Background: an optimization exercise with open tools, aiming at small area and a short achievable clock period. Do not read the settings as production practice. At most, simulation tests tie the RTL to the original design; equivalence was not proved. The series may have gaps, and a smaller design here may also do less where the tests do not look. The RTL of runs 4, 5, 10 and 11 was laid out without a check of its function.

### run.sh
#!/bin/bash
# synth_recipe.tcl (not shown) runs the flow's synth.tcl, then flattens the netlist and writes it again
# the make line also repeats each setting of config.mk as NAME=value (left out here)
make -C /OpenROAD-flow-scripts/flow DESIGN_CONFIG=/design/flow/config.mk WORK_HOME=/design/flow/orfs CLKGATE_MAP_FILE= SYNTH_SCRIPT=/design/flow/synth_recipe.tcl finish
### config.mk
export PLATFORM = sky130hd
export DESIGN_NAME = kalman_range
export DESIGN_NICKNAME = kalman_range
export VERILOG_FILES = /design/flow/design.v
export SDC_FILE = /design/flow/constraint.sdc
export NUM_CORES = 4
export LEC_CHECK = 0
export CAP_MARGIN = 20
export CORE_MARGIN = 2
export CORE_UTILIZATION = 40
export PLACE_DENSITY = 0.6
export SLEW_MARGIN = 20
export SYNTH_HIERARCHICAL = 1
export SYNTH_MINIMUM_KEEP_SIZE = 0
### constraint.sdc
create_clock -name core_clock -period 140.0 [get_ports {clk}]
set_input_delay 28.0000 -clock core_clock [delete_from_list [all_inputs] [get_ports {clk}]]
set_output_delay 28.0000 -clock core_clock [all_outputs]
set_load 0.01 [all_outputs]
### design.v
module kalman_filter(
input				clk,
input				rst_n,
input		[18:0]	data_in,
input		[17:0]	bsel,
output	reg	[18:0]	data_out
);
    wire n0 = ~data_out[0];
    wire n1 = ~data_out[1];
    wire n2 = ~data_out[2];
    wire n3 = ~data_out[3];
    wire n4 = ~data_out[4];
    wire n5 = ~data_out[5];
    wire n6 = ~data_out[6];
    wire n7 = ~data_out[7];
    wire n8 = ~data_out[8];
    wire n9 = ~data_out[9];
    wire n10 = ~data_out[10];
    wire n11 = ~data_out[11];
    wire n12 = ~data_out[12];
    wire n13 = ~data_out[13];
    wire n14 = ~data_out[14];
    wire n15 = ~data_out[15];
    wire n16 = ~data_out[16];
    wire n17 = ~data_out[17];
    wire n18 = ~data_out[18];
    wire n19 = data_in[0] & n0;
    wire n20 = data_in[0] ^ n0;
    wire n21 = data_in[1] & n1;
    wire n22 = data_in[1] ^ n1;
    wire n23 = data_in[2] & n2;
    wire n24 = data_in[2] ^ n2;
    wire n25 = data_in[3] & n3;
    wire n26 = data_in[3] ^ n3;
    wire n27 = data_in[4] & n4;
    wire n28 = data_in[4] ^ n4;
    wire n29 = data_in[5] & n5;
    wire n30 = data_in[5] ^ n5;
    wire n31 = data_in[6] & n6;
    wire n32 = data_in[6] ^ n6;
    wire n33 = data_in[7] & n7;
    wire n34 = data_in[7] ^ n7;
    wire n35 = data_in[8] & n8;
    wire n36 = data_in[8] ^ n8;
    wire n37 = data_in[9] & n9;
    wire n38 = data_in[9] ^ n9;
    wire n39 = data_in[10] & n10;
    wire n40 = data_in[10] ^ n10;
    wire n41 = data_in[11] & n11;
    wire n42 = data_in[11] ^ n11;
    wire n43 = data_in[12] & n12;
    wire n44 = data_in[12] ^ n12;
    wire n45 = data_in[13] & n13;
    wire n46 = data_in[13] ^ n13;
    wire n47 = data_in[14] & n14;
    wire n48 = data_in[14] ^ n14;
    wire n49 = data_in[15] & n15;
    wire n50 = data_in[15] ^ n15;
    wire n51 = data_in[16] & n16;
    wire n52 = data_in[16] ^ n16;
    wire n53 = data_in[17] & n17;
    wire n54 = data_in[17] ^ n17;
    wire n55 = data_in[18] & n18;
    wire n56 = data_in[18] ^ n18;
    wire n57 = n19 | n20;
    wire n58 = n21 | (n22 & n57);
    wire n59 = n22 & n20;
    wire n60 = n25 | (n26 & n23);
    wire n61 = n26 & n24;
    wire n62 = n29 | (n30 & n27);
    wire n63 = n30 & n28;
    wire n64 = n33 | (n34 & n31);
    wire n65 = n34 & n32;
    wire n66 = n37 | (n38 & n35);
    wire n67 = n38 & n36;
    wire n68 = n41 | (n42 & n39);
    wire n69 = n42 & n40;
    wire n70 = n45 | (n46 & n43);
    wire n71 = n46 & n44;
    wire n72 = n49 | (n50 & n47);
    wire n73 = n50 & n48;
    wire n74 = n53 | (n54 & n51);
    wire n75 = n54 & n52;
    wire n76 = n23 | (n24 & n58);
    wire n77 = n24 & n59;
    wire n78 = n60 | (n61 & n58);
    wire n79 = n61 & n59;
    wire n80 = n31 | (n32 & n62);
    wire n81 = n32 & n63;
    wire n82 = n64 | (n65 & n62);
    wire n83 = n65 & n63;
    wire n84 = n39 | (n40 & n66);
    wire n85 = n40 & n67;
    wire n86 = n68 | (n69 & n66);
    wire n87 = n69 & n67;
    wire n88 = n47 | (n48 & n70);
    wire n89 = n48 & n71;
    wire n90 = n72 | (n73 & n70);
    wire n91 = n73 & n71;
    wire n92 = n55 | (n56 & n74);
    wire n93 = n56 & n75;
    wire n94 = n55 | (n56 & n74);
    wire n95 = n56 & n75;
    wire n96 = n27 | (n28 & n78);
    wire n97 = n28 & n79;
    wire n98 = n62 | (n63 & n78);
    wire n99 = n63 & n79;
    wire n100 = n80 | (n81 & n78);
    wire n101 = n81 & n79;
    wire n102 = n82 | (n83 & n78);
    wire n103 = n83 & n79;
    wire n104 = n43 | (n44 & n86);
    wire n105 = n44 & n87;
    wire n106 = n70 | (n71 & n86);
    wire n107 = n71 & n87;
    wire n108 = n88 | (n89 & n86);
    wire n109 = n89 & n87;
    wire n110 = n90 | (n91 & n86);
    wire n111 = n91 & n87;
    wire n112 = n35 | (n36 & n102);
    wire n113 = n36 & n103;
    wire n114 = n66 | (n67 & n102);
    wire n115 = n67 & n103;
    wire n116 = n84 | (n85 & n102);
    wire n117 = n85 & n103;
    wire n118 = n86 | (n87 & n102);
    wire n119 = n87 & n103;
    wire n120 = n104 | (n105 & n102);
    wire n121 = n105 & n103;
    wire n122 = n106 | (n107 & n102);
    wire n123 = n107 & n103;
    wire n124 = n108 | (n109 & n102);
    wire n125 = n109 & n103;
    wire n126 = n110 | (n111 & n102);
    wire n127 = n111 & n103;
    wire n128 = n51 | (n52 & n126);
    wire n129 = n52 & n127;
    wire n130 = n74 | (n75 & n126);
    wire n131 = n75 & n127;
    wire n132 = n92 | (n93 & n126);
    wire n133 = n93 & n127;
    wire n134 = n94 | (n95 & n126);
    wire n135 = n95 & n127;
    wire n136 = ~n20;
    wire n137 = n22 ^ n57;
    wire n138 = n24 ^ n58;
    wire n139 = n26 ^ n76;
    wire n140 = n28 ^ n78;
    wire n141 = n30 ^ n96;
    wire n142 = n32 ^ n98;
    wire n143 = n34 ^ n100;
    wire n144 = n36 ^ n102;
    wire n145 = n38 ^ n112;
    wire n146 = n40 ^ n114;
    wire n147 = n42 ^ n116;
    wire n148 = n44 ^ n118;
    wire n149 = n46 ^ n120;
    wire n150 = n48 ^ n122;
    wire n151 = n50 ^ n124;
    wire n152 = n52 ^ n126;
    wire n153 = n54 ^ n128;
    wire n154 = n56 ^ n130;
    wire n155 = ~n132;
    wire n156 = bsel[0] & n136;
    wire n157 = bsel[0] & n137;
    wire n158 = bsel[1] & n136;
    wire n159 = n157 | n158;
    wire n160 = bsel[0] & n138;
    wire n161 = bsel[1] & n137;
    wire n162 = n160 | n161;
    wire n163 = bsel[0] & n139;
    wire n164 = bsel[1] & n138;
    wire n165 = n163 | n164;
    wire n166 = bsel[0] & n140;
    wire n167 = bsel[1] & n139;
    wire n168 = n166 | n167;
    wire n169 = bsel[0] & n141;
    wire n170 = bsel[1] & n140;
    wire n171 = n169 | n170;
    wire n172 = bsel[0] & n142;
    wire n173 = bsel[1] & n141;
    wire n174 = n172 | n173;
    wire n175 = bsel[0] & n143;
    wire n176 = bsel[1] & n142;
    wire n177 = n175 | n176;
    wire n178 = bsel[0] & n144;
    wire n179 = bsel[1] & n143;
    wire n180 = n178 | n179;
    wire n181 = bsel[0] & n145;
    wire n182 = bsel[1] & n144;
    wire n183 = n181 | n182;
    wire n184 = bsel[0] & n146;
    wire n185 = bsel[1] & n145;
    wire n186 = n184 | n185;
    wire n187 = bsel[0] & n147;
    wire n188 = bsel[1] & n146;
    wire n189 = n187 | n188;
    wire n190 = bsel[0] & n148;
    wire n191 = bsel[1] & n147;
    wire n192 = n190 | n191;
    wire n193 = bsel[0] & n149;
    wire n194 = bsel[1] & n148;
    wire n195 = n193 | n194;
    wire n196 = bsel[0] & n150;
    wire n197 = bsel[1] & n149;
    wire n198 = n196 | n197;
    wire n199 = bsel[0] & n151;
    wire n200 = bsel[1] & n150;
    wire n201 = n199 | n200;
    wire n202 = bsel[0] & n152;
    wire n203 = bsel[1] & n151;
    wire n204 = n202 | n203;
    wire n205 = bsel[0] & n153;
    wire n206 = bsel[1] & n152;
    wire n207 = n205 | n206;
    wire n208 = bsel[0] & n154;
    wire n209 = bsel[1] & n153;
    wire n210 = n208 | n209;
    wire n211 = bsel[0] & n155;
    wire n212 = bsel[1] & n154;
    wire n213 = n211 | n212;
    wire n214 = bsel[0] & n155;
    wire n215 = bsel[1] & n155;
    wire n216 = n214 | n215;
    wire n217 = ~n216;
    wire n218 = bsel[2] & n136;
    wire n219 = n218 ^ bsel[3];
    wire n220 = bsel[2] & n137;
    wire n221 = n220 ^ bsel[3];
    wire n222 = bsel[2] & n138;
    wire n223 = n222 ^ bsel[3];
    wire n224 = bsel[2] & n139;
    wire n225 = n224 ^ bsel[3];
    wire n226 = bsel[2] & n140;
    wire n227 = n226 ^ bsel[3];
    wire n228 = bsel[2] & n141;
    wire n229 = n228 ^ bsel[3];
    wire n230 = bsel[2] & n142;
    wire n231 = n230 ^ bsel[3];
    wire n232 = bsel[2] & n143;
    wire n233 = n232 ^ bsel[3];
    wire n234 = bsel[2] & n144;
    wire n235 = n234 ^ bsel[3];
    wire n236 = bsel[2] & n145;
    wire n237 = n236 ^ bsel[3];
    wire n238 = bsel[2] & n146;
    wire n239 = n238 ^ bsel[3];
    wire n240 = bsel[2] & n147;
    wire n241 = n240 ^ bsel[3];
    wire n242 = bsel[2] & n148;
    wire n243 = n242 ^ bsel[3];
    wire n244 = bsel[2] & n149;
    wire n245 = n244 ^ bsel[3];
    wire n246 = bsel[2] & n150;
    wire n247 = n246 ^ bsel[3];
    wire n248 = bsel[2] & n151;
    wire n249 = n248 ^ bsel[3];
    wire n250 = bsel[2] & n152;
    wire n251 = n250 ^ bsel[3];
    wire n252 = bsel[2] & n153;
    wire n253 = n252 ^ bsel[3];
    wire n254 = bsel[2] & n154;
    wire n255 = n254 ^ bsel[3];
    wire n256 = bsel[2] & n155;
    wire n257 = n256 ^ bsel[3];
    wire n258 = bsel[2] & n155;
    wire n259 = n258 ^ bsel[3];
    wire n260 = ~n259;
    wire n261 = bsel[4] & n136;
    wire n262 = bsel[4] & n137;
    wire n263 = bsel[5] & n136;
    wire n264 = n262 | n263;
    wire n265 = bsel[4] & n138;
    wire n266 = bsel[5] & n137;
    wire n267 = n265 | n266;
    wire n268 = bsel[4] & n139;
    wire n269 = bsel[5] & n138;
    wire n270 = n268 | n269;
    wire n271 = bsel[4] & n140;
    wire n272 = bsel[5] & n139;
    wire n273 = n271 | n272;
    wire n274 = bsel[4] & n141;
    wire n275 = bsel[5] & n140;
    wire n276 = n274 | n275;
    wire n277 = bsel[4] & n142;
    wire n278 = bsel[5] & n141;
    wire n279 = n277 | n278;
    wire n280 = bsel[4] & n143;
    wire n281 = bsel[5] & n142;
    wire n282 = n280 | n281;
    wire n283 = bsel[4] & n144;
    wire n284 = bsel[5] & n143;
    wire n285 = n283 | n284;
    wire n286 = bsel[4] & n145;
    wire n287 = bsel[5] & n144;
    wire n288 = n286 | n287;
    wire n289 = bsel[4] & n146;
    wire n290 = bsel[5] & n145;
    wire n291 = n289 | n290;
    wire n292 = bsel[4] & n147;
    wire n293 = bsel[5] & n146;
    wire n294 = n292 | n293;
    wire n295 = bsel[4] & n148;
    wire n296 = bsel[5] & n147;
    wire n297 = n295 | n296;
    wire n298 = bsel[4] & n149;
    wire n299 = bsel[5] & n148;
    wire n300 = n298 | n299;
    wire n301 = bsel[4] & n150;
    wire n302 = bsel[5] & n149;
    wire n303 = n301 | n302;
    wire n304 = bsel[4] & n151;
    wire n305 = bsel[5] & n150;
    wire n306 = n304 | n305;
    wire n307 = bsel[4] & n152;
    wire n308 = bsel[5] & n151;
    wire n309 = n307 | n308;
    wire n310 = bsel[4] & n153;
    wire n311 = bsel[5] & n152;
    wire n312 = n310 | n311;
    wire n313 = bsel[4] & n154;
    wire n314 = bsel[5] & n153;
    wire n315 = n313 | n314;
    wire n316 = bsel[4] & n155;
    wire n317 = bsel[5] & n154;
    wire n318 = n316 | n317;
    wire n319 = bsel[4] & n155;
    wire n320 = bsel[5] & n155;
    wire n321 = n319 | n320;
    wire n322 = ~n321;
    wire n323 = bsel[6] & n136;
    wire n324 = n323 ^ bsel[8];
    wire n325 = bsel[6] & n137;
    wire n326 = bsel[7] & n136;
    wire n327 = n325 | n326;
    wire n328 = n327 ^ bsel[8];
    wire n329 = bsel[6] & n138;
    wire n330 = bsel[7] & n137;
    wire n331 = n329 | n330;
    wire n332 = n331 ^ bsel[8];
    wire n333 = bsel[6] & n139;
    wire n334 = bsel[7] & n138;
    wire n335 = n333 | n334;
    wire n336 = n335 ^ bsel[8];
    wire n337 = bsel[6] & n140;
    wire n338 = bsel[7] & n139;
    wire n339 = n337 | n338;
    wire n340 = n339 ^ bsel[8];
    wire n341 = bsel[6] & n141;
    wire n342 = bsel[7] & n140;
    wire n343 = n341 | n342;
    wire n344 = n343 ^ bsel[8];
    wire n345 = bsel[6] & n142;
    wire n346 = bsel[7] & n141;
    wire n347 = n345 | n346;
    wire n348 = n347 ^ bsel[8];
    wire n349 = bsel[6] & n143;
    wire n350 = bsel[7] & n142;
    wire n351 = n349 | n350;
    wire n352 = n351 ^ bsel[8];
    wire n353 = bsel[6] & n144;
    wire n354 = bsel[7] & n143;
    wire n355 = n353 | n354;
    wire n356 = n355 ^ bsel[8];
    wire n357 = bsel[6] & n145;
    wire n358 = bsel[7] & n144;
    wire n359 = n357 | n358;
    wire n360 = n359 ^ bsel[8];
    wire n361 = bsel[6] & n146;
    wire n362 = bsel[7] & n145;
    wire n363 = n361 | n362;
    wire n364 = n363 ^ bsel[8];
    wire n365 = bsel[6] & n147;
    wire n366 = bsel[7] & n146;
    wire n367 = n365 | n366;
    wire n368 = n367 ^ bsel[8];
    wire n369 = bsel[6] & n148;
    wire n370 = bsel[7] & n147;
    wire n371 = n369 | n370;
    wire n372 = n371 ^ bsel[8];
    wire n373 = bsel[6] & n149;
    wire n374 = bsel[7] & n148;
    wire n375 = n373 | n374;
    wire n376 = n375 ^ bsel[8];
    wire n377 = bsel[6] & n150;
    wire n378 = bsel[7] & n149;
    wire n379 = n377 | n378;
    wire n380 = n379 ^ bsel[8];
    wire n381 = bsel[6] & n151;
    wire n382 = bsel[7] & n150;
    wire n383 = n381 | n382;
    wire n384 = n383 ^ bsel[8];
    wire n385 = bsel[6] & n152;
    wire n386 = bsel[7] & n151;
    wire n387 = n385 | n386;
    wire n388 = n387 ^ bsel[8];
    wire n389 = bsel[6] & n153;
    wire n390 = bsel[7] & n152;
    wire n391 = n389 | n390;
    wire n392 = n391 ^ bsel[8];
    wire n393 = bsel[6] & n154;
    wire n394 = bsel[7] & n153;
    wire n395 = n393 | n394;
    wire n396 = n395 ^ bsel[8];
    wire n397 = bsel[6] & n155;
    wire n398 = bsel[7] & n154;
    wire n399 = n397 | n398;
    wire n400 = n399 ^ bsel[8];
    wire n401 = bsel[6] & n155;
    wire n402 = bsel[7] & n155;
    wire n403 = n401 | n402;
    wire n404 = n403 ^ bsel[8];
    wire n405 = ~n404;
    wire n406 = bsel[9] & n136;
    wire n407 = n406 ^ bsel[11];
    wire n408 = bsel[9] & n137;
    wire n409 = bsel[10] & n136;
    wire n410 = n408 | n409;
    wire n411 = n410 ^ bsel[11];
    wire n412 = bsel[9] & n138;
    wire n413 = bsel[10] & n137;
    wire n414 = n412 | n413;
    wire n415 = n414 ^ bsel[11];
    wire n416 = bsel[9] & n139;
    wire n417 = bsel[10] & n138;
    wire n418 = n416 | n417;
    wire n419 = n418 ^ bsel[11];
    wire n420 = bsel[9] & n140;
    wire n421 = bsel[10] & n139;
    wire n422 = n420 | n421;
    wire n423 = n422 ^ bsel[11];
    wire n424 = bsel[9] & n141;
    wire n425 = bsel[10] & n140;
    wire n426 = n424 | n425;
    wire n427 = n426 ^ bsel[11];
    wire n428 = bsel[9] & n142;
    wire n429 = bsel[10] & n141;
    wire n430 = n428 | n429;
    wire n431 = n430 ^ bsel[11];
    wire n432 = bsel[9] & n143;
    wire n433 = bsel[10] & n142;
    wire n434 = n432 | n433;
    wire n435 = n434 ^ bsel[11];
    wire n436 = bsel[9] & n144;
    wire n437 = bsel[10] & n143;
    wire n438 = n436 | n437;
    wire n439 = n438 ^ bsel[11];
    wire n440 = bsel[9] & n145;
    wire n441 = bsel[10] & n144;
    wire n442 = n440 | n441;
    wire n443 = n442 ^ bsel[11];
    wire n444 = bsel[9] & n146;
    wire n445 = bsel[10] & n145;
    wire n446 = n444 | n445;
    wire n447 = n446 ^ bsel[11];
    wire n448 = bsel[9] & n147;
    wire n449 = bsel[10] & n146;
    wire n450 = n448 | n449;
    wire n451 = n450 ^ bsel[11];
    wire n452 = bsel[9] & n148;
    wire n453 = bsel[10] & n147;
    wire n454 = n452 | n453;
    wire n455 = n454 ^ bsel[11];
    wire n456 = bsel[9] & n149;
    wire n457 = bsel[10] & n148;
    wire n458 = n456 | n457;
    wire n459 = n458 ^ bsel[11];
    wire n460 = bsel[9] & n150;
    wire n461 = bsel[10] & n149;
    wire n462 = n460 | n461;
    wire n463 = n462 ^ bsel[11];
    wire n464 = bsel[9] & n151;
    wire n465 = bsel[10] & n150;
    wire n466 = n464 | n465;
    wire n467 = n466 ^ bsel[11];
    wire n468 = bsel[9] & n152;
    wire n469 = bsel[10] & n151;
    wire n470 = n468 | n469;
    wire n471 = n470 ^ bsel[11];
    wire n472 = bsel[9] & n153;
    wire n473 = bsel[10] & n152;
    wire n474 = n472 | n473;
    wire n475 = n474 ^ bsel[11];
    wire n476 = bsel[9] & n154;
    wire n477 = bsel[10] & n153;
    wire n478 = n476 | n477;
    wire n479 = n478 ^ bsel[11];
    wire n480 = bsel[9] & n155;
    wire n481 = bsel[10] & n154;
    wire n482 = n480 | n481;
    wire n483 = n482 ^ bsel[11];
    wire n484 = bsel[9] & n155;
    wire n485 = bsel[10] & n155;
    wire n486 = n484 | n485;
    wire n487 = n486 ^ bsel[11];
    wire n488 = ~n487;
    wire n489 = bsel[12] & n136;
    wire n490 = n489 ^ bsel[14];
    wire n491 = bsel[12] & n137;
    wire n492 = bsel[13] & n136;
    wire n493 = n491 | n492;
    wire n494 = n493 ^ bsel[14];
    wire n495 = bsel[12] & n138;
    wire n496 = bsel[13] & n137;
    wire n497 = n495 | n496;
    wire n498 = n497 ^ bsel[14];
    wire n499 = bsel[12] & n139;
    wire n500 = bsel[13] & n138;
    wire n501 = n499 | n500;
    wire n502 = n501 ^ bsel[14];
    wire n503 = bsel[12] & n140;
    wire n504 = bsel[13] & n139;
    wire n505 = n503 | n504;
    wire n506 = n505 ^ bsel[14];
    wire n507 = bsel[12] & n141;
    wire n508 = bsel[13] & n140;
    wire n509 = n507 | n508;
    wire n510 = n509 ^ bsel[14];
    wire n511 = bsel[12] & n142;
    wire n512 = bsel[13] & n141;
    wire n513 = n511 | n512;
    wire n514 = n513 ^ bsel[14];
    wire n515 = bsel[12] & n143;
    wire n516 = bsel[13] & n142;
    wire n517 = n515 | n516;
    wire n518 = n517 ^ bsel[14];
    wire n519 = bsel[12] & n144;
    wire n520 = bsel[13] & n143;
    wire n521 = n519 | n520;
    wire n522 = n521 ^ bsel[14];
    wire n523 = bsel[12] & n145;
    wire n524 = bsel[13] & n144;
    wire n525 = n523 | n524;
    wire n526 = n525 ^ bsel[14];
    wire n527 = bsel[12] & n146;
    wire n528 = bsel[13] & n145;
    wire n529 = n527 | n528;
    wire n530 = n529 ^ bsel[14];
    wire n531 = bsel[12] & n147;
    wire n532 = bsel[13] & n146;
    wire n533 = n531 | n532;
    wire n534 = n533 ^ bsel[14];
    wire n535 = bsel[12] & n148;
    wire n536 = bsel[13] & n147;
    wire n537 = n535 | n536;
    wire n538 = n537 ^ bsel[14];
    wire n539 = bsel[12] & n149;
    wire n540 = bsel[13] & n148;
    wire n541 = n539 | n540;
    wire n542 = n541 ^ bsel[14];
    wire n543 = bsel[12] & n150;
    wire n544 = bsel[13] & n149;
    wire n545 = n543 | n544;
    wire n546 = n545 ^ bsel[14];
    wire n547 = bsel[12] & n151;
    wire n548 = bsel[13] & n150;
    wire n549 = n547 | n548;
    wire n550 = n549 ^ bsel[14];
    wire n551 = bsel[12] & n152;
    wire n552 = bsel[13] & n151;
    wire n553 = n551 | n552;
    wire n554 = n553 ^ bsel[14];
    wire n555 = bsel[12] & n153;
    wire n556 = bsel[13] & n152;
    wire n557 = n555 | n556;
    wire n558 = n557 ^ bsel[14];
    wire n559 = bsel[12] & n154;
    wire n560 = bsel[13] & n153;
    wire n561 = n559 | n560;
    wire n562 = n561 ^ bsel[14];
    wire n563 = bsel[12] & n155;
    wire n564 = bsel[13] & n154;
    wire n565 = n563 | n564;
    wire n566 = n565 ^ bsel[14];
    wire n567 = bsel[12] & n155;
    wire n568 = bsel[13] & n155;
    wire n569 = n567 | n568;
    wire n570 = n569 ^ bsel[14];
    wire n571 = ~n570;
    wire n572 = bsel[15] & n136;
    wire n573 = n572 ^ bsel[17];
    wire n574 = bsel[15] & n137;
    wire n575 = bsel[16] & n136;
    wire n576 = n574 | n575;
    wire n577 = n576 ^ bsel[17];
    wire n578 = bsel[15] & n138;
    wire n579 = bsel[16] & n137;
    wire n580 = n578 | n579;
    wire n581 = n580 ^ bsel[17];
    wire n582 = bsel[15] & n139;
    wire n583 = bsel[16] & n138;
    wire n584 = n582 | n583;
    wire n585 = n584 ^ bsel[17];
    wire n586 = bsel[15] & n140;
    wire n587 = bsel[16] & n139;
    wire n588 = n586 | n587;
    wire n589 = n588 ^ bsel[17];
    wire n590 = bsel[15] & n141;
    wire n591 = bsel[16] & n140;
    wire n592 = n590 | n591;
    wire n593 = n592 ^ bsel[17];
    wire n594 = bsel[15] & n142;
    wire n595 = bsel[16] & n141;
    wire n596 = n594 | n595;
    wire n597 = n596 ^ bsel[17];
    wire n598 = bsel[15] & n143;
    wire n599 = bsel[16] & n142;
    wire n600 = n598 | n599;
    wire n601 = n600 ^ bsel[17];
    wire n602 = bsel[15] & n144;
    wire n603 = bsel[16] & n143;
    wire n604 = n602 | n603;
    wire n605 = n604 ^ bsel[17];
    wire n606 = bsel[15] & n145;
    wire n607 = bsel[16] & n144;
    wire n608 = n606 | n607;
    wire n609 = n608 ^ bsel[17];
    wire n610 = bsel[15] & n146;
    wire n611 = bsel[16] & n145;
    wire n612 = n610 | n611;
    wire n613 = n612 ^ bsel[17];
    wire n614 = bsel[15] & n147;
    wire n615 = bsel[16] & n146;
    wire n616 = n614 | n615;
    wire n617 = n616 ^ bsel[17];
    wire n618 = bsel[15] & n148;
    wire n619 = bsel[16] & n147;
    wire n620 = n618 | n619;
    wire n621 = n620 ^ bsel[17];
    wire n622 = bsel[15] & n149;
    wire n623 = bsel[16] & n148;
    wire n624 = n622 | n623;
    wire n625 = n624 ^ bsel[17];
    wire n626 = bsel[15] & n150;
    wire n627 = bsel[16] & n149;
    wire n628 = n626 | n627;
    wire n629 = n628 ^ bsel[17];
    wire n630 = bsel[15] & n151;
    wire n631 = bsel[16] & n150;
    wire n632 = n630 | n631;
    wire n633 = n632 ^ bsel[17];
    wire n634 = bsel[15] & n152;
    wire n635 = bsel[16] & n151;
    wire n636 = n634 | n635;
    wire n637 = n636 ^ bsel[17];
    wire n638 = bsel[15] & n153;
    wire n639 = bsel[16] & n152;
    wire n640 = n638 | n639;
    wire n641 = n640 ^ bsel[17];
    wire n642 = bsel[15] & n154;
    wire n643 = bsel[16] & n153;
    wire n644 = n642 | n643;
    wire n645 = n644 ^ bsel[17];
    wire n646 = bsel[15] & n155;
    wire n647 = bsel[16] & n154;
    wire n648 = n646 | n647;
    wire n649 = n648 ^ bsel[17];
    wire n650 = bsel[15] & n155;
    wire n651 = bsel[16] & n155;
    wire n652 = n650 | n651;
    wire n653 = n652 ^ bsel[17];
    wire n654 = ~n653;
    wire n655 = ~n155;
    wire n656, n657;
    add_fa nu0 (.a(bsel[3]), .b(n219), .c(n162), .s(n656), .co(n657));
    wire n658, n659;
    add_fa nu1 (.a(n221), .b(n155), .c(n165), .s(n658), .co(n659));
    wire n660, n661;
    add_fa nu2 (.a(n261), .b(n223), .c(n155), .s(n660), .co(n661));
    wire n662, n663;
    add_ha nu3 (.a(n168), .b(n659), .s(n662), .co(n663));
    wire n664, n665;
    add_fa nu4 (.a(n264), .b(n155), .c(n225), .s(n664), .co(n665));
    wire n666, n667;
    add_fa nu5 (.a(n171), .b(n661), .c(n664), .s(n666), .co(n667));
    wire n668, n669;
    add_fa nu6 (.a(bsel[8]), .b(n324), .c(n267), .s(n668), .co(n669));
    wire n670, n671;
    add_fa nu7 (.a(n155), .b(n227), .c(n174), .s(n670), .co(n671));
    wire n672, n673;
    add_fa nu8 (.a(n668), .b(n665), .c(n670), .s(n672), .co(n673));
    wire n674, n675;
    add_fa nu9 (.a(n328), .b(n155), .c(n270), .s(n674), .co(n675));
    wire n676, n677;
    add_fa nu10 (.a(n177), .b(n669), .c(n229), .s(n676), .co(n677));
    wire n678, n679;
    add_fa nu11 (.a(n674), .b(n671), .c(n676), .s(n678), .co(n679));
    wire n680, n681;
    add_fa nu12 (.a(bsel[11]), .b(n407), .c(n155), .s(n680), .co(n681));
    wire n682, n683;
    add_fa nu13 (.a(n273), .b(n332), .c(n180), .s(n682), .co(n683));
    wire n684, n685;
    add_fa nu14 (.a(n231), .b(n675), .c(n680), .s(n684), .co(n685));
    wire n686, n687;
    add_fa nu15 (.a(n677), .b(n682), .c(n684), .s(n686), .co(n687));
    wire n688, n689;
    add_fa nu16 (.a(n411), .b(n155), .c(n276), .s(n688), .co(n689));
    wire n690, n691;
    add_fa nu17 (.a(n233), .b(n336), .c(n681), .s(n690), .co(n691));
    wire n692, n693;
    add_fa nu18 (.a(n183), .b(n683), .c(n688), .s(n692), .co(n693));
    wire n694, n695;
    add_fa nu19 (.a(n685), .b(n690), .c(n692), .s(n694), .co(n695));
    wire n696, n697;
    add_fa nu20 (.a(bsel[14]), .b(n490), .c(n155), .s(n696), .co(n697));
    wire n698, n699;
    add_fa nu21 (.a(n415), .b(n279), .c(n235), .s(n698), .co(n699));
    wire n700, n701;
    add_fa nu22 (.a(n340), .b(n186), .c(n696), .s(n700), .co(n701));
    wire n702, n703;
    add_fa nu23 (.a(n689), .b(n691), .c(n698), .s(n702), .co(n703));
    wire n704, n705;
    add_fa nu24 (.a(n700), .b(n693), .c(n702), .s(n704), .co(n705));
    wire n706, n707;
    add_fa nu25 (.a(n494), .b(n155), .c(n282), .s(n706), .co(n707));
    wire n708, n709;
    add_fa nu26 (.a(n419), .b(n697), .c(n189), .s(n708), .co(n709));
    wire n710, n711;
    add_fa nu27 (.a(n237), .b(n344), .c(n699), .s(n710), .co(n711));
    wire n712, n713;
    add_fa nu28 (.a(n706), .b(n701), .c(n708), .s(n712), .co(n713));
    wire n714, n715;
    add_fa nu29 (.a(n703), .b(n710), .c(n712), .s(n714), .co(n715));
    wire n716, n717;
    add_fa nu30 (.a(bsel[17]), .b(n573), .c(n155), .s(n716), .co(n717));
    wire n718, n719;
    add_fa nu31 (.a(n498), .b(n285), .c(n423), .s(n718), .co(n719));
    wire n720, n721;
    add_fa nu32 (.a(n192), .b(n716), .c(n239), .s(n720), .co(n721));
    wire n722, n723;
    add_fa nu33 (.a(n348), .b(n707), .c(n709), .s(n722), .co(n723));
    wire n724, n725;
    add_fa nu34 (.a(n718), .b(n720), .c(n711), .s(n724), .co(n725));
    wire n726, n727;
    add_fa nu35 (.a(n713), .b(n722), .c(n724), .s(n726), .co(n727));
    wire n728, n729;
    add_fa nu36 (.a(n577), .b(n155), .c(n502), .s(n728), .co(n729));
    wire n730, n731;
    add_fa nu37 (.a(n717), .b(n195), .c(n288), .s(n730), .co(n731));
    wire n732, n733;
    add_fa nu38 (.a(n241), .b(n352), .c(n427), .s(n732), .co(n733));
    wire n734, n735;
    add_fa nu39 (.a(n719), .b(n728), .c(n721), .s(n734), .co(n735));
    wire n736, n737;
    add_fa nu40 (.a(n730), .b(n732), .c(n723), .s(n736), .co(n737));
    wire n738, n739;
    add_fa nu41 (.a(n734), .b(n725), .c(n736), .s(n738), .co(n739));
    wire n740, n741;
    add_fa nu42 (.a(n136), .b(n155), .c(n581), .s(n740), .co(n741));
    wire n742, n743;
    add_fa nu43 (.a(n506), .b(n198), .c(n291), .s(n742), .co(n743));
    wire n744, n745;
    add_fa nu44 (.a(n243), .b(n356), .c(n431), .s(n744), .co(n745));
    wire n746, n747;
    add_fa nu45 (.a(n740), .b(n729), .c(n731), .s(n746), .co(n747));
    wire n748, n749;
    add_fa nu46 (.a(n733), .b(n742), .c(n744), .s(n748), .co(n749));
    wire n750, n751;
    add_fa nu47 (.a(n735), .b(n746), .c(n748), .s(n750), .co(n751));
    wire n752, n753;
    add_ha nu48 (.a(n737), .b(n750), .s(n752), .co(n753));
    wire n754, n755;
    add_fa nu49 (.a(n137), .b(n155), .c(n585), .s(n754), .co(n755));
    wire n756, n757;
    add_fa nu50 (.a(n201), .b(n294), .c(n245), .s(n756), .co(n757));
    wire n758, n759;
    add_fa nu51 (.a(n435), .b(n510), .c(n741), .s(n758), .co(n759));
    wire n760, n761;
    add_fa nu52 (.a(n360), .b(n743), .c(n754), .s(n760), .co(n761));
    wire n762, n763;
    add_fa nu53 (.a(n745), .b(n756), .c(n758), .s(n762), .co(n763));
    wire n764, n765;
    add_fa nu54 (.a(n747), .b(n760), .c(n749), .s(n764), .co(n765));
    wire n766, n767;
    add_fa nu55 (.a(n762), .b(n751), .c(n764), .s(n766), .co(n767));
    wire n768, n769;
    add_fa nu56 (.a(data_out[0]), .b(n138), .c(n589), .s(n768), .co(n769));
    wire n770, n771;
    add_fa nu57 (.a(n204), .b(n297), .c(n247), .s(n770), .co(n771));
    wire n772, n773;
    add_fa nu58 (.a(n439), .b(n514), .c(n364), .s(n772), .co(n773));
    wire n774, n775;
    add_fa nu59 (.a(n755), .b(n768), .c(n757), .s(n774), .co(n775));
    wire n776, n777;
    add_fa nu60 (.a(n759), .b(n770), .c(n761), .s(n776), .co(n777));
    wire n778, n779;
    add_fa nu61 (.a(n772), .b(n774), .c(n763), .s(n778), .co(n779));
    wire n780, n781;
    add_fa nu62 (.a(n776), .b(n765), .c(n778), .s(n780), .co(n781));
    wire n782, n783;
    add_fa nu63 (.a(data_out[1]), .b(n139), .c(n300), .s(n782), .co(n783));
    wire n784, n785;
    add_fa nu64 (.a(n249), .b(n518), .c(n593), .s(n784), .co(n785));
    wire n786, n787;
    add_fa nu65 (.a(n207), .b(n368), .c(n443), .s(n786), .co(n787));
    wire n788, n789;
    add_fa nu66 (.a(n769), .b(n771), .c(n782), .s(n788), .co(n789));
    wire n790, n791;
    add_fa nu67 (.a(n784), .b(n773), .c(n786), .s(n790), .co(n791));
    wire n792, n793;
    add_fa nu68 (.a(n775), .b(n788), .c(n777), .s(n792), .co(n793));
    wire n794, n795;
    add_fa nu69 (.a(n790), .b(n779), .c(n792), .s(n794), .co(n795));
    wire n796, n797;
    add_fa nu70 (.a(data_out[2]), .b(n140), .c(n303), .s(n796), .co(n797));
    wire n798, n799;
    add_fa nu71 (.a(n251), .b(n522), .c(n597), .s(n798), .co(n799));
    wire n800, n801;
    add_fa nu72 (.a(n210), .b(n372), .c(n447), .s(n800), .co(n801));
    wire n802, n803;
    add_fa nu73 (.a(n783), .b(n785), .c(n796), .s(n802), .co(n803));
    wire n804, n805;
    add_fa nu74 (.a(n798), .b(n787), .c(n800), .s(n804), .co(n805));
    wire n806, n807;
    add_fa nu75 (.a(n789), .b(n802), .c(n791), .s(n806), .co(n807));
    wire n808, n809;
    add_fa nu76 (.a(n804), .b(n793), .c(n806), .s(n808), .co(n809));
    wire n810, n811;
    add_fa nu77 (.a(data_out[3]), .b(n141), .c(n306), .s(n810), .co(n811));
    wire n812, n813;
    add_fa nu78 (.a(n601), .b(n213), .c(n253), .s(n812), .co(n813));
    wire n814, n815;
    add_fa nu79 (.a(n376), .b(n451), .c(n526), .s(n814), .co(n815));
    wire n816, n817;
    add_fa nu80 (.a(n797), .b(n799), .c(n810), .s(n816), .co(n817));
    wire n818, n819;
    add_fa nu81 (.a(n801), .b(n812), .c(n814), .s(n818), .co(n819));
    wire n820, n821;
    add_fa nu82 (.a(n803), .b(n816), .c(n805), .s(n820), .co(n821));
    wire n822, n823;
    add_fa nu83 (.a(n818), .b(n807), .c(n820), .s(n822), .co(n823));
    wire n824 = data_out[4] ^ n142;
    wire n825 = ~n824;
    wire n826 = data_out[4] | n142;
    wire n827, n828;
    add_fa nu84 (.a(n825), .b(n217), .c(n309), .s(n827), .co(n828));
    wire n829, n830;
    add_fa nu85 (.a(n605), .b(n255), .c(n380), .s(n829), .co(n830));
    wire n831, n832;
    add_fa nu86 (.a(n455), .b(n530), .c(n811), .s(n831), .co(n832));
    wire n833, n834;
    add_fa nu87 (.a(n827), .b(n813), .c(n815), .s(n833), .co(n834));
    wire n835, n836;
    add_fa nu88 (.a(n829), .b(n817), .c(n831), .s(n835), .co(n836));
    wire n837, n838;
    add_fa nu89 (.a(n819), .b(n833), .c(n835), .s(n837), .co(n838));
    wire n839, n840;
    add_ha nu90 (.a(n821), .b(n837), .s(n839), .co(n840));
    wire n841 = data_out[5] ^ n143;
    wire n842 = ~n841;
    wire n843 = data_out[5] | n143;
    wire n844, n845;
    add_fa nu91 (.a(n826), .b(n842), .c(n257), .s(n844), .co(n845));
    wire n846, n847;
    add_fa nu92 (.a(n312), .b(n384), .c(n459), .s(n846), .co(n847));
    wire n848, n849;
    add_fa nu93 (.a(n534), .b(n609), .c(n828), .s(n848), .co(n849));
    wire n850, n851;
    add_fa nu94 (.a(n844), .b(n830), .c(n832), .s(n850), .co(n851));
    wire n852, n853;
    add_fa nu95 (.a(n846), .b(n848), .c(n834), .s(n852), .co(n853));
    wire n854, n855;
    add_fa nu96 (.a(n836), .b(n850), .c(n852), .s(n854), .co(n855));
    wire n856, n857;
    add_ha nu97 (.a(n838), .b(n854), .s(n856), .co(n857));
    wire n858, n859;
    add_fa nu98 (.a(data_out[6]), .b(n144), .c(n843), .s(n858), .co(n859));
    wire n860, n861;
    add_fa nu99 (.a(n260), .b(n858), .c(n315), .s(n860), .co(n861));
    wire n862, n863;
    add_fa nu100 (.a(n388), .b(n463), .c(n538), .s(n862), .co(n863));
    wire n864, n865;
    add_fa nu101 (.a(n613), .b(n845), .c(n847), .s(n864), .co(n865));
    wire n866, n867;
    add_fa nu102 (.a(n860), .b(n849), .c(n862), .s(n866), .co(n867));
    wire n868, n869;
    add_fa nu103 (.a(n851), .b(n864), .c(n866), .s(n868), .co(n869));
    wire n870, n871;
    add_fa nu104 (.a(n853), .b(n868), .c(n855), .s(n870), .co(n871));
    wire n872 = data_out[7] ^ n145;
    wire n873 = ~n872;
    wire n874 = data_out[7] | n145;
    wire n875, n876;
    add_fa nu105 (.a(n873), .b(n859), .c(n318), .s(n875), .co(n876));
    wire n877, n878;
    add_fa nu106 (.a(n467), .b(n542), .c(n617), .s(n877), .co(n878));
    wire n879, n880;
    add_fa nu107 (.a(n392), .b(n861), .c(n863), .s(n879), .co(n880));
    wire n881, n882;
    add_fa nu108 (.a(n875), .b(n877), .c(n865), .s(n881), .co(n882));
    wire n883, n884;
    add_fa nu109 (.a(n867), .b(n879), .c(n881), .s(n883), .co(n884));
    wire n885, n886;
    add_ha nu110 (.a(n869), .b(n883), .s(n885), .co(n886));
    wire n887, n888;
    add_fa nu111 (.a(data_out[8]), .b(n146), .c(n874), .s(n887), .co(n888));
    wire n889, n890;
    add_fa nu112 (.a(n322), .b(n471), .c(n546), .s(n889), .co(n890));
    wire n891, n892;
    add_fa nu113 (.a(n621), .b(n887), .c(n396), .s(n891), .co(n892));
    wire n893, n894;
    add_fa nu114 (.a(n876), .b(n878), .c(n889), .s(n893), .co(n894));
    wire n895, n896;
    add_fa nu115 (.a(n891), .b(n880), .c(n893), .s(n895), .co(n896));
    wire n897, n898;
    add_fa nu116 (.a(n882), .b(n895), .c(n884), .s(n897), .co(n898));
    wire n899 = data_out[9] ^ n147;
    wire n900 = ~n899;
    wire n901 = data_out[9] | n147;
    wire n902, n903;
    add_fa nu117 (.a(n900), .b(n888), .c(n550), .s(n902), .co(n903));
    wire n904, n905;
    add_fa nu118 (.a(n625), .b(n400), .c(n475), .s(n904), .co(n905));
    wire n906, n907;
    add_fa nu119 (.a(n890), .b(n902), .c(n892), .s(n906), .co(n907));
    wire n908, n909;
    add_fa nu120 (.a(n904), .b(n894), .c(n906), .s(n908), .co(n909));
    wire n910, n911;
    add_ha nu121 (.a(n896), .b(n908), .s(n910), .co(n911));
    wire n912, n913;
    add_fa nu122 (.a(data_out[10]), .b(n148), .c(n901), .s(n912), .co(n913));
    wire n914, n915;
    add_fa nu123 (.a(n405), .b(n554), .c(n629), .s(n914), .co(n915));
    wire n916, n917;
    add_fa nu124 (.a(n912), .b(n479), .c(n903), .s(n916), .co(n917));
    wire n918, n919;
    add_fa nu125 (.a(n914), .b(n905), .c(n916), .s(n918), .co(n919));
    wire n920, n921;
    add_fa nu126 (.a(n907), .b(n918), .c(n909), .s(n920), .co(n921));
    wire n922 = data_out[11] ^ n149;
    wire n923 = ~n922;
    wire n924 = data_out[11] | n149;
    wire n925, n926;
    add_fa nu127 (.a(n923), .b(n913), .c(n633), .s(n925), .co(n926));
    wire n927, n928;
    add_fa nu128 (.a(n483), .b(n558), .c(n915), .s(n927), .co(n928));
    wire n929, n930;
    add_fa nu129 (.a(n925), .b(n917), .c(n927), .s(n929), .co(n930));
    wire n931, n932;
    add_ha nu130 (.a(n919), .b(n929), .s(n931), .co(n932));
    wire n933, n934;
    add_fa nu131 (.a(data_out[12]), .b(n150), .c(n924), .s(n933), .co(n934));
    wire n935, n936;
    add_fa nu132 (.a(n488), .b(n637), .c(n933), .s(n935), .co(n936));
    wire n937, n938;
    add_fa nu133 (.a(n562), .b(n926), .c(n935), .s(n937), .co(n938));
    wire n939, n940;
    add_fa nu134 (.a(n928), .b(n937), .c(n930), .s(n939), .co(n940));
    wire n941 = data_out[13] ^ n151;
    wire n942 = ~n941;
    wire n943 = data_out[13] | n151;
    wire n944, n945;
    add_fa nu135 (.a(n942), .b(n934), .c(n566), .s(n944), .co(n945));
    wire n946, n947;
    add_fa nu136 (.a(n641), .b(n936), .c(n944), .s(n946), .co(n947));
    wire n948, n949;
    add_ha nu137 (.a(n938), .b(n946), .s(n948), .co(n949));
    wire n950, n951;
    add_fa nu138 (.a(data_out[14]), .b(n152), .c(n943), .s(n950), .co(n951));
    wire n952, n953;
    add_fa nu139 (.a(n571), .b(n950), .c(n645), .s(n952), .co(n953));
    wire n954, n955;
    add_fa nu140 (.a(n945), .b(n952), .c(n947), .s(n954), .co(n955));
    wire n956 = data_out[15] ^ n153;
    wire n957 = ~n956;
    wire n958 = data_out[15] | n153;
    wire n959, n960;
    add_fa nu141 (.a(n957), .b(n951), .c(n649), .s(n959), .co(n960));
    wire n961, n962;
    add_ha nu142 (.a(n953), .b(n959), .s(n961), .co(n962));
    wire n963, n964;
    add_fa nu143 (.a(data_out[16]), .b(n154), .c(n958), .s(n963), .co(n964));
    wire n965, n966;
    add_fa nu144 (.a(n654), .b(n963), .c(n960), .s(n965), .co(n966));
    wire n967 = data_out[17] ^ n155;
    wire n968 = ~n967;
    wire n969 = data_out[17] | n155;
    wire n970, n971;
    add_ha nu145 (.a(n968), .b(n964), .s(n970), .co(n971));
    wire n972, n973;
    add_fa nu146 (.a(data_out[18]), .b(n655), .c(n969), .s(n972), .co(n973));
    wire n974 = n156 & n155;
    wire n975 = n156 ^ n155;
    wire n976 = n159 & n155;
    wire n977 = n159 ^ n155;
    wire n978 = n155 & n656;
    wire n979 = n155 ^ n656;
    wire n980 = n657 & n658;
    wire n981 = n657 ^ n658;
    wire n982 = n660 & n662;
    wire n983 = n660 ^ n662;
    wire n984 = n663 & n666;
    wire n985 = n663 ^ n666;
    wire n986 = n667 & n672;
    wire n987 = n667 ^ n672;
    wire n988 = n673 & n678;
    wire n989 = n673 ^ n678;
    wire n990 = n679 & n686;
    wire n991 = n679 ^ n686;
    wire n992 = n687 & n694;
    wire n993 = n687 ^ n694;
    wire n994 = n695 & n704;
    wire n995 = n695 ^ n704;
    wire n996 = n705 & n714;
    wire n997 = n705 ^ n714;
    wire n998 = n715 & n726;
    wire n999 = n715 ^ n726;
    wire n1000 = n727 & n738;
    wire n1001 = n727 ^ n738;
    wire n1002 = n739 & n752;
    wire n1003 = n739 ^ n752;
    wire n1004 = n753 & n766;
    wire n1005 = n753 ^ n766;
    wire n1006 = n767 & n780;
    wire n1007 = n767 ^ n780;
    wire n1008 = n781 & n794;
    wire n1009 = n781 ^ n794;
    wire n1010 = n795 & n808;
    wire n1011 = n795 ^ n808;
    wire n1012 = n809 & n822;
    wire n1013 = n809 ^ n822;
    wire n1014 = n823 & n839;
    wire n1015 = n823 ^ n839;
    wire n1016 = n840 & n856;
    wire n1017 = n840 ^ n856;
    wire n1018 = n857 & n870;
    wire n1019 = n857 ^ n870;
    wire n1020 = n871 & n885;
    wire n1021 = n871 ^ n885;
    wire n1022 = n886 & n897;
    wire n1023 = n886 ^ n897;
    wire n1024 = n898 & n910;
    wire n1025 = n898 ^ n910;
    wire n1026 = n911 & n920;
    wire n1027 = n911 ^ n920;
    wire n1028 = n921 & n931;
    wire n1029 = n921 ^ n931;
    wire n1030 = n932 & n939;
    wire n1031 = n932 ^ n939;
    wire n1032 = n940 & n948;
    wire n1033 = n940 ^ n948;
    wire n1034 = n949 & n954;
    wire n1035 = n949 ^ n954;
    wire n1036 = n955 & n961;
    wire n1037 = n955 ^ n961;
    wire n1038 = n962 & n965;
    wire n1039 = n962 ^ n965;
    wire n1040 = n966 & n970;
    wire n1041 = n966 ^ n970;
    wire n1042 = n971 & n972;
    wire n1043 = n971 ^ n972;
    wire n1044 = n976 | (n977 & n974);
    wire n1045 = n977 & n975;
    wire n1046 = n980 | (n981 & n978);
    wire n1047 = n981 & n979;
    wire n1048 = n984 | (n985 & n982);
    wire n1049 = n985 & n983;
    wire n1050 = n988 | (n989 & n986);
    wire n1051 = n989 & n987;
    wire n1052 = n992 | (n993 & n990);
    wire n1053 = n993 & n991;
    wire n1054 = n996 | (n997 & n994);
    wire n1055 = n997 & n995;
    wire n1056 = n1000 | (n1001 & n998);
    wire n1057 = n1001 & n999;
    wire n1058 = n1004 | (n1005 & n1002);
    wire n1059 = n1005 & n1003;
    wire n1060 = n1008 | (n1009 & n1006);
    wire n1061 = n1009 & n1007;
    wire n1062 = n1012 | (n1013 & n1010);
    wire n1063 = n1013 & n1011;
    wire n1064 = n1016 | (n1017 & n1014);
    wire n1065 = n1017 & n1015;
    wire n1066 = n1020 | (n1021 & n1018);
    wire n1067 = n1021 & n1019;
    wire n1068 = n1024 | (n1025 & n1022);
    wire n1069 = n1025 & n1023;
    wire n1070 = n1028 | (n1029 & n1026);
    wire n1071 = n1029 & n1027;
    wire n1072 = n1032 | (n1033 & n1030);
    wire n1073 = n1033 & n1031;
    wire n1074 = n1036 | (n1037 & n1034);
    wire n1075 = n1037 & n1035;
    wire n1076 = n1040 | (n1041 & n1038);
    wire n1077 = n1041 & n1039;
    wire n1078 = n978 | (n979 & n1044);
    wire n1079 = n979 & n1045;
    wire n1080 = n1046 | (n1047 & n1044);
    wire n1081 = n1047 & n1045;
    wire n1082 = n986 | (n987 & n1048);
    wire n1083 = n987 & n1049;
    wire n1084 = n1050 | (n1051 & n1048);
    wire n1085 = n1051 & n1049;
    wire n1086 = n994 | (n995 & n1052);
    wire n1087 = n995 & n1053;
    wire n1088 = n1054 | (n1055 & n1052);
    wire n1089 = n1055 & n1053;
    wire n1090 = n1002 | (n1003 & n1056);
    wire n1091 = n1003 & n1057;
    wire n1092 = n1058 | (n1059 & n1056);
    wire n1093 = n1059 & n1057;
    wire n1094 = n1010 | (n1011 & n1060);
    wire n1095 = n1011 & n1061;
    wire n1096 = n1062 | (n1063 & n1060);
    wire n1097 = n1063 & n1061;
    wire n1098 = n1018 | (n1019 & n1064);
    wire n1099 = n1019 & n1065;
    wire n1100 = n1066 | (n1067 & n1064);
    wire n1101 = n1067 & n1065;
    wire n1102 = n1026 | (n1027 & n1068);
    wire n1103 = n1027 & n1069;
    wire n1104 = n1070 | (n1071 & n1068);
    wire n1105 = n1071 & n1069;
    wire n1106 = n1034 | (n1035 & n1072);
    wire n1107 = n1035 & n1073;
    wire n1108 = n1074 | (n1075 & n1072);
    wire n1109 = n1075 & n1073;
    wire n1110 = n1042 | (n1043 & n1076);
    wire n1111 = n1043 & n1077;
    wire n1112 = n982 | (n983 & n1080);
    wire n1113 = n983 & n1081;
    wire n1114 = n1048 | (n1049 & n1080);
    wire n1115 = n1049 & n1081;
    wire n1116 = n1082 | (n1083 & n1080);
    wire n1117 = n1083 & n1081;
    wire n1118 = n1084 | (n1085 & n1080);
    wire n1119 = n1085 & n1081;
    wire n1120 = n998 | (n999 & n1088);
    wire n1121 = n999 & n1089;
    wire n1122 = n1056 | (n1057 & n1088);
    wire n1123 = n1057 & n1089;
    wire n1124 = n1090 | (n1091 & n1088);
    wire n1125 = n1091 & n1089;
    wire n1126 = n1092 | (n1093 & n1088);
    wire n1127 = n1093 & n1089;
    wire n1128 = n1014 | (n1015 & n1096);
    wire n1129 = n1015 & n1097;
    wire n1130 = n1064 | (n1065 & n1096);
    wire n1131 = n1065 & n1097;
    wire n1132 = n1098 | (n1099 & n1096);
    wire n1133 = n1099 & n1097;
    wire n1134 = n1100 | (n1101 & n1096);
    wire n1135 = n1101 & n1097;
    wire n1136 = n1030 | (n1031 & n1104);
    wire n1137 = n1031 & n1105;
    wire n1138 = n1072 | (n1073 & n1104);
    wire n1139 = n1073 & n1105;
    wire n1140 = n1106 | (n1107 & n1104);
    wire n1141 = n1107 & n1105;
    wire n1142 = n1108 | (n1109 & n1104);
    wire n1143 = n1109 & n1105;
    wire n1144 = n990 | (n991 & n1118);
    wire n1145 = n991 & n1119;
    wire n1146 = n1052 | (n1053 & n1118);
    wire n1147 = n1053 & n1119;
    wire n1148 = n1086 | (n1087 & n1118);
    wire n1149 = n1087 & n1119;
    wire n1150 = n1088 | (n1089 & n1118);
    wire n1151 = n1089 & n1119;
    wire n1152 = n1120 | (n1121 & n1118);
    wire n1153 = n1121 & n1119;
    wire n1154 = n1122 | (n1123 & n1118);
    wire n1155 = n1123 & n1119;
    wire n1156 = n1124 | (n1125 & n1118);
    wire n1157 = n1125 & n1119;
    wire n1158 = n1126 | (n1127 & n1118);
    wire n1159 = n1127 & n1119;
    wire n1160 = n1022 | (n1023 & n1134);
    wire n1161 = n1023 & n1135;
    wire n1162 = n1068 | (n1069 & n1134);
    wire n1163 = n1069 & n1135;
    wire n1164 = n1102 | (n1103 & n1134);
    wire n1165 = n1103 & n1135;
    wire n1166 = n1104 | (n1105 & n1134);
    wire n1167 = n1105 & n1135;
    wire n1168 = n1136 | (n1137 & n1134);
    wire n1169 = n1137 & n1135;
    wire n1170 = n1138 | (n1139 & n1134);
    wire n1171 = n1139 & n1135;
    wire n1172 = n1140 | (n1141 & n1134);
    wire n1173 = n1141 & n1135;
    wire n1174 = n1142 | (n1143 & n1134);
    wire n1175 = n1143 & n1135;
    wire n1176 = n1006 | (n1007 & n1158);
    wire n1177 = n1007 & n1159;
    wire n1178 = n1060 | (n1061 & n1158);
    wire n1179 = n1061 & n1159;
    wire n1180 = n1094 | (n1095 & n1158);
    wire n1181 = n1095 & n1159;
    wire n1182 = n1096 | (n1097 & n1158);
    wire n1183 = n1097 & n1159;
    wire n1184 = n1128 | (n1129 & n1158);
    wire n1185 = n1129 & n1159;
    wire n1186 = n1130 | (n1131 & n1158);
    wire n1187 = n1131 & n1159;
    wire n1188 = n1132 | (n1133 & n1158);
    wire n1189 = n1133 & n1159;
    wire n1190 = n1134 | (n1135 & n1158);
    wire n1191 = n1135 & n1159;
    wire n1192 = n1160 | (n1161 & n1158);
    wire n1193 = n1161 & n1159;
    wire n1194 = n1162 | (n1163 & n1158);
    wire n1195 = n1163 & n1159;
    wire n1196 = n1164 | (n1165 & n1158);
    wire n1197 = n1165 & n1159;
    wire n1198 = n1166 | (n1167 & n1158);
    wire n1199 = n1167 & n1159;
    wire n1200 = n1168 | (n1169 & n1158);
    wire n1201 = n1169 & n1159;
    wire n1202 = n1170 | (n1171 & n1158);
    wire n1203 = n1171 & n1159;
    wire n1204 = n1172 | (n1173 & n1158);
    wire n1205 = n1173 & n1159;
    wire n1206 = n1174 | (n1175 & n1158);
    wire n1207 = n1175 & n1159;
    wire n1208 = n1038 | (n1039 & n1206);
    wire n1209 = n1039 & n1207;
    wire n1210 = n1076 | (n1077 & n1206);
    wire n1211 = n1077 & n1207;
    wire n1212 = n1110 | (n1111 & n1206);
    wire n1213 = n1111 & n1207;
    wire n1214 = n1007 ^ n1158;
    wire n1215 = n1009 ^ n1176;
    wire n1216 = n1011 ^ n1178;
    wire n1217 = n1013 ^ n1180;
    wire n1218 = n1015 ^ n1182;
    wire n1219 = n1017 ^ n1184;
    wire n1220 = n1019 ^ n1186;
    wire n1221 = n1021 ^ n1188;
    wire n1222 = n1023 ^ n1190;
    wire n1223 = n1025 ^ n1192;
    wire n1224 = n1027 ^ n1194;
    wire n1225 = n1029 ^ n1196;
    wire n1226 = n1031 ^ n1198;
    wire n1227 = n1033 ^ n1200;
    wire n1228 = n1035 ^ n1202;
    wire n1229 = n1037 ^ n1204;
    wire n1230 = n1039 ^ n1206;
    wire n1231 = n1041 ^ n1208;
    wire n1232 = n1043 ^ n1210;
    wire [18:0] next_out = {n1232, n1231, n1230, n1229, n1228, n1227, n1226, n1225, n1224, n1223, n1222, n1221, n1220, n1219, n1218, n1217, n1216, n1215, n1214};
always @(posedge clk or negedge rst_n) begin
	if(~rst_n)
		data_out	<= 19'd0;
	else
		data_out	<= next_out;
end
endmodule
module seg_driver(
		input	wire		clk		,
		input	wire		rst_n	,
		input	wire		alive	,	 
		input	wire [12:0]	q_in	,
		input	wire [6:0]	r_in	,
		output	wire [6:0]	hex1	,
		output	wire [6:0]	hex2	,
		output	wire [6:0]	hex3	,
		output	wire [6:0]	hex4	,
		output	wire [6:0]	hex5	,
		output	wire [6:0]	hex6	,
		output	wire [6:0]	hex7	,
		output	wire [6:0]	hex8
	);
		reg		[12:0]	q1;
		reg		[6:0]	r1;
		always @(posedge clk) begin
			q1 <= q_in;
			r1 <= r_in;
		end
		function [3:0] add3;
			input [3:0] d;
			add3 = {d[3] | d[2] & (d[1] | d[0]),
			        d[3] & d[0] | d[2] & ~d[1] & ~d[0],
			        d[3] & ~d[0] | ~d[2] & d[1] | d[1] & d[0],
			        d[3] & ~d[0] | ~d[3] & ~d[2] & d[0] | d[2] & d[1] & ~d[0]};
		endfunction
		reg		[28:0]	sq;
		reg		[14:0]	sr;
		integer			i;
		always @(*) begin
			sq = {16'd0, q1};
			for (i = 0; i < 13; i = i + 1) begin
				sq[16:13] = add3(sq[16:13]);
				sq[20:17] = add3(sq[20:17]);
				sq[24:21] = add3(sq[24:21]);
				sq = sq << 1;
			end
			sr = {8'd0, r1};
			for (i = 0; i < 7; i = i + 1) begin
				sr[10:7]  = add3(sr[10:7]);
				sr = sr << 1;
			end
		end
		reg		[3:0]	point_3, point_2, point_1, cm_unit, cm_ten;
		reg		[2:0]	cm_hund;
		always @(posedge clk or negedge rst_n) begin
			if(!rst_n)begin
				point_3	<= 4'd8;
				point_2	<= 4'd8;
				point_1	<= 4'd8;
				cm_unit	<= 4'd8;
				cm_ten	<= 4'd8;
				cm_hund	<= 3'd7;
			end
			else begin
				point_3	<= sr[10:7];
				point_2	<= sr[14:11];
				point_1	<= sq[16:13];
				cm_unit	<= sq[20:17];
				cm_ten	<= sq[24:21];
				cm_hund	<= sq[27:25];
			end
		end
		assign hex1 = hex_data(point_3);
		assign hex2 = hex_data(point_2);
		assign hex3 = hex_data(point_1);
		assign hex4 = {1'b0, {6{alive}}};
		assign hex5 = hex_data(cm_unit);
		assign hex6 = hex_data(cm_ten);
		assign hex7 = hex_hund(cm_hund);
		assign hex8 = {7{alive}};
		function  [6:0]	hex_data;
			input   [3:0]	d;
			hex_data = ~{d[3] | d[2] ^ d[1] | d[1] & ~d[0],						 
			             d[3] | ~d[1] & ~d[0] | d[2] & ~d[1] | d[2] & ~d[0],	 
			             ~d[2] & ~d[0] | d[1] & ~d[0],							 
			             d[3] | ~d[2] & ~d[0] | ~d[2] & d[1] | d[1] & ~d[0] | d[2] & ~d[1] & d[0],	 
			             d[2] | ~d[1] | d[0],									 
			             ~d[2] | ~d[1] & ~d[0] | d[1] & d[0],					 
			             d[3] | d[1] | d[2] & d[0] | ~d[2] & ~d[0]};			 
		endfunction
		function  [6:0]	hex_hund;
			input   [2:0]	d;
			case (d)
				3'd0:    hex_hund = 7'b1000000;
				3'd1:    hex_hund = 7'b1111001;
				3'd2:    hex_hund = 7'b0100100;
				3'd3:    hex_hund = 7'b0110000;
				3'd4:    hex_hund = 7'b0011001;
				3'd5:    hex_hund = 7'b0010010;
				default: hex_hund = 7'b0000000;
			endcase
		endfunction
	endmodule
module kalman_range (
    input               clk,
    input               rst_n,
    input       [18:0]  f_data_in,
    input       [18:0]  b_data_in,
    output      [6:0]   hex1,
    output      [6:0]   hex2,
    output      [6:0]   hex3,
    output      [6:0]   hex4,
    output      [6:0]   hex5,
    output      [6:0]   hex6,
    output      [6:0]   hex7,
    output      [6:0]   hex8,
    output      [12:0]  distance_data_f,
    output      [12:0]  distance_data_b
);
    reg     [2:0]   step;
    always @(posedge clk or negedge rst_n) begin
        if (!rst_n)
            step <= 3'd0;
        else if (step != 3'd5)
            step <= step + 3'd1;
    end
    reg     [17:0]   bsel;
    always @(*) begin
        case (step)
            3'd0: bsel = 18'b110110110110100010;    
            3'd1: bsel = 18'b110001001000011101;    
            3'd2: bsel = 18'b101000000000000000;    
            3'd3: bsel = 18'b101010101010000100;    
            3'd4: bsel = 18'b000101000001001100;    
            default: bsel = 18'b000101010010000010;    
        endcase
    end
    wire    [18:0]  filter_data_f;
    wire    [18:0]  filter_data_b;
    kalman_filter   f_kalman_filter(
        .clk        (clk),
        .rst_n      (rst_n),
        .data_in    (f_data_in),
        .bsel       (bsel),
        .data_out   (filter_data_f)
    );
    kalman_filter   b_kalman_filter(
        .clk        (clk),
        .rst_n      (rst_n),
        .data_in    (b_data_in),
        .bsel       (bsel),
        .data_out   (filter_data_b)
    );
    div100  f_div (.x(filter_data_f), .q(distance_data_f));
    div100  b_div (.x(filter_data_b), .q(distance_data_b));
    wire    [6:0]   rf;
    mod100  f_mod (.x(filter_data_f), .q(distance_data_f), .r(rf));
    seg_driver u_seg_driver(
        .clk        (clk),
        .rst_n      (rst_n),
        .alive      (step != 3'd0),
        .q_in       (distance_data_f),
        .r_in       (rf),
        .hex1       (hex1),
        .hex2       (hex2),
        .hex3       (hex3),
        .hex4       (hex4),
        .hex5       (hex5),
        .hex6       (hex6),
        .hex7       (hex7),
        .hex8       (hex8)
    );
endmodule
module div100(
    input   [18:0]  x,
    output  [12:0]  q
);
    wire d0 = ~x[0];
    wire d1 = ~x[1];
    wire d2 = ~x[2];
    wire d3 = ~x[3];
    wire d4 = ~x[4];
    wire d5 = ~x[5];
    wire d6 = ~x[6];
    wire d7 = ~x[7];
    wire d8 = ~x[8];
    wire d9 = ~x[9];
    wire d10 = ~x[10];
    wire d11 = ~x[11];
    wire d12 = ~x[12];
    wire d13 = ~x[13];
    wire d14 = ~x[14];
    wire d15 = ~x[15];
    wire d16 = ~x[16];
    wire d17 = ~x[17];
    wire d18 = ~x[18];
    wire d19, d20;
    add_ha du0 (.a(d0), .b(d2), .s(d19), .co(d20));
    wire d21, d22;
    add_fa du1 (.a(d1), .b(d3), .c(d6), .s(d21), .co(d22));
    wire d23, d24;
    add_fa du2 (.a(d2), .b(d4), .c(d7), .s(d23), .co(d24));
    wire d25, d26;
    add_fa du3 (.a(d3), .b(d5), .c(d8), .s(d25), .co(d26));
    wire d27, d28;
    add_fa du4 (.a(d4), .b(d6), .c(d9), .s(d27), .co(d28));
    wire d29, d30;
    add_fa du5 (.a(x[0]), .b(d5), .c(d7), .s(d29), .co(d30));
    wire d31, d32;
    add_ha du6 (.a(d10), .b(d28), .s(d31), .co(d32));
    wire d33, d34;
    add_fa du7 (.a(x[1]), .b(d6), .c(d8), .s(d33), .co(d34));
    wire d35, d36;
    add_fa du8 (.a(d11), .b(d30), .c(d33), .s(d35), .co(d36));
    wire d37, d38;
    add_fa du9 (.a(x[2]), .b(d7), .c(d9), .s(d37), .co(d38));
    wire d39, d40;
    add_fa du10 (.a(d12), .b(d34), .c(d37), .s(d39), .co(d40));
    wire d41, d42;
    add_fa du11 (.a(x[0]), .b(x[3]), .c(d8), .s(d41), .co(d42));
    wire d43, d44;
    add_fa du12 (.a(d10), .b(d13), .c(d38), .s(d43), .co(d44));
    wire d45, d46;
    add_ha du13 (.a(d41), .b(d43), .s(d45), .co(d46));
    wire d47, d48;
    add_fa du14 (.a(x[1]), .b(x[4]), .c(d9), .s(d47), .co(d48));
    wire d49, d50;
    add_fa du15 (.a(d11), .b(d14), .c(d42), .s(d49), .co(d50));
    wire d51, d52;
    add_fa du16 (.a(d47), .b(d44), .c(d49), .s(d51), .co(d52));
    wire d53 = x[0] ^ x[2];
    wire d54 = ~d53;
    wire d55 = x[0] | x[2];
    wire d56, d57;
    add_fa du17 (.a(x[5]), .b(d10), .c(d12), .s(d56), .co(d57));
    wire d58, d59;
    add_fa du18 (.a(d15), .b(d54), .c(d48), .s(d58), .co(d59));
    wire d60, d61;
    add_fa du19 (.a(d56), .b(d50), .c(d58), .s(d60), .co(d61));
    wire d62, d63;
    add_fa du20 (.a(x[1]), .b(x[3]), .c(x[6]), .s(d62), .co(d63));
    wire d64, d65;
    add_fa du21 (.a(d11), .b(d13), .c(d16), .s(d64), .co(d65));
    wire d66, d67;
    add_fa du22 (.a(d55), .b(d57), .c(d62), .s(d66), .co(d67));
    wire d68, d69;
    add_fa du23 (.a(d64), .b(d59), .c(d66), .s(d68), .co(d69));
    wire d70, d71;
    add_fa du24 (.a(x[2]), .b(x[4]), .c(x[7]), .s(d70), .co(d71));
    wire d72, d73;
    add_fa du25 (.a(d12), .b(d14), .c(d17), .s(d72), .co(d73));
    wire d74, d75;
    add_fa du26 (.a(d63), .b(d65), .c(d70), .s(d74), .co(d75));
    wire d76, d77;
    add_fa du27 (.a(d72), .b(d67), .c(d74), .s(d76), .co(d77));
    wire d78, d79;
    add_fa du28 (.a(x[3]), .b(x[5]), .c(x[8]), .s(d78), .co(d79));
    wire d80, d81;
    add_fa du29 (.a(d13), .b(d15), .c(d18), .s(d80), .co(d81));
    wire d82, d83;
    add_fa du30 (.a(d71), .b(d73), .c(d78), .s(d82), .co(d83));
    wire d84, d85;
    add_fa du31 (.a(d80), .b(d75), .c(d82), .s(d84), .co(d85));
    wire d86 = x[4] ^ x[6];
    wire d87 = ~d86;
    wire d88 = x[4] | x[6];
    wire d89, d90;
    add_fa du32 (.a(x[9]), .b(d14), .c(d16), .s(d89), .co(d90));
    wire d91, d92;
    add_fa du33 (.a(d87), .b(d79), .c(d81), .s(d91), .co(d92));
    wire d93, d94;
    add_fa du34 (.a(d89), .b(d83), .c(d91), .s(d93), .co(d94));
    wire d95 = x[5] ^ x[7];
    wire d96 = ~d95;
    wire d97 = x[5] | x[7];
    wire d98, d99;
    add_fa du35 (.a(x[10]), .b(d15), .c(d17), .s(d98), .co(d99));
    wire d100, d101;
    add_fa du36 (.a(d88), .b(d96), .c(d90), .s(d100), .co(d101));
    wire d102, d103;
    add_fa du37 (.a(d98), .b(d92), .c(d100), .s(d102), .co(d103));
    wire d104 = x[6] ^ x[8];
    wire d105 = ~d104;
    wire d106 = x[6] | x[8];
    wire d107, d108;
    add_fa du38 (.a(x[11]), .b(d16), .c(d18), .s(d107), .co(d108));
    wire d109, d110;
    add_fa du39 (.a(d97), .b(d105), .c(d99), .s(d109), .co(d110));
    wire d111, d112;
    add_fa du40 (.a(d107), .b(d101), .c(d109), .s(d111), .co(d112));
    wire d113, d114;
    add_fa du41 (.a(x[7]), .b(x[9]), .c(x[12]), .s(d113), .co(d114));
    wire d115, d116;
    add_fa du42 (.a(d17), .b(d106), .c(d108), .s(d115), .co(d116));
    wire d117, d118;
    add_fa du43 (.a(d113), .b(d110), .c(d115), .s(d117), .co(d118));
    wire d119 = x[8] ^ x[10];
    wire d120 = ~d119;
    wire d121 = x[8] | x[10];
    wire d122, d123;
    add_fa du44 (.a(x[13]), .b(d18), .c(d120), .s(d122), .co(d123));
    wire d124, d125;
    add_fa du45 (.a(d114), .b(d116), .c(d122), .s(d124), .co(d125));
    wire d126, d127;
    add_fa du46 (.a(x[9]), .b(x[11]), .c(x[14]), .s(d126), .co(d127));
    wire d128, d129;
    add_fa du47 (.a(d121), .b(d126), .c(d123), .s(d128), .co(d129));
    wire d130 = x[10] ^ x[12];
    wire d131 = ~d130;
    wire d132 = x[10] | x[12];
    wire d133, d134;
    add_fa du48 (.a(x[15]), .b(d131), .c(d127), .s(d133), .co(d134));
    wire d135 = x[11] ^ x[13];
    wire d136 = ~d135;
    wire d137 = x[11] | x[13];
    wire d138, d139;
    add_fa du49 (.a(x[16]), .b(d132), .c(d136), .s(d138), .co(d139));
    wire d140 = x[12] ^ x[14];
    wire d141 = ~d140;
    wire d142 = x[12] | x[14];
    wire d143, d144;
    add_fa du50 (.a(x[17]), .b(d137), .c(d141), .s(d143), .co(d144));
    wire d145 = x[13] ^ x[15];
    wire d146 = ~d145;
    wire d147 = x[13] | x[15];
    wire d148, d149;
    add_fa du51 (.a(x[18]), .b(d142), .c(d146), .s(d148), .co(d149));
    wire d150 = x[14] ^ x[16];
    wire d151 = ~d150;
    wire d152 = x[14] | x[16];
    wire d153, d154;
    add_ha du52 (.a(d147), .b(d151), .s(d153), .co(d154));
    wire d155 = x[15] ^ x[17];
    wire d156 = ~d155;
    wire d157 = x[15] | x[17];
    wire d158, d159;
    add_ha du53 (.a(d152), .b(d156), .s(d158), .co(d159));
    wire d160 = x[16] ^ x[18];
    wire d161 = ~d160;
    wire d162 = x[16] | x[18];
    wire d163, d164;
    add_ha du54 (.a(d157), .b(d161), .s(d163), .co(d164));
    wire d165 = x[17] ^ d162;
    wire d166 = ~d165;
    wire d167 = x[17] | d162;
    wire d168 = ~x[18];
    wire d169 = d0 & d3;
    wire d170 = d0 ^ d3;
    wire d171 = d1 & d4;
    wire d172 = d1 ^ d4;
    wire d173 = d5 & d19;
    wire d174 = d5 ^ d19;
    wire d175 = d20 & d21;
    wire d176 = d20 ^ d21;
    wire d177 = d22 & d23;
    wire d178 = d22 ^ d23;
    wire d179 = d24 & d25;
    wire d180 = d24 ^ d25;
    wire d181 = d26 & d27;
    wire d182 = d26 ^ d27;
    wire d183 = d29 & d31;
    wire d184 = d29 ^ d31;
    wire d185 = d32 & d35;
    wire d186 = d32 ^ d35;
    wire d187 = d36 & d39;
    wire d188 = d36 ^ d39;
    wire d189 = d40 & d45;
    wire d190 = d40 ^ d45;
    wire d191 = d46 & d51;
    wire d192 = d46 ^ d51;
    wire d193 = d52 & d60;
    wire d194 = d52 ^ d60;
    wire d195 = d61 & d68;
    wire d196 = d61 ^ d68;
    wire d197 = d69 & d76;
    wire d198 = d69 ^ d76;
    wire d199 = d77 & d84;
    wire d200 = d77 ^ d84;
    wire d201 = d85 & d93;
    wire d202 = d85 ^ d93;
    wire d203 = d94 & d102;
    wire d204 = d94 ^ d102;
    wire d205 = d103 & d111;
    wire d206 = d103 ^ d111;
    wire d207 = d112 & d117;
    wire d208 = d112 ^ d117;
    wire d209 = d118 & d124;
    wire d210 = d118 ^ d124;
    wire d211 = d125 & d128;
    wire d212 = d125 ^ d128;
    wire d213 = d129 & d133;
    wire d214 = d129 ^ d133;
    wire d215 = d134 & d138;
    wire d216 = d134 ^ d138;
    wire d217 = d139 & d143;
    wire d218 = d139 ^ d143;
    wire d219 = d144 & d148;
    wire d220 = d144 ^ d148;
    wire d221 = d149 & d153;
    wire d222 = d149 ^ d153;
    wire d223 = d154 & d158;
    wire d224 = d154 ^ d158;
    wire d225 = d159 & d163;
    wire d226 = d159 ^ d163;
    wire d227 = d164 & d166;
    wire d228 = d164 ^ d166;
    wire d229 = d167 & d168;
    wire d230 = d167 ^ d168;
    wire d231 = ~x[18];
    wire d232 = d1 & d0;
    wire d233 = d170 & d2;
    wire d234 = d173 | (d174 & d171);
    wire d235 = d174 & d172;
    wire d236 = d177 | (d178 & d175);
    wire d237 = d178 & d176;
    wire d238 = d181 | (d182 & d179);
    wire d239 = d182 & d180;
    wire d240 = d185 | (d186 & d183);
    wire d241 = d186 & d184;
    wire d242 = d189 | (d190 & d187);
    wire d243 = d190 & d188;
    wire d244 = d193 | (d194 & d191);
    wire d245 = d194 & d192;
    wire d246 = d197 | (d198 & d195);
    wire d247 = d198 & d196;
    wire d248 = d201 | (d202 & d199);
    wire d249 = d202 & d200;
    wire d250 = d205 | (d206 & d203);
    wire d251 = d206 & d204;
    wire d252 = d209 | (d210 & d207);
    wire d253 = d210 & d208;
    wire d254 = d213 | (d214 & d211);
    wire d255 = d214 & d212;
    wire d256 = d217 | (d218 & d215);
    wire d257 = d218 & d216;
    wire d258 = d221 | (d222 & d219);
    wire d259 = d222 & d220;
    wire d260 = d225 | (d226 & d223);
    wire d261 = d226 & d224;
    wire d262 = d229 | (d230 & d227);
    wire d263 = d230 & d228;
    wire d264 = d2 & d232;
    wire d265 = d233 & d232;
    wire d266 = d175 | (d176 & d234);
    wire d267 = d176 & d235;
    wire d268 = d236 | (d237 & d234);
    wire d269 = d237 & d235;
    wire d270 = d183 | (d184 & d238);
    wire d271 = d184 & d239;
    wire d272 = d240 | (d241 & d238);
    wire d273 = d241 & d239;
    wire d274 = d191 | (d192 & d242);
    wire d275 = d192 & d243;
    wire d276 = d244 | (d245 & d242);
    wire d277 = d245 & d243;
    wire d278 = d199 | (d200 & d246);
    wire d279 = d200 & d247;
    wire d280 = d248 | (d249 & d246);
    wire d281 = d249 & d247;
    wire d282 = d207 | (d208 & d250);
    wire d283 = d208 & d251;
    wire d284 = d252 | (d253 & d250);
    wire d285 = d253 & d251;
    wire d286 = d215 | (d216 & d254);
    wire d287 = d216 & d255;
    wire d288 = d256 | (d257 & d254);
    wire d289 = d257 & d255;
    wire d290 = d223 | (d224 & d258);
    wire d291 = d224 & d259;
    wire d292 = d260 | (d261 & d258);
    wire d293 = d261 & d259;
    wire d294 = x[18] | (d231 & d262);
    wire d295 = d231 & d263;
    wire d296 = d171 | (d172 & d169);
    wire d297 = d172 & d265;
    wire d298 = d234 | (d235 & d169);
    wire d299 = d235 & d265;
    wire d300 = d266 | (d267 & d169);
    wire d301 = d267 & d265;
    wire d302 = d268 | (d269 & d169);
    wire d303 = d269 & d265;
    wire d304 = d187 | (d188 & d272);
    wire d305 = d188 & d273;
    wire d306 = d242 | (d243 & d272);
    wire d307 = d243 & d273;
    wire d308 = d274 | (d275 & d272);
    wire d309 = d275 & d273;
    wire d310 = d276 | (d277 & d272);
    wire d311 = d277 & d273;
    wire d312 = d203 | (d204 & d280);
    wire d313 = d204 & d281;
    wire d314 = d250 | (d251 & d280);
    wire d315 = d251 & d281;
    wire d316 = d282 | (d283 & d280);
    wire d317 = d283 & d281;
    wire d318 = d284 | (d285 & d280);
    wire d319 = d285 & d281;
    wire d320 = d219 | (d220 & d288);
    wire d321 = d220 & d289;
    wire d322 = d258 | (d259 & d288);
    wire d323 = d259 & d289;
    wire d324 = d290 | (d291 & d288);
    wire d325 = d291 & d289;
    wire d326 = d292 | (d293 & d288);
    wire d327 = d293 & d289;
    wire d328 = d179 | (d180 & d302);
    wire d329 = d180 & d303;
    wire d330 = d238 | (d239 & d302);
    wire d331 = d239 & d303;
    wire d332 = d270 | (d271 & d302);
    wire d333 = d271 & d303;
    wire d334 = d272 | (d273 & d302);
    wire d335 = d273 & d303;
    wire d336 = d304 | (d305 & d302);
    wire d337 = d305 & d303;
    wire d338 = d306 | (d307 & d302);
    wire d339 = d307 & d303;
    wire d340 = d308 | (d309 & d302);
    wire d341 = d309 & d303;
    wire d342 = d310 | (d311 & d302);
    wire d343 = d311 & d303;
    wire d344 = d211 | (d212 & d318);
    wire d345 = d212 & d319;
    wire d346 = d254 | (d255 & d318);
    wire d347 = d255 & d319;
    wire d348 = d286 | (d287 & d318);
    wire d349 = d287 & d319;
    wire d350 = d288 | (d289 & d318);
    wire d351 = d289 & d319;
    wire d352 = d320 | (d321 & d318);
    wire d353 = d321 & d319;
    wire d354 = d322 | (d323 & d318);
    wire d355 = d323 & d319;
    wire d356 = d324 | (d325 & d318);
    wire d357 = d325 & d319;
    wire d358 = d326 | (d327 & d318);
    wire d359 = d327 & d319;
    wire d360 = d195 | (d196 & d342);
    wire d361 = d196 & d343;
    wire d362 = d246 | (d247 & d342);
    wire d363 = d247 & d343;
    wire d364 = d278 | (d279 & d342);
    wire d365 = d279 & d343;
    wire d366 = d280 | (d281 & d342);
    wire d367 = d281 & d343;
    wire d368 = d312 | (d313 & d342);
    wire d369 = d313 & d343;
    wire d370 = d314 | (d315 & d342);
    wire d371 = d315 & d343;
    wire d372 = d316 | (d317 & d342);
    wire d373 = d317 & d343;
    wire d374 = d318 | (d319 & d342);
    wire d375 = d319 & d343;
    wire d376 = d344 | (d345 & d342);
    wire d377 = d345 & d343;
    wire d378 = d346 | (d347 & d342);
    wire d379 = d347 & d343;
    wire d380 = d348 | (d349 & d342);
    wire d381 = d349 & d343;
    wire d382 = d350 | (d351 & d342);
    wire d383 = d351 & d343;
    wire d384 = d352 | (d353 & d342);
    wire d385 = d353 & d343;
    wire d386 = d354 | (d355 & d342);
    wire d387 = d355 & d343;
    wire d388 = d356 | (d357 & d342);
    wire d389 = d357 & d343;
    wire d390 = d358 | (d359 & d342);
    wire d391 = d359 & d343;
    wire d392 = d227 | (d228 & d390);
    wire d393 = d228 & d391;
    wire d394 = d262 | (d263 & d390);
    wire d395 = d263 & d391;
    wire d396 = d294 | (d295 & d390);
    wire d397 = d295 & d391;
    wire d398 = d208 ^ d370;
    wire d399 = d210 ^ d372;
    wire d400 = d212 ^ d374;
    wire d401 = d214 ^ d376;
    wire d402 = d216 ^ d378;
    wire d403 = d218 ^ d380;
    wire d404 = d220 ^ d382;
    wire d405 = d222 ^ d384;
    wire d406 = d224 ^ d386;
    wire d407 = d226 ^ d388;
    wire d408 = d228 ^ d390;
    wire d409 = d230 ^ d392;
    wire d410 = d231 ^ d394;
    assign q = {d410, d409, d408, d407, d406, d405, d404, d403, d402, d401, d400, d399, d398};
endmodule
module mod100(
    input   [18:0]  x,
    input   [12:0]  q,
    output  [6:0]   r
);
    wire m0 = ~q[0];
    wire m1 = ~q[0];
    wire m2 = ~q[1];
    wire m3 = ~q[0];
    wire m4 = ~q[1];
    wire m5 = ~q[2];
    wire m6 = ~q[3];
    wire m7 = ~q[4];
    wire m8 = ~x[2];
    wire m9, m10;
    add_ha mu0 (.a(x[3]), .b(x[2]), .s(m9), .co(m10));
    wire m11, m12;
    add_ha mu1 (.a(x[4]), .b(m5), .s(m11), .co(m12));
    wire m13 = x[5] ^ m1;
    wire m14 = ~m13;
    wire m15 = x[5] | m1;
    wire m16, m17;
    add_ha mu2 (.a(m6), .b(m12), .s(m16), .co(m17));
    wire m18 = x[6] ^ m0;
    wire m19 = ~m18;
    wire m20 = x[6] | m0;
    wire m21, m22;
    add_fa mu3 (.a(m2), .b(m7), .c(m15), .s(m21), .co(m22));
    wire m23, m24;
    add_ha mu4 (.a(m19), .b(m17), .s(m23), .co(m24));
    wire m25 = m3 & m8;
    wire m26 = m3 ^ m8;
    wire m27 = m4 & m9;
    wire m28 = m4 ^ m9;
    wire m29 = m10 & m11;
    wire m30 = m10 ^ m11;
    wire m31 = m14 & m16;
    wire m32 = m14 ^ m16;
    wire m33 = m21 & m23;
    wire m34 = m21 ^ m23;
    wire m35 = m27 | (m28 & m25);
    wire m36 = m29 | (m30 & m35);
    wire m37 = m31 | (m32 & m36);
    wire m38 = m33 | (m34 & m37);
    wire m39 = m28 ^ m25;
    wire m40 = m30 ^ m35;
    wire m41 = m32 ^ m36;
    wire m42 = m34 ^ m37;
    assign r = {m42, m41, m40, m39, m26, x[1], x[0]};
endmodule
module add_fa(input a, input b, input c, output s, output co);
    assign s  = a ^ b ^ c;
    assign co = (a & b) | (a & c) | (b & c);
endmodule
module add_ha(input a, input b, output s, output co);
    assign s  = a ^ b;
    assign co = a & b;
endmodule
Fig. 1: run 1, clock wiring as the flow saved it
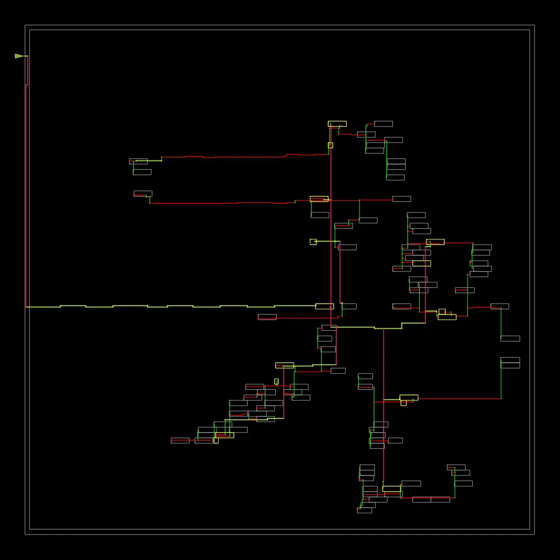
sequential cell count: 84
Sink Count: 84
Post-Route Skew: 0.0303 ns

Fig. 2: run 1, ports around the boundary
Scale: 2 px per um. Pins as bars across the die edge, other pins in grey.
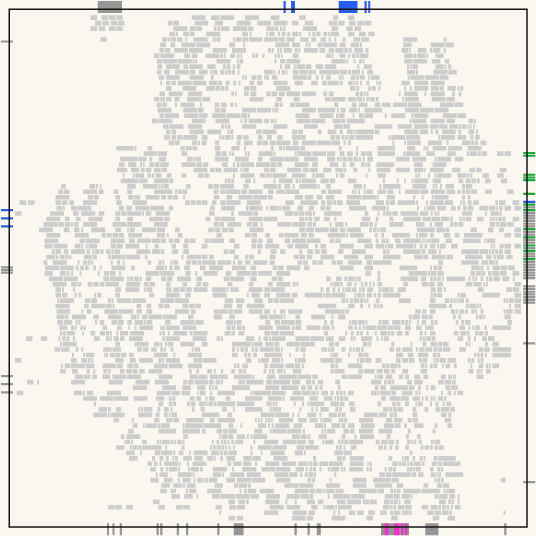
- magenta: hex1 (pins 7; direction output; edge bottom)
- green: distance_data_b (pins 13; direction output; edge right)
- blue: b_data_in (pins 19; direction input; edge 15 top, 3 left, 1 right)
- all pins by edge: 44 right, 40 bottom, 28 top, 10 left

Fig. 3: run 1, wires at chosen ports, followed through buffers
Scale: 2 px per um.
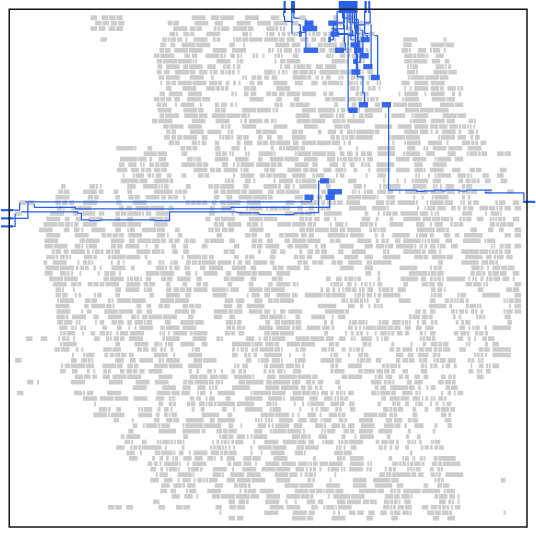
- blue: b_data_in (direction input; edge 15 top, 3 left, 1 right; end cells 23; wire 1080 um)
Ports: 122
PortBufs: 120

Fig. 4: run 1, where the registers sit
Scale: 2 px per um.
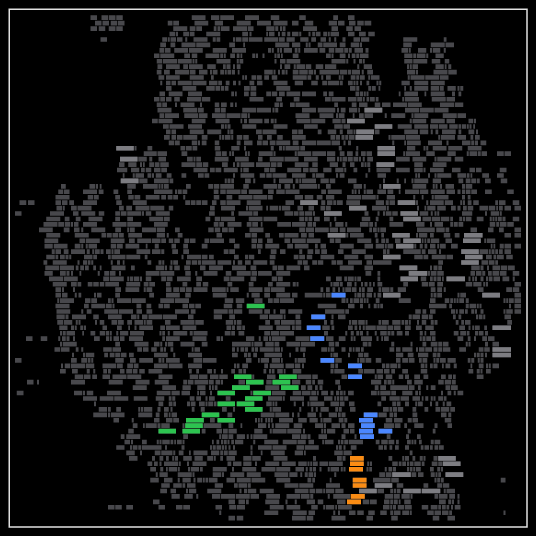
- blue: u_seg_driver.q1 (flops 13)
- orange: u_seg_driver.r1 (flops 7)
- green: f_kalman_filter.data_out (flops 19; where bottom middle)
- not coloured: 45

-- run 1: cells by family (layout without fill, tap and decap cells) --
family	after synthesis	after routing	share of synthesized area, %
buffers and inverters	474	449	7.85
AO/OA/AOI/OAI	680	680	19.5
multiplexers	13	13	0.557
other	1	1	0.0145
AND/OR/NAND/NOR	561	561	11.0
flip-flops	84	84	7.79
adder cells (fa/ha/maj)	655	655	43.1
XOR/XNOR	301	301	10.3
-- run 1: modules after synthesis, one instance, submodules excluded --
module / cell area [sq um] / times used
seg_driver: 4920 / 1
kalman_filter: 4820 / 2
div100: 1380 / 2
kalman_range: 384 / 1
mod100: 219 / 1
add_fa: 20.0 / 373
add_ha: 12.5 / 36
-- run 1: layout make-up --
| cell class | instances | area, sq um | share of cell area, % |
|---|---|---|---|
| Clock buffer | 10 | 250 | 0.901 |
| Multi-Input combinational cell | 2211 | 21900 | 78.8 |
| Clock inverter | 6 | 42.5 | 0.153 |
| Tap cell | 855 | 1070 | 3.85 |
| Inverter | 273 | 1020 | 3.69 |
| Sequential cell | 84 | 2010 | 7.24 |
| Timing Repair Buffer | 160 | 1500 | 5.39 |
-- run 1: registers in the layout, indices dropped and copies added, names as in the netlist --
name and flops:
u_seg_driver.cm_unit 4, u_seg_driver.cm_hund 3, u_seg_driver.point_3 4, u_seg_driver.point_2 4, u_seg_driver.r1 7, u_seg_driver.point_1 4, b_kalman_filter.data_out 19, u_seg_driver.cm_ten 4
f_kalman_filter.data_out 19, step 3, u_seg_driver.q1 13
-- run 1: placed cells by master, fill, tap and decap left out, types with 7 or more instances in the layout --
| master | instances |
|---|---|
| fa_1 | 392 |
| inv_1 | 264 |
| ha_1 | 258 |
| xnor2_1 | 252 |
| nand2_1 | 188 |
| a22oi_1 | 141 |
| o21ai_0 | 124 |
| clkdlybuf4s50_1 | 119 |
| nor2_1 | 97 |
| a21oi_1 | 97 |
| nor3_1 | 58 |
| dfrtp_1 | 56 |
| xor2_1 | 46 |
| nand3_1 | 45 |
| buf_4 | 41 |
| a21o_1 | 36 |
| o211ai_1 | 27 |
| a32oi_1 | 23 |
| nand4_1 | 21 |
| and3_1 | 21 |
| nand2b_1 | 20 |
| nor2b_1 | 20 |
| a22o_1 | 20 |
| dfxtp_1 | 20 |
| o22ai_1 | 17 |
| o21a_1 | 16 |
| and2_1 | 14 |
| o31ai_1 | 12 |
| a31oi_1 | 12 |
| o21bai_1 | 10 |
| clkbuf_16 | 10 |
| or3_1 | 9 |
| a211oi_1 | 9 |
| nor3b_1 | 8 |
| mux2i_1 | 8 |
| dfstp_2 | 8 |
| o21ai_1 | 7 |
-- run 1: layer usage --
layer / up-vias / part of all wire, % / track usage (%)
met3: 127 / 6.7 / 3.85
met2: 758 / 48 / 39.1
met5: - / 0 / 0
met4: 0 / 2.7 / 7.74
li1: 9524 / - / -
met1: 10500 / 43 / 30.7
-- run 1: per-stage QoR --
step                util, %  std cells  hold WS (ns)  setup slack, ns
floorplan                 -       2769         0.316           104.56
global placement       42.9       3583         0.319           103.52
detailed placement     42.9       3583         0.324           103.49
CTS                    43.3       3599         0.333           103.88
global route           43.3       3599         0.336           103.74
finish                 43.3       3599         0.333           104.14
-- run 1: path summary, 6_finish.rpt --
kind	cells after the start	slack (ns)	to
worst max-delay path	27	104.14	b_kalman_filter.data_out[17]$_DFF_PN0_
worst min-delay path	0	0.33	u_seg_driver.point_3[0]$_DFF_PN0_
worst max register to register	26	131.44	f_kalman_filter.data_out[17]$_DFF_PN0_
worst min register to register	0	0.33	u_seg_driver.point_3[0]$_DFF_PN0_
max in group asynchronous	1	111.65	b_kalman_filter.data_out[17]$_DFF_PN0_
min in group asynchronous	1	27.75	f_kalman_filter.data_out[10]$_DFF_PN0_
==> impl_metrics.toml, run 1 <==
[critical_path]
critPathKind = "input pin to flip-flop"
worstPathArrival_ns = 36.12
cp-end-kind = "flip-flop"
cp.required_ns = 140.26
worst-path-buf-inv = 4
r2r-start = "f_kalman_filter.data_out[0]$_DFF_PN0_"
path_max_fanout = 10
startpoint_type = "input pin"

[layout]
stdcell_area_sq_um = 27800
n_antenna_cell = 0
fill_cells = 6142

[clock_tree]
cts_tree = "built"
clock_latency_ns = 0.40
cts_hold_buf = 0
cts_buffers = 9
cts-root-buf = "clkbuf_16"
ctsResizeCount = 0
cts_setup_buffers = 0

[yosys]
ys_ff_latch = 84
yosysTopAreaCell = "fa_1"
synthFlopType = "dfrtp_1"
netlist_top_cells_area = "fa_1, ha_1, xnor2_1"
ys_top_cells_by_count = "fa_1, inv_1, ha_1, xnor2_1, nand2_1"
ys_seq_area_share_pct = 7.79
yosysMostFrequentCell = "fa_1"
ys_types = 126
synthesis.area_sq_um = 25800
synthArstFlopShare_pct = 76.2
synth_top_area_share_pct = 30.4
synth_edf_count = 0

[floorplanning]
initial_core_util_pct = 40.3
core_area_sq_um = 64100
die_w_um = 258
die_h_um = 258
die_area_sq_um = 66600
num_rows = 93

[timing]
fin_crit_ns = 35.86
slew_violations = 0
hold_viol = 0
max_freq_ghz = 0.0279
tightest_slew_ns = 1.16
setup-tns-final_ns = 0
period_share_pct = 25.6

[routing]
first_iter_violations = 1568
post_drt_wl_per_cell_um = 21.4
routed_via_density = 5.80
antenna_left = 0

[worst_hold_path]
hold_path_class = "flip-flop to flip-flop"
hp-start = "u_seg_driver.r1[0]$_DFF_P_"

[global_routing]
globalRouteTotalUtil_pct = 23.4
grt_overflow = 0
grt_pass1_wl_um = 123000
antenna_found_initial = 1

[place]
place_area_sq_um = 27500
hpwlAfterDp_um = 59200
place.gp.congestion = 0.930

[run_status]
status = "complete, no violations"

[run]
maxCapViolCount = 0
## Run 2: what changed since run 1
--- a/design.v
+++ b/design.v
@@ -1437,395 +1437,289 @@
     wire d18 = ~x[18];
-    wire d19, d20;
-    add_ha du0 (.a(d0), .b(d2), .s(d19), .co(d20));
-    wire d21, d22;
-    add_fa du1 (.a(d1), .b(d3), .c(d6), .s(d21), .co(d22));
-    wire d23, d24;
-    add_fa du2 (.a(d2), .b(d4), .c(d7), .s(d23), .co(d24));
-    wire d25, d26;
-    add_fa du3 (.a(d3), .b(d5), .c(d8), .s(d25), .co(d26));
-    wire d27, d28;
-    add_fa du4 (.a(d4), .b(d6), .c(d9), .s(d27), .co(d28));
-    wire d29, d30;
-    add_fa du5 (.a(x[0]), .b(d5), .c(d7), .s(d29), .co(d30));
-    wire d31, d32;
-    add_ha du6 (.a(d10), .b(d28), .s(d31), .co(d32));
-    wire d33, d34;
-    add_fa du7 (.a(x[1]), .b(d6), .c(d8), .s(d33), .co(d34));
-    wire d35, d36;
-    add_fa du8 (.a(d11), .b(d30), .c(d33), .s(d35), .co(d36));
-    wire d37, d38;
-    add_fa du9 (.a(x[2]), .b(d7), .c(d9), .s(d37), .co(d38));
+    wire d19 = x[2] ^ d7;
+    wire d20 = ~d19;
+    wire d21 = x[2] | d7;
+    wire d22, d23;
+    add_ha du0 (.a(d9), .b(d12), .s(d22), .co(d23));
+    wire d24, d25;
+    add_fa du1 (.a(x[0]), .b(x[3]), .c(d8), .s(d24), .co(d25));
+    wire d26, d27;
+    add_fa du2 (.a(d10), .b(d13), .c(d21), .s(d26), .co(d27));
+    wire d28, d29;
+    add_ha du3 (.a(d23), .b(d24), .s(d28), .co(d29));
+    wire d30, d31;
+    add_fa du4 (.a(x[1]), .b(x[4]), .c(d9), .s(d30), .co(d31));
+    wire d32, d33;
+    add_fa du5 (.a(d11), .b(d14), .c(d25), .s(d32), .co(d33));
+    wire d34, d35;
+    add_fa du6 (.a(d30), .b(d27), .c(d29), .s(d34), .co(d35));
+    wire d36 = x[0] ^ x[2];
+    wire d37 = ~d36;
+    wire d38 = x[0] | x[2];
     wire d39, d40;
-    add_fa du10 (.a(d12), .b(d34), .c(d37), .s(d39), .co(d40));
+    add_fa du7 (.a(x[5]), .b(d10), .c(d12), .s(d39), .co(d40));
     wire d41, d42;
-    add_fa du11 (.a(x[0]), .b(x[3]), .c(d8), .s(d41), .co(d42));
+    add_fa du8 (.a(d15), .b(d37), .c(d31), .s(d41), .co(d42));
     wire d43, d44;
-    add_fa du12 (.a(d10), .b(d13), .c(d38), .s(d43), .co(d44));
+    add_fa du9 (.a(d39), .b(d33), .c(d41), .s(d43), .co(d44));
     wire d45, d46;
-    add_ha du13 (.a(d41), .b(d43), .s(d45), .co(d46));
+    add_fa du10 (.a(x[1]), .b(x[3]), .c(x[6]), .s(d45), .co(d46));
     wire d47, d48;
-    add_fa du14 (.a(x[1]), .b(x[4]), .c(d9), .s(d47), .co(d48));
+    add_fa du11 (.a(d11), .b(d13), .c(d16), .s(d47), .co(d48));
     wire d49, d50;
-    add_fa du15 (.a(d11), .b(d14), .c(d42), .s(d49), .co(d50));
+    add_fa du12 (.a(d38), .b(d40), .c(d45), .s(d49), .co(d50));
     wire d51, d52;
-    add_fa du16 (.a(d47), .b(d44), .c(d49), .s(d51), .co(d52));
-    wire d53 = x[0] ^ x[2];
-    wire d54 = ~d53;
-    wire d55 = x[0] | x[2];
-    wire d56, d57;
-    add_fa du17 (.a(x[5]), .b(d10), .c(d12), .s(d56), .co(d57));
-    wire d58, d59;
-    add_fa du18 (.a(d15), .b(d54), .c(d48), .s(d58), .co(d59));
-    wire d60, d61;
-    add_fa du19 (.a(d56), .b(d50), .c(d58), .s(d60), .co(d61));
-    wire d62, d63;
-    add_fa du20 (.a(x[1]), .b(x[3]), .c(x[6]), .s(d62), .co(d63));
-    wire d64, d65;
-    add_fa du21 (.a(d11), .b(d13), .c(d16), .s(d64), .co(d65));
-    wire d66, d67;
-    add_fa du22 (.a(d55), .b(d57), .c(d62), .s(d66), .co(d67));
-    wire d68, d69;
-    add_fa du23 (.a(d64), .b(d59), .c(d66), .s(d68), .co(d69));
-    wire d70, d71;
-    add_fa du24 (.a(x[2]), .b(x[4]), .c(x[7]), .s(d70), .co(d71));
+    add_fa du13 (.a(d47), .b(d42), .c(d49), .s(d51), .co(d52));
+    wire d53, d54;
+    add_fa du14 (.a(x[2]), .b(x[4]), .c(x[7]), .s(d53), .co(d54));
+    wire d55, d56;
+    add_fa du15 (.a(d12), .b(d14), .c(d17), .s(d55), .co(d56));
+    wire d57, d58;
+    add_fa du16 (.a(d46), .b(d48), .c(d53), .s(d57), .co(d58));
+    wire d59, d60;
+    add_fa du17 (.a(d55), .b(d50), .c(d57), .s(d59), .co(d60));
+    wire d61, d62;
+    add_fa du18 (.a(x[3]), .b(x[5]), .c(x[8]), .s(d61), .co(d62));
+    wire d63, d64;
+    add_fa du19 (.a(d13), .b(d15), .c(d18), .s(d63), .co(d64));
+    wire d65, d66;
+    add_fa du20 (.a(d54), .b(d56), .c(d61), .s(d65), .co(d66));
+    wire d67, d68;
+    add_fa du21 (.a(d63), .b(d58), .c(d65), .s(d67), .co(d68));
+    wire d69 = x[4] ^ x[6];
+    wire d70 = ~d69;
+    wire d71 = x[4] | x[6];
     wire d72, d73;
-    add_fa du25 (.a(d12), .b(d14), .c(d17), .s(d72), .co(d73));
+    add_fa du22 (.a(x[9]), .b(d14), .c(d16), .s(d72), .co(d73));
     wire d74, d75;
-    add_fa du26 (.a(d63), .b(d65), .c(d70), .s(d74), .co(d75));
+    add_fa du23 (.a(d70), .b(d62), .c(d64), .s(d74), .co(d75));
     wire d76, d77;
-    add_fa du27 (.a(d72), .b(d67), .c(d74), .s(d76), .co(d77));
-    wire d78, d79;
-    add_fa du28 (.a(x[3]), .b(x[5]), .c(x[8]), .s(d78), .co(d79));
-    wire d80, d81;
-    add_fa du29 (.a(d13), .b(d15), .c(d18), .s(d80), .co(d81));
-    wire d82, d83;
-    add_fa du30 (.a(d71), .b(d73), .c(d78), .s(d82), .co(d83));
-    wire d84, d85;
-    add_fa du31 (.a(d80), .b(d75), .c(d82), .s(d84), .co(d85));
-    wire d86 = x[4] ^ x[6];
-    wire d87 = ~d86;
-    wire d88 = x[4] | x[6];
-    wire d89, d90;
-    add_fa du32 (.a(x[9]), .b(d14), .c(d16), .s(d89), .co(d90));
-    wire d91, d92;
-    add_fa du33 (.a(d87), .b(d79), .c(d81), .s(d91), .co(d92));
-    wire d93, d94;
-    add_fa du34 (.a(d89), .b(d83), .c(d91), .s(d93), .co(d94));
-    wire d95 = x[5] ^ x[7];
-    wire d96 = ~d95;
-    wire d97 = x[5] | x[7];
+    add_fa du24 (.a(d72), .b(d66), .c(d74), .s(d76), .co(d77));
+    wire d78 = x[5] ^ x[7];
+    wire d79 = ~d78;
+    wire d80 = x[5] | x[7];
+    wire d81, d82;
+    add_fa du25 (.a(x[10]), .b(d15), .c(d17), .s(d81), .co(d82));
+    wire d83, d84;
+    add_fa du26 (.a(d71), .b(d79), .c(d73), .s(d83), .co(d84));
+    wire d85, d86;
+    add_fa du27 (.a(d81), .b(d75), .c(d83), .s(d85), .co(d86));
+    wire d87 = x[6] ^ x[8];
+    wire d88 = ~d87;
+    wire d89 = x[6] | x[8];
+    wire d90, d91;
+    add_fa du28 (.a(x[11]), .b(d16), .c(d18), .s(d90), .co(d91));
+    wire d92, d93;
+    add_fa du29 (.a(d80), .b(d88), .c(d82), .s(d92), .co(d93));
+    wire d94, d95;
+    add_fa du30 (.a(d90), .b(d84), .c(d92), .s(d94), .co(d95));
+    wire d96, d97;
+    add_fa du31 (.a(x[7]), .b(x[9]), .c(x[12]), .s(d96), .co(d97));
     wire d98, d99;
-    add_fa du35 (.a(x[10]), .b(d15), .c(d17), .s(d98), .co(d99));
+    add_fa du32 (.a(d17), .b(d89), .c(d91), .s(d98), .co(d99));
     wire d100, d101;
-    add_fa du36 (.a(d88), .b(d96), .c(d90), .s(d100), .co(d101));
-    wire d102, d103;
-    add_fa du37 (.a(d98), .b(d92), .c(d100), .s(d102), .co(d103));
-    wire d104 = x[6] ^ x[8];
-    wire d105 = ~d104;
-    wire d106 = x[6] | x[8];
+    add_fa du33 (.a(d96), .b(d93), .c(d98), .s(d100), .co(d101));
+    wire d102 = x[8] ^ x[10];
+    wire d103 = ~d102;
+    wire d104 = x[8] | x[10];
+    wire d105, d106;
+    add_fa du34 (.a(x[13]), .b(d18), .c(d103), .s(d105), .co(d106));
     wire d107, d108;
-    add_fa du38 (.a(x[11]), .b(d16), .c(d18), .s(d107), .co(d108));
+    add_fa du35 (.a(d97), .b(d99), .c(d105), .s(d107), .co(d108));
     wire d109, d110;
-    add_fa du39 (.a(d97), .b(d105), .c(d99), .s(d109), .co(d110));
+    add_fa du36 (.a(x[9]), .b(x[11]), .c(x[14]), .s(d109), .co(d110));
     wire d111, d112;
-    add_fa du40 (.a(d107), .b(d101), .c(d109), .s(d111), .co(d112));
-    wire d113, d114;
-    add_fa du41 (.a(x[7]), .b(x[9]), .c(x[12]), .s(d113), .co(d114));
-    wire d115, d116;
-    add_fa du42 (.a(d17), .b(d106), .c(d108), .s(d115), .co(d116));
-    wire d117, d118;
-    add_fa du43 (.a(d113), .b(d110), .c(d115), .s(d117), .co(d118));
-    wire d119 = x[8] ^ x[10];
-    wire d120 = ~d119;
-    wire d121 = x[8] | x[10];
-    wire d122, d123;
-    add_fa du44 (.a(x[13]), .b(d18), .c(d120), .s(d122), .co(d123));
-    wire d124, d125;
-    add_fa du45 (.a(d114), .b(d116), .c(d122), .s(d124), .co(d125));
+    add_fa du37 (.a(d104), .b(d109), .c(d106), .s(d111), .co(d112));
+    wire d113 = x[10] ^ x[12];
+    wire d114 = ~d113;
+    wire d115 = x[10] | x[12];
+    wire d116, d117;
+    add_fa du38 (.a(x[15]), .b(d114), .c(d110), .s(d116), .co(d117));
+    wire d118 = x[11] ^ x[13];
+    wire d119 = ~d118;
+    wire d120 = x[11] | x[13];
+    wire d121, d122;
+    add_fa du39 (.a(x[16]), .b(d115), .c(d119), .s(d121), .co(d122));
+    wire d123 = x[12] ^ x[14];
+    wire d124 = ~d123;
+    wire d125 = x[12] | x[14];
     wire d126, d127;
-    add_fa du46 (.a(x[9]), .b(x[11]), .c(x[14]), .s(d126), .co(d127));
-    wire d128, d129;
-    add_fa du47 (.a(d121), .b(d126), .c(d123), .s(d128), .co(d129));
-    wire d130 = x[10] ^ x[12];
-    wire d131 = ~d130;
-    wire d132 = x[10] | x[12];
-    wire d133, d134;
-    add_fa du48 (.a(x[15]), .b(d131), .c(d127), .s(d133), .co(d134));
-    wire d135 = x[11] ^ x[13];
-    wire d136 = ~d135;
-    wire d137 = x[11] | x[13];
-    wire d138, d139;
-    add_fa du49 (.a(x[16]), .b(d132), .c(d136), .s(d138), .co(d139));
-    wire d140 = x[12] ^ x[14];
-    wire d141 = ~d140;
-    wire d142 = x[12] | x[14];
-    wire d143, d144;
-    add_fa du50 (.a(x[17]), .b(d137), .c(d141), .s(d143), .co(d144));
-    wire d145 = x[13] ^ x[15];
-    wire d146 = ~d145;
-    wire d147 = x[13] | x[15];
-    wire d148, d149;
-    add_fa du51 (.a(x[18]), .b(d142), .c(d146), .s(d148), .co(d149));
-    wire d150 = x[14] ^ x[16];
-    wire d151 = ~d150;
-    wire d152 = x[14] | x[16];
-    wire d153, d154;
-    add_ha du52 (.a(d147), .b(d151), .s(d153), .co(d154));
-    wire d155 = x[15] ^ x[17];
-    wire d156 = ~d155;
-    wire d157 = x[15] | x[17];
-    wire d158, d159;
-    add_ha du53 (.a(d152), .b(d156), .s(d158), .co(d159));
-    wire d160 = x[16] ^ x[18];
-    wire d161 = ~d160;
-    wire d162 = x[16] | x[18];
-    wire d163, d164;
-    add_ha du54 (.a(d157), .b(d161), .s(d163), .co(d164));
-    wire d165 = x[17] ^ d162;
-    wire d166 = ~d165;
-    wire d167 = x[17] | d162;
-    wire d168 = ~x[18];
-    wire d169 = d0 & d3;
-    wire d170 = d0 ^ d3;
-    wire d171 = d1 & d4;
-    wire d172 = d1 ^ d4;
-    wire d173 = d5 & d19;
-    wire d174 = d5 ^ d19;
-    wire d175 = d20 & d21;
-    wire d176 = d20 ^ d21;
-    wire d177 = d22 & d23;
-    wire d178 = d22 ^ d23;
-    wire d179 = d24 & d25;
-    wire d180 = d24 ^ d25;
-    wire d181 = d26 & d27;
-    wire d182 = d26 ^ d27;
-    wire d183 = d29 & d31;
-    wire d184 = d29 ^ d31;
-    wire d185 = d32 & d35;
-    wire d186 = d32 ^ d35;
-    wire d187 = d36 & d39;
-    wire d188 = d36 ^ d39;
-    wire d189 = d40 & d45;
-    wire d190 = d40 ^ d45;
-    wire d191 = d46 & d51;
-    wire d192 = d46 ^ d51;
-    wire d193 = d52 & d60;
-    wire d194 = d52 ^ d60;
-    wire d195 = d61 & d68;
-    wire d196 = d61 ^ d68;
-    wire d197 = d69 & d76;
-    wire d198 = d69 ^ d76;
-    wire d199 = d77 & d84;
-    wire d200 = d77 ^ d84;
-    wire d201 = d85 & d93;
-    wire d202 = d85 ^ d93;
-    wire d203 = d94 & d102;
-    wire d204 = d94 ^ d102;
-    wire d205 = d103 & d111;
-    wire d206 = d103 ^ d111;
-    wire d207 = d112 & d117;
-    wire d208 = d112 ^ d117;
-    wire d209 = d118 & d124;
-    wire d210 = d118 ^ d124;
-    wire d211 = d125 & d128;
-    wire d212 = d125 ^ d128;
-    wire d213 = d129 & d133;
-    wire d214 = d129 ^ d133;
-    wire d215 = d134 & d138;
-    wire d216 = d134 ^ d138;
-    wire d217 = d139 & d143;
-    wire d218 = d139 ^ d143;
-    wire d219 = d144 & d148;
-    wire d220 = d144 ^ d148;
-    wire d221 = d149 & d153;
-    wire d222 = d149 ^ d153;
-    wire d223 = d154 & d158;
-    wire d224 = d154 ^ d158;
-    wire d225 = d159 & d163;
-    wire d226 = d159 ^ d163;
-    wire d227 = d164 & d166;
-    wire d228 = d164 ^ d166;
-    wire d229 = d167 & d168;
-    wire d230 = d167 ^ d168;
-    wire d231 = ~x[18];
-    wire d232 = d1 & d0;
-    wire d233 = d170 & d2;
-    wire d234 = d173 | (d174 & d171);
-    wire d235 = d174 & d172;
-    wire d236 = d177 | (d178 & d175);
-    wire d237 = d178 & d176;
-    wire d238 = d181 | (d182 & d179);
-    wire d239 = d182 & d180;
-    wire d240 = d185 | (d186 & d183);
-    wire d241 = d186 & d184;
-    wire d242 = d189 | (d190 & d187);
-    wire d243 = d190 & d188;
-    wire d244 = d193 | (d194 & d191);
-    wire d245 = d194 & d192;
-    wire d246 = d197 | (d198 & d195);
-    wire d247 = d198 & d196;
-    wire d248 = d201 | (d202 & d199);
-    wire d249 = d202 & d200;
-    wire d250 = d205 | (d206 & d203);
-    wire d251 = d206 & d204;
-    wire d252 = d209 | (d210 & d207);
-    wire d253 = d210 & d208;
-    wire d254 = d213 | (d214 & d211);
-    wire d255 = d214 & d212;
-    wire d256 = d217 | (d218 & d215);
-    wire d257 = d218 & d216;
-    wire d258 = d221 | (d222 & d219);
-    wire d259 = d222 & d220;
-    wire d260 = d225 | (d226 & d223);
-    wire d261 = d226 & d224;
-    wire d262 = d229 | (d230 & d227);
-    wire d263 = d230 & d228;
-    wire d264 = d2 & d232;
-    wire d265 = d233 & d232;
-    wire d266 = d175 | (d176 & d234);
-    wire d267 = d176 & d235;
-    wire d268 = d236 | (d237 & d234);
-    wire d269 = d237 & d235;
-    wire d270 = d183 | (d184 & d238);
-    wire d271 = d184 & d239;
-    wire d272 = d240 | (d241 & d238);
-    wire d273 = d241 & d239;
-    wire d274 = d191 | (d192 & d242);
-    wire d275 = d192 & d243;
-    wire d276 = d244 | (d245 & d242);
-    wire d277 = d245 & d243;
-    wire d278 = d199 | (d200 & d246);
-    wire d279 = d200 & d247;
-    wire d280 = d248 | (d249 & d246);
-    wire d281 = d249 & d247;
-    wire d282 = d207 | (d208 & d250);
-    wire d283 = d208 & d251;
-    wire d284 = d252 | (d253 & d250);
-    wire d285 = d253 & d251;
-    wire d286 = d215 | (d216 & d254);
-    wire d287 = d216 & d255;
-    wire d288 = d256 | (d257 & d254);
-    wire d289 = d257 & d255;
-    wire d290 = d223 | (d224 & d258);
-    wire d291 = d224 & d259;
-    wire d292 = d260 | (d261 & d258);
-    wire d293 = d261 & d259;
-    wire d294 = x[18] | (d231 & d262);
-    wire d295 = d231 & d263;
-    wire d296 = d171 | (d172 & d169);
-    wire d297 = d172 & d265;
-    wire d298 = d234 | (d235 & d169);
-    wire d299 = d235 & d265;
-    wire d300 = d266 | (d267 & d169);
-    wire d301 = d267 & d265;
-    wire d302 = d268 | (d269 & d169);
-    wire d303 = d269 & d265;
-    wire d304 = d187 | (d188 & d272);
-    wire d305 = d188 & d273;
-    wire d306 = d242 | (d243 & d272);
-    wire d307 = d243 & d273;
-    wire d308 = d274 | (d275 & d272);
-    wire d309 = d275 & d273;
-    wire d310 = d276 | (d277 & d272);
-    wire d311 = d277 & d273;
-    wire d312 = d203 | (d204 & d280);
-    wire d313 = d204 & d281;
-    wire d314 = d250 | (d251 & d280);
-    wire d315 = d251 & d281;
-    wire d316 = d282 | (d283 & d280);
-    wire d317 = d283 & d281;
-    wire d318 = d284 | (d285 & d280);
-    wire d319 = d285 & d281;
-    wire d320 = d219 | (d220 & d288);
-    wire d321 = d220 & d289;
-    wire d322 = d258 | (d259 & d288);
-    wire d323 = d259 & d289;
-    wire d324 = d290 | (d291 & d288);
-    wire d325 = d291 & d289;
-    wire d326 = d292 | (d293 & d288);
-    wire d327 = d293 & d289;
-    wire d328 = d179 | (d180 & d302);
-    wire d329 = d180 & d303;
-    wire d330 = d238 | (d239 & d302);
-    wire d331 = d239 & d303;
-    wire d332 = d270 | (d271 & d302);
-    wire d333 = d271 & d303;
-    wire d334 = d272 | (d273 & d302);
-    wire d335 = d273 & d303;
-    wire d336 = d304 | (d305 & d302);
-    wire d337 = d305 & d303;
-    wire d338 = d306 | (d307 & d302);
-    wire d339 = d307 & d303;
-    wire d340 = d308 | (d309 & d302);
-    wire d341 = d309 & d303;
-    wire d342 = d310 | (d311 & d302);
-    wire d343 = d311 & d303;
-    wire d344 = d211 | (d212 & d318);
-    wire d345 = d212 & d319;
-    wire d346 = d254 | (d255 & d318);
-    wire d347 = d255 & d319;
-    wire d348 = d286 | (d287 & d318);
-    wire d349 = d287 & d319;
-    wire d350 = d288 | (d289 & d318);
-    wire d351 = d289 & d319;
-    wire d352 = d320 | (d321 & d318);
-    wire d353 = d321 & d319;
-    wire d354 = d322 | (d323 & d318);
-    wire d355 = d323 & d319;
-    wire d356 = d324 | (d325 & d318);
-    wire d357 = d325 & d319;
-    wire d358 = d326 | (d327 & d318);
-    wire d359 = d327 & d319;
-    wire d360 = d195 | (d196 & d342);
-    wire d361 = d196 & d343;
-    wire d362 = d246 | (d247 & d342);
-    wire d363 = d247 & d343;
-    wire d364 = d278 | (d279 & d342);
-    wire d365 = d279 & d343;
-    wire d366 = d280 | (d281 & d342);
-    wire d367 = d281 & d343;
-    wire d368 = d312 | (d313 & d342);
-    wire d369 = d313 & d343;
-    wire d370 = d314 | (d315 & d342);
-    wire d371 = d315 & d343;
-    wire d372 = d316 | (d317 & d342);
-    wire d373 = d317 & d343;
-    wire d374 = d318 | (d319 & d342);
-    wire d375 = d319 & d343;
-    wire d376 = d344 | (d345 & d342);
-    wire d377 = d345 & d343;
-    wire d378 = d346 | (d347 & d342);
-    wire d379 = d347 & d343;
-    wire d380 = d348 | (d349 & d342);
-    wire d381 = d349 & d343;
-    wire d382 = d350 | (d351 & d342);
-    wire d383 = d351 & d343;
-    wire d384 = d352 | (d353 & d342);
-    wire d385 = d353 & d343;
-    wire d386 = d354 | (d355 & d342);
-    wire d387 = d355 & d343;
-    wire d388 = d356 | (d357 & d342);
-    wire d389 = d357 & d343;
-    wire d390 = d358 | (d359 & d342);
-    wire d391 = d359 & d343;
-    wire d392 = d227 | (d228 & d390);
-    wire d393 = d228 & d391;
-    wire d394 = d262 | (d263 & d390);
-    wire d395 = d263 & d391;
-    wire d396 = d294 | (d295 & d390);
-    wire d397 = d295 & d391;
-    wire d398 = d208 ^ d370;
-    wire d399 = d210 ^ d372;
-    wire d400 = d212 ^ d374;
-    wire d401 = d214 ^ d376;
-    wire d402 = d216 ^ d378;
-    wire d403 = d218 ^ d380;
-    wire d404 = d220 ^ d382;
-    wire d405 = d222 ^ d384;
-    wire d406 = d224 ^ d386;
-    wire d407 = d226 ^ d388;
-    wire d408 = d228 ^ d390;
-    wire d409 = d230 ^ d392;
-    wire d410 = d231 ^ d394;
-    assign q = {d410, d409, d408, d407, d406, d405, d404, d403, d402, d401, d400, d399, d398};
+    add_fa du40 (.a(x[17]), .b(d120), .c(d124), .s(d126), .co(d127));
+    wire d128 = x[13] ^ x[15];
+    wire d129 = ~d128;
+    wire d130 = x[13] | x[15];
+    wire d131, d132;
+    add_fa du41 (.a(x[18]), .b(d125), .c(d129), .s(d131), .co(d132));
+    wire d133 = x[14] ^ x[16];
+    wire d134 = ~d133;
+    wire d135 = x[14] | x[16];
+    wire d136, d137;
+    add_ha du42 (.a(d130), .b(d134), .s(d136), .co(d137));
+    wire d138 = x[15] ^ x[17];
+    wire d139 = ~d138;
+    wire d140 = x[15] | x[17];
+    wire d141, d142;
+    add_ha du43 (.a(d135), .b(d139), .s(d141), .co(d142));
+    wire d143 = x[16] ^ x[18];
+    wire d144 = ~d143;
+    wire d145 = x[16] | x[18];
+    wire d146, d147;
+    add_ha du44 (.a(d140), .b(d144), .s(d146), .co(d147));
+    wire d148 = x[17] ^ d145;
+    wire d149 = ~d148;
+    wire d150 = x[17] | d145;
+    wire d151 = ~x[18];
+    wire d152 = d20 & d22;
+    wire d153 = d20 ^ d22;
+    wire d154 = d26 & d28;
+    wire d155 = d26 ^ d28;
+    wire d156 = d32 & d34;
+    wire d157 = d32 ^ d34;
+    wire d158 = d35 & d43;
+    wire d159 = d35 ^ d43;
+    wire d160 = d44 & d51;
+    wire d161 = d44 ^ d51;
+    wire d162 = d52 & d59;
+    wire d163 = d52 ^ d59;
+    wire d164 = d60 & d67;
+    wire d165 = d60 ^ d67;
+    wire d166 = d68 & d76;
+    wire d167 = d68 ^ d76;
+    wire d168 = d77 & d85;
+    wire d169 = d77 ^ d85;
+    wire d170 = d86 & d94;
+    wire d171 = d86 ^ d94;
+    wire d172 = d95 & d100;
+    wire d173 = d95 ^ d100;
+    wire d174 = d101 & d107;
+    wire d175 = d101 ^ d107;
+    wire d176 = d108 & d111;
+    wire d177 = d108 ^ d111;
+    wire d178 = d112 & d116;
+    wire d179 = d112 ^ d116;
+    wire d180 = d117 & d121;
+    wire d181 = d117 ^ d121;
+    wire d182 = d122 & d126;
+    wire d183 = d122 ^ d126;
+    wire d184 = d127 & d131;
+    wire d185 = d127 ^ d131;
+    wire d186 = d132 & d136;
+    wire d187 = d132 ^ d136;
+    wire d188 = d137 & d141;
+    wire d189 = d137 ^ d141;
+    wire d190 = d142 & d146;
+    wire d191 = d142 ^ d146;
+    wire d192 = d147 & d149;
+    wire d193 = d147 ^ d149;
+    wire d194 = d150 & d151;
+    wire d195 = d150 ^ d151;
+    wire d196 = ~x[18];
+    wire d197 = d154 | (d155 & d152);
+    wire d198 = d155 & d153;
+    wire d199 = d158 | (d159 & d156);
+    wire d200 = d159 & d157;
+    wire d201 = d162 | (d163 & d160);
+    wire d202 = d163 & d161;
+    wire d203 = d166 | (d167 & d164);
+    wire d204 = d167 & d165;
+    wire d205 = d170 | (d171 & d168);
+    wire d206 = d171 & d169;
+    wire d207 = d174 | (d175 & d172);
+    wire d208 = d175 & d173;
+    wire d209 = d178 | (d179 & d176);
+    wire d210 = d179 & d177;
+    wire d211 = d182 | (d183 & d180);
+    wire d212 = d183 & d181;
+    wire d213 = d186 | (d187 & d184);
+    wire d214 = d187 & d185;
+    wire d215 = d190 | (d191 & d188);
+    wire d216 = d191 & d189;
+    wire d217 = d194 | (d195 & d192);
+    wire d218 = d195 & d193;
+    wire d219 = d156 | (d157 & d197);
+    wire d220 = d157 & d198;
+    wire d221 = d199 | (d200 & d197);
+    wire d222 = d200 & d198;
+    wire d223 = d164 | (d165 & d201);
+    wire d224 = d165 & d202;
+    wire d225 = d203 | (d204 & d201);
+    wire d226 = d204 & d202;
+    wire d227 = d172 | (d173 & d205);
+    wire d228 = d173 & d206;
+    wire d229 = d207 | (d208 & d205);
+    wire d230 = d208 & d206;
+    wire d231 = d180 | (d181 & d209);
+    wire d232 = d181 & d210;
+    wire d233 = d211 | (d212 & d209);
+    wire d234 = d212 & d210;
+    wire d235 = d188 | (d189 & d213);
+    wire d236 = d189 & d214;
+    wire d237 = d215 | (d216 & d213);
+    wire d238 = d216 & d214;
+    wire d239 = x[18] | (d196 & d217);
+    wire d240 = d196 & d218;
+    wire d241 = d168 | (d169 & d225);
+    wire d242 = d169 & d226;
+    wire d243 = d205 | (d206 & d225);
+    wire d244 = d206 & d226;
+    wire d245 = d227 | (d228 & d225);
+    wire d246 = d228 & d226;
+    wire d247 = d229 | (d230 & d225);
+    wire d248 = d230 & d226;
+    wire d249 = d184 | (d185 & d233);
+    wire d250 = d185 & d234;
+    wire d251 = d213 | (d214 & d233);
+    wire d252 = d214 & d234;
+    wire d253 = d235 | (d236 & d233);
+    wire d254 = d236 & d234;
+    wire d255 = d237 | (d238 & d233);
+    wire d256 = d238 & d234;
+    wire d257 = d176 | (d177 & d247);
+    wire d258 = d177 & d248;
+    wire d259 = d209 | (d210 & d247);
+    wire d260 = d210 & d248;
+    wire d261 = d231 | (d232 & d247);
+    wire d262 = d232 & d248;
+    wire d263 = d233 | (d234 & d247);
+    wire d264 = d234 & d248;
+    wire d265 = d249 | (d250 & d247);
+    wire d266 = d250 & d248;
+    wire d267 = d251 | (d252 & d247);
+    wire d268 = d252 & d248;
+    wire d269 = d253 | (d254 & d247);
+    wire d270 = d254 & d248;
+    wire d271 = d255 | (d256 & d247);
+    wire d272 = d256 & d248;
+    wire d273 = d160 | (d161 & d221);
+    wire d274 = d201 | (d202 & d221);
+    wire d275 = d223 | (d224 & d221);
+    wire d276 = d225 | (d226 & d221);
+    wire d277 = d241 | (d242 & d221);
+    wire d278 = d243 | (d244 & d221);
+    wire d279 = d245 | (d246 & d221);
+    wire d280 = d247 | (d248 & d221);
+    wire d281 = d257 | (d258 & d221);
+    wire d282 = d259 | (d260 & d221);
+    wire d283 = d261 | (d262 & d221);
+    wire d284 = d263 | (d264 & d221);
+    wire d285 = d265 | (d266 & d221);
+    wire d286 = d267 | (d268 & d221);
+    wire d287 = d269 | (d270 & d221);
+    wire d288 = d271 | (d272 & d221);
+    wire d289 = d192 | (d193 & d288);
+    wire d290 = d217 | (d218 & d288);
+    wire d291 = d239 | (d240 & d288);
+    wire d292 = d173 ^ d278;
+    wire d293 = d175 ^ d279;
+    wire d294 = d177 ^ d280;
+    wire d295 = d179 ^ d281;
+    wire d296 = d181 ^ d282;
+    wire d297 = d183 ^ d283;
+    wire d298 = d185 ^ d284;
+    wire d299 = d187 ^ d285;
+    wire d300 = d189 ^ d286;
+    wire d301 = d191 ^ d287;
+    wire d302 = d193 ^ d288;
+    wire d303 = d195 ^ d289;
+    wire d304 = d196 ^ d290;
+    assign q = {d304, d303, d302, d301, d300, d299, d298, d297, d296, d295, d294, d293, d292};
 endmodule
--- a/config.mk
+++ b/config.mk
@@ -7,2 +7,3 @@
 export LEC_CHECK = 0
+export ABC_AREA = 1
 export CAP_MARGIN = 20
Fig. 5: run 2, ports around the boundary
Scale: 2 px per um. Pins as bars across the die edge, other pins in grey.
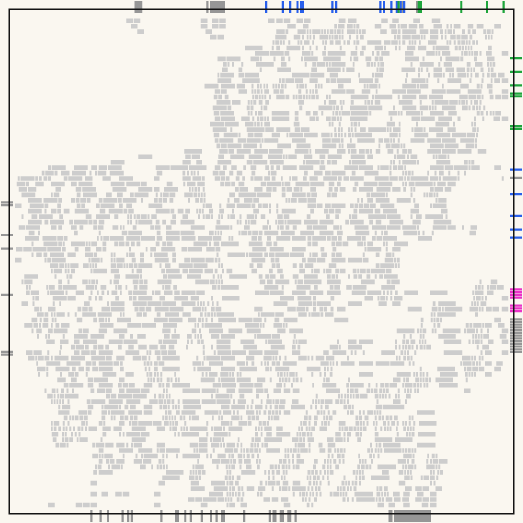
Die X: 252 um
Die Y: 252 um

Fig. 6: run 2, gate-type map
Scale: 2 px per um.
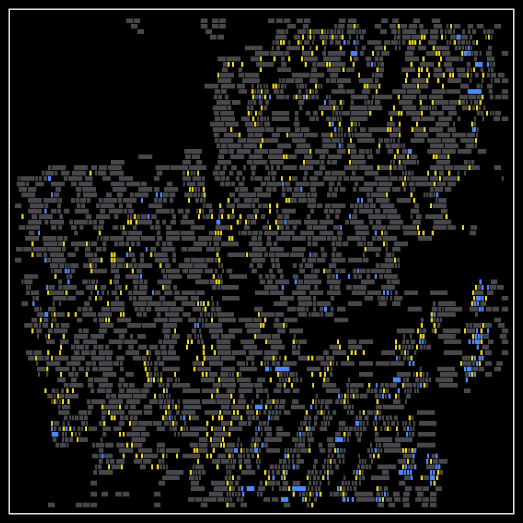
- blue: nor cells (cells 168; most used nor2_1; where all over the die)
- yellow: inv cells (cells 494; most used inv_1; where all over the die)

==> run 2 against run 1 <==
  * Still clean
  * Clock-buffer cell count shrank 1
  * Clock skew shrank 0.015 ns
  * Area after synthesis shrank 5.1%
  * Design area down 5.3%
  * First-iteration DRC count decreased by 21%
  * Utilization grew 0.15 points
  * Critical path type unchanged
==> impl_metrics.toml, run 2 <==
[routing]
drc = 0
totalWireLength_um = 65600
dr.pass1.iters = 5
routed_via_density = 5.28
post_drt_wl_per_cell_um = 17.6
first_iter_violations = 1237
num_vias = 19700
antenna_left = 0

[layout]
n_antenna_cell = 0
final_cells = 3731
syn_to_final_growth_pct = 7.28
reg_top3 = "b_kalman_filter.data_out: 19 flops, f_kalman_filter.data_out: 19 flops, u_seg_driver.q1: 13 flops"
stdcell_area_sq_um = 26300
final_common_cell = "nand2_1"
fin_util_pct = 43.5
final_nets = 3598
final_cell_mix = "nand2_1, inv_1, fa_1, ha_1, xor2_1"
drive_above_1_share_pct = 9.22

[global_routing]
grt_overflow = 0
grt_pass1_wl_um = 107000
grt_max_degree = 65
grt_pass1_vias = 20400
globalRouteTotalUtil_pct = 21.1
antenna_found_initial = 0

[yosys]
synth_edf_count = 0
netlist_top_cells_area = "fa_1, ha_1, xor2_1"
ys_ff_latch = 84
synthesis.area_sq_um = 24500
avgSynthCellArea_sq_um = 8.30
ys_top_cells_by_count = "nand2_1, inv_1, fa_1, ha_1, xor2_1"
syn_inst = 2952
ys_warn_count = 9
synthArstFlopShare_pct = 76.2
synthFlopType = "dfrtp_1"
ys_seq_area_share_pct = 8.21
yosysTopAreaCell = "fa_1"
ys_types = 52
synth_top_area_share_pct = 30.5
yosysMostFrequentCell = "nand2_1"

[critical_path]
critPathKind = "input pin to flip-flop"
reg2reg_slack_ns = 131.64
cpMostUsedCell = "fa_1"
critPathMaxStageDelay_ns = 0.98
path_max_fanout = 18
worstPathArrival_ns = 36.05
startpoint_type = "input pin"
cp-end-kind = "flip-flop"
cp.required_ns = 140.26
cp_slowest_cell = "clkinv_1"

[place]
portBuffers = 120
place.gp.congestion = 0.928
hpwlAfterDp_um = 51800
place_area_sq_um = 26000
dp_cells = 3715

[timing]
max_freq_ghz = 0.0279
fin_hold_ws_ns = 0.337
fin_crit_ns = 35.80
finalSetupViolations = 0
slew_violations = 0
tightest_slew_ns = 1.02
setup-tns-final_ns = 0
relSlewSlack_pct = 31.9
hold_viol = 0
rsz0062_at_grt = "no"
fin_skew_ns = 0.0154
period_share_pct = 25.6

[clock_tree]
cts_buffers = 9
cts_sinks = 84
ctsResizeCount = 0
clock_latency_ns = 0.39
clk_pin_slew_ns = 0.08
cts_hold_buf = 0
h-tree-depth = 3
cts_tree = "built"
cts-root-buf = "clkbuf_16"
cts_setup_buffers = 0
cts.path.max_buffers = 2

[run]
maxCapViolCount = 0

[worst_hold_path]
hold_path_class = "flip-flop to flip-flop"

[floorplanning]
initial_core_util_pct = 40.5
die_area_sq_um = 63300
ioPinCount = 122
core_area_sq_um = 60500
num_rows = 90

[run_status]
status = "complete, no violations"
Fig. 7: run 2, where the registers sit
Scale: 2 px per um.
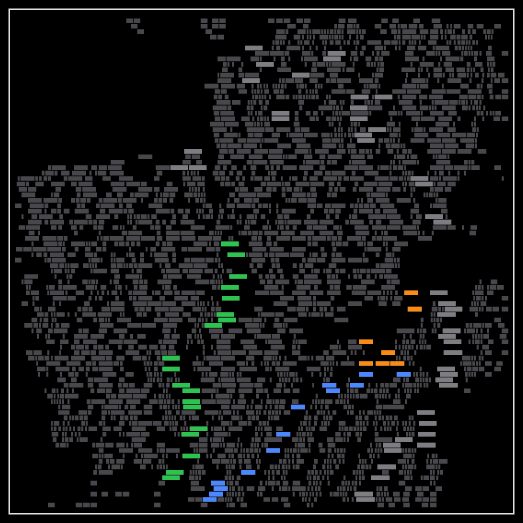
- orange: u_seg_driver.r1 (flops 7)
- green: f_kalman_filter.data_out (flops 19)
- blue: u_seg_driver.q1 (flops 13; where bottom middle)

run 2: cell types whose count changed in the layout (fill, tap and decap cells not counted), moves of 67 or more:
cell     previous run  this run
o22ai_1            17       208
nand2_1           188       497
o21ai_0           124        26
nand3_1            45       112
inv_1             264       456
xnor2_1           252        10
nand2_2             2        95
xor2_1             46       238
a22oi_1           141         0
run 2: layer usage:
| metal | track usage, % | vias to the layer above | wire (um) |
|---|---|---|---|
| met5 | 0 | - | 0 |
| met4 | 6.80 | 0 | 1720 |
| met3 | 2.70 | 104 | 3820 |
| met1 | 28.2 | 9573 | 28900 |
| li1 | - | 9332 | - |
| met2 | 35.5 | 699 | 31200 |
run 2: final timing paths:
kind,depth (start not counted),endpoint,from
worst max register to register,32,b_kalman_filter.data_out[17]$_DFF_PN0_,b_kalman_filter.data_out[9]$_DFF_PN0_
worst max-delay path,35,b_kalman_filter.data_out[17]$_DFF_PN0_,b_data_in[0]
worst min register to register,0,u_seg_driver.point_3[0]$_DFF_PN0_,u_seg_driver.r1[0]$_DFF_P_
min in group asynchronous,1,b_kalman_filter.data_out[18]$_DFF_PN0_,rst_n
worst min-delay path,0,u_seg_driver.point_3[0]$_DFF_PN0_,u_seg_driver.r1[0]$_DFF_P_
max in group asynchronous,1,f_kalman_filter.data_out[6]$_DFF_PN0_,rst_n
run 2: area by class of cell:
| type | count | area, sq um |
|---|---|---|
| Fill cell | 5825 | 34200 |
| Multi-Input combinational cell | 2218 | 19800 |
| Sequential cell | 84 | 2010 |
| Inverter | 494 | 1850 |
| Timing Repair Buffer | 137 | 1330 |
| Tap cell | 782 | 978 |
| Clock buffer | 9 | 225 |
| Clock inverter | 7 | 86.3 |
run 2: metrics by stage:
step	setup slack (ns)
after floorplan	105.69
after global placement	104.24
after detailed placement	104.02
after CTS	104.41
after global routing	103.58
final	104.21
run 2: cell families (layout without fill, tap and decap cells):
group	count (synthesis)	after routing	share of synthesized area, %
compound gates	405	405	10.8
xor+xnor	250	250	8.99
fa+ha+maj	614	614	42.8
buf+inv	650	647	11.0
flops	84	84	8.21
other cells	1	1	0.0153
simple gates	948	948	18.2
run 2: Yosys stat by module (local to each module, per instance):
| module | copies in the design | flops+latches |
|---|---|---|
| kalman_filter | 2 | 19 |
| seg_driver | 1 | 43 |
| div100 | 2 | 0 |
| kalman_range | 1 | 3 |
| mod100 | 1 | 0 |
| add_fa | 355 | 0 |
| add_ha | 34 | 0 |
run 2: worst max-delay path: cells and delay by family:
kind | cells | cell delay [ns]
AOI/OAI and AO/OA | 7 | 1.01
adders and majority gates | 9 | 3.23
xor gates and xnor gates | 2 | 0.46
and+or+nand+nor | 10 | 1.50
buffers and inverters | 7 | 1.81
Fig. 8: run 2, clock wiring as the flow saved it
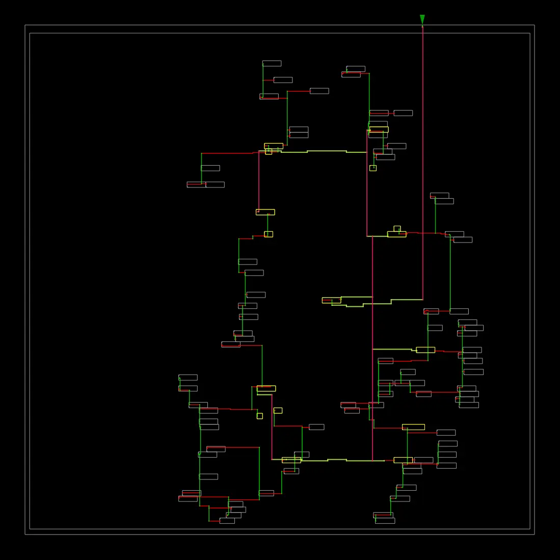

## Run 3: large edit since run 2, in outline
design.v: 1783 -> 1897 lines; modules unchanged: 4
  kalman_filter: edited, 1248 -> 1294 lines
  seg_driver: edited, 96 -> 158 lines
  bcd_add3: new, 6 lines
  kalman_range: edited, 70 -> 70 lines
==> module bcd_add3 as of run 3 <==
module bcd_add3(input [3:0] d, output [3:0] o);
	assign o = {d[3] | d[2] & (d[1] | d[0]),
	            d[3] & d[0] | d[2] & ~d[1] & ~d[0],
	            d[3] & ~d[0] | ~d[2] & d[1] | d[1] & d[0],
	            d[3] & ~d[0] | ~d[3] & ~d[2] & d[0] | d[2] & d[1] & ~d[0]};
endmodule
==> module kalman_range as of run 3 <==
module kalman_range (
    input               clk,
    input               rst_n,
    input       [18:0]  f_data_in,
    input       [18:0]  b_data_in,
    output      [6:0]   hex1,
    output      [6:0]   hex2,
    output      [6:0]   hex3,
    output      [6:0]   hex4,
    output      [6:0]   hex5,
    output      [6:0]   hex6,
    output      [6:0]   hex7,
    output      [6:0]   hex8,
    output      [12:0]  distance_data_f,
    output      [12:0]  distance_data_b
);
    reg     [2:0]   step;
    always @(posedge clk or negedge rst_n) begin
        if (!rst_n)
            step <= 3'd0;
        else if (step != 3'd5)
            step <= step + 3'd1;
    end
    reg     [15:0]   bsel;
    always @(*) begin
        case (step)
            3'd0: bsel = 16'b0100101001100010;    
            3'd1: bsel = 16'b0110010000010101;    
            3'd2: bsel = 16'b1000000000000000;    
            3'd3: bsel = 16'b0000100001001000;    
            3'd4: bsel = 16'b0001000010000100;    
            default: bsel = 16'b0000001100000010;    
        endcase
    end
    wire    [18:0]  filter_data_f;
    wire    [18:0]  filter_data_b;
    kalman_filter   f_kalman_filter(
        .clk        (clk),
        .rst_n      (rst_n),
        .data_in    (f_data_in),
        .bsel       (bsel),
        .data_out   (filter_data_f)
    );
    kalman_filter   b_kalman_filter(
        .clk        (clk),
        .rst_n      (rst_n),
        .data_in    (b_data_in),
        .bsel       (bsel),
        .data_out   (filter_data_b)
    );
    div100  f_div (.x(filter_data_f), .q(distance_data_f));
    div100  b_div (.x(filter_data_b), .q(distance_data_b));
    wire    [6:0]   rf;
    mod100  f_mod (.x(filter_data_f), .q(distance_data_f), .r(rf));
    seg_driver u_seg_driver(
        .clk        (clk),
        .rst_n      (rst_n),
        .alive      (step != 3'd0),
        .q_in       (distance_data_f),
        .r_in       (rf),
        .hex1       (hex1),
        .hex2       (hex2),
        .hex3       (hex3),
        .hex4       (hex4),
        .hex5       (hex5),
        .hex6       (hex6),
        .hex7       (hex7),
        .hex8       (hex8)
    );
endmodule
==> module seg_driver as of run 3 <==
module seg_driver(
		input	wire		clk		,
		input	wire		rst_n	,
		input	wire		alive	,	 
		input	wire [12:0]	q_in	,
		input	wire [6:0]	r_in	,
		output	wire [6:0]	hex1	,
		output	wire [6:0]	hex2	,
		output	wire [6:0]	hex3	,
		output	wire [6:0]	hex4	,
		output	wire [6:0]	hex5	,
		output	wire [6:0]	hex6	,
		output	wire [6:0]	hex7	,
		output	wire [6:0]	hex8
	);
		reg		[12:0]	q1;
		reg		[6:0]	r1;
		always @(posedge clk) begin
			q1 <= q_in;
			r1 <= r_in;
		end
		wire	[28:0]	q_s3 = {16'd0, q1} << 3;
		wire	[28:0]	q_c3;
		wire	[3:0]	qa0;
		bcd_add3 u_qa0 (.d(q_s3[16:13]), .o(qa0));
		assign q_c3 = {q_s3[28:17], qa0, q_s3[12:0]};
		wire	[28:0]	q_s4 = q_c3 << 1;
		wire	[28:0]	q_c4;
		wire	[3:0]	qa1;
		bcd_add3 u_qa1 (.d(q_s4[16:13]), .o(qa1));
		assign q_c4 = {q_s4[28:17], qa1, q_s4[12:0]};
		wire	[28:0]	q_s5 = q_c4 << 1;
		wire	[28:0]	q_c5;
		wire	[3:0]	qa2;
		bcd_add3 u_qa2 (.d(q_s5[16:13]), .o(qa2));
		assign q_c5 = {q_s5[28:17], qa2, q_s5[12:0]};
		wire	[28:0]	q_s6 = q_c5 << 1;
		wire	[28:0]	q_c6;
		wire	[3:0]	qa3;
		bcd_add3 u_qa3 (.d(q_s6[20:17]), .o(qa3));
		wire	[3:0]	qa4;
		bcd_add3 u_qa4 (.d(q_s6[16:13]), .o(qa4));
		assign q_c6 = {q_s6[28:21], qa3, qa4, q_s6[12:0]};
		wire	[28:0]	q_s7 = q_c6 << 1;
		wire	[28:0]	q_c7;
		wire	[3:0]	qa5;
		bcd_add3 u_qa5 (.d(q_s7[20:17]), .o(qa5));
		wire	[3:0]	qa6;
		bcd_add3 u_qa6 (.d(q_s7[16:13]), .o(qa6));
		assign q_c7 = {q_s7[28:21], qa5, qa6, q_s7[12:0]};
		wire	[28:0]	q_s8 = q_c7 << 1;
		wire	[28:0]	q_c8;
		wire	[3:0]	qa7;
		bcd_add3 u_qa7 (.d(q_s8[20:17]), .o(qa7));
		wire	[3:0]	qa8;
		bcd_add3 u_qa8 (.d(q_s8[16:13]), .o(qa8));
		assign q_c8 = {q_s8[28:21], qa7, qa8, q_s8[12:0]};
		wire	[28:0]	q_s9 = q_c8 << 1;
		wire	[28:0]	q_c9;
		wire	[3:0]	qa9;
		bcd_add3 u_qa9 (.d(q_s9[24:21]), .o(qa9));
		wire	[3:0]	qa10;
		bcd_add3 u_qa10 (.d(q_s9[20:17]), .o(qa10));
		wire	[3:0]	qa11;
		bcd_add3 u_qa11 (.d(q_s9[16:13]), .o(qa11));
		assign q_c9 = {q_s9[28:25], qa9, qa10, qa11, q_s9[12:0]};
		wire	[28:0]	q_s10 = q_c9 << 1;
		wire	[28:0]	q_c10;
		wire	[3:0]	qa12;
		bcd_add3 u_qa12 (.d(q_s10[24:21]), .o(qa12));
		wire	[3:0]	qa13;
		bcd_add3 u_qa13 (.d(q_s10[20:17]), .o(qa13));
		wire	[3:0]	qa14;
		bcd_add3 u_qa14 (.d(q_s10[16:13]), .o(qa14));
		assign q_c10 = {q_s10[28:25], qa12, qa13, qa14, q_s10[12:0]};
		wire	[28:0]	q_s11 = q_c10 << 1;
		wire	[28:0]	q_c11;
		wire	[3:0]	qa15;
		bcd_add3 u_qa15 (.d(q_s11[24:21]), .o(qa15));
		wire	[3:0]	qa16;
		bcd_add3 u_qa16 (.d(q_s11[20:17]), .o(qa16));
		wire	[3:0]	qa17;
		bcd_add3 u_qa17 (.d(q_s11[16:13]), .o(qa17));
		assign q_c11 = {q_s11[28:25], qa15, qa16, qa17, q_s11[12:0]};
		wire	[28:0]	q_s12 = q_c11 << 1;
		wire	[28:0]	q_c12;
		wire	[3:0]	qa18;
		bcd_add3 u_qa18 (.d(q_s12[24:21]), .o(qa18));
		wire	[3:0]	qa19;
		bcd_add3 u_qa19 (.d(q_s12[20:17]), .o(qa19));
		wire	[3:0]	qa20;
		bcd_add3 u_qa20 (.d(q_s12[16:13]), .o(qa20));
		assign q_c12 = {q_s12[28:25], qa18, qa19, qa20, q_s12[12:0]};
		wire	[28:0]	q_s13 = q_c12 << 1;
		wire	[14:0]	r_s3 = {8'd0, r1} << 3;
		wire	[3:0]	ra3;
		bcd_add3 u_ra3 (.d(r_s3[10:7]), .o(ra3));
		wire	[14:0]	r_s4 = {r_s3[13:11], ra3, r_s3[6:0], 1'b0};
		wire	[3:0]	ra4;
		bcd_add3 u_ra4 (.d(r_s4[10:7]), .o(ra4));
		wire	[14:0]	r_s5 = {r_s4[13:11], ra4, r_s4[6:0], 1'b0};
		wire	[3:0]	ra5;
		bcd_add3 u_ra5 (.d(r_s5[10:7]), .o(ra5));
		wire	[14:0]	r_s6 = {r_s5[13:11], ra5, r_s5[6:0], 1'b0};
		wire	[3:0]	ra6;
		bcd_add3 u_ra6 (.d(r_s6[10:7]), .o(ra6));
		wire	[14:0]	r_s7 = {r_s6[13:11], ra6, r_s6[6:0], 1'b0};
		reg		[3:0]	point_3, point_2, point_1, cm_unit, cm_ten;
		reg		[2:0]	cm_hund;
		always @(posedge clk or negedge rst_n) begin
			if(!rst_n)begin
				point_3	<= 4'd8;
				point_2	<= 4'd8;
				point_1	<= 4'd8;
				cm_unit	<= 4'd8;
				cm_ten	<= 4'd8;
				cm_hund	<= 3'd7;
			end
			else begin
				point_3	<= r_s7[10:7];
				point_2	<= r_s7[14:11];
				point_1	<= q_s13[16:13];
				cm_unit	<= q_s13[20:17];
				cm_ten	<= q_s13[24:21];
				cm_hund	<= q_s13[27:25];
			end
		end
		assign hex1 = hex_data(point_3);
		assign hex2 = hex_data(point_2);
		assign hex3 = hex_data(point_1);
		assign hex4 = {1'b0, {6{alive}}};
		assign hex5 = hex_data(cm_unit);
		assign hex6 = hex_data(cm_ten);
		assign hex7 = hex_hund(cm_hund);
		assign hex8 = {7{alive}};
		function  [6:0]	hex_data;
			input   [3:0]	d;
			hex_data = ~{d[3] | d[2] ^ d[1] | d[1] & ~d[0],						 
			             d[3] | ~d[1] & ~d[0] | d[2] & ~d[1] | d[2] & ~d[0],	 
			             ~d[2] & ~d[0] | d[1] & ~d[0],							 
			             d[3] | ~d[2] & ~d[0] | ~d[2] & d[1] | d[1] & ~d[0] | d[2] & ~d[1] & d[0],	 
			             d[2] | ~d[1] | d[0],									 
			             ~d[2] | ~d[1] & ~d[0] | d[1] & d[0],					 
			             d[3] | d[1] | d[2] & d[0] | ~d[2] & ~d[0]};			 
		endfunction
		function  [6:0]	hex_hund;
			input   [2:0]	d;
			case (d)
				3'd0:    hex_hund = 7'b1000000;
				3'd1:    hex_hund = 7'b1111001;
				3'd2:    hex_hund = 7'b0100100;
				3'd3:    hex_hund = 7'b0110000;
				3'd4:    hex_hund = 7'b0011001;
				3'd5:    hex_hund = 7'b0010010;
				default: hex_hund = 7'b0000000;
			endcase
		endfunction
	endmodule
Fig. 9: run 3, clock wiring as the flow saved it
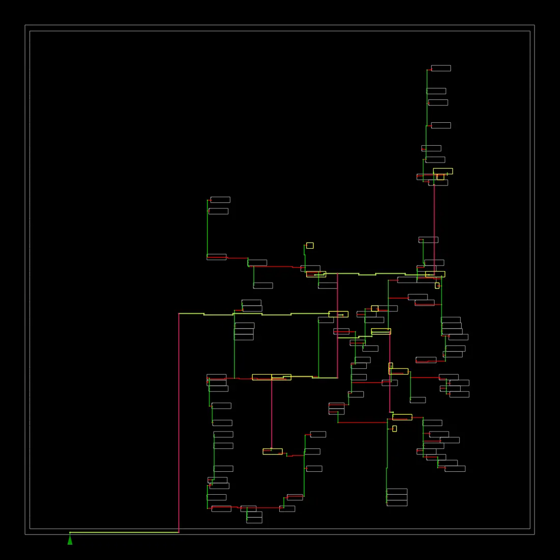
CTS buffer count: 9
Worst-Skew Late Latency: 0.36 ns

Fig. 10: run 3, wires at chosen ports, followed through buffers
Scale: 2 px per um.
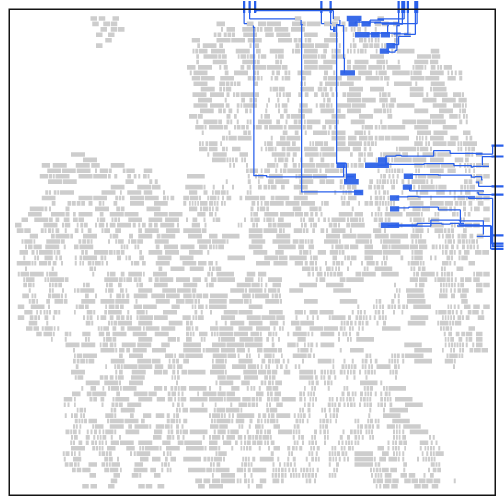

==> run 3 against run 2 <==
  * Synthesized cell count fell by 4.4%
  * Worst hold slack better by 0.016 ns
  * Final cell count down 3.6%
  * First-iteration DRC count up 47%
  * Still clean on timing, DRC and antenna
  * Critical endpoint unchanged
  * Non-clock buffer count is 10 lower
  * Register-to-register slack improved by 0.84 ns
==> impl_metrics.toml, run 3 <==
[routing]
antenna_left = 0
drc = 0
post_drt_wl_per_cell_um = 17.2
dr.pass1.iters = 9
num_vias = 19300
totalWireLength_um = 61900
routed_via_density = 5.37
first_iter_violations = 1813

[critical_path]
path_delay_family = "adder cells"
path_max_fanout = 15
worst-path-buf-inv = 4
critPathMaxStageDelay_ns = 0.48
worstPathArrival_ns = 35.22
cp_slowest_cell = "nand2_1"
cp.required_ns = 140.23
cp-end-kind = "flip-flop"
startpoint_type = "input pin"
rr_worst_depth = 28
cpMostUsedCell = "fa_1"
critPathKind = "input pin to flip-flop"
cp_num_cells = 30

[global_routing]
globalRouteTotalUtil_pct = 21.3
use_met3_pct = 4.31
grt_pass1_vias = 19400
grt_max_degree = 65
use_met1_pct = 27.9
grt_pass1_wl_um = 101000
grt_overflow = 0
grt_busiest_layer = "met2"
antenna_found_initial = 0
met2_usage_pct = 35.0

[timing]
fin_skew_ns = 0.0125
hold_viol = 0
slew_violations = 0
setup-tns-final_ns = 0
rsz0062_at_grt = "no"
period_share_pct = 25.0
relSlewSlack_pct = 37.5
tightest_slew_ns = 0.937
fin_crit_ns = 34.99
max_freq_ghz = 0.0286
finalSetupViolations = 0

[layout]
syn_to_final_growth_pct = 7.91
seqCellArea_sq_um = 2010
final_common_cell = "nand2_1"
stdcell_area_sq_um = 24500
reg_top3 = "b_kalman_filter.data_out: 19 flops, f_kalman_filter.data_out: 19 flops, u_seg_driver.q1: 13 flops"
final_nets = 3489
drive_above_1_share_pct = 6.48
n_antenna_cell = 0
multi_input_area_sq_um = 18300
fill_cells = 5583
fin_util_pct = 43.5
final_cell_mix = "nand2_1, inv_1, fa_1, ha_1, o22ai_1"

[place]
place_area_sq_um = 24200
portBuffers = 120
hpwlAfterDp_um = 51000
place.gp.congestion = 0.942

[clock_tree]
cts.path.max_buffers = 2
cts_hold_buf = 0
cts_setup_buffers = 0
cts-root-buf = "clkbuf_16"
ctsResizeCount = 0
h-tree-depth = 3
cts_tree = "built"
clk_pin_slew_ns = 0.07
cts_sinks = 84

[yosys]
ys_warn_count = 9
syn_inst = 2822
avgSynthCellArea_sq_um = 8.04
synthesis.area_sq_um = 22700

[worst_hold_path]
min_path_cells = 0
hold_path_class = "flip-flop to flip-flop"

[floorplanning]
core_area_sq_um = 56300
die_w_um = 242
num_rows = 87
ioPinCount = 122
initial_core_util_pct = 40.3
die_h_um = 242
die_area_sq_um = 58700

[run_status]
status = "complete, no violations"

[run]
maxCapViolCount = 0
Fig. 11: run 3, where the registers sit
Scale: 2 px per um.
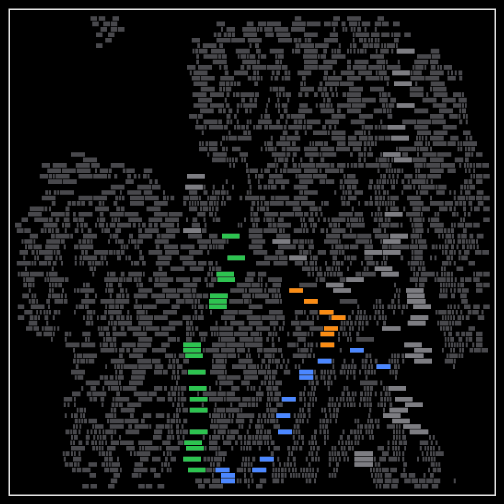
- blue: u_seg_driver.q1 (flops 13; where bottom middle)
- green: f_kalman_filter.data_out (flops 19)
- orange: u_seg_driver.r1 (flops 7)
- not coloured: 45

[run 3: cell types whose count changed in the layout (fill, tap and decap cells not counted), sizes merged, moves of 10 or more]
cell / before / now
inv: 490 / 447
nand2: 617 / 677
o221ai: 0 / 62
o22ai: 230 / 152
xor2: 238 / 46
a2111oi: 10 / 0
conb: 1 / 13
a22oi: 0 / 12
nor2: 157 / 143
nand3: 122 / 111
buf: 18 / 8
o21ai: 38 / 134
[run 3: path summary, 6_finish.rpt]
| path | slack [ns] | end | start |
|---|---|---|---|
| worst max-delay path | 105.02 | b_kalman_filter.data_out[17]$_DFF_PN0_ | b_data_in[0] |
| max in group asynchronous | 111.71 | f_kalman_filter.data_out[11]$_DFF_PN0_ | rst_n |
| worst max register to register | 132.48 | f_kalman_filter.data_out[17]$_DFF_PN0_ | f_kalman_filter.data_out[0]$_DFF_PN0_ |
| worst min register to register | 0.35 | u_seg_driver.point_3[0]$_DFF_PN0_ | u_seg_driver.r1[0]$_DFF_P_ |
| worst min-delay path | 0.35 | u_seg_driver.point_3[0]$_DFF_PN0_ | u_seg_driver.r1[0]$_DFF_P_ |
| min in group asynchronous | 27.72 | b_kalman_filter.data_out[0]$_DFF_PN0_ | rst_n |
[run 3: routing by layer]
| layer | vias up | share of wire [%] |
|---|---|---|
| li1 | 9138 | - |
| met1 | 9241 | 42 |
| met2 | 786 | 47 |
| met3 | 136 | 7.8 |
| met4 | 0 | 3.2 |
| met5 | - | 0 |
[run 3: through the flow]
stage,hold slack (ns),setup slack [ns],cells
final,0.353,105.02,3597
after global routing,0.359,104.59,3597
after CTS,0.356,105.09,3597
after detailed placement,0.336,104.72,3581
after global placement,0.337,104.81,3581
after floorplan,0.316,105.74,2834
[run 3: worst register-to-register path, delay by kind of cell (launching register included)]
kind	cells	cell delay, ns
fa+ha+maj	10	3.92
compound gates	8	1.28
buf+inv	2	0.21
flops	1	0.62
xor+xnor	1	0.17
simple gates	7	1.25
[run 3: final cells by class]
| type | instances | share of cell area, % |
|---|---|---|
| flip-flops and latches | 84 | 8.21 |
| well taps | 756 | 3.86 |
| multi-input cells | 2156 | 74.6 |
| repair buffers | 127 | 5.11 |
| clock buffers | 10 | 1.02 |
| inverters | 458 | 7.02 |
| clock inverters | 6 | 0.169 |
## Run 4: what changed since run 3
--- a/design.v
+++ b/design.v
@@ -1131,158 +1131,110 @@
     wire n1123 = n1087 & n1085;
-    wire n1124 = n1024 | (n1025 & n1090);
-    wire n1125 = n1025 & n1091;
-    wire n1126 = n1092 | (n1093 & n1090);
-    wire n1127 = n1093 & n1091;
-    wire n1128 = n1032 | (n1033 & n1094);
-    wire n1129 = n1033 & n1095;
-    wire n1130 = n1096 | (n1097 & n1094);
-    wire n1131 = n1097 & n1095;
-    wire n1132 = n1040 | (n1041 & n1098);
-    wire n1133 = n1041 & n1099;
-    wire n1134 = n1100 | (n1101 & n1098);
-    wire n1135 = n1101 & n1099;
-    wire n1136 = n1048 | (n1049 & n1102);
-    wire n1137 = n1049 & n1103;
-    wire n1138 = n1104 | (n1105 & n1102);
-    wire n1139 = n1105 & n1103;
-    wire n1140 = n1056 | (n1057 & n1106);
-    wire n1141 = n1057 & n1107;
-    wire n1142 = n1108 | (n1109 & n1106);
-    wire n1143 = n1109 & n1107;
-    wire n1144 = n1064 | (n1065 & n1110);
-    wire n1145 = n1065 & n1111;
-    wire n1146 = n1112 | (n1113 & n1110);
-    wire n1147 = n1113 & n1111;
-    wire n1148 = n1072 | (n1073 & n1114);
-    wire n1149 = n1073 & n1115;
-    wire n1150 = n1116 | (n1117 & n1114);
-    wire n1151 = n1117 & n1115;
-    wire n1152 = n1080 | (n1081 & n1118);
-    wire n1153 = n1081 & n1119;
-    wire n1154 = n1120 | (n1121 & n1118);
-    wire n1155 = n1121 & n1119;
-    wire n1156 = n1088 | (n1089 & n1122);
-    wire n1157 = n1089 & n1123;
-    wire n1158 = n1028 | (n1029 & n1126);
-    wire n1159 = n1029 & n1127;
-    wire n1160 = n1094 | (n1095 & n1126);
-    wire n1161 = n1095 & n1127;
-    wire n1162 = n1128 | (n1129 & n1126);
-    wire n1163 = n1129 & n1127;
-    wire n1164 = n1130 | (n1131 & n1126);
-    wire n1165 = n1131 & n1127;
-    wire n1166 = n1044 | (n1045 & n1134);
-    wire n1167 = n1045 & n1135;
-    wire n1168 = n1102 | (n1103 & n1134);
-    wire n1169 = n1103 & n1135;
-    wire n1170 = n1136 | (n1137 & n1134);
-    wire n1171 = n1137 & n1135;
-    wire n1172 = n1138 | (n1139 & n1134);
-    wire n1173 = n1139 & n1135;
-    wire n1174 = n1060 | (n1061 & n1142);
-    wire n1175 = n1061 & n1143;
-    wire n1176 = n1110 | (n1111 & n1142);
-    wire n1177 = n1111 & n1143;
-    wire n1178 = n1144 | (n1145 & n1142);
-    wire n1179 = n1145 & n1143;
-    wire n1180 = n1146 | (n1147 & n1142);
-    wire n1181 = n1147 & n1143;
-    wire n1182 = n1076 | (n1077 & n1150);
-    wire n1183 = n1077 & n1151;
-    wire n1184 = n1118 | (n1119 & n1150);
-    wire n1185 = n1119 & n1151;
-    wire n1186 = n1152 | (n1153 & n1150);
-    wire n1187 = n1153 & n1151;
-    wire n1188 = n1154 | (n1155 & n1150);
-    wire n1189 = n1155 & n1151;
-    wire n1190 = n1036 | (n1037 & n1164);
-    wire n1191 = n1037 & n1165;
-    wire n1192 = n1098 | (n1099 & n1164);
-    wire n1193 = n1099 & n1165;
-    wire n1194 = n1132 | (n1133 & n1164);
-    wire n1195 = n1133 & n1165;
-    wire n1196 = n1134 | (n1135 & n1164);
-    wire n1197 = n1135 & n1165;
-    wire n1198 = n1166 | (n1167 & n1164);
-    wire n1199 = n1167 & n1165;
-    wire n1200 = n1168 | (n1169 & n1164);
-    wire n1201 = n1169 & n1165;
-    wire n1202 = n1170 | (n1171 & n1164);
-    wire n1203 = n1171 & n1165;
-    wire n1204 = n1172 | (n1173 & n1164);
-    wire n1205 = n1173 & n1165;
-    wire n1206 = n1068 | (n1069 & n1180);
-    wire n1207 = n1069 & n1181;
-    wire n1208 = n1114 | (n1115 & n1180);
-    wire n1209 = n1115 & n1181;
-    wire n1210 = n1148 | (n1149 & n1180);
-    wire n1211 = n1149 & n1181;
-    wire n1212 = n1150 | (n1151 & n1180);
-    wire n1213 = n1151 & n1181;
-    wire n1214 = n1182 | (n1183 & n1180);
-    wire n1215 = n1183 & n1181;
-    wire n1216 = n1184 | (n1185 & n1180);
-    wire n1217 = n1185 & n1181;
-    wire n1218 = n1186 | (n1187 & n1180);
-    wire n1219 = n1187 & n1181;
-    wire n1220 = n1188 | (n1189 & n1180);
-    wire n1221 = n1189 & n1181;
-    wire n1222 = n1052 | (n1053 & n1204);
-    wire n1223 = n1053 & n1205;
-    wire n1224 = n1106 | (n1107 & n1204);
-    wire n1225 = n1107 & n1205;
-    wire n1226 = n1140 | (n1141 & n1204);
-    wire n1227 = n1141 & n1205;
-    wire n1228 = n1142 | (n1143 & n1204);
-    wire n1229 = n1143 & n1205;
-    wire n1230 = n1174 | (n1175 & n1204);
-    wire n1231 = n1175 & n1205;
-    wire n1232 = n1176 | (n1177 & n1204);
-    wire n1233 = n1177 & n1205;
-    wire n1234 = n1178 | (n1179 & n1204);
-    wire n1235 = n1179 & n1205;
-    wire n1236 = n1180 | (n1181 & n1204);
-    wire n1237 = n1181 & n1205;
-    wire n1238 = n1206 | (n1207 & n1204);
-    wire n1239 = n1207 & n1205;
-    wire n1240 = n1208 | (n1209 & n1204);
-    wire n1241 = n1209 & n1205;
-    wire n1242 = n1210 | (n1211 & n1204);
-    wire n1243 = n1211 & n1205;
-    wire n1244 = n1212 | (n1213 & n1204);
-    wire n1245 = n1213 & n1205;
-    wire n1246 = n1214 | (n1215 & n1204);
-    wire n1247 = n1215 & n1205;
-    wire n1248 = n1216 | (n1217 & n1204);
-    wire n1249 = n1217 & n1205;
-    wire n1250 = n1218 | (n1219 & n1204);
-    wire n1251 = n1219 & n1205;
-    wire n1252 = n1220 | (n1221 & n1204);
-    wire n1253 = n1221 & n1205;
-    wire n1254 = n1084 | (n1085 & n1252);
-    wire n1255 = n1085 & n1253;
-    wire n1256 = n1122 | (n1123 & n1252);
-    wire n1257 = n1123 & n1253;
-    wire n1258 = n1156 | (n1157 & n1252);
-    wire n1259 = n1157 & n1253;
-    wire n1260 = n1053 ^ n1204;
-    wire n1261 = n1055 ^ n1222;
-    wire n1262 = n1057 ^ n1224;
-    wire n1263 = n1059 ^ n1226;
-    wire n1264 = n1061 ^ n1228;
-    wire n1265 = n1063 ^ n1230;
-    wire n1266 = n1065 ^ n1232;
-    wire n1267 = n1067 ^ n1234;
-    wire n1268 = n1069 ^ n1236;
-    wire n1269 = n1071 ^ n1238;
-    wire n1270 = n1073 ^ n1240;
-    wire n1271 = n1075 ^ n1242;
-    wire n1272 = n1077 ^ n1244;
-    wire n1273 = n1079 ^ n1246;
-    wire n1274 = n1081 ^ n1248;
-    wire n1275 = n1083 ^ n1250;
-    wire n1276 = n1085 ^ n1252;
-    wire n1277 = n1087 ^ n1254;
-    wire n1278 = n1089 ^ n1256;
-    wire [18:0] next_out = {n1278, n1277, n1276, n1275, n1274, n1273, n1272, n1271, n1270, n1269, n1268, n1267, n1266, n1265, n1264, n1263, n1262, n1261, n1260};
+    wire n1124 = n1092 | (n1093 & n1090);
+    wire n1125 = n1093 & n1091;
+    wire n1126 = n1096 | (n1097 & n1094);
+    wire n1127 = n1097 & n1095;
+    wire n1128 = n1100 | (n1101 & n1098);
+    wire n1129 = n1101 & n1099;
+    wire n1130 = n1104 | (n1105 & n1102);
+    wire n1131 = n1105 & n1103;
+    wire n1132 = n1108 | (n1109 & n1106);
+    wire n1133 = n1109 & n1107;
+    wire n1134 = n1112 | (n1113 & n1110);
+    wire n1135 = n1113 & n1111;
+    wire n1136 = n1116 | (n1117 & n1114);
+    wire n1137 = n1117 & n1115;
+    wire n1138 = n1120 | (n1121 & n1118);
+    wire n1139 = n1121 & n1119;
+    wire n1140 = n1126 | (n1127 & n1124);
+    wire n1141 = n1127 & n1125;
+    wire n1142 = n1130 | (n1131 & n1128);
+    wire n1143 = n1131 & n1129;
+    wire n1144 = n1134 | (n1135 & n1132);
+    wire n1145 = n1135 & n1133;
+    wire n1146 = n1138 | (n1139 & n1136);
+    wire n1147 = n1139 & n1137;
+    wire n1148 = n1142 | (n1143 & n1140);
+    wire n1149 = n1143 & n1141;
+    wire n1150 = n1146 | (n1147 & n1144);
+    wire n1151 = n1147 & n1145;
+    wire n1152 = n1150 | (n1151 & n1148);
+    wire n1153 = n1151 & n1149;
+    wire n1154 = n1144 | (n1145 & n1148);
+    wire n1155 = n1145 & n1149;
+    wire n1156 = n1128 | (n1129 & n1140);
+    wire n1157 = n1129 & n1141;
+    wire n1158 = n1132 | (n1133 & n1148);
+    wire n1159 = n1133 & n1149;
+    wire n1160 = n1136 | (n1137 & n1154);
+    wire n1161 = n1137 & n1155;
+    wire n1162 = n1094 | (n1095 & n1124);
+    wire n1163 = n1095 & n1125;
+    wire n1164 = n1098 | (n1099 & n1140);
+    wire n1165 = n1099 & n1141;
+    wire n1166 = n1102 | (n1103 & n1156);
+    wire n1167 = n1103 & n1157;
+    wire n1168 = n1106 | (n1107 & n1148);
+    wire n1169 = n1107 & n1149;
+    wire n1170 = n1110 | (n1111 & n1158);
+    wire n1171 = n1111 & n1159;
+    wire n1172 = n1114 | (n1115 & n1154);
+    wire n1173 = n1115 & n1155;
+    wire n1174 = n1118 | (n1119 & n1160);
+    wire n1175 = n1119 & n1161;
+    wire n1176 = n1122 | (n1123 & n1152);
+    wire n1177 = n1123 & n1153;
+    wire n1178 = n1024 | (n1025 & n1090);
+    wire n1179 = n1025 & n1091;
+    wire n1180 = n1028 | (n1029 & n1124);
+    wire n1181 = n1029 & n1125;
+    wire n1182 = n1032 | (n1033 & n1162);
+    wire n1183 = n1033 & n1163;
+    wire n1184 = n1036 | (n1037 & n1140);
+    wire n1185 = n1037 & n1141;
+    wire n1186 = n1040 | (n1041 & n1164);
+    wire n1187 = n1041 & n1165;
+    wire n1188 = n1044 | (n1045 & n1156);
+    wire n1189 = n1045 & n1157;
+    wire n1190 = n1048 | (n1049 & n1166);
+    wire n1191 = n1049 & n1167;
+    wire n1192 = n1052 | (n1053 & n1148);
+    wire n1193 = n1053 & n1149;
+    wire n1194 = n1056 | (n1057 & n1168);
+    wire n1195 = n1057 & n1169;
+    wire n1196 = n1060 | (n1061 & n1158);
+    wire n1197 = n1061 & n1159;
+    wire n1198 = n1064 | (n1065 & n1170);
+    wire n1199 = n1065 & n1171;
+    wire n1200 = n1068 | (n1069 & n1154);
+    wire n1201 = n1069 & n1155;
+    wire n1202 = n1072 | (n1073 & n1172);
+    wire n1203 = n1073 & n1173;
+    wire n1204 = n1076 | (n1077 & n1160);
+    wire n1205 = n1077 & n1161;
+    wire n1206 = n1080 | (n1081 & n1174);
+    wire n1207 = n1081 & n1175;
+    wire n1208 = n1084 | (n1085 & n1152);
+    wire n1209 = n1085 & n1153;
+    wire n1210 = n1088 | (n1089 & n1176);
+    wire n1211 = n1089 & n1177;
+    wire n1212 = n1053 ^ n1148;
+    wire n1213 = n1055 ^ n1192;
+    wire n1214 = n1057 ^ n1168;
+    wire n1215 = n1059 ^ n1194;
+    wire n1216 = n1061 ^ n1158;
+    wire n1217 = n1063 ^ n1196;
+    wire n1218 = n1065 ^ n1170;
+    wire n1219 = n1067 ^ n1198;
+    wire n1220 = n1069 ^ n1154;
+    wire n1221 = n1071 ^ n1200;
+    wire n1222 = n1073 ^ n1172;
+    wire n1223 = n1075 ^ n1202;
+    wire n1224 = n1077 ^ n1160;
+    wire n1225 = n1079 ^ n1204;
+    wire n1226 = n1081 ^ n1174;
+    wire n1227 = n1083 ^ n1206;
+    wire n1228 = n1085 ^ n1152;
+    wire n1229 = n1087 ^ n1208;
+    wire n1230 = n1089 ^ n1176;
+    wire [18:0] next_out = {n1230, n1229, n1228, n1227, n1226, n1225, n1224, n1223, n1222, n1221, n1220, n1219, n1218, n1217, n1216, n1215, n1214, n1213, n1212};
 always @(posedge clk or negedge rst_n) begin
==> flow/run.sh (new file) <==
#!/bin/bash
# The standard layout (standard.sh: ORFS with the standard synthesis),
# with the port buffers that global placement inserts made buf_1 cells instead
# of the delay buffers buffer_ports picks on its own. Every port still gets
# its own buffer. ORFS writes each step's full log under orfs/logs; make's own
# output goes to flow_make.log here.
set -euo pipefail
export BUFFER_PORTS_ARGS="-buffer_cell sky130_fd_sc_hd__buf_1"
bash standard.sh finish > flow_make.log 2>&1
==> standard.sh (new file) <==
#!/bin/bash
# synth_recipe.tcl (not shown) runs the flow's synth.tcl, then flattens the netlist and writes it again
# the make line also repeats each setting of config.mk as NAME=value (left out here)
make -C /OpenROAD-flow-scripts/flow DESIGN_CONFIG=/design/flow/config.mk WORK_HOME=/design/flow/orfs CLKGATE_MAP_FILE= SYNTH_SCRIPT=/design/flow/synth_recipe.tcl "${@:-finish}"
removed: run.sh
==> run 4 against run 3 <==
  * Still clean on timing, DRC and antenna
  * Global-route usage fell by 0.48 points
  * Clock skew hardly changed
  * First-iteration DRC count decreased by 5.2%
  * Routed wire length decreased by 2.2%
  * Area after synthesis barely moved
  * Synthesized cell count down 2.3%
  * Critical path depth did not move
  * Die area about the same
  * Non-clock buffer count rose by 1
==> impl_metrics.toml, run 4 <==
[timing]
layout_setup_ws_ns = 105.66
relSlewSlack_pct = 35.8
period_share_pct = 24.5
fin_hold_ws_ns = 0.330
hold_viol = 0
rsz0062_at_grt = "no"
max_freq_ghz = 0.0291
setup-tns-final_ns = 0
tightest_slew_ns = 0.960
fin_crit_ns = 34.34

[place]
dp_cells = 3518
place.gp.congestion = 0.935
hpwlAfterDp_um = 50300
post-place-ws_ns = 105.37
portBuffers = 120
place_area_sq_um = 23500

[clock_tree]
clk_pin_slew_ns = 0.07
cts_hold_buf = 0
cts-root-buf = "clkbuf_16"
cts_tree = "built"
cts.path.max_buffers = 2
cts_buffers = 9
cts_setup_buffers = 0
cts_sinks = 84
ctsResizeCount = 0
h-tree-depth = 3

[floorplanning]
die_area_sq_um = 58700
num_rows = 87
initial_core_util_pct = 40.3
core_area_sq_um = 56300
ioPinCount = 122

[critical_path]
r2r-start = "f_kalman_filter.data_out[3]$_DFF_PN0_"
reg2reg_slack_ns = 132.78
cp.required_ns = 140.25
critPathKind = "input pin to flip-flop"
worstPathArrival_ns = 34.60
rr_worst_depth = 31
rr_endpoint = "f_kalman_filter.data_out[15]$_DFF_PN0_"
critPathMaxStageDelay_ns = 0.53
cp_slowest_cell = "fa_1"
cpMostUsedCell = "fa_1"
path_max_fanout = 15

[routing]
antenna_left = 0
num_vias = 18800
routed_via_density = 5.32
post_drt_wl_per_cell_um = 17.1
drc = 0
dr.pass1.iters = 7

[layout]
fin_util_pct = 42.2
stdcell_area_sq_um = 23800
fill_cells = 5611
final_cell_mix = "nand2_1, inv_1, fa_1, ha_1, o22ai_1"
n_antenna_cell = 0
syn_to_final_growth_pct = 4.63
reg_top3 = "b_kalman_filter.data_out: 19 flops, f_kalman_filter.data_out: 19 flops, u_seg_driver.q1: 13 flops"
final_nets = 3440
drive_above_1_share_pct = 7.81

[yosys]
ys_warn_count = 9
synthesis.area_sq_um = 22700
avgSynthCellArea_sq_um = 8.24
syn_inst = 2756

[run_status]
status = "complete, no violations"

[global_routing]
grt_pass1_vias = 18900
grt_pass1_wl_um = 99100
antenna_found_initial = 2
globalRouteTotalUtil_pct = 20.8
grt_overflow = 0

[run]
maxCapViolCount = 0

[worst_hold_path]
min_path_cells = 0
hold_end = "u_seg_driver.point_3[0]$_DFF_PN0_"
hold_path_class = "flip-flop to flip-flop"
-- run 4: cell count changes in the layout (fill, tap and decap cells not counted), moves of 10 or more --
cell,before,now
o221ai_2,0,10
nand2_1,619,587
buf_1,0,119
xor2_1,46,34
clkdlybuf4s50_1,119,0
nand2_2,53,65
o21bai_1,12,0
fa_1,374,388
a21oi_1,82,68
nand3_1,108,92
-- run 4: how the worst max path moves through the flow --
stage,start,to,slack [ns],cells past startpoint
floorplan,f_data_in[0],f_kalman_filter.data_out[15]$_DFF_PN0_,105.94,32
global placement,f_data_in[0],f_kalman_filter.data_out[15]$_DFF_PN0_,105.39,35
detailed placement,b_data_in[0],b_kalman_filter.data_out[15]$_DFF_PN0_,105.37,32
CTS,b_data_in[0],b_kalman_filter.data_out[15]$_DFF_PN0_,105.73,32
global route,b_data_in[0],b_kalman_filter.data_out[15]$_DFF_PN0_,105.27,32
finish,b_data_in[0],b_kalman_filter.data_out[17]$_DFF_PN0_,105.66,30
-- run 4: worst max-delay path, delay by kind of cell --
kind                     cells  cell delay (ns)
XOR/XNOR                     1             0.15
AO/OA/AOI/OAI                5             0.98
buffers and inverters        4             0.23
AND/OR/NAND/NOR             10             1.44
adder cells (fa/ha/maj)     10             3.82
-- run 4: final cells by class --
type / count / area, sq um / share of cell area (%)
flip-flops and latches: 84 / 2010 / 8.47
well taps: 756 / 946 / 3.98
clock inverters: 7 / 72.6 / 0.305
inverters: 458 / 1720 / 7.24
repair buffers: 128 / 514 / 2.16
clock buffers: 9 / 225 / 0.948
multi-input cells: 2092 / 18300 / 76.9
-- run 4: metal layers --
| layer | wire [um] | global-route usage (%) | vias to the layer above |
|---|---|---|---|
| met1 | 26700 | 28.4 | 9122 |
| met5 | 19 | 0 | - |
| met3 | 3940 | 3.11 | 93 |
| met4 | 1350 | 5.57 | 4 |
| met2 | 28500 | 34.4 | 661 |
| li1 | - | - | 8916 |
Fig. 12: run 4, gate-type map
Scale: 2 px per um.
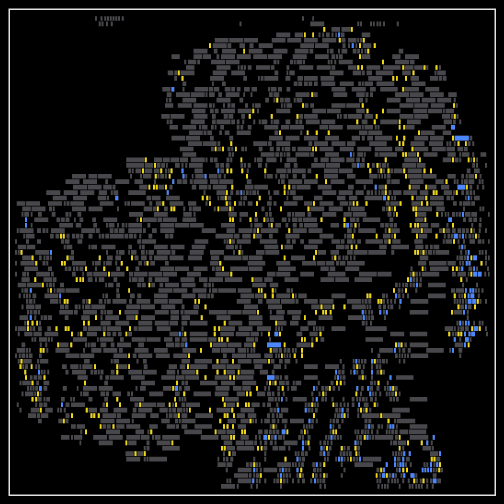
- yellow: inv cells (cells 458; most used inv_1; where all over the die)
- blue: nor cells (cells 148; most used nor2_1)
multi-input combinational area share: 76.9%
commonest non-fill, non-tap cell in the layout: nand2_1
Non-Filler Instances: 3534

Fig. 13: run 4, clock wiring as the flow saved it
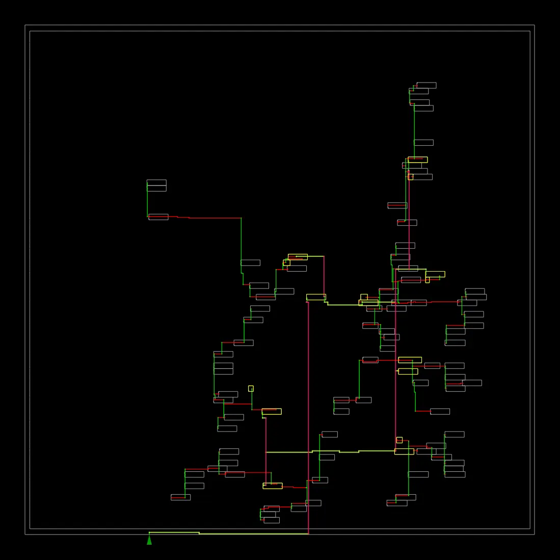
Post-Route Skew: 0.0124 ns
Worst-Skew Late Latency: 0.37 ns
Clock Buffer Count: 9

Fig. 14: run 4, ports around the boundary
Scale: 2 px per um. Pins as bars across the die edge, other pins in grey.
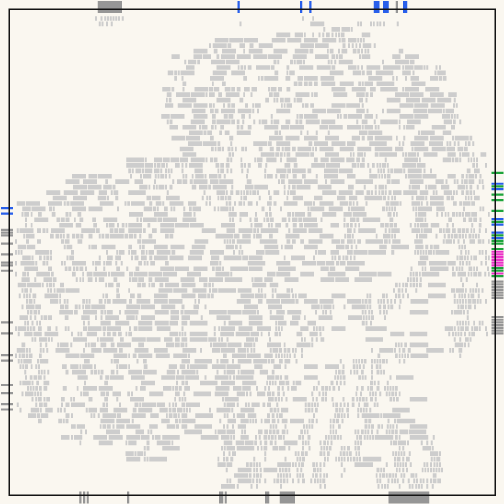
- green: distance_data_b (pins 13; direction output; edge right)
- magenta: hex1 (pins 7; direction output; edge right)
- blue: b_data_in (pins 19; direction input; edge 11 top, 6 right, 2 left)
Die X: 242 um
Die Y: 242 um

Fig. 15: run 4, where the registers sit
Scale: 2 px per um.
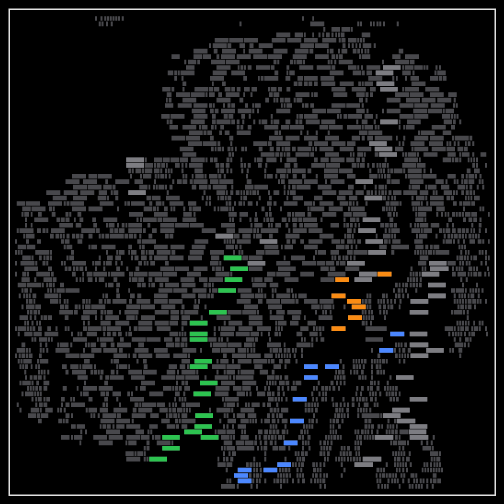

## Run 5: what changed since run 4
==> flow/run.sh (replaced) <==
#!/bin/bash
# The standard layout (standard.sh: ORFS with the standard synthesis),
# with two changes to how it is made, none to the constraints:
# - the port buffers that global placement inserts are buf_1 cells instead of
#   the delay buffers buffer_ports picks on its own (every port still gets its
#   own buffer);
# - ORFS's timing repair aims for 106.5 ns of setup slack instead of 0, so it
#   sizes up the gates of the paths that set the achieved period.
# ORFS writes each step's full log under orfs/logs; make's own output goes to
# flow_make.log here.
set -euo pipefail
export BUFFER_PORTS_ARGS="-buffer_cell sky130_fd_sc_hd__buf_1"
export SETUP_SLACK_MARGIN=106.5
bash standard.sh finish > flow_make.log 2>&1
Fig. 16: run 5, where the registers sit
Scale: 2 px per um.
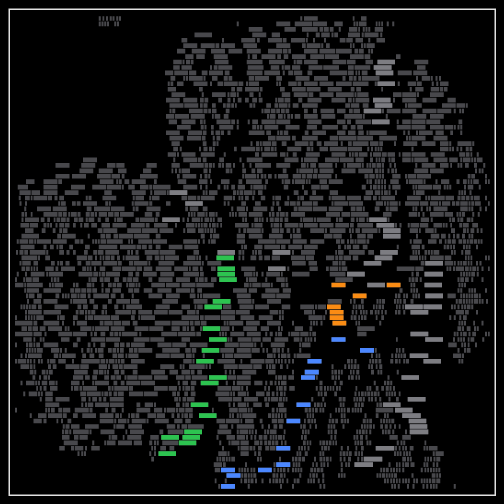
FF/Latch Area: 2010 sq um
fin util: 46.5%
sequential share of cell area: 7.69%

Fig. 17: run 5, gate-type map
Scale: 2 px per um.
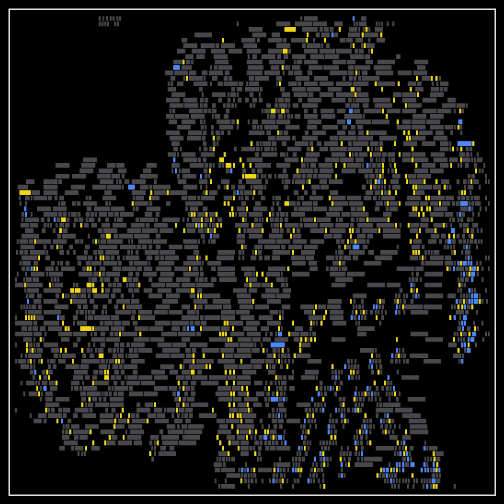
multi-input combinational area share: 74.8%
Non-Filler Instances: 3649

==> run 5 against run 4 <==
  * Critical path type unchanged
  * Utilization up 4.3 points
  * Sequential share of layout area decreased by 0.78 points
  * Register-to-register slack better by 0.29 ns
  * Clock-buffer cell count up 3
  * Still clean
  * Clock skew up 0.0030 ns
==> impl_metrics.toml, run 5 <==
[yosys]
synthesis.area_sq_um = 22700
syn_inst = 2756
avgSynthCellArea_sq_um = 8.24
ys_warn_count = 9

[place]
dp_cells = 3515
place.gp.congestion = 0.938
portBuffers = 120
hpwlAfterDp_um = 50600
post-place-ws_ns = 105.39

[timing]
max_freq_ghz = 0.0297
rsz0062_at_grt = "yes"
finalSetupViolations = 0
tightest_slew_ns = 0.981
hold_viol = 0
fin_crit_ns = 33.62
setup-tns-final_ns = 0
slew_violations = 0
relSlewSlack_pct = 34.5
layout_setup_ws_ns = 106.38
period_share_pct = 24.0

[run]
maxCapViolCount = 0

[clock_tree]
cts-root-buf = "clkbuf_16"
clock_latency_ns = 0.37
cts_sinks = 84
clk_pin_slew_ns = 0.06
cts_hold_buf = 0
cts_buffers = 9
h-tree-depth = 3
cts_tree = "built"
cts.path.max_buffers = 2

[critical_path]
cp.required_ns = 140.25
reg2reg_slack_ns = 133.07
worst-path-buf-inv = 5
critPathMaxStageDelay_ns = 0.57
r2r-start = "step[1]$_DFFE_PN0P_"
path_delay_family = "adder cells"
critPathKind = "input pin to flip-flop"
cp_num_cells = 30
rr_worst_depth = 22
startpoint_type = "input pin"
rr_endpoint = "f_kalman_filter.data_out[17]$_DFF_PN0_"
endpoint = "b_kalman_filter.data_out[17]$_DFF_PN0_"
cp-end-kind = "flip-flop"
worstPathArrival_ns = 33.87
path_max_fanout = 3
cp_slowest_cell = "fa_1"
crit_start = "b_data_in[0]"

[layout]
drive_above_1_share_pct = 19.0
reg_top3 = "b_kalman_filter.data_out: 19 flops, f_kalman_filter.data_out: 19 flops, u_seg_driver.q1: 13 flops"
final_nets = 3555
syn_to_final_growth_pct = 15.3
final_common_cell = "nand2_1"
final_cell_mix = "nand2_1, inv_1, fa_1, ha_1, o22ai_1"
fill_cells = 5337
n_antenna_cell = 0

[global_routing]
grt_busiest_layer = "met2"
grt_overflow = 0
met2_usage_pct = 35.5
grt_pass1_vias = 19300
globalRouteTotalUtil_pct = 21.3
grt_max_degree = 65
use_met1_pct = 28.4
antenna_found_initial = 1
use_met3_pct = 3.42
grt_pass1_wl_um = 101000

[worst_hold_path]
hold_path_class = "flip-flop to flip-flop"

[floorplanning]
num_rows = 87
core_area_sq_um = 56300
initial_core_util_pct = 40.3
die_w_um = 242
die_area_sq_um = 58700
ioPinCount = 122
die_h_um = 242

[routing]
post_drt_wl_per_cell_um = 17.5
totalWireLength_um = 64000
dr.pass1.iters = 8
antenna_left = 0
first_iter_violations = 1867
routed_via_density = 5.38
drc = 0
num_vias = 19600

[run_status]
status = "complete, no violations"
Fig. 18: run 5, clock wiring as the flow saved it
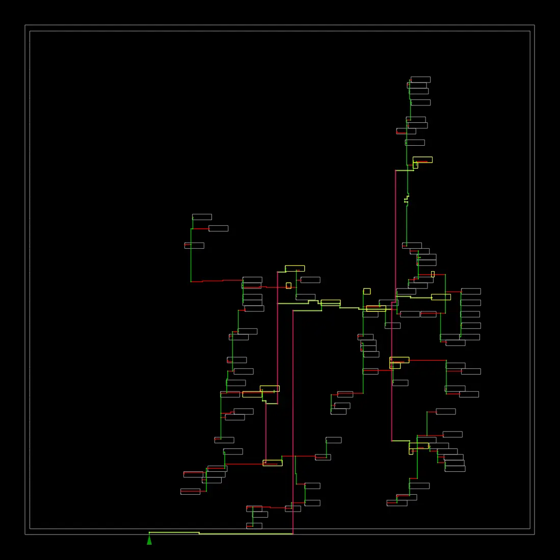
Clock Buffer Count: 12
Post-Route Skew: 0.0154 ns

## run 5: routing by layer
layer	routed length, um	vias up
met4	1960	2
met2	30300	904
met3	4840	147
met1	26900	9422
met5	13	-
li1	-	9156
## run 5: worst min path at each step
stage                     cells past startpoint  slack (ns)                       start                           endpoint
after floorplan                               0        0.32  u_seg_driver.q1[0]$_DFF_P_  u_seg_driver.point_1[0]$_DFF_PN0_
after global placement                        0        0.32  u_seg_driver.r1[0]$_DFF_P_  u_seg_driver.point_3[0]$_DFF_PN0_
after detailed placement                      0        0.33  u_seg_driver.r1[0]$_DFF_P_  u_seg_driver.point_3[0]$_DFF_PN0_
after CTS                                     0        0.34  u_seg_driver.r1[0]$_DFF_P_  u_seg_driver.point_3[0]$_DFF_PN0_
after global routing                          0        0.35  u_seg_driver.r1[0]$_DFF_P_  u_seg_driver.point_3[0]$_DFF_PN0_
final                                         0        0.34  u_seg_driver.r1[0]$_DFF_P_  u_seg_driver.point_3[0]$_DFF_PN0_
## run 5: through the flow
stage	cell area (sq um)	hold WS, ns
2_1_floorplan	23000	0.316
3_3_place_gp	23600	0.323
3_5_place_dp	23600	0.332
4_1_cts	25000	0.339
5_1_grt	26200	0.350
6_report	26200	0.335
## run 5: what timing repair did
action | in CTS | in global routing
setup endpoints to repair | 38 | 38
gates cloned | 1 | 1
resized for setup | 119 | 153
setup buffers | 63 | 53
pin swaps | 76 | 98
## run 5: cell type report
cell class              count  area [sq um]  share of cell area, %
inverters                 458          1820                   6.96
well taps                 756           946                   3.61
clock inverters             4          26.3                  0.100
flip-flops and latches     84          2010                   7.69
repair inverters            2          17.5                 0.0669
multi-input cells        2092         19600                   74.8
repair buffers            241          1510                   5.78
clock buffers              12           268                   1.02
## run 5: worst register-to-register path, cell delays in order (launching register included)
cell	delay [ns]
dfrtp_1	0.41
inv_1	0.11
ha_1	0.26
nand2_1	0.10
inv_1	0.68
buf_4	0.44
clkinv_1	0.70
o221ai_1	0.58
fa_2	0.33
fa_2	0.22
fa_1	0.46
fa_2	0.39
fa_2	0.59
ha_4	0.22
nand2_2	0.05
nor2_1	0.04
a211oi_2	0.22
o21a_1	0.21
inv_1	0.05
a31oi_1	0.16
nand2_2	0.10
fa_2	0.34
xor2_1	0.16
Fig. 19: run 5, ports around the boundary
Scale: 2 px per um. Pins as bars across the die edge, other pins in grey.
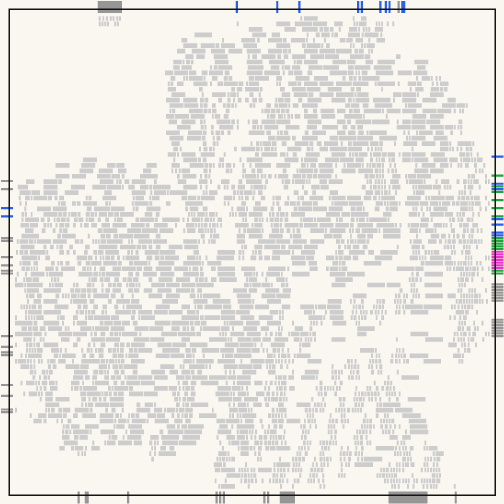

## Run 6: what changed since run 5
--- a/design.v
+++ b/design.v
@@ -1682,12 +1682,12 @@
     wire d197 = d154 | (d155 & d152);
-    wire d198 = d155 & d153;
-    wire d199 = d158 | (d159 & d156);
-    wire d200 = d159 & d157;
-    wire d201 = d162 | (d163 & d160);
-    wire d202 = d163 & d161;
-    wire d203 = d166 | (d167 & d164);
-    wire d204 = d167 & d165;
-    wire d205 = d170 | (d171 & d168);
-    wire d206 = d171 & d169;
-    wire d207 = d174 | (d175 & d172);
+    wire d198 = d156 | (d157 & d197);
+    wire d199 = d158 | (d159 & d198);
+    wire d200 = d160 | (d161 & d199);
+    wire d201 = d162 | (d163 & d200);
+    wire d202 = d164 | (d165 & d201);
+    wire d203 = d166 | (d167 & d202);
+    wire d204 = d168 | (d169 & d203);
+    wire d205 = d170 | (d171 & d204);
+    wire d206 = d172 | (d173 & d205);
+    wire d207 = d174 | (d175 & d206);
     wire d208 = d175 & d173;
@@ -1703,89 +1703,48 @@
     wire d218 = d195 & d193;
-    wire d219 = d156 | (d157 & d197);
-    wire d220 = d157 & d198;
-    wire d221 = d199 | (d200 & d197);
-    wire d222 = d200 & d198;
-    wire d223 = d164 | (d165 & d201);
-    wire d224 = d165 & d202;
-    wire d225 = d203 | (d204 & d201);
-    wire d226 = d204 & d202;
-    wire d227 = d172 | (d173 & d205);
-    wire d228 = d173 & d206;
-    wire d229 = d207 | (d208 & d205);
-    wire d230 = d208 & d206;
-    wire d231 = d180 | (d181 & d209);
-    wire d232 = d181 & d210;
-    wire d233 = d211 | (d212 & d209);
-    wire d234 = d212 & d210;
-    wire d235 = d188 | (d189 & d213);
-    wire d236 = d189 & d214;
-    wire d237 = d215 | (d216 & d213);
-    wire d238 = d216 & d214;
-    wire d239 = x[18] | (d196 & d217);
-    wire d240 = d196 & d218;
-    wire d241 = d168 | (d169 & d225);
-    wire d242 = d169 & d226;
-    wire d243 = d205 | (d206 & d225);
-    wire d244 = d206 & d226;
-    wire d245 = d227 | (d228 & d225);
-    wire d246 = d228 & d226;
-    wire d247 = d229 | (d230 & d225);
-    wire d248 = d230 & d226;
-    wire d249 = d184 | (d185 & d233);
-    wire d250 = d185 & d234;
-    wire d251 = d213 | (d214 & d233);
-    wire d252 = d214 & d234;
-    wire d253 = d235 | (d236 & d233);
-    wire d254 = d236 & d234;
-    wire d255 = d237 | (d238 & d233);
-    wire d256 = d238 & d234;
-    wire d257 = d176 | (d177 & d247);
-    wire d258 = d177 & d248;
-    wire d259 = d209 | (d210 & d247);
-    wire d260 = d210 & d248;
-    wire d261 = d231 | (d232 & d247);
-    wire d262 = d232 & d248;
-    wire d263 = d233 | (d234 & d247);
-    wire d264 = d234 & d248;
-    wire d265 = d249 | (d250 & d247);
-    wire d266 = d250 & d248;
-    wire d267 = d251 | (d252 & d247);
-    wire d268 = d252 & d248;
-    wire d269 = d253 | (d254 & d247);
-    wire d270 = d254 & d248;
-    wire d271 = d255 | (d256 & d247);
-    wire d272 = d256 & d248;
-    wire d273 = d160 | (d161 & d221);
-    wire d274 = d201 | (d202 & d221);
-    wire d275 = d223 | (d224 & d221);
-    wire d276 = d225 | (d226 & d221);
-    wire d277 = d241 | (d242 & d221);
-    wire d278 = d243 | (d244 & d221);
-    wire d279 = d245 | (d246 & d221);
-    wire d280 = d247 | (d248 & d221);
-    wire d281 = d257 | (d258 & d221);
-    wire d282 = d259 | (d260 & d221);
-    wire d283 = d261 | (d262 & d221);
-    wire d284 = d263 | (d264 & d221);
-    wire d285 = d265 | (d266 & d221);
-    wire d286 = d267 | (d268 & d221);
-    wire d287 = d269 | (d270 & d221);
-    wire d288 = d271 | (d272 & d221);
-    wire d289 = d192 | (d193 & d288);
-    wire d290 = d217 | (d218 & d288);
-    wire d291 = d239 | (d240 & d288);
-    wire d292 = d173 ^ d278;
-    wire d293 = d175 ^ d279;
-    wire d294 = d177 ^ d280;
-    wire d295 = d179 ^ d281;
-    wire d296 = d181 ^ d282;
-    wire d297 = d183 ^ d283;
-    wire d298 = d185 ^ d284;
-    wire d299 = d187 ^ d285;
-    wire d300 = d189 ^ d286;
-    wire d301 = d191 ^ d287;
-    wire d302 = d193 ^ d288;
-    wire d303 = d195 ^ d289;
-    wire d304 = d196 ^ d290;
-    assign q = {d304, d303, d302, d301, d300, d299, d298, d297, d296, d295, d294, d293, d292};
+    wire d219 = d176 | (d177 & d207);
+    wire d220 = d177 & d208;
+    wire d221 = d209 | (d210 & d207);
+    wire d222 = d210 & d208;
+    wire d223 = d184 | (d185 & d211);
+    wire d224 = d185 & d212;
+    wire d225 = d213 | (d214 & d211);
+    wire d226 = d214 & d212;
+    wire d227 = d192 | (d193 & d215);
+    wire d228 = d193 & d216;
+    wire d229 = d217 | (d218 & d215);
+    wire d230 = d218 & d216;
+    wire d231 = d180 | (d181 & d221);
+    wire d232 = d181 & d222;
+    wire d233 = d211 | (d212 & d221);
+    wire d234 = d212 & d222;
+    wire d235 = d223 | (d224 & d221);
+    wire d236 = d224 & d222;
+    wire d237 = d225 | (d226 & d221);
+    wire d238 = d226 & d222;
+    wire d239 = x[18] | (d196 & d229);
+    wire d240 = d196 & d230;
+    wire d241 = d188 | (d189 & d237);
+    wire d242 = d189 & d238;
+    wire d243 = d215 | (d216 & d237);
+    wire d244 = d216 & d238;
+    wire d245 = d227 | (d228 & d237);
+    wire d246 = d228 & d238;
+    wire d247 = d229 | (d230 & d237);
+    wire d248 = d230 & d238;
+    wire d249 = d239 | (d240 & d237);
+    wire d250 = d240 & d238;
+    wire d251 = d173 ^ d205;
+    wire d252 = d175 ^ d206;
+    wire d253 = d177 ^ d207;
+    wire d254 = d179 ^ d219;
+    wire d255 = d181 ^ d221;
+    wire d256 = d183 ^ d231;
+    wire d257 = d185 ^ d233;
+    wire d258 = d187 ^ d235;
+    wire d259 = d189 ^ d237;
+    wire d260 = d191 ^ d241;
+    wire d261 = d193 ^ d243;
+    wire d262 = d195 ^ d245;
+    wire d263 = d196 ^ d247;
+    assign q = {d263, d262, d261, d260, d259, d258, d257, d256, d255, d254, d253, d252, d251};
 endmodule
==> flow/run.sh (replaced) <==
#!/bin/bash
# The standard layout (standard.sh: ORFS with the standard synthesis),
# with the port buffers that global placement inserts made buf_1 cells instead
# of the delay buffers buffer_ports picks on its own. Every port still gets
# its own buffer. ORFS writes each step's full log under orfs/logs; make's own
# output goes to flow_make.log here.
set -euo pipefail
export BUFFER_PORTS_ARGS="-buffer_cell sky130_fd_sc_hd__buf_1"
bash standard.sh finish > flow_make.log 2>&1
--- a/config.mk
+++ b/config.mk
@@ -11,2 +11,3 @@
 export CORE_UTILIZATION = 40
+export CTS_BUF_LIST = sky130_fd_sc_hd__clkbuf_8
 export PLACE_DENSITY = 0.6
Fig. 20: run 6, ports around the boundary
Scale: 2 px per um. Pins as bars across the die edge, other pins in grey.
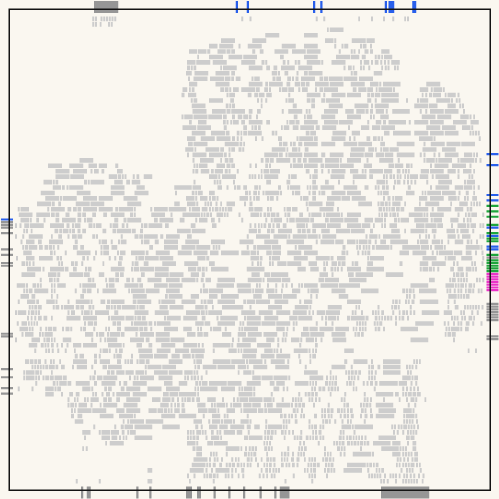
- magenta: hex1 (pins 7; direction output; edge right)
- green: distance_data_b (pins 13; direction output; edge right)
- blue: b_data_in (pins 19; direction input; edge 10 top, 8 right, 1 left)

Fig. 21: run 6, wires at chosen ports, followed through buffers
Scale: 2 px per um.
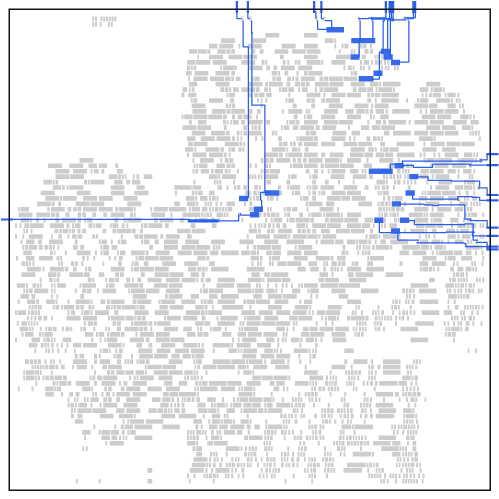
- blue: b_data_in (direction input; edge 10 top, 8 right, 1 left; end cells 23; wire 997 um)

==> run 6 against run 5 <==
  * Area after synthesis down 2.1%
  * Worst hold slack better by 0.0011 ns
  * First-iteration DRC count down 18%
  * Utilization down 4.3 points
  * Fmax down 2.0%
  * Critical path type unchanged
  * Critical path depth unchanged
  * Design area down 11%
==> impl_metrics.toml, run 6 <==
[routing]
num_vias = 18100
routed_via_density = 5.29
wl_met3_um = 4300
dr.pass1.iters = 9
drc = 0
totalWireLength_um = 58100
post_drt_wl_per_cell_um = 17.0
routed-wl-met2_um = 26600
antenna_left = 0
wl_met1_um = 25600
first_iter_violations = 1525
top_layer = "met5"

[global_routing]
globalRouteTotalUtil_pct = 20.9
grt_pass1_wl_um = 95800
antenna_found_initial = 2
grt_pass1_vias = 18400
grt_overflow = 0
grt_max_degree = 65

[critical_path]
path_max_fanout = 15
startpoint_type = "input pin"
cp_slowest_cell = "fa_1"
critPathKind = "input pin to flip-flop"
cp.required_ns = 140.30
cp-end-kind = "flip-flop"
rr_endpoint = "f_kalman_filter.data_out[17]$_DFF_PN0_"
cpMostUsedCell = "fa_1"
worstPathArrival_ns = 34.63
critPathMaxStageDelay_ns = 0.52
reg2reg_slack_ns = 132.66
rr_worst_depth = 28
r2r-start = "f_kalman_filter.data_out[0]$_DFF_PN0_"

[layout]
stdcell_area_sq_um = 23200
fin_util_pct = 42.2
final_common_cell = "nand2_1"
multi_input_area_sq_um = 17800
reg_top3 = "b_kalman_filter.data_out: 19 flops, f_kalman_filter.data_out: 19 flops, u_seg_driver.q1: 13 flops"
final_cell_mix = "nand2_1, inv_1, fa_1, ha_1, o22ai_1"
final_nets = 3336
fill_cells = 5447
drive_above_1_share_pct = 7.87
syn_to_final_growth_pct = 4.39
seqCellArea_sq_um = 2010

[timing]
hold_viol = 0
fin_skew_ns = 0.0175
fin_crit_ns = 34.33
setup-tns-final_ns = 0
max_freq_ghz = 0.0291
period_share_pct = 24.5
rsz0062_at_grt = "no"
finalSetupViolations = 0
relSlewSlack_pct = 38.5
tightest_slew_ns = 0.922
slew_violations = 0
fin_hold_ws_ns = 0.336

[worst_hold_path]
min_path_cells = 0
hold_end = "u_seg_driver.point_1[0]$_DFF_PN0_"
hp-start = "u_seg_driver.q1[0]$_DFF_P_"
hold_path_class = "flip-flop to flip-flop"

[run_status]
status = "complete, no violations"

[floorplanning]
initial_core_util_pct = 40.4
die_w_um = 240
ioPinCount = 122
core_area_sq_um = 55000
num_rows = 86
die_h_um = 240
die_area_sq_um = 57500

[clock_tree]
h-tree-depth = 3
ctsResizeCount = 0
cts_setup_buffers = 0
cts_buffers = 9
cts_tree = "built"
cts_sinks = 84
clock_latency_ns = 0.41
cts.path.max_buffers = 2
clk_pin_slew_ns = 0.10
cts-root-buf = "clkbuf_8"
cts_hold_buf = 0

[yosys]
synthesis.area_sq_um = 22200
avgSynthCellArea_sq_um = 8.40
syn_inst = 2646
ys_warn_count = 9

[place]
dp_cells = 3402
place_area_sq_um = 23000
hpwlAfterDp_um = 48400
portBuffers = 120
place.gp.congestion = 0.924

[run]
maxCapViolCount = 0
Fig. 22: run 6, gate-type map
Scale: 2 px per um.
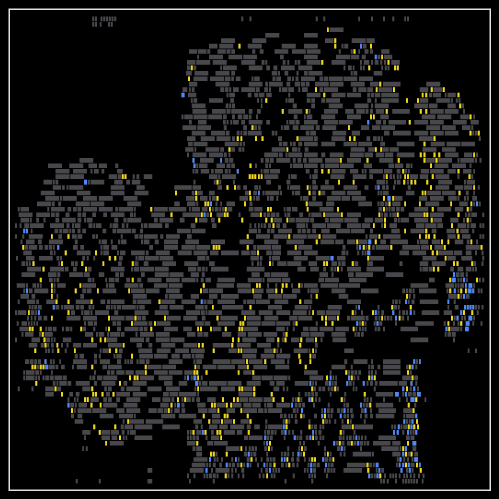
Non-Filler Instances: 3419
multi-input combinational area share: 76.6%

==> run 6: critical path: cells and delay by family <==
family          cells  cell delay, ns
xor+xnor            1            0.15
buf+inv             3            0.17
fa+ha+maj          10            3.81
compound gates      5            0.90
simple gates       11            1.57
==> run 6: cell type report <==
cell class,instances,area share [%]
Sequential cell,84,8.67
Clock buffer,9,0.534
Multi-Input combinational cell,1976,76.6
Antenna cell,1,0.0108
Clock inverter,7,0.394
Tap cell,748,4.03
Timing Repair Buffer,130,2.28
Inverter,464,7.51
==> run 6: routing by layer <==
layer	GRT usage [%]	vias to the layer above
met5	0	-
met3	3.20	128
li1	-	8505
met4	7.20	2
met1	28.9	8701
met2	33.5	748
==> run 6: metrics by stage <==
step                setup slack (ns)
finish                        105.67
global route                  105.31
CTS                           105.72
detailed placement            105.28
global placement              105.34
floorplan                     105.92
==> run 6: worst max path at each step <==
stage | start | endpoint | slack (ns) | cells past startpoint
floorplan | b_data_in[0] | b_kalman_filter.data_out[17]$_DFF_PN0_ | 105.92 | 30
global route | f_data_in[0] | f_kalman_filter.data_out[17]$_DFF_PN0_ | 105.31 | 30
detailed placement | f_data_in[0] | f_kalman_filter.data_out[15]$_DFF_PN0_ | 105.28 | 35
global placement | f_data_in[0] | f_kalman_filter.data_out[17]$_DFF_PN0_ | 105.34 | 32
CTS | b_data_in[0] | b_kalman_filter.data_out[17]$_DFF_PN0_ | 105.72 | 30
finish | f_data_in[0] | f_kalman_filter.data_out[17]$_DFF_PN0_ | 105.67 | 30
Fig. 23: run 6, where the registers sit
Scale: 2 px per um.
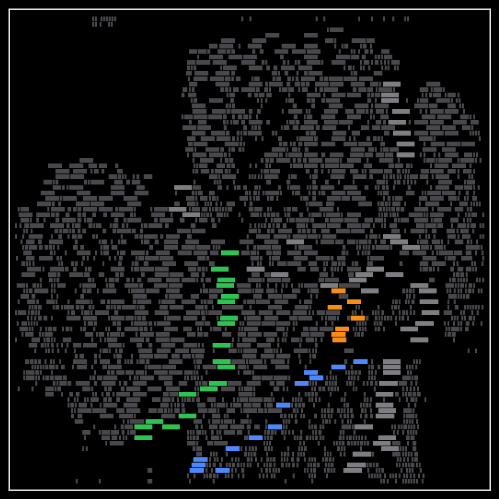

## Run 7: what changed since run 6
--- a/config.mk
+++ b/config.mk
@@ -11,3 +11,2 @@
 export CORE_UTILIZATION = 40
-export CTS_BUF_LIST = sky130_fd_sc_hd__clkbuf_8
 export PLACE_DENSITY = 0.6
Fig. 24: run 7, where the registers sit
Scale: 2 px per um.
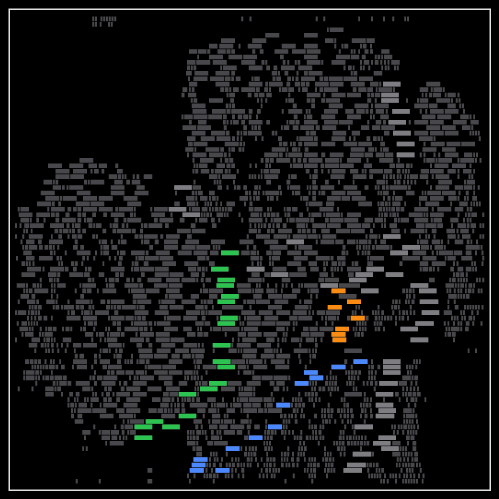
- blue: u_seg_driver.q1 (flops 13; where bottom middle)
- orange: u_seg_driver.r1 (flops 7)
- green: f_kalman_filter.data_out (flops 19)
- not coloured: 45

Fig. 25: run 7, clock wiring as the flow saved it
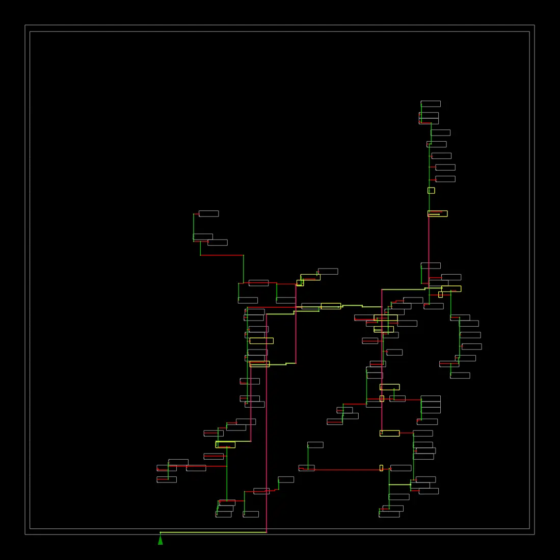
Clock Buffer Count: 10
Worst-Skew Late Latency: 0.36 ns
Post-Route Skew: 0.0113 ns

==> run 7 against run 6 <==
  * Design area up 0.43%
  * Die area unchanged
  * Clock-buffer cell count up 1
  * Sequential share of layout area about the same
  * Area after synthesis unchanged
  * Final cell count about the same
==> impl_metrics.toml, run 7 <==
[global_routing]
grt_pass1_wl_um = 95900
globalRouteTotalUtil_pct = 20.9
grt_pass1_vias = 18500
antenna_found_initial = 1
grt_overflow = 0

[timing]
finalSetupViolations = 0
slew_violations = 0
fin_hold_ws_ns = 0.333
max_freq_ghz = 0.0291
tightest_slew_ns = 0.932
setup-tns-final_ns = 0
period_share_pct = 24.6
hold_viol = 0
rsz0062_at_grt = "no"

[yosys]
synthesis.area_sq_um = 22200
syn_inst = 2646

[clock_tree]
cts_setup_buffers = 0
cts_hold_buf = 0
h-tree-depth = 3
cts-root-buf = "clkbuf_16"
ctsResizeCount = 0
cts_buffers = 9
clk_pin_slew_ns = 0.07
cts.path.max_buffers = 2

[layout]
fill_cells = 5430
syn_to_final_growth_pct = 4.84
fin_util_pct = 42.4
reg_top3 = "b_kalman_filter.data_out: 19 flops, f_kalman_filter.data_out: 19 flops, u_seg_driver.q1: 13 flops"
final_cells = 3418
final_common_cell = "nand2_1"
n_antenna_cell = 0
multi_input_area_sq_um = 17800

[floorplanning]
die_area_sq_um = 57500
num_rows = 86
die_h_um = 240
initial_core_util_pct = 40.4
ioPinCount = 122
die_w_um = 240
core_area_sq_um = 55000

[critical_path]
worstPathArrival_ns = 34.64
critPathMaxStageDelay_ns = 0.52
cp.required_ns = 140.25
rr_endpoint = "f_kalman_filter.data_out[17]$_DFF_PN0_"
path_max_fanout = 15
startpoint_type = "input pin"
rr_worst_depth = 28
worst-path-buf-inv = 3
path_delay_family = "adder cells"

[routing]
antenna_left = 0
drc = 0
first_iter_violations = 1577
num_vias = 18000
totalWireLength_um = 58100

[run]
maxCapViolCount = 0

[worst_hold_path]
hold_path_class = "flip-flop to flip-flop"
hp-start = "u_seg_driver.q1[0]$_DFF_P_"
min_path_cells = 0

[run_status]
status = "complete, no violations"

[place]
hpwlAfterDp_um = 48400
Fig. 26: run 7, wires at chosen ports, followed through buffers
Scale: 2 px per um.
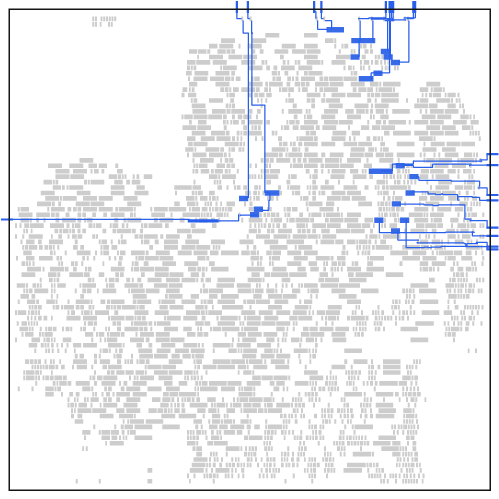
- blue: b_data_in (direction input; edge 10 top, 8 right, 1 left; end cells 23; wire 1010 um)

run 7: area by class of cell:
type | instances | area share (%)
clock buffer | 10 | 0.983
timing repair buffer | 130 | 2.27
sequential | 84 | 8.63
clock inverter | 6 | 0.376
tap | 748 | 4.02
multi-input combinational | 1976 | 76.2
inverter | 464 | 7.47
run 7: worst max path at each step:
stage | from | endpoint | cells past startpoint
floorplan | b_data_in[0] | b_kalman_filter.data_out[17]$_DFF_PN0_ | 30
global placement | f_data_in[0] | f_kalman_filter.data_out[17]$_DFF_PN0_ | 32
detailed placement | f_data_in[0] | f_kalman_filter.data_out[15]$_DFF_PN0_ | 35
CTS | b_data_in[0] | b_kalman_filter.data_out[17]$_DFF_PN0_ | 30
global route | f_data_in[0] | f_kalman_filter.data_out[17]$_DFF_PN0_ | 30
finish | f_data_in[0] | f_kalman_filter.data_out[17]$_DFF_PN0_ | 30
run 7: routing by layer:
metal	global-route usage, %	vias to the layer above	part of all wire [%]
met1	28.9	8680	44
met2	33.6	735	46
met4	6.82	2	2.7
li1	-	8500	-
met5	0	-	0.022
met3	3.23	115	7.3
run 7: per-stage QoR:
stage | setup slack [ns] | area (sq um)
final | 105.61 | 23300
after CTS | 105.66 | 23300
after global routing | 105.24 | 23300
after global placement | 105.34 | 23000
after detailed placement | 105.28 | 23000
after floorplan | 105.92 | 22300
## Run 8: what changed since run 7
--- a/design.v
+++ b/design.v
@@ -1270,3 +1270,3 @@
 		wire	[3:0]	qa0;
-		bcd_add3 u_qa0 (.d(q_s3[16:13]), .o(qa0));
+		bcd_add3s u_qa0 (.d(q_s3[15:13]), .o(qa0));
 		assign q_c3 = {q_s3[28:17], qa0, q_s3[12:0]};
@@ -1285,3 +1285,3 @@
 		wire	[3:0]	qa3;
-		bcd_add3 u_qa3 (.d(q_s6[20:17]), .o(qa3));
+		bcd_add3s u_qa3 (.d(q_s6[19:17]), .o(qa3));
 		wire	[3:0]	qa4;
@@ -1306,3 +1306,3 @@
 		wire	[3:0]	qa9;
-		bcd_add3 u_qa9 (.d(q_s9[24:21]), .o(qa9));
+		bcd_add3s u_qa9 (.d(q_s9[23:21]), .o(qa9));
 		wire	[3:0]	qa10;
@@ -1342,3 +1342,3 @@
 		wire	[3:0]	ra3;
-		bcd_add3 u_ra3 (.d(r_s3[10:7]), .o(ra3));
+		bcd_add3s u_ra3 (.d(r_s3[9:7]), .o(ra3));
 		wire	[14:0]	r_s4 = {r_s3[13:11], ra3, r_s3[6:0], 1'b0};
@@ -1410,2 +1410,8 @@
 endmodule
+module bcd_add3s(input [2:0] d, output [3:0] o);
+	assign o = {d[2] & (d[1] | d[0]),
+	            d[2] & ~d[1] & ~d[0],
+	            ~d[2] & d[1] | d[1] & d[0],
+	            ~d[2] & d[0] | d[2] & d[1] & ~d[0]};
+endmodule
 module kalman_range (
--- a/config.mk
+++ b/config.mk
@@ -11,2 +11,5 @@
 export CORE_UTILIZATION = 40
+export CTS_BUF_LIST = sky130_fd_sc_hd__clkbuf_8
+export CTS_CLUSTER_DIAMETER = 150
+export CTS_CLUSTER_SIZE = 40
 export PLACE_DENSITY = 0.6
Fig. 27: run 8, wires at chosen ports, followed through buffers
Scale: 2 px per um.
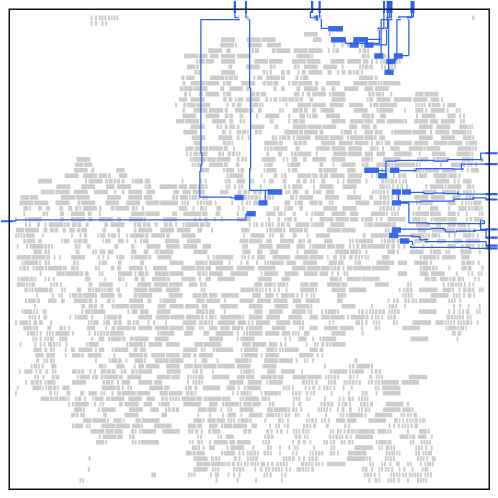
- blue: b_data_in (direction input; edge 10 top, 8 right, 1 left; end cells 23; wire 1010 um)

Fig. 28: run 8, ports around the boundary
Scale: 2 px per um. Pins as bars across the die edge, other pins in grey.
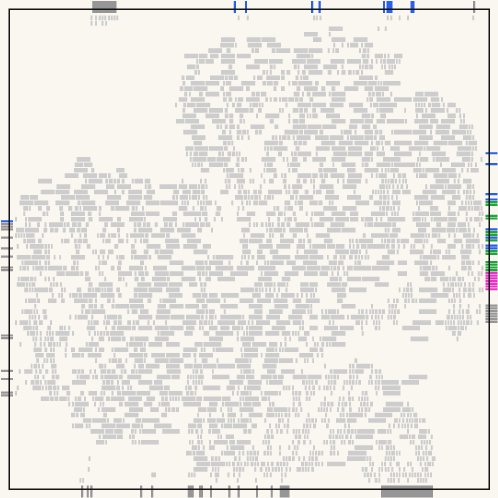
Die X: 239 um
Die Y: 239 um

Fig. 29: run 8, gate-type map
Scale: 2 px per um.
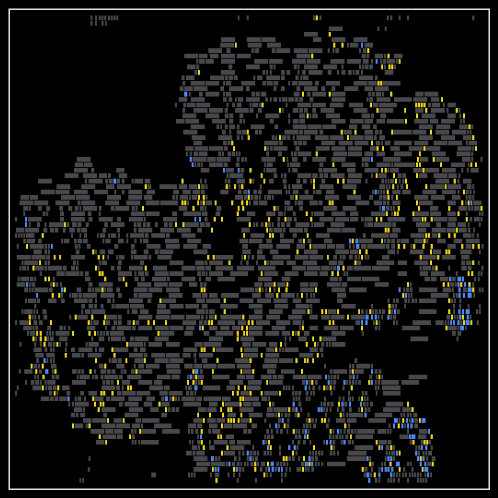
- yellow: inv cells (cells 462; most used inv_1)
- blue: nor cells (cells 140; most used nor2_1)

==> run 8 against run 7 <==
  * Largest cell class unchanged
  * Still clean on timing, DRC and antenna
  * Final cell count is 2.4% lower
  * Setup slack lost 0.024 ns
  * Via count down 0.21%
  * Design area fell by 1.2%
  * Non-clock buffer count decreased by 2
  * Fmax about the same
==> impl_metrics.toml, run 8 <==
[run_status]
status = "complete, no violations"

[clock_tree]
cts_tree = "built"
cts-root-buf = "clkbuf_8"
cts_sinks = 84
cts_hold_buf = 0
cts.path.max_buffers = 2
h-tree-depth = 3
cts_buffers = 9
cts_setup_buffers = 0
clock_latency_ns = 0.41
clk_pin_slew_ns = 0.10
ctsResizeCount = 0

[timing]
relSlewSlack_pct = 36.1
rsz0062_at_grt = "no"
slew_violations = 0
tightest_slew_ns = 0.958
fin_skew_ns = 0.0204
period_share_pct = 24.6
finalSetupViolations = 0
hold_viol = 0
max_freq_ghz = 0.0291
setup-tns-final_ns = 0
fin_crit_ns = 34.41

[yosys]
ys_warn_count = 9
syn_inst = 2620
avgSynthCellArea_sq_um = 8.45
synthesis.area_sq_um = 22100

[critical_path]
rr_worst_depth = 29
critPathMaxStageDelay_ns = 0.55
path_delay_family = "adder cells"
reg2reg_slack_ns = 132.61
cp-end-kind = "flip-flop"
startpoint_type = "input pin"
worst-path-buf-inv = 6
crit_start = "f_data_in[0]"
endpoint = "f_kalman_filter.data_out[17]$_DFF_PN0_"
rr_endpoint = "f_kalman_filter.data_out[17]$_DFF_PN0_"
cp_num_cells = 32
worstPathArrival_ns = 34.72
r2r-start = "f_kalman_filter.data_out[7]$_DFF_PN0_"
cp.required_ns = 140.31
critPathKind = "input pin to flip-flop"
cpMostUsedCell = "fa_1"
path_max_fanout = 14
cp_slowest_cell = "clkinv_1"

[place]
place.gp.congestion = 0.921
hpwlAfterDp_um = 48500
portBuffers = 120

[floorplanning]
num_rows = 86
initial_core_util_pct = 40.3
ioPinCount = 122
die_area_sq_um = 57200
core_area_sq_um = 54900

[routing]
dr.pass1.iters = 6
antenna_left = 0
first_iter_violations = 1654
routed_via_density = 5.40
post_drt_wl_per_cell_um = 17.4
totalWireLength_um = 58200
drc = 0
num_vias = 18000

[global_routing]
grt_pass1_wl_um = 95700
grt_pass1_vias = 18300
antenna_found_initial = 1
globalRouteTotalUtil_pct = 21.0
grt_max_degree = 65
grt_overflow = 0

[layout]
syn_to_final_growth_pct = 3.97
reg_top3 = "b_kalman_filter.data_out: 19 flops, f_kalman_filter.data_out: 19 flops, u_seg_driver.q1: 13 flops"
final_cell_mix = "nand2_1, inv_1, fa_1, ha_1, o22ai_1"
drive_above_1_share_pct = 7.79
final_common_cell = "nand2_1"
fin_util_pct = 41.9
fill_cells = 5482
final_nets = 3296

[run]
maxCapViolCount = 0

[worst_hold_path]
hold_path_class = "flip-flop to flip-flop"
run 8: final cells by class:
class | count | area (sq um) | share of cell area (%)
inverter | 462 | 1730 | 7.54
antenna | 1 | 2.50 | 0.0109
tap | 704 | 881 | 3.83
clock buffer | 11 | 151 | 0.658
clock inverter | 5 | 82.6 | 0.359
sequential | 84 | 2010 | 8.74
multi-input combinational | 1940 | 17600 | 76.6
timing repair buffer | 128 | 514 | 2.23
run 8: worst min-delay path by stage:
stage / slack [ns] / end / depth (start not counted) / from
CTS: 0.34 / u_seg_driver.point_3[0]$_DFF_PN0_ / 0 / u_seg_driver.r1[0]$_DFF_P_
floorplan: 0.32 / u_seg_driver.point_1[0]$_DFF_PN0_ / 0 / u_seg_driver.q1[0]$_DFF_P_
global route: 0.35 / u_seg_driver.point_3[0]$_DFF_PN0_ / 0 / u_seg_driver.r1[0]$_DFF_P_
global placement: 0.32 / u_seg_driver.point_1[0]$_DFF_PN0_ / 0 / u_seg_driver.q1[0]$_DFF_P_
detailed placement: 0.33 / u_seg_driver.point_1[0]$_DFF_PN0_ / 0 / u_seg_driver.q1[0]$_DFF_P_
finish: 0.34 / u_seg_driver.point_1[0]$_DFF_PN0_ / 0 / u_seg_driver.q1[0]$_DFF_P_
run 8: routing by layer:
metal	track usage, %	share of wire [%]
met4	5.91	2.0
met1	28.9	44
met2	34.1	46
met3	3.48	7.4
met5	0	0
run 8: stage by stage:
| step | std cells | setup WS [ns] | hold WS, ns | cell area (sq um) |
|---|---|---|---|---|
| after floorplan | 2620 | 105.92 | 0.316 | 22100 |
| after global placement | 3318 | 105.33 | 0.323 | 22800 |
| after detailed placement | 3318 | 105.25 | 0.326 | 22800 |
| after CTS | 3334 | 105.67 | 0.338 | 23000 |
| after global routing | 3335 | 105.21 | 0.345 | 23000 |
| final | 3335 | 105.59 | 0.337 | 23000 |
## Run 9: what changed since run 8
--- a/config.mk
+++ b/config.mk
@@ -12,4 +12,2 @@
 export CTS_BUF_LIST = sky130_fd_sc_hd__clkbuf_8
-export CTS_CLUSTER_DIAMETER = 150
-export CTS_CLUSTER_SIZE = 40
 export PLACE_DENSITY = 0.6
==> run 9 against run 8 <==
  * Final cell count stayed put
  * Utilization did not move
  * Sequential share of layout area did not move
  * Flip-flop and latch count did not move
  * Synthesized cell count unchanged
  * Setup slack stayed put
  * Critical endpoint unchanged
  * Clock skew did not move
  * Fmax is the same
  * First-iteration DRC count unchanged
  * Non-clock buffer count unchanged
  * Global-route usage unchanged
  * Register-to-register slack about the same
==> impl_metrics.toml, run 9 <==
[timing]
fin_crit_ns = 34.41
slew_violations = 0
relSlewSlack_pct = 36.1
period_share_pct = 24.6
rsz0062_at_grt = "no"
setup-tns-final_ns = 0
max_freq_ghz = 0.0291
tightest_slew_ns = 0.958
hold_viol = 0
finalSetupViolations = 0
fin_hold_ws_ns = 0.337

[routing]
dr.pass1.iters = 6
antenna_left = 0
num_vias = 18000
routed_via_density = 5.40
first_iter_violations = 1654
drc = 0
post_drt_wl_per_cell_um = 17.4
totalWireLength_um = 58200

[critical_path]
cpMostUsedCell = "fa_1"
rr_worst_depth = 29
cp_slowest_cell = "clkinv_1"
critPathMaxStageDelay_ns = 0.55
cp.required_ns = 140.31
cp-end-kind = "flip-flop"
startpoint_type = "input pin"
path_max_fanout = 14
critPathKind = "input pin to flip-flop"
worstPathArrival_ns = 34.72

[yosys]
synthesis.area_sq_um = 22100
syn_inst = 2620
avgSynthCellArea_sq_um = 8.45
ys_warn_count = 9

[clock_tree]
cts_hold_buf = 0
clk_pin_slew_ns = 0.10
cts-root-buf = "clkbuf_8"
cts_setup_buffers = 0
clock_latency_ns = 0.41
h-tree-depth = 3
cts.path.max_buffers = 2
cts_buffers = 9
cts_tree = "built"
ctsResizeCount = 0
cts_sinks = 84

[place]
hpwlAfterDp_um = 48500
place.gp.congestion = 0.921
portBuffers = 120

[layout]
final_cell_mix = "nand2_1, inv_1, fa_1, ha_1, o22ai_1"
final_nets = 3296
syn_to_final_growth_pct = 3.97
seqCellArea_sq_um = 2010
drive_above_1_share_pct = 7.79
final_common_cell = "nand2_1"
reg_top3 = "b_kalman_filter.data_out: 19 flops, f_kalman_filter.data_out: 19 flops, u_seg_driver.q1: 13 flops"
fill_cells = 5482
multi_input_area_sq_um = 17600

[floorplanning]
die_h_um = 239
num_rows = 86
initial_core_util_pct = 40.3
die_area_sq_um = 57200
ioPinCount = 122
core_area_sq_um = 54900
die_w_um = 239

[global_routing]
grt_max_degree = 65
globalRouteTotalUtil_pct = 21.0
grt_pass1_wl_um = 95700
grt_overflow = 0
antenna_found_initial = 1
grt_pass1_vias = 18300

[run]
maxCapViolCount = 0

[run_status]
status = "complete, no violations"

[worst_hold_path]
hold_path_class = "flip-flop to flip-flop"
min_path_cells = 0
==> run 9: layout make-up <==
| class | count | area share, % |
|---|---|---|
| Sequential cell | 84 | 8.74 |
| Multi-Input combinational cell | 1940 | 76.6 |
| Antenna cell | 1 | 0.0109 |
| Clock buffer | 11 | 0.658 |
| Clock inverter | 5 | 0.359 |
| Timing Repair Buffer | 128 | 2.23 |
| Inverter | 462 | 7.54 |
| Tap cell | 704 | 3.83 |
==> run 9: final timing paths <==
| path | slack [ns] | end | start |
|---|---|---|---|
| max reg2reg | 132.61 | f_kalman_filter.data_out[17]$_DFF_PN0_ | f_kalman_filter.data_out[7]$_DFF_PN0_ |
| max in group asynchronous | 111.67 | u_seg_driver.point_1[2]$_DFF_PN0_ | rst_n |
| min in group asynchronous | 27.69 | f_kalman_filter.data_out[18]$_DFF_PN0_ | rst_n |
| max | 105.59 | f_kalman_filter.data_out[17]$_DFF_PN0_ | f_data_in[0] |
| min | 0.34 | u_seg_driver.point_1[0]$_DFF_PN0_ | u_seg_driver.q1[0]$_DFF_P_ |
| min reg2reg | 0.34 | u_seg_driver.point_1[0]$_DFF_PN0_ | u_seg_driver.q1[0]$_DFF_P_ |
==> run 9: through the flow <==
stage	area, sq um	setup slack, ns	instances
5_1_grt	23000	105.21	3335
3_5_place_dp	22800	105.25	3318
6_report	23000	105.59	3335
3_3_place_gp	22800	105.33	3318
4_1_cts	23000	105.67	3334
2_1_floorplan	22100	105.92	2620
==> run 9: worst max-delay path: cells and delay by family <==
family | cells | cell delay (ns)
adder cells (fa/ha/maj) | 9 | 3.28
AND/OR/NAND/NOR | 11 | 1.23
buffers and inverters | 6 | 1.23
AO/OA/AOI/OAI | 5 | 0.82
XOR/XNOR | 1 | 0.15
==> run 9: routing by layer <==
metal / track usage [%] / routed length, um / part of all wire [%]
met5: 0 / 0 / 0
met4: 5.91 / 1150 / 2.0
met3: 3.48 / 4320 / 7.4
met2: 34.1 / 27000 / 46
met1: 28.9 / 25700 / 44
Fig. 30: run 9, clock wiring as the flow saved it
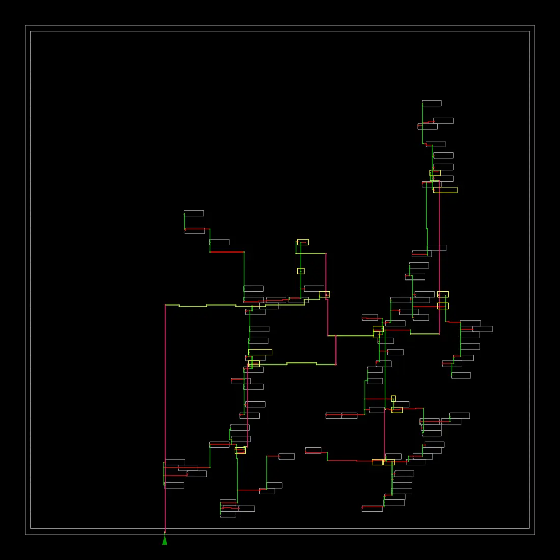
Post-Route Skew: 0.0204 ns
Clock Buffer Count: 11

Fig. 31: run 9, where the registers sit
Scale: 2 px per um.
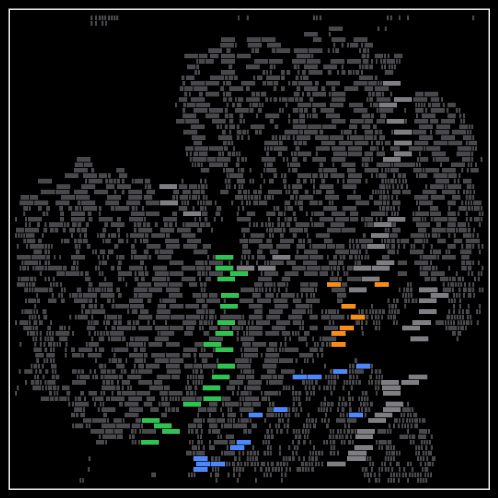
- green: f_kalman_filter.data_out (flops 19)
- orange: u_seg_driver.r1 (flops 7)
- blue: u_seg_driver.q1 (flops 13; where bottom middle)
fin util: 41.9%
sequential share of cell area: 8.74%

## Run 10: what changed since run 9
--- a/design.v
+++ b/design.v
@@ -1098,18 +1098,18 @@
     wire n1090 = n1022 | (n1023 & n1020);
-    wire n1091 = n1023 & n1021;
-    wire n1092 = n1026 | (n1027 & n1024);
-    wire n1093 = n1027 & n1025;
-    wire n1094 = n1030 | (n1031 & n1028);
-    wire n1095 = n1031 & n1029;
-    wire n1096 = n1034 | (n1035 & n1032);
-    wire n1097 = n1035 & n1033;
-    wire n1098 = n1038 | (n1039 & n1036);
-    wire n1099 = n1039 & n1037;
-    wire n1100 = n1042 | (n1043 & n1040);
-    wire n1101 = n1043 & n1041;
-    wire n1102 = n1046 | (n1047 & n1044);
-    wire n1103 = n1047 & n1045;
-    wire n1104 = n1050 | (n1051 & n1048);
-    wire n1105 = n1051 & n1049;
-    wire n1106 = n1054 | (n1055 & n1052);
+    wire n1091 = n1024 | (n1025 & n1090);
+    wire n1092 = n1026 | (n1027 & n1091);
+    wire n1093 = n1028 | (n1029 & n1092);
+    wire n1094 = n1030 | (n1031 & n1093);
+    wire n1095 = n1032 | (n1033 & n1094);
+    wire n1096 = n1034 | (n1035 & n1095);
+    wire n1097 = n1036 | (n1037 & n1096);
+    wire n1098 = n1038 | (n1039 & n1097);
+    wire n1099 = n1040 | (n1041 & n1098);
+    wire n1100 = n1042 | (n1043 & n1099);
+    wire n1101 = n1044 | (n1045 & n1100);
+    wire n1102 = n1046 | (n1047 & n1101);
+    wire n1103 = n1048 | (n1049 & n1102);
+    wire n1104 = n1050 | (n1051 & n1103);
+    wire n1105 = n1052 | (n1053 & n1104);
+    wire n1106 = n1054 | (n1055 & n1105);
     wire n1107 = n1055 & n1053;
@@ -1131,110 +1131,78 @@
     wire n1123 = n1087 & n1085;
-    wire n1124 = n1092 | (n1093 & n1090);
-    wire n1125 = n1093 & n1091;
-    wire n1126 = n1096 | (n1097 & n1094);
-    wire n1127 = n1097 & n1095;
-    wire n1128 = n1100 | (n1101 & n1098);
-    wire n1129 = n1101 & n1099;
-    wire n1130 = n1104 | (n1105 & n1102);
-    wire n1131 = n1105 & n1103;
-    wire n1132 = n1108 | (n1109 & n1106);
-    wire n1133 = n1109 & n1107;
-    wire n1134 = n1112 | (n1113 & n1110);
-    wire n1135 = n1113 & n1111;
-    wire n1136 = n1116 | (n1117 & n1114);
-    wire n1137 = n1117 & n1115;
+    wire n1124 = n1056 | (n1057 & n1106);
+    wire n1125 = n1057 & n1107;
+    wire n1126 = n1108 | (n1109 & n1106);
+    wire n1127 = n1109 & n1107;
+    wire n1128 = n1064 | (n1065 & n1110);
+    wire n1129 = n1065 & n1111;
+    wire n1130 = n1112 | (n1113 & n1110);
+    wire n1131 = n1113 & n1111;
+    wire n1132 = n1072 | (n1073 & n1114);
+    wire n1133 = n1073 & n1115;
+    wire n1134 = n1116 | (n1117 & n1114);
+    wire n1135 = n1117 & n1115;
+    wire n1136 = n1080 | (n1081 & n1118);
+    wire n1137 = n1081 & n1119;
     wire n1138 = n1120 | (n1121 & n1118);
     wire n1139 = n1121 & n1119;
-    wire n1140 = n1126 | (n1127 & n1124);
-    wire n1141 = n1127 & n1125;
-    wire n1142 = n1130 | (n1131 & n1128);
-    wire n1143 = n1131 & n1129;
-    wire n1144 = n1134 | (n1135 & n1132);
-    wire n1145 = n1135 & n1133;
-    wire n1146 = n1138 | (n1139 & n1136);
-    wire n1147 = n1139 & n1137;
-    wire n1148 = n1142 | (n1143 & n1140);
-    wire n1149 = n1143 & n1141;
-    wire n1150 = n1146 | (n1147 & n1144);
-    wire n1151 = n1147 & n1145;
-    wire n1152 = n1150 | (n1151 & n1148);
-    wire n1153 = n1151 & n1149;
-    wire n1154 = n1144 | (n1145 & n1148);
-    wire n1155 = n1145 & n1149;
-    wire n1156 = n1128 | (n1129 & n1140);
-    wire n1157 = n1129 & n1141;
-    wire n1158 = n1132 | (n1133 & n1148);
-    wire n1159 = n1133 & n1149;
-    wire n1160 = n1136 | (n1137 & n1154);
-    wire n1161 = n1137 & n1155;
-    wire n1162 = n1094 | (n1095 & n1124);
-    wire n1163 = n1095 & n1125;
-    wire n1164 = n1098 | (n1099 & n1140);
-    wire n1165 = n1099 & n1141;
-    wire n1166 = n1102 | (n1103 & n1156);
-    wire n1167 = n1103 & n1157;
-    wire n1168 = n1106 | (n1107 & n1148);
-    wire n1169 = n1107 & n1149;
-    wire n1170 = n1110 | (n1111 & n1158);
-    wire n1171 = n1111 & n1159;
-    wire n1172 = n1114 | (n1115 & n1154);
-    wire n1173 = n1115 & n1155;
-    wire n1174 = n1118 | (n1119 & n1160);
-    wire n1175 = n1119 & n1161;
-    wire n1176 = n1122 | (n1123 & n1152);
-    wire n1177 = n1123 & n1153;
-    wire n1178 = n1024 | (n1025 & n1090);
-    wire n1179 = n1025 & n1091;
-    wire n1180 = n1028 | (n1029 & n1124);
-    wire n1181 = n1029 & n1125;
-    wire n1182 = n1032 | (n1033 & n1162);
-    wire n1183 = n1033 & n1163;
-    wire n1184 = n1036 | (n1037 & n1140);
-    wire n1185 = n1037 & n1141;
-    wire n1186 = n1040 | (n1041 & n1164);
-    wire n1187 = n1041 & n1165;
-    wire n1188 = n1044 | (n1045 & n1156);
-    wire n1189 = n1045 & n1157;
-    wire n1190 = n1048 | (n1049 & n1166);
-    wire n1191 = n1049 & n1167;
-    wire n1192 = n1052 | (n1053 & n1148);
-    wire n1193 = n1053 & n1149;
-    wire n1194 = n1056 | (n1057 & n1168);
-    wire n1195 = n1057 & n1169;
-    wire n1196 = n1060 | (n1061 & n1158);
-    wire n1197 = n1061 & n1159;
-    wire n1198 = n1064 | (n1065 & n1170);
-    wire n1199 = n1065 & n1171;
-    wire n1200 = n1068 | (n1069 & n1154);
-    wire n1201 = n1069 & n1155;
-    wire n1202 = n1072 | (n1073 & n1172);
-    wire n1203 = n1073 & n1173;
-    wire n1204 = n1076 | (n1077 & n1160);
-    wire n1205 = n1077 & n1161;
-    wire n1206 = n1080 | (n1081 & n1174);
-    wire n1207 = n1081 & n1175;
-    wire n1208 = n1084 | (n1085 & n1152);
-    wire n1209 = n1085 & n1153;
-    wire n1210 = n1088 | (n1089 & n1176);
-    wire n1211 = n1089 & n1177;
-    wire n1212 = n1053 ^ n1148;
-    wire n1213 = n1055 ^ n1192;
-    wire n1214 = n1057 ^ n1168;
-    wire n1215 = n1059 ^ n1194;
-    wire n1216 = n1061 ^ n1158;
-    wire n1217 = n1063 ^ n1196;
-    wire n1218 = n1065 ^ n1170;
-    wire n1219 = n1067 ^ n1198;
-    wire n1220 = n1069 ^ n1154;
-    wire n1221 = n1071 ^ n1200;
-    wire n1222 = n1073 ^ n1172;
-    wire n1223 = n1075 ^ n1202;
-    wire n1224 = n1077 ^ n1160;
-    wire n1225 = n1079 ^ n1204;
-    wire n1226 = n1081 ^ n1174;
-    wire n1227 = n1083 ^ n1206;
-    wire n1228 = n1085 ^ n1152;
-    wire n1229 = n1087 ^ n1208;
-    wire n1230 = n1089 ^ n1176;
-    wire [18:0] next_out = {n1230, n1229, n1228, n1227, n1226, n1225, n1224, n1223, n1222, n1221, n1220, n1219, n1218, n1217, n1216, n1215, n1214, n1213, n1212};
+    wire n1140 = n1088 | (n1089 & n1122);
+    wire n1141 = n1089 & n1123;
+    wire n1142 = n1060 | (n1061 & n1126);
+    wire n1143 = n1061 & n1127;
+    wire n1144 = n1110 | (n1111 & n1126);
+    wire n1145 = n1111 & n1127;
+    wire n1146 = n1128 | (n1129 & n1126);
+    wire n1147 = n1129 & n1127;
+    wire n1148 = n1130 | (n1131 & n1126);
+    wire n1149 = n1131 & n1127;
+    wire n1150 = n1076 | (n1077 & n1134);
+    wire n1151 = n1077 & n1135;
+    wire n1152 = n1118 | (n1119 & n1134);
+    wire n1153 = n1119 & n1135;
+    wire n1154 = n1136 | (n1137 & n1134);
+    wire n1155 = n1137 & n1135;
+    wire n1156 = n1138 | (n1139 & n1134);
+    wire n1157 = n1139 & n1135;
+    wire n1158 = n1068 | (n1069 & n1148);
+    wire n1159 = n1069 & n1149;
+    wire n1160 = n1114 | (n1115 & n1148);
+    wire n1161 = n1115 & n1149;
+    wire n1162 = n1132 | (n1133 & n1148);
+    wire n1163 = n1133 & n1149;
+    wire n1164 = n1134 | (n1135 & n1148);
+    wire n1165 = n1135 & n1149;
+    wire n1166 = n1150 | (n1151 & n1148);
+    wire n1167 = n1151 & n1149;
+    wire n1168 = n1152 | (n1153 & n1148);
+    wire n1169 = n1153 & n1149;
+    wire n1170 = n1154 | (n1155 & n1148);
+    wire n1171 = n1155 & n1149;
+    wire n1172 = n1156 | (n1157 & n1148);
+    wire n1173 = n1157 & n1149;
+    wire n1174 = n1084 | (n1085 & n1172);
+    wire n1175 = n1085 & n1173;
+    wire n1176 = n1122 | (n1123 & n1172);
+    wire n1177 = n1123 & n1173;
+    wire n1178 = n1140 | (n1141 & n1172);
+    wire n1179 = n1141 & n1173;
+    wire n1180 = n1053 ^ n1104;
+    wire n1181 = n1055 ^ n1105;
+    wire n1182 = n1057 ^ n1106;
+    wire n1183 = n1059 ^ n1124;
+    wire n1184 = n1061 ^ n1126;
+    wire n1185 = n1063 ^ n1142;
+    wire n1186 = n1065 ^ n1144;
+    wire n1187 = n1067 ^ n1146;
+    wire n1188 = n1069 ^ n1148;
+    wire n1189 = n1071 ^ n1158;
+    wire n1190 = n1073 ^ n1160;
+    wire n1191 = n1075 ^ n1162;
+    wire n1192 = n1077 ^ n1164;
+    wire n1193 = n1079 ^ n1166;
+    wire n1194 = n1081 ^ n1168;
+    wire n1195 = n1083 ^ n1170;
+    wire n1196 = n1085 ^ n1172;
+    wire n1197 = n1087 ^ n1174;
+    wire n1198 = n1089 ^ n1176;
+    wire [18:0] next_out = {n1198, n1197, n1196, n1195, n1194, n1193, n1192, n1191, n1190, n1189, n1188, n1187, n1186, n1185, n1184, n1183, n1182, n1181, n1180};
 always @(posedge clk or negedge rst_n) begin
@@ -1270,3 +1238,3 @@
 		wire	[3:0]	qa0;
-		bcd_add3s u_qa0 (.d(q_s3[15:13]), .o(qa0));
+		bcd_add3 u_qa0 (.d(q_s3[16:13]), .o(qa0));
 		assign q_c3 = {q_s3[28:17], qa0, q_s3[12:0]};
@@ -1285,3 +1253,3 @@
 		wire	[3:0]	qa3;
-		bcd_add3s u_qa3 (.d(q_s6[19:17]), .o(qa3));
+		bcd_add3 u_qa3 (.d(q_s6[20:17]), .o(qa3));
 		wire	[3:0]	qa4;
@@ -1306,3 +1274,3 @@
 		wire	[3:0]	qa9;
-		bcd_add3s u_qa9 (.d(q_s9[23:21]), .o(qa9));
+		bcd_add3 u_qa9 (.d(q_s9[24:21]), .o(qa9));
 		wire	[3:0]	qa10;
@@ -1342,3 +1310,3 @@
 		wire	[3:0]	ra3;
-		bcd_add3s u_ra3 (.d(r_s3[9:7]), .o(ra3));
+		bcd_add3 u_ra3 (.d(r_s3[10:7]), .o(ra3));
 		wire	[14:0]	r_s4 = {r_s3[13:11], ra3, r_s3[6:0], 1'b0};
@@ -1410,8 +1378,2 @@
 endmodule
-module bcd_add3s(input [2:0] d, output [3:0] o);
-	assign o = {d[2] & (d[1] | d[0]),
-	            d[2] & ~d[1] & ~d[0],
-	            ~d[2] & d[1] | d[1] & d[0],
-	            ~d[2] & d[0] | d[2] & d[1] & ~d[0]};
-endmodule
 module kalman_range (
--- a/config.mk
+++ b/config.mk
@@ -11,3 +11,2 @@
 export CORE_UTILIZATION = 40
-export CTS_BUF_LIST = sky130_fd_sc_hd__clkbuf_8
 export PLACE_DENSITY = 0.6
Fig. 32: run 10, wires at chosen ports, followed through buffers
Scale: 2 px per um.
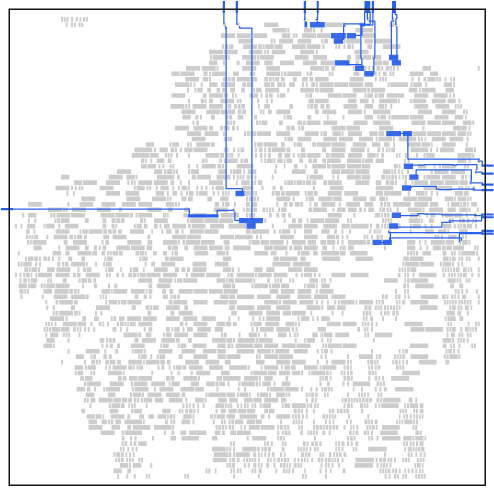
- blue: b_data_in (direction input; edge 10 top, 8 right, 1 left; end cells 23; wire 940 um)

Fig. 33: run 10, where the registers sit
Scale: 2 px per um.
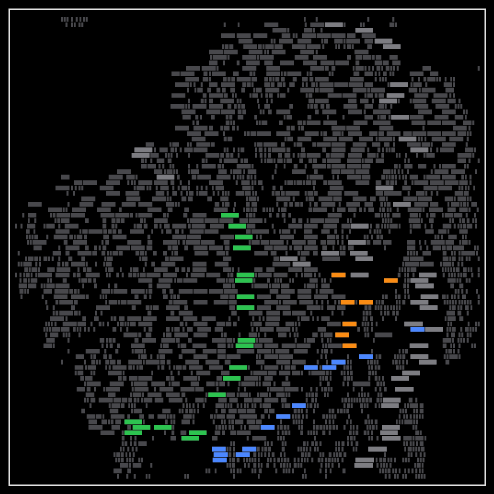
- blue: u_seg_driver.q1 (flops 13; where bottom middle)
- orange: u_seg_driver.r1 (flops 7)
- green: f_kalman_filter.data_out (flops 19)
sequential share of cell area: 8.81%
fin util: 42.4%

Fig. 34: run 10, ports around the boundary
Scale: 2 px per um. Pins as bars across the die edge, other pins in grey.
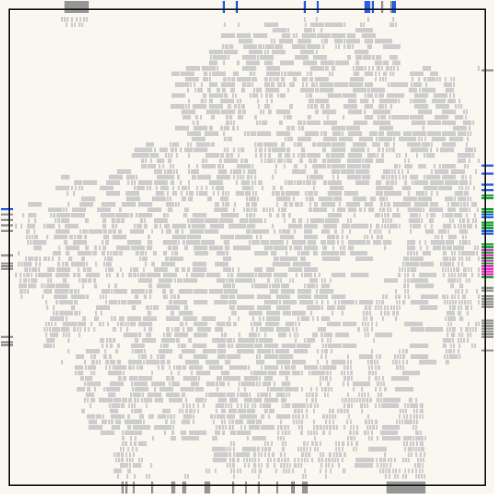
Die X: 237 um
Die Y: 237 um

==> run 10 against run 9 <==
  * Setup slack worse by 2.0 ns
  * Worst hold slack worse by 0.0090 ns
  * Register-to-register slack got worse by 2.0 ns
  * Still clean on timing, DRC and antenna
  * Non-clock buffer count is 4 higher
  * Utilization increased by 0.48 points
  * Sequential share of layout area up 0.071 points
  * Fmax fell by 5.6%
  * Clock skew fell by 0.0082 ns
==> impl_metrics.toml, run 10 <==
[run_status]
status = "complete, no violations"

[global_routing]
antenna_found_initial = 1
grt_pass1_vias = 18200
grt_overflow = 0
grt_max_degree = 65
grt_pass1_wl_um = 95600
globalRouteTotalUtil_pct = 21.2

[timing]
fin_crit_ns = 36.45
finalSetupViolations = 0
relSlewSlack_pct = 34.2
fin_hold_ws_ns = 0.328
fin_skew_ns = 0.0122
rsz0062_at_grt = "no"
hold_viol = 0
tightest_slew_ns = 0.987
slew_violations = 0
period_share_pct = 26.0
max_freq_ghz = 0.0274
setup-tns-final_ns = 0

[floorplanning]
num_rows = 85
die_area_sq_um = 56300
core_area_sq_um = 53800
initial_core_util_pct = 40.4
ioPinCount = 122

[critical_path]
rr_endpoint = "f_kalman_filter.data_out[17]$_DFF_PN0_"
cp_slowest_cell = "fa_1"
cp.required_ns = 140.25
startpoint_type = "input pin"
worst-path-buf-inv = 8
path_delay_family = "adder cells"
cp-end-kind = "flip-flop"
rr_worst_depth = 37
reg2reg_slack_ns = 130.63
worstPathArrival_ns = 36.70
critPathKind = "input pin to flip-flop"
path_max_fanout = 14
critPathMaxStageDelay_ns = 0.58
cpMostUsedCell = "fa_1"
r2r-start = "f_kalman_filter.data_out[3]$_DFF_PN0_"

[clock_tree]
h-tree-depth = 3
ctsResizeCount = 0
cts-root-buf = "clkbuf_16"
clk_pin_slew_ns = 0.07
cts_buffers = 9
cts_sinks = 84
clock_latency_ns = 0.36
cts_tree = "built"
cts_hold_buf = 0
cts.path.max_buffers = 2
cts_setup_buffers = 0

[place]
dp_cells = 3316
hpwlAfterDp_um = 47000
portBuffers = 120
place.gp.congestion = 0.912

[worst_hold_path]
hold_end = "u_seg_driver.point_1[0]$_DFF_PN0_"
hold_path_class = "flip-flop to flip-flop"
hp-start = "u_seg_driver.q1[0]$_DFF_P_"
min_path_cells = 0

[layout]
final_cells = 3332
final_common_cell = "nand2_1"
final_nets = 3292
n_antenna_cell = 0
reg_top3 = "b_kalman_filter.data_out: 19 flops, f_kalman_filter.data_out: 19 flops, u_seg_driver.q1: 13 flops"
fill_cells = 5355
drive_above_1_share_pct = 7.40
syn_to_final_growth_pct = 4.90
final_cell_mix = "nand2_1, inv_1, fa_1, ha_1, o22ai_1"

[yosys]
avgSynthCellArea_sq_um = 8.34
synthesis.area_sq_um = 21800
ys_warn_count = 9
syn_inst = 2610

[routing]
first_iter_violations = 1366
num_vias = 17800
post_drt_wl_per_cell_um = 17.3
dr.pass1.iters = 7
totalWireLength_um = 57700
antenna_left = 0
drc = 0
routed_via_density = 5.34

[run]
maxCapViolCount = 0
-- run 10: cell type report --
cell class,instances,area (sq um),area share (%)
Inverter,468,1760,7.70
Sequential cell,84,2010,8.81
Clock buffer,12,258,1.13
Multi-Input combinational cell,1936,17400,76.0
Timing Repair Buffer,132,544,2.38
Tap cell,696,871,3.81
Clock inverter,4,31.3,0.137
-- run 10: how the worst max path moves through the flow --
| stage | startpoint | end | slack, ns | depth (start not counted) |
|---|---|---|---|---|
| 2_1_floorplan | b_data_in[0] | b_kalman_filter.data_out[17]$_DFF_PN0_ | 104.02 | 39 |
| 3_3_place_gp | f_data_in[0] | f_kalman_filter.data_out[17]$_DFF_PN0_ | 103.39 | 41 |
| 3_5_place_dp | f_data_in[0] | f_kalman_filter.data_out[17]$_DFF_PN0_ | 103.13 | 41 |
| 4_1_cts | f_data_in[0] | f_kalman_filter.data_out[17]$_DFF_PN0_ | 103.50 | 41 |
| 5_1_grt | f_data_in[0] | f_kalman_filter.data_out[17]$_DFF_PN0_ | 102.95 | 41 |
| 6_report | f_data_in[0] | f_kalman_filter.data_out[17]$_DFF_PN0_ | 103.55 | 41 |
-- run 10: metal layers --
metal	global-route usage (%)	up-vias	routed length [um]
li1	-	8339	-
met1	28.6	8633	24700
met2	34.9	715	27100
met3	3.24	117	4280
met4	6.86	2	1580
met5	0	-	13
-- run 10: worst reg2reg max path: cells and delay by family, from the launching register on --
kind                       cells  cell delay [ns]
adders and majority gates     10             4.28
buffers and inverters          6             1.22
AOI/OAI and AO/OA             10             1.77
and+or+nand+nor               10             1.13
xor gates and xnor gates       1             0.17
DFF                            1             0.71
-- run 10: metrics by stage --
stage / utilization, % / instance area, sq um / setup WS, ns
after global routing: 42.4 / 22800 / 102.95
after detailed placement: 41.9 / 22500 / 103.13
after floorplan: - / 21800 / 104.02
after global placement: 41.9 / 22500 / 103.39
after CTS: 42.4 / 22800 / 103.50
final: 42.4 / 22800 / 103.55
==> run 11: too many edits to list; what changed since run 10 <==
design.v: 1776 -> 1826 lines; modules unchanged: 6
  kalman_filter: edited, 1214 -> 1258 lines
  seg_driver: edited, 158 -> 158 lines
  bcd_add3s: new, 6 lines
==> module bcd_add3s as of run 11 <==
module bcd_add3s(input [2:0] d, output [3:0] o);
	assign o = {d[2] & (d[1] | d[0]),
	            d[2] & ~d[1] & ~d[0],
	            ~d[2] & d[1] | d[1] & d[0],
	            ~d[2] & d[0] | d[2] & d[1] & ~d[0]};
endmodule
--- a/config.mk
+++ b/config.mk
@@ -10,4 +10,5 @@
 export CORE_MARGIN = 2
 export CORE_UTILIZATION = 40
+export CTS_BUF_LIST = sky130_fd_sc_hd__clkbuf_8
 export PLACE_DENSITY = 0.6
 export SLEW_MARGIN = 20
Fig. 35: run 11, where the registers sit
Scale: 2 px per um.
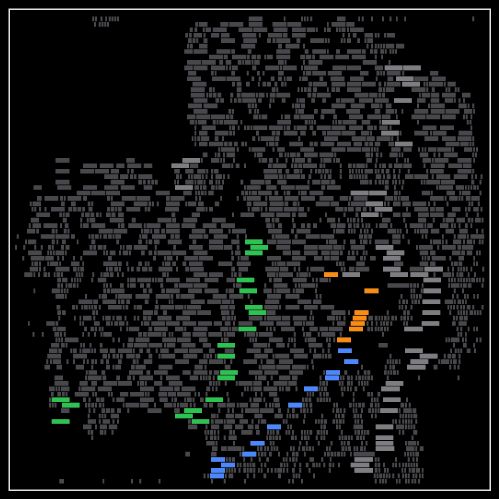
- green: f_kalman_filter.data_out (flops 19)
- blue: u_seg_driver.q1 (flops 13; where bottom middle)
- orange: u_seg_driver.r1 (flops 7)
- not coloured: 45

Fig. 36: run 11, gate-type map
Scale: 2 px per um.
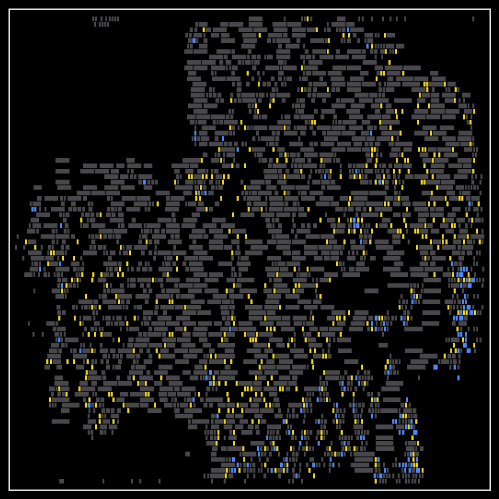
multi-input combinational area share: 76.5%
Non-Filler Instances: 3396

Fig. 37: run 11, ports around the boundary
Scale: 2 px per um. Pins as bars across the die edge, other pins in grey.
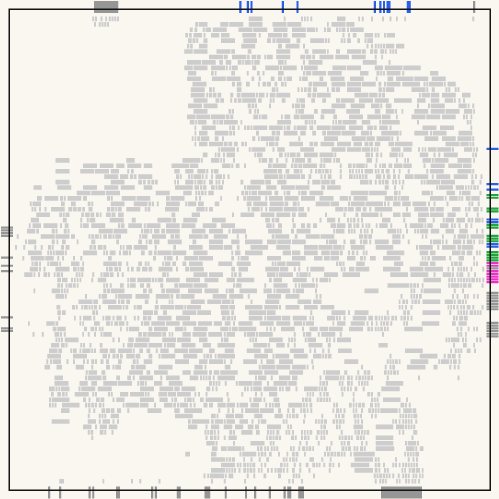
- green: distance_data_b (pins 13; direction output; edge right)
- magenta: hex1 (pins 7; direction output; edge right)
- blue: b_data_in (pins 19; direction input; edge 12 top, 7 right)
- all pins by edge: 45 bottom, 41 right, 26 top, 10 left

==> run 11 against run 10 <==
  * Still clean on timing, DRC and antenna
  * Global-route usage increased by 0.42 points
  * Via count increased by 1.9%
  * Synthesized cell count increased by 1.0%
  * Clock skew increased by 0.0061 ns
  * Critical path depth decreased by 10
  * Flip-flop and latch count unchanged
  * First-iteration DRC count increased by 10%
  * Critical path type unchanged
  * Largest cell class unchanged
==> impl_metrics.toml, run 11 <==
[clock_tree]
cts.path.max_buffers = 2
h-tree-depth = 3
clock_latency_ns = 0.43
cts-root-buf = "clkbuf_8"
cts_sinks = 84
clk_pin_slew_ns = 0.11
cts_tree = "built"
cts_hold_buf = 0
cts_setup_buffers = 0
cts_buffers = 9

[routing]
dr.pass1.iters = 7
routed_via_density = 5.34
first_iter_violations = 1506
drc = 0

[critical_path]
critPathKind = "input pin to flip-flop"
cp_slowest_cell = "clkinv_1"
critPathMaxStageDelay_ns = 0.61
cpMostUsedCell = "nand2_1"
startpoint_type = "input pin"
worstPathArrival_ns = 34.72
path_max_fanout = 15

[floorplanning]
die_w_um = 240
initial_core_util_pct = 40.4
num_rows = 86

[layout]
reg_top3 = "b_kalman_filter.data_out: 19 flops, f_kalman_filter.data_out: 19 flops, u_seg_driver.q1: 13 flops"
final_common_cell = "nand2_1"
final_nets = 3323
syn_to_final_growth_pct = 4.28
drive_above_1_share_pct = 7.56
final_cell_mix = "nand2_1, inv_1, fa_1, ha_1, o22ai_1"

[timing]
finalSetupViolations = 0
period_share_pct = 24.6
rsz0062_at_grt = "no"
slew_violations = 0
setup-tns-final_ns = 0
tightest_slew_ns = 0.944
fin_skew_ns = 0.0183
layout_setup_ws_ns = 105.61
hold_viol = 0

[place]
place.gp.congestion = 0.921
post-place-ws_ns = 105.18
portBuffers = 120
dp_cells = 3379

[yosys]
avgSynthCellArea_sq_um = 8.43
syn_inst = 2636
synthesis.area_sq_um = 22200
ys_warn_count = 9

[global_routing]
antenna_found_initial = 0
grt_max_degree = 60
grt_overflow = 0

[run_status]
status = "complete, no violations"

[run]
maxCapViolCount = 0
==> run 11: changes by cell type in the layout (fill, tap and decap cells not counted), moves of 12 or more <==
cell	previous run	this run
nand2_2	25	53
a21oi_1	28	46
ha_1	231	245
conb_1	13	1
a21oi_2	12	0
nand2_1	571	526
==> run 11: metrics by stage <==
stage	utilization [%]	hold slack, ns	area [sq um]
6_report	42.2	0.351	23200
5_1_grt	42.2	0.373	23200
4_1_cts	42.2	0.362	23200
3_5_place_dp	41.7	0.347	23000
3_3_place_gp	41.7	0.348	23000
2_1_floorplan	-	0.316	22200
==> run 11: final cells by class <==
cell class | count | area, sq um
Clock buffer | 9 | 124
Inverter | 464 | 1740
Antenna cell | 1 | 2.50
Sequential cell | 84 | 2010
Timing Repair Buffer | 129 | 522
Fill cell | 5410 | 31800
Clock inverter | 7 | 103
Tap cell | 748 | 936
Multi-Input combinational cell | 1954 | 17700
==> run 11: worst max-delay path, delay by kind of cell <==
family,cells,cell delay (ns)
compound gates,2,0.30
buf+inv,4,1.34
simple gates,16,1.48
fa+ha+maj,8,3.40
xor+xnor,1,0.17
==> run 11: routing by layer <==
layer	global-route usage, %	wire (um)	vias up	share of wire [%]
li1	-	-	8483	-
met4	6.70	1680	0	2.8
met1	28.8	25500	8786	43
met2	34.4	27300	767	46
met3	5.45	5380	115	9.0
met5	0	0	-	0
==> run 11: path summary, 6_finish.rpt <==
kind	from	to	slack, ns	cells after the start
worst max-delay path	f_data_in[6]	f_kalman_filter.data_out[15]$_DFF_PN0_	105.61	31
worst min-delay path	u_seg_driver.q1[0]$_DFF_P_	u_seg_driver.point_1[0]$_DFF_PN0_	0.35	0
worst max register to register	f_kalman_filter.data_out[3]$_DFF_PN0_	f_kalman_filter.data_out[15]$_DFF_PN0_	132.64	30
worst min register to register	u_seg_driver.q1[0]$_DFF_P_	u_seg_driver.point_1[0]$_DFF_PN0_	0.35	0
max in group asynchronous	rst_n	b_kalman_filter.data_out[0]$_DFF_PN0_	111.57	2
min in group asynchronous	rst_n	f_kalman_filter.data_out[17]$_DFF_PN0_	27.38	1

==> notes/layouts.md <==
Pictures saved along the way, in no particular order.

Gate-type map.
Scale: 2 px per um.
shot_01.png
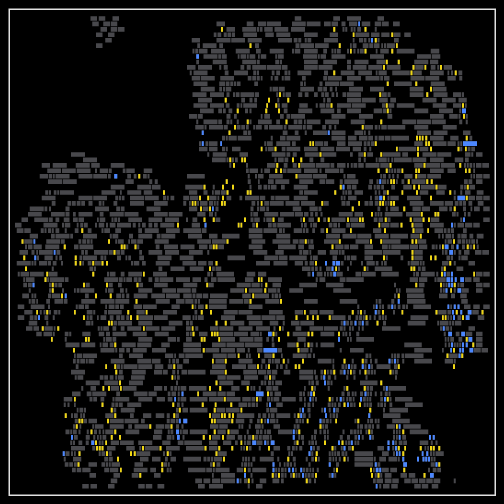
shot_02.png
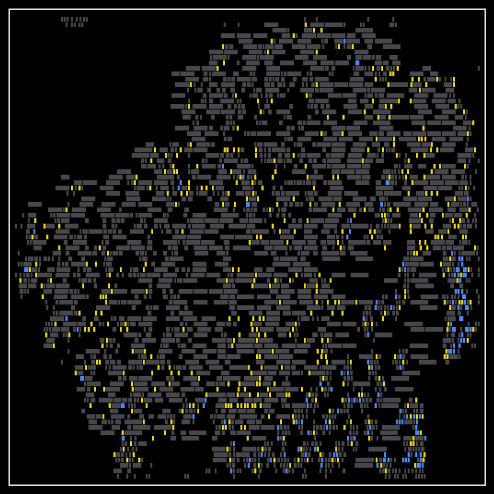
shot_03.png
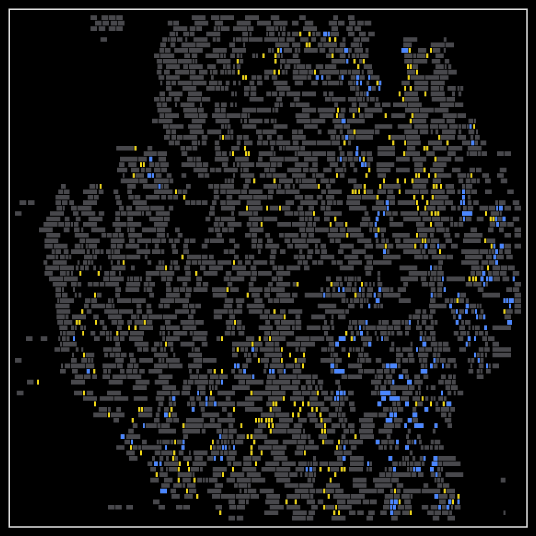
- shot_01.png = run 3
- shot_03.png = run 1
- shot_02.png = run 10

==> afterwards: timing with drivers on the ports <==
The flow's constraints put no driver on any port. The routed layouts listed below were extracted and timed again, unchanged, in two steps. Step 1: set_driving_cell puts a clkbuf_16 on clk and a buf_2 on each other input, an assumption about the parent block. Step 2 adds t to the input delays and takes it off the output delays; t is the mean of the earliest and latest rising clock arrival at the registers after step 1. Input paths then give back, and output paths get back, about the clock's delay inside the block. Three values: ideal ports, drivers, drivers and shift; two values: the first two.
run	t, ns	slack for setup (ns)	worst hold slack (ns)	worst setup path after step 2	pins driven straight from the clock port
run 1	0.447	104.138 / 104.175 / 103.728	0.333 / 0.333 / 0.333	input to register	1
run 2	0.439	104.205 / 104.230 / 103.791	0.337 / 0.337 / 0.337	input to register	1
run 3	0.412	105.015 / 105.049 / 104.637	0.353 / 0.353 / 0.353	input to register	1
run 4	0.412	105.659 / 105.689 / 105.277	0.330 / 0.330 / 0.330	input to register	1
run 5	0.412	106.377 / 106.383 / 105.971	0.335 / 0.335 / 0.335	input to register	1
run 6	0.445	105.674 / 105.703 / 105.259	0.336 / 0.336 / 0.336	input to register	1
run 7	0.407	105.610 / 105.642 / 105.235	0.333 / 0.333 / 0.333	input to register	1
run 8	0.451	105.586 / 105.613 / 105.162	0.337 / 0.337 / 0.337	input to register	1
run 9	0.451	105.586 / 105.613 / 105.162	0.337 / 0.337 / 0.337	input to register	1
run 10	0.412	103.551 / 103.580 / 103.168	0.328 / 0.328 / 0.328	input to register	1
run 11	0.470	105.607 / 105.631 / 105.161	0.351 / 0.351 / 0.351	input to register	1
After both steps setup and hold are still met in every run listed. The setup slack of run 11, which loses most, moves by +0.024 ns with the drivers and by -0.446 ns with both steps.
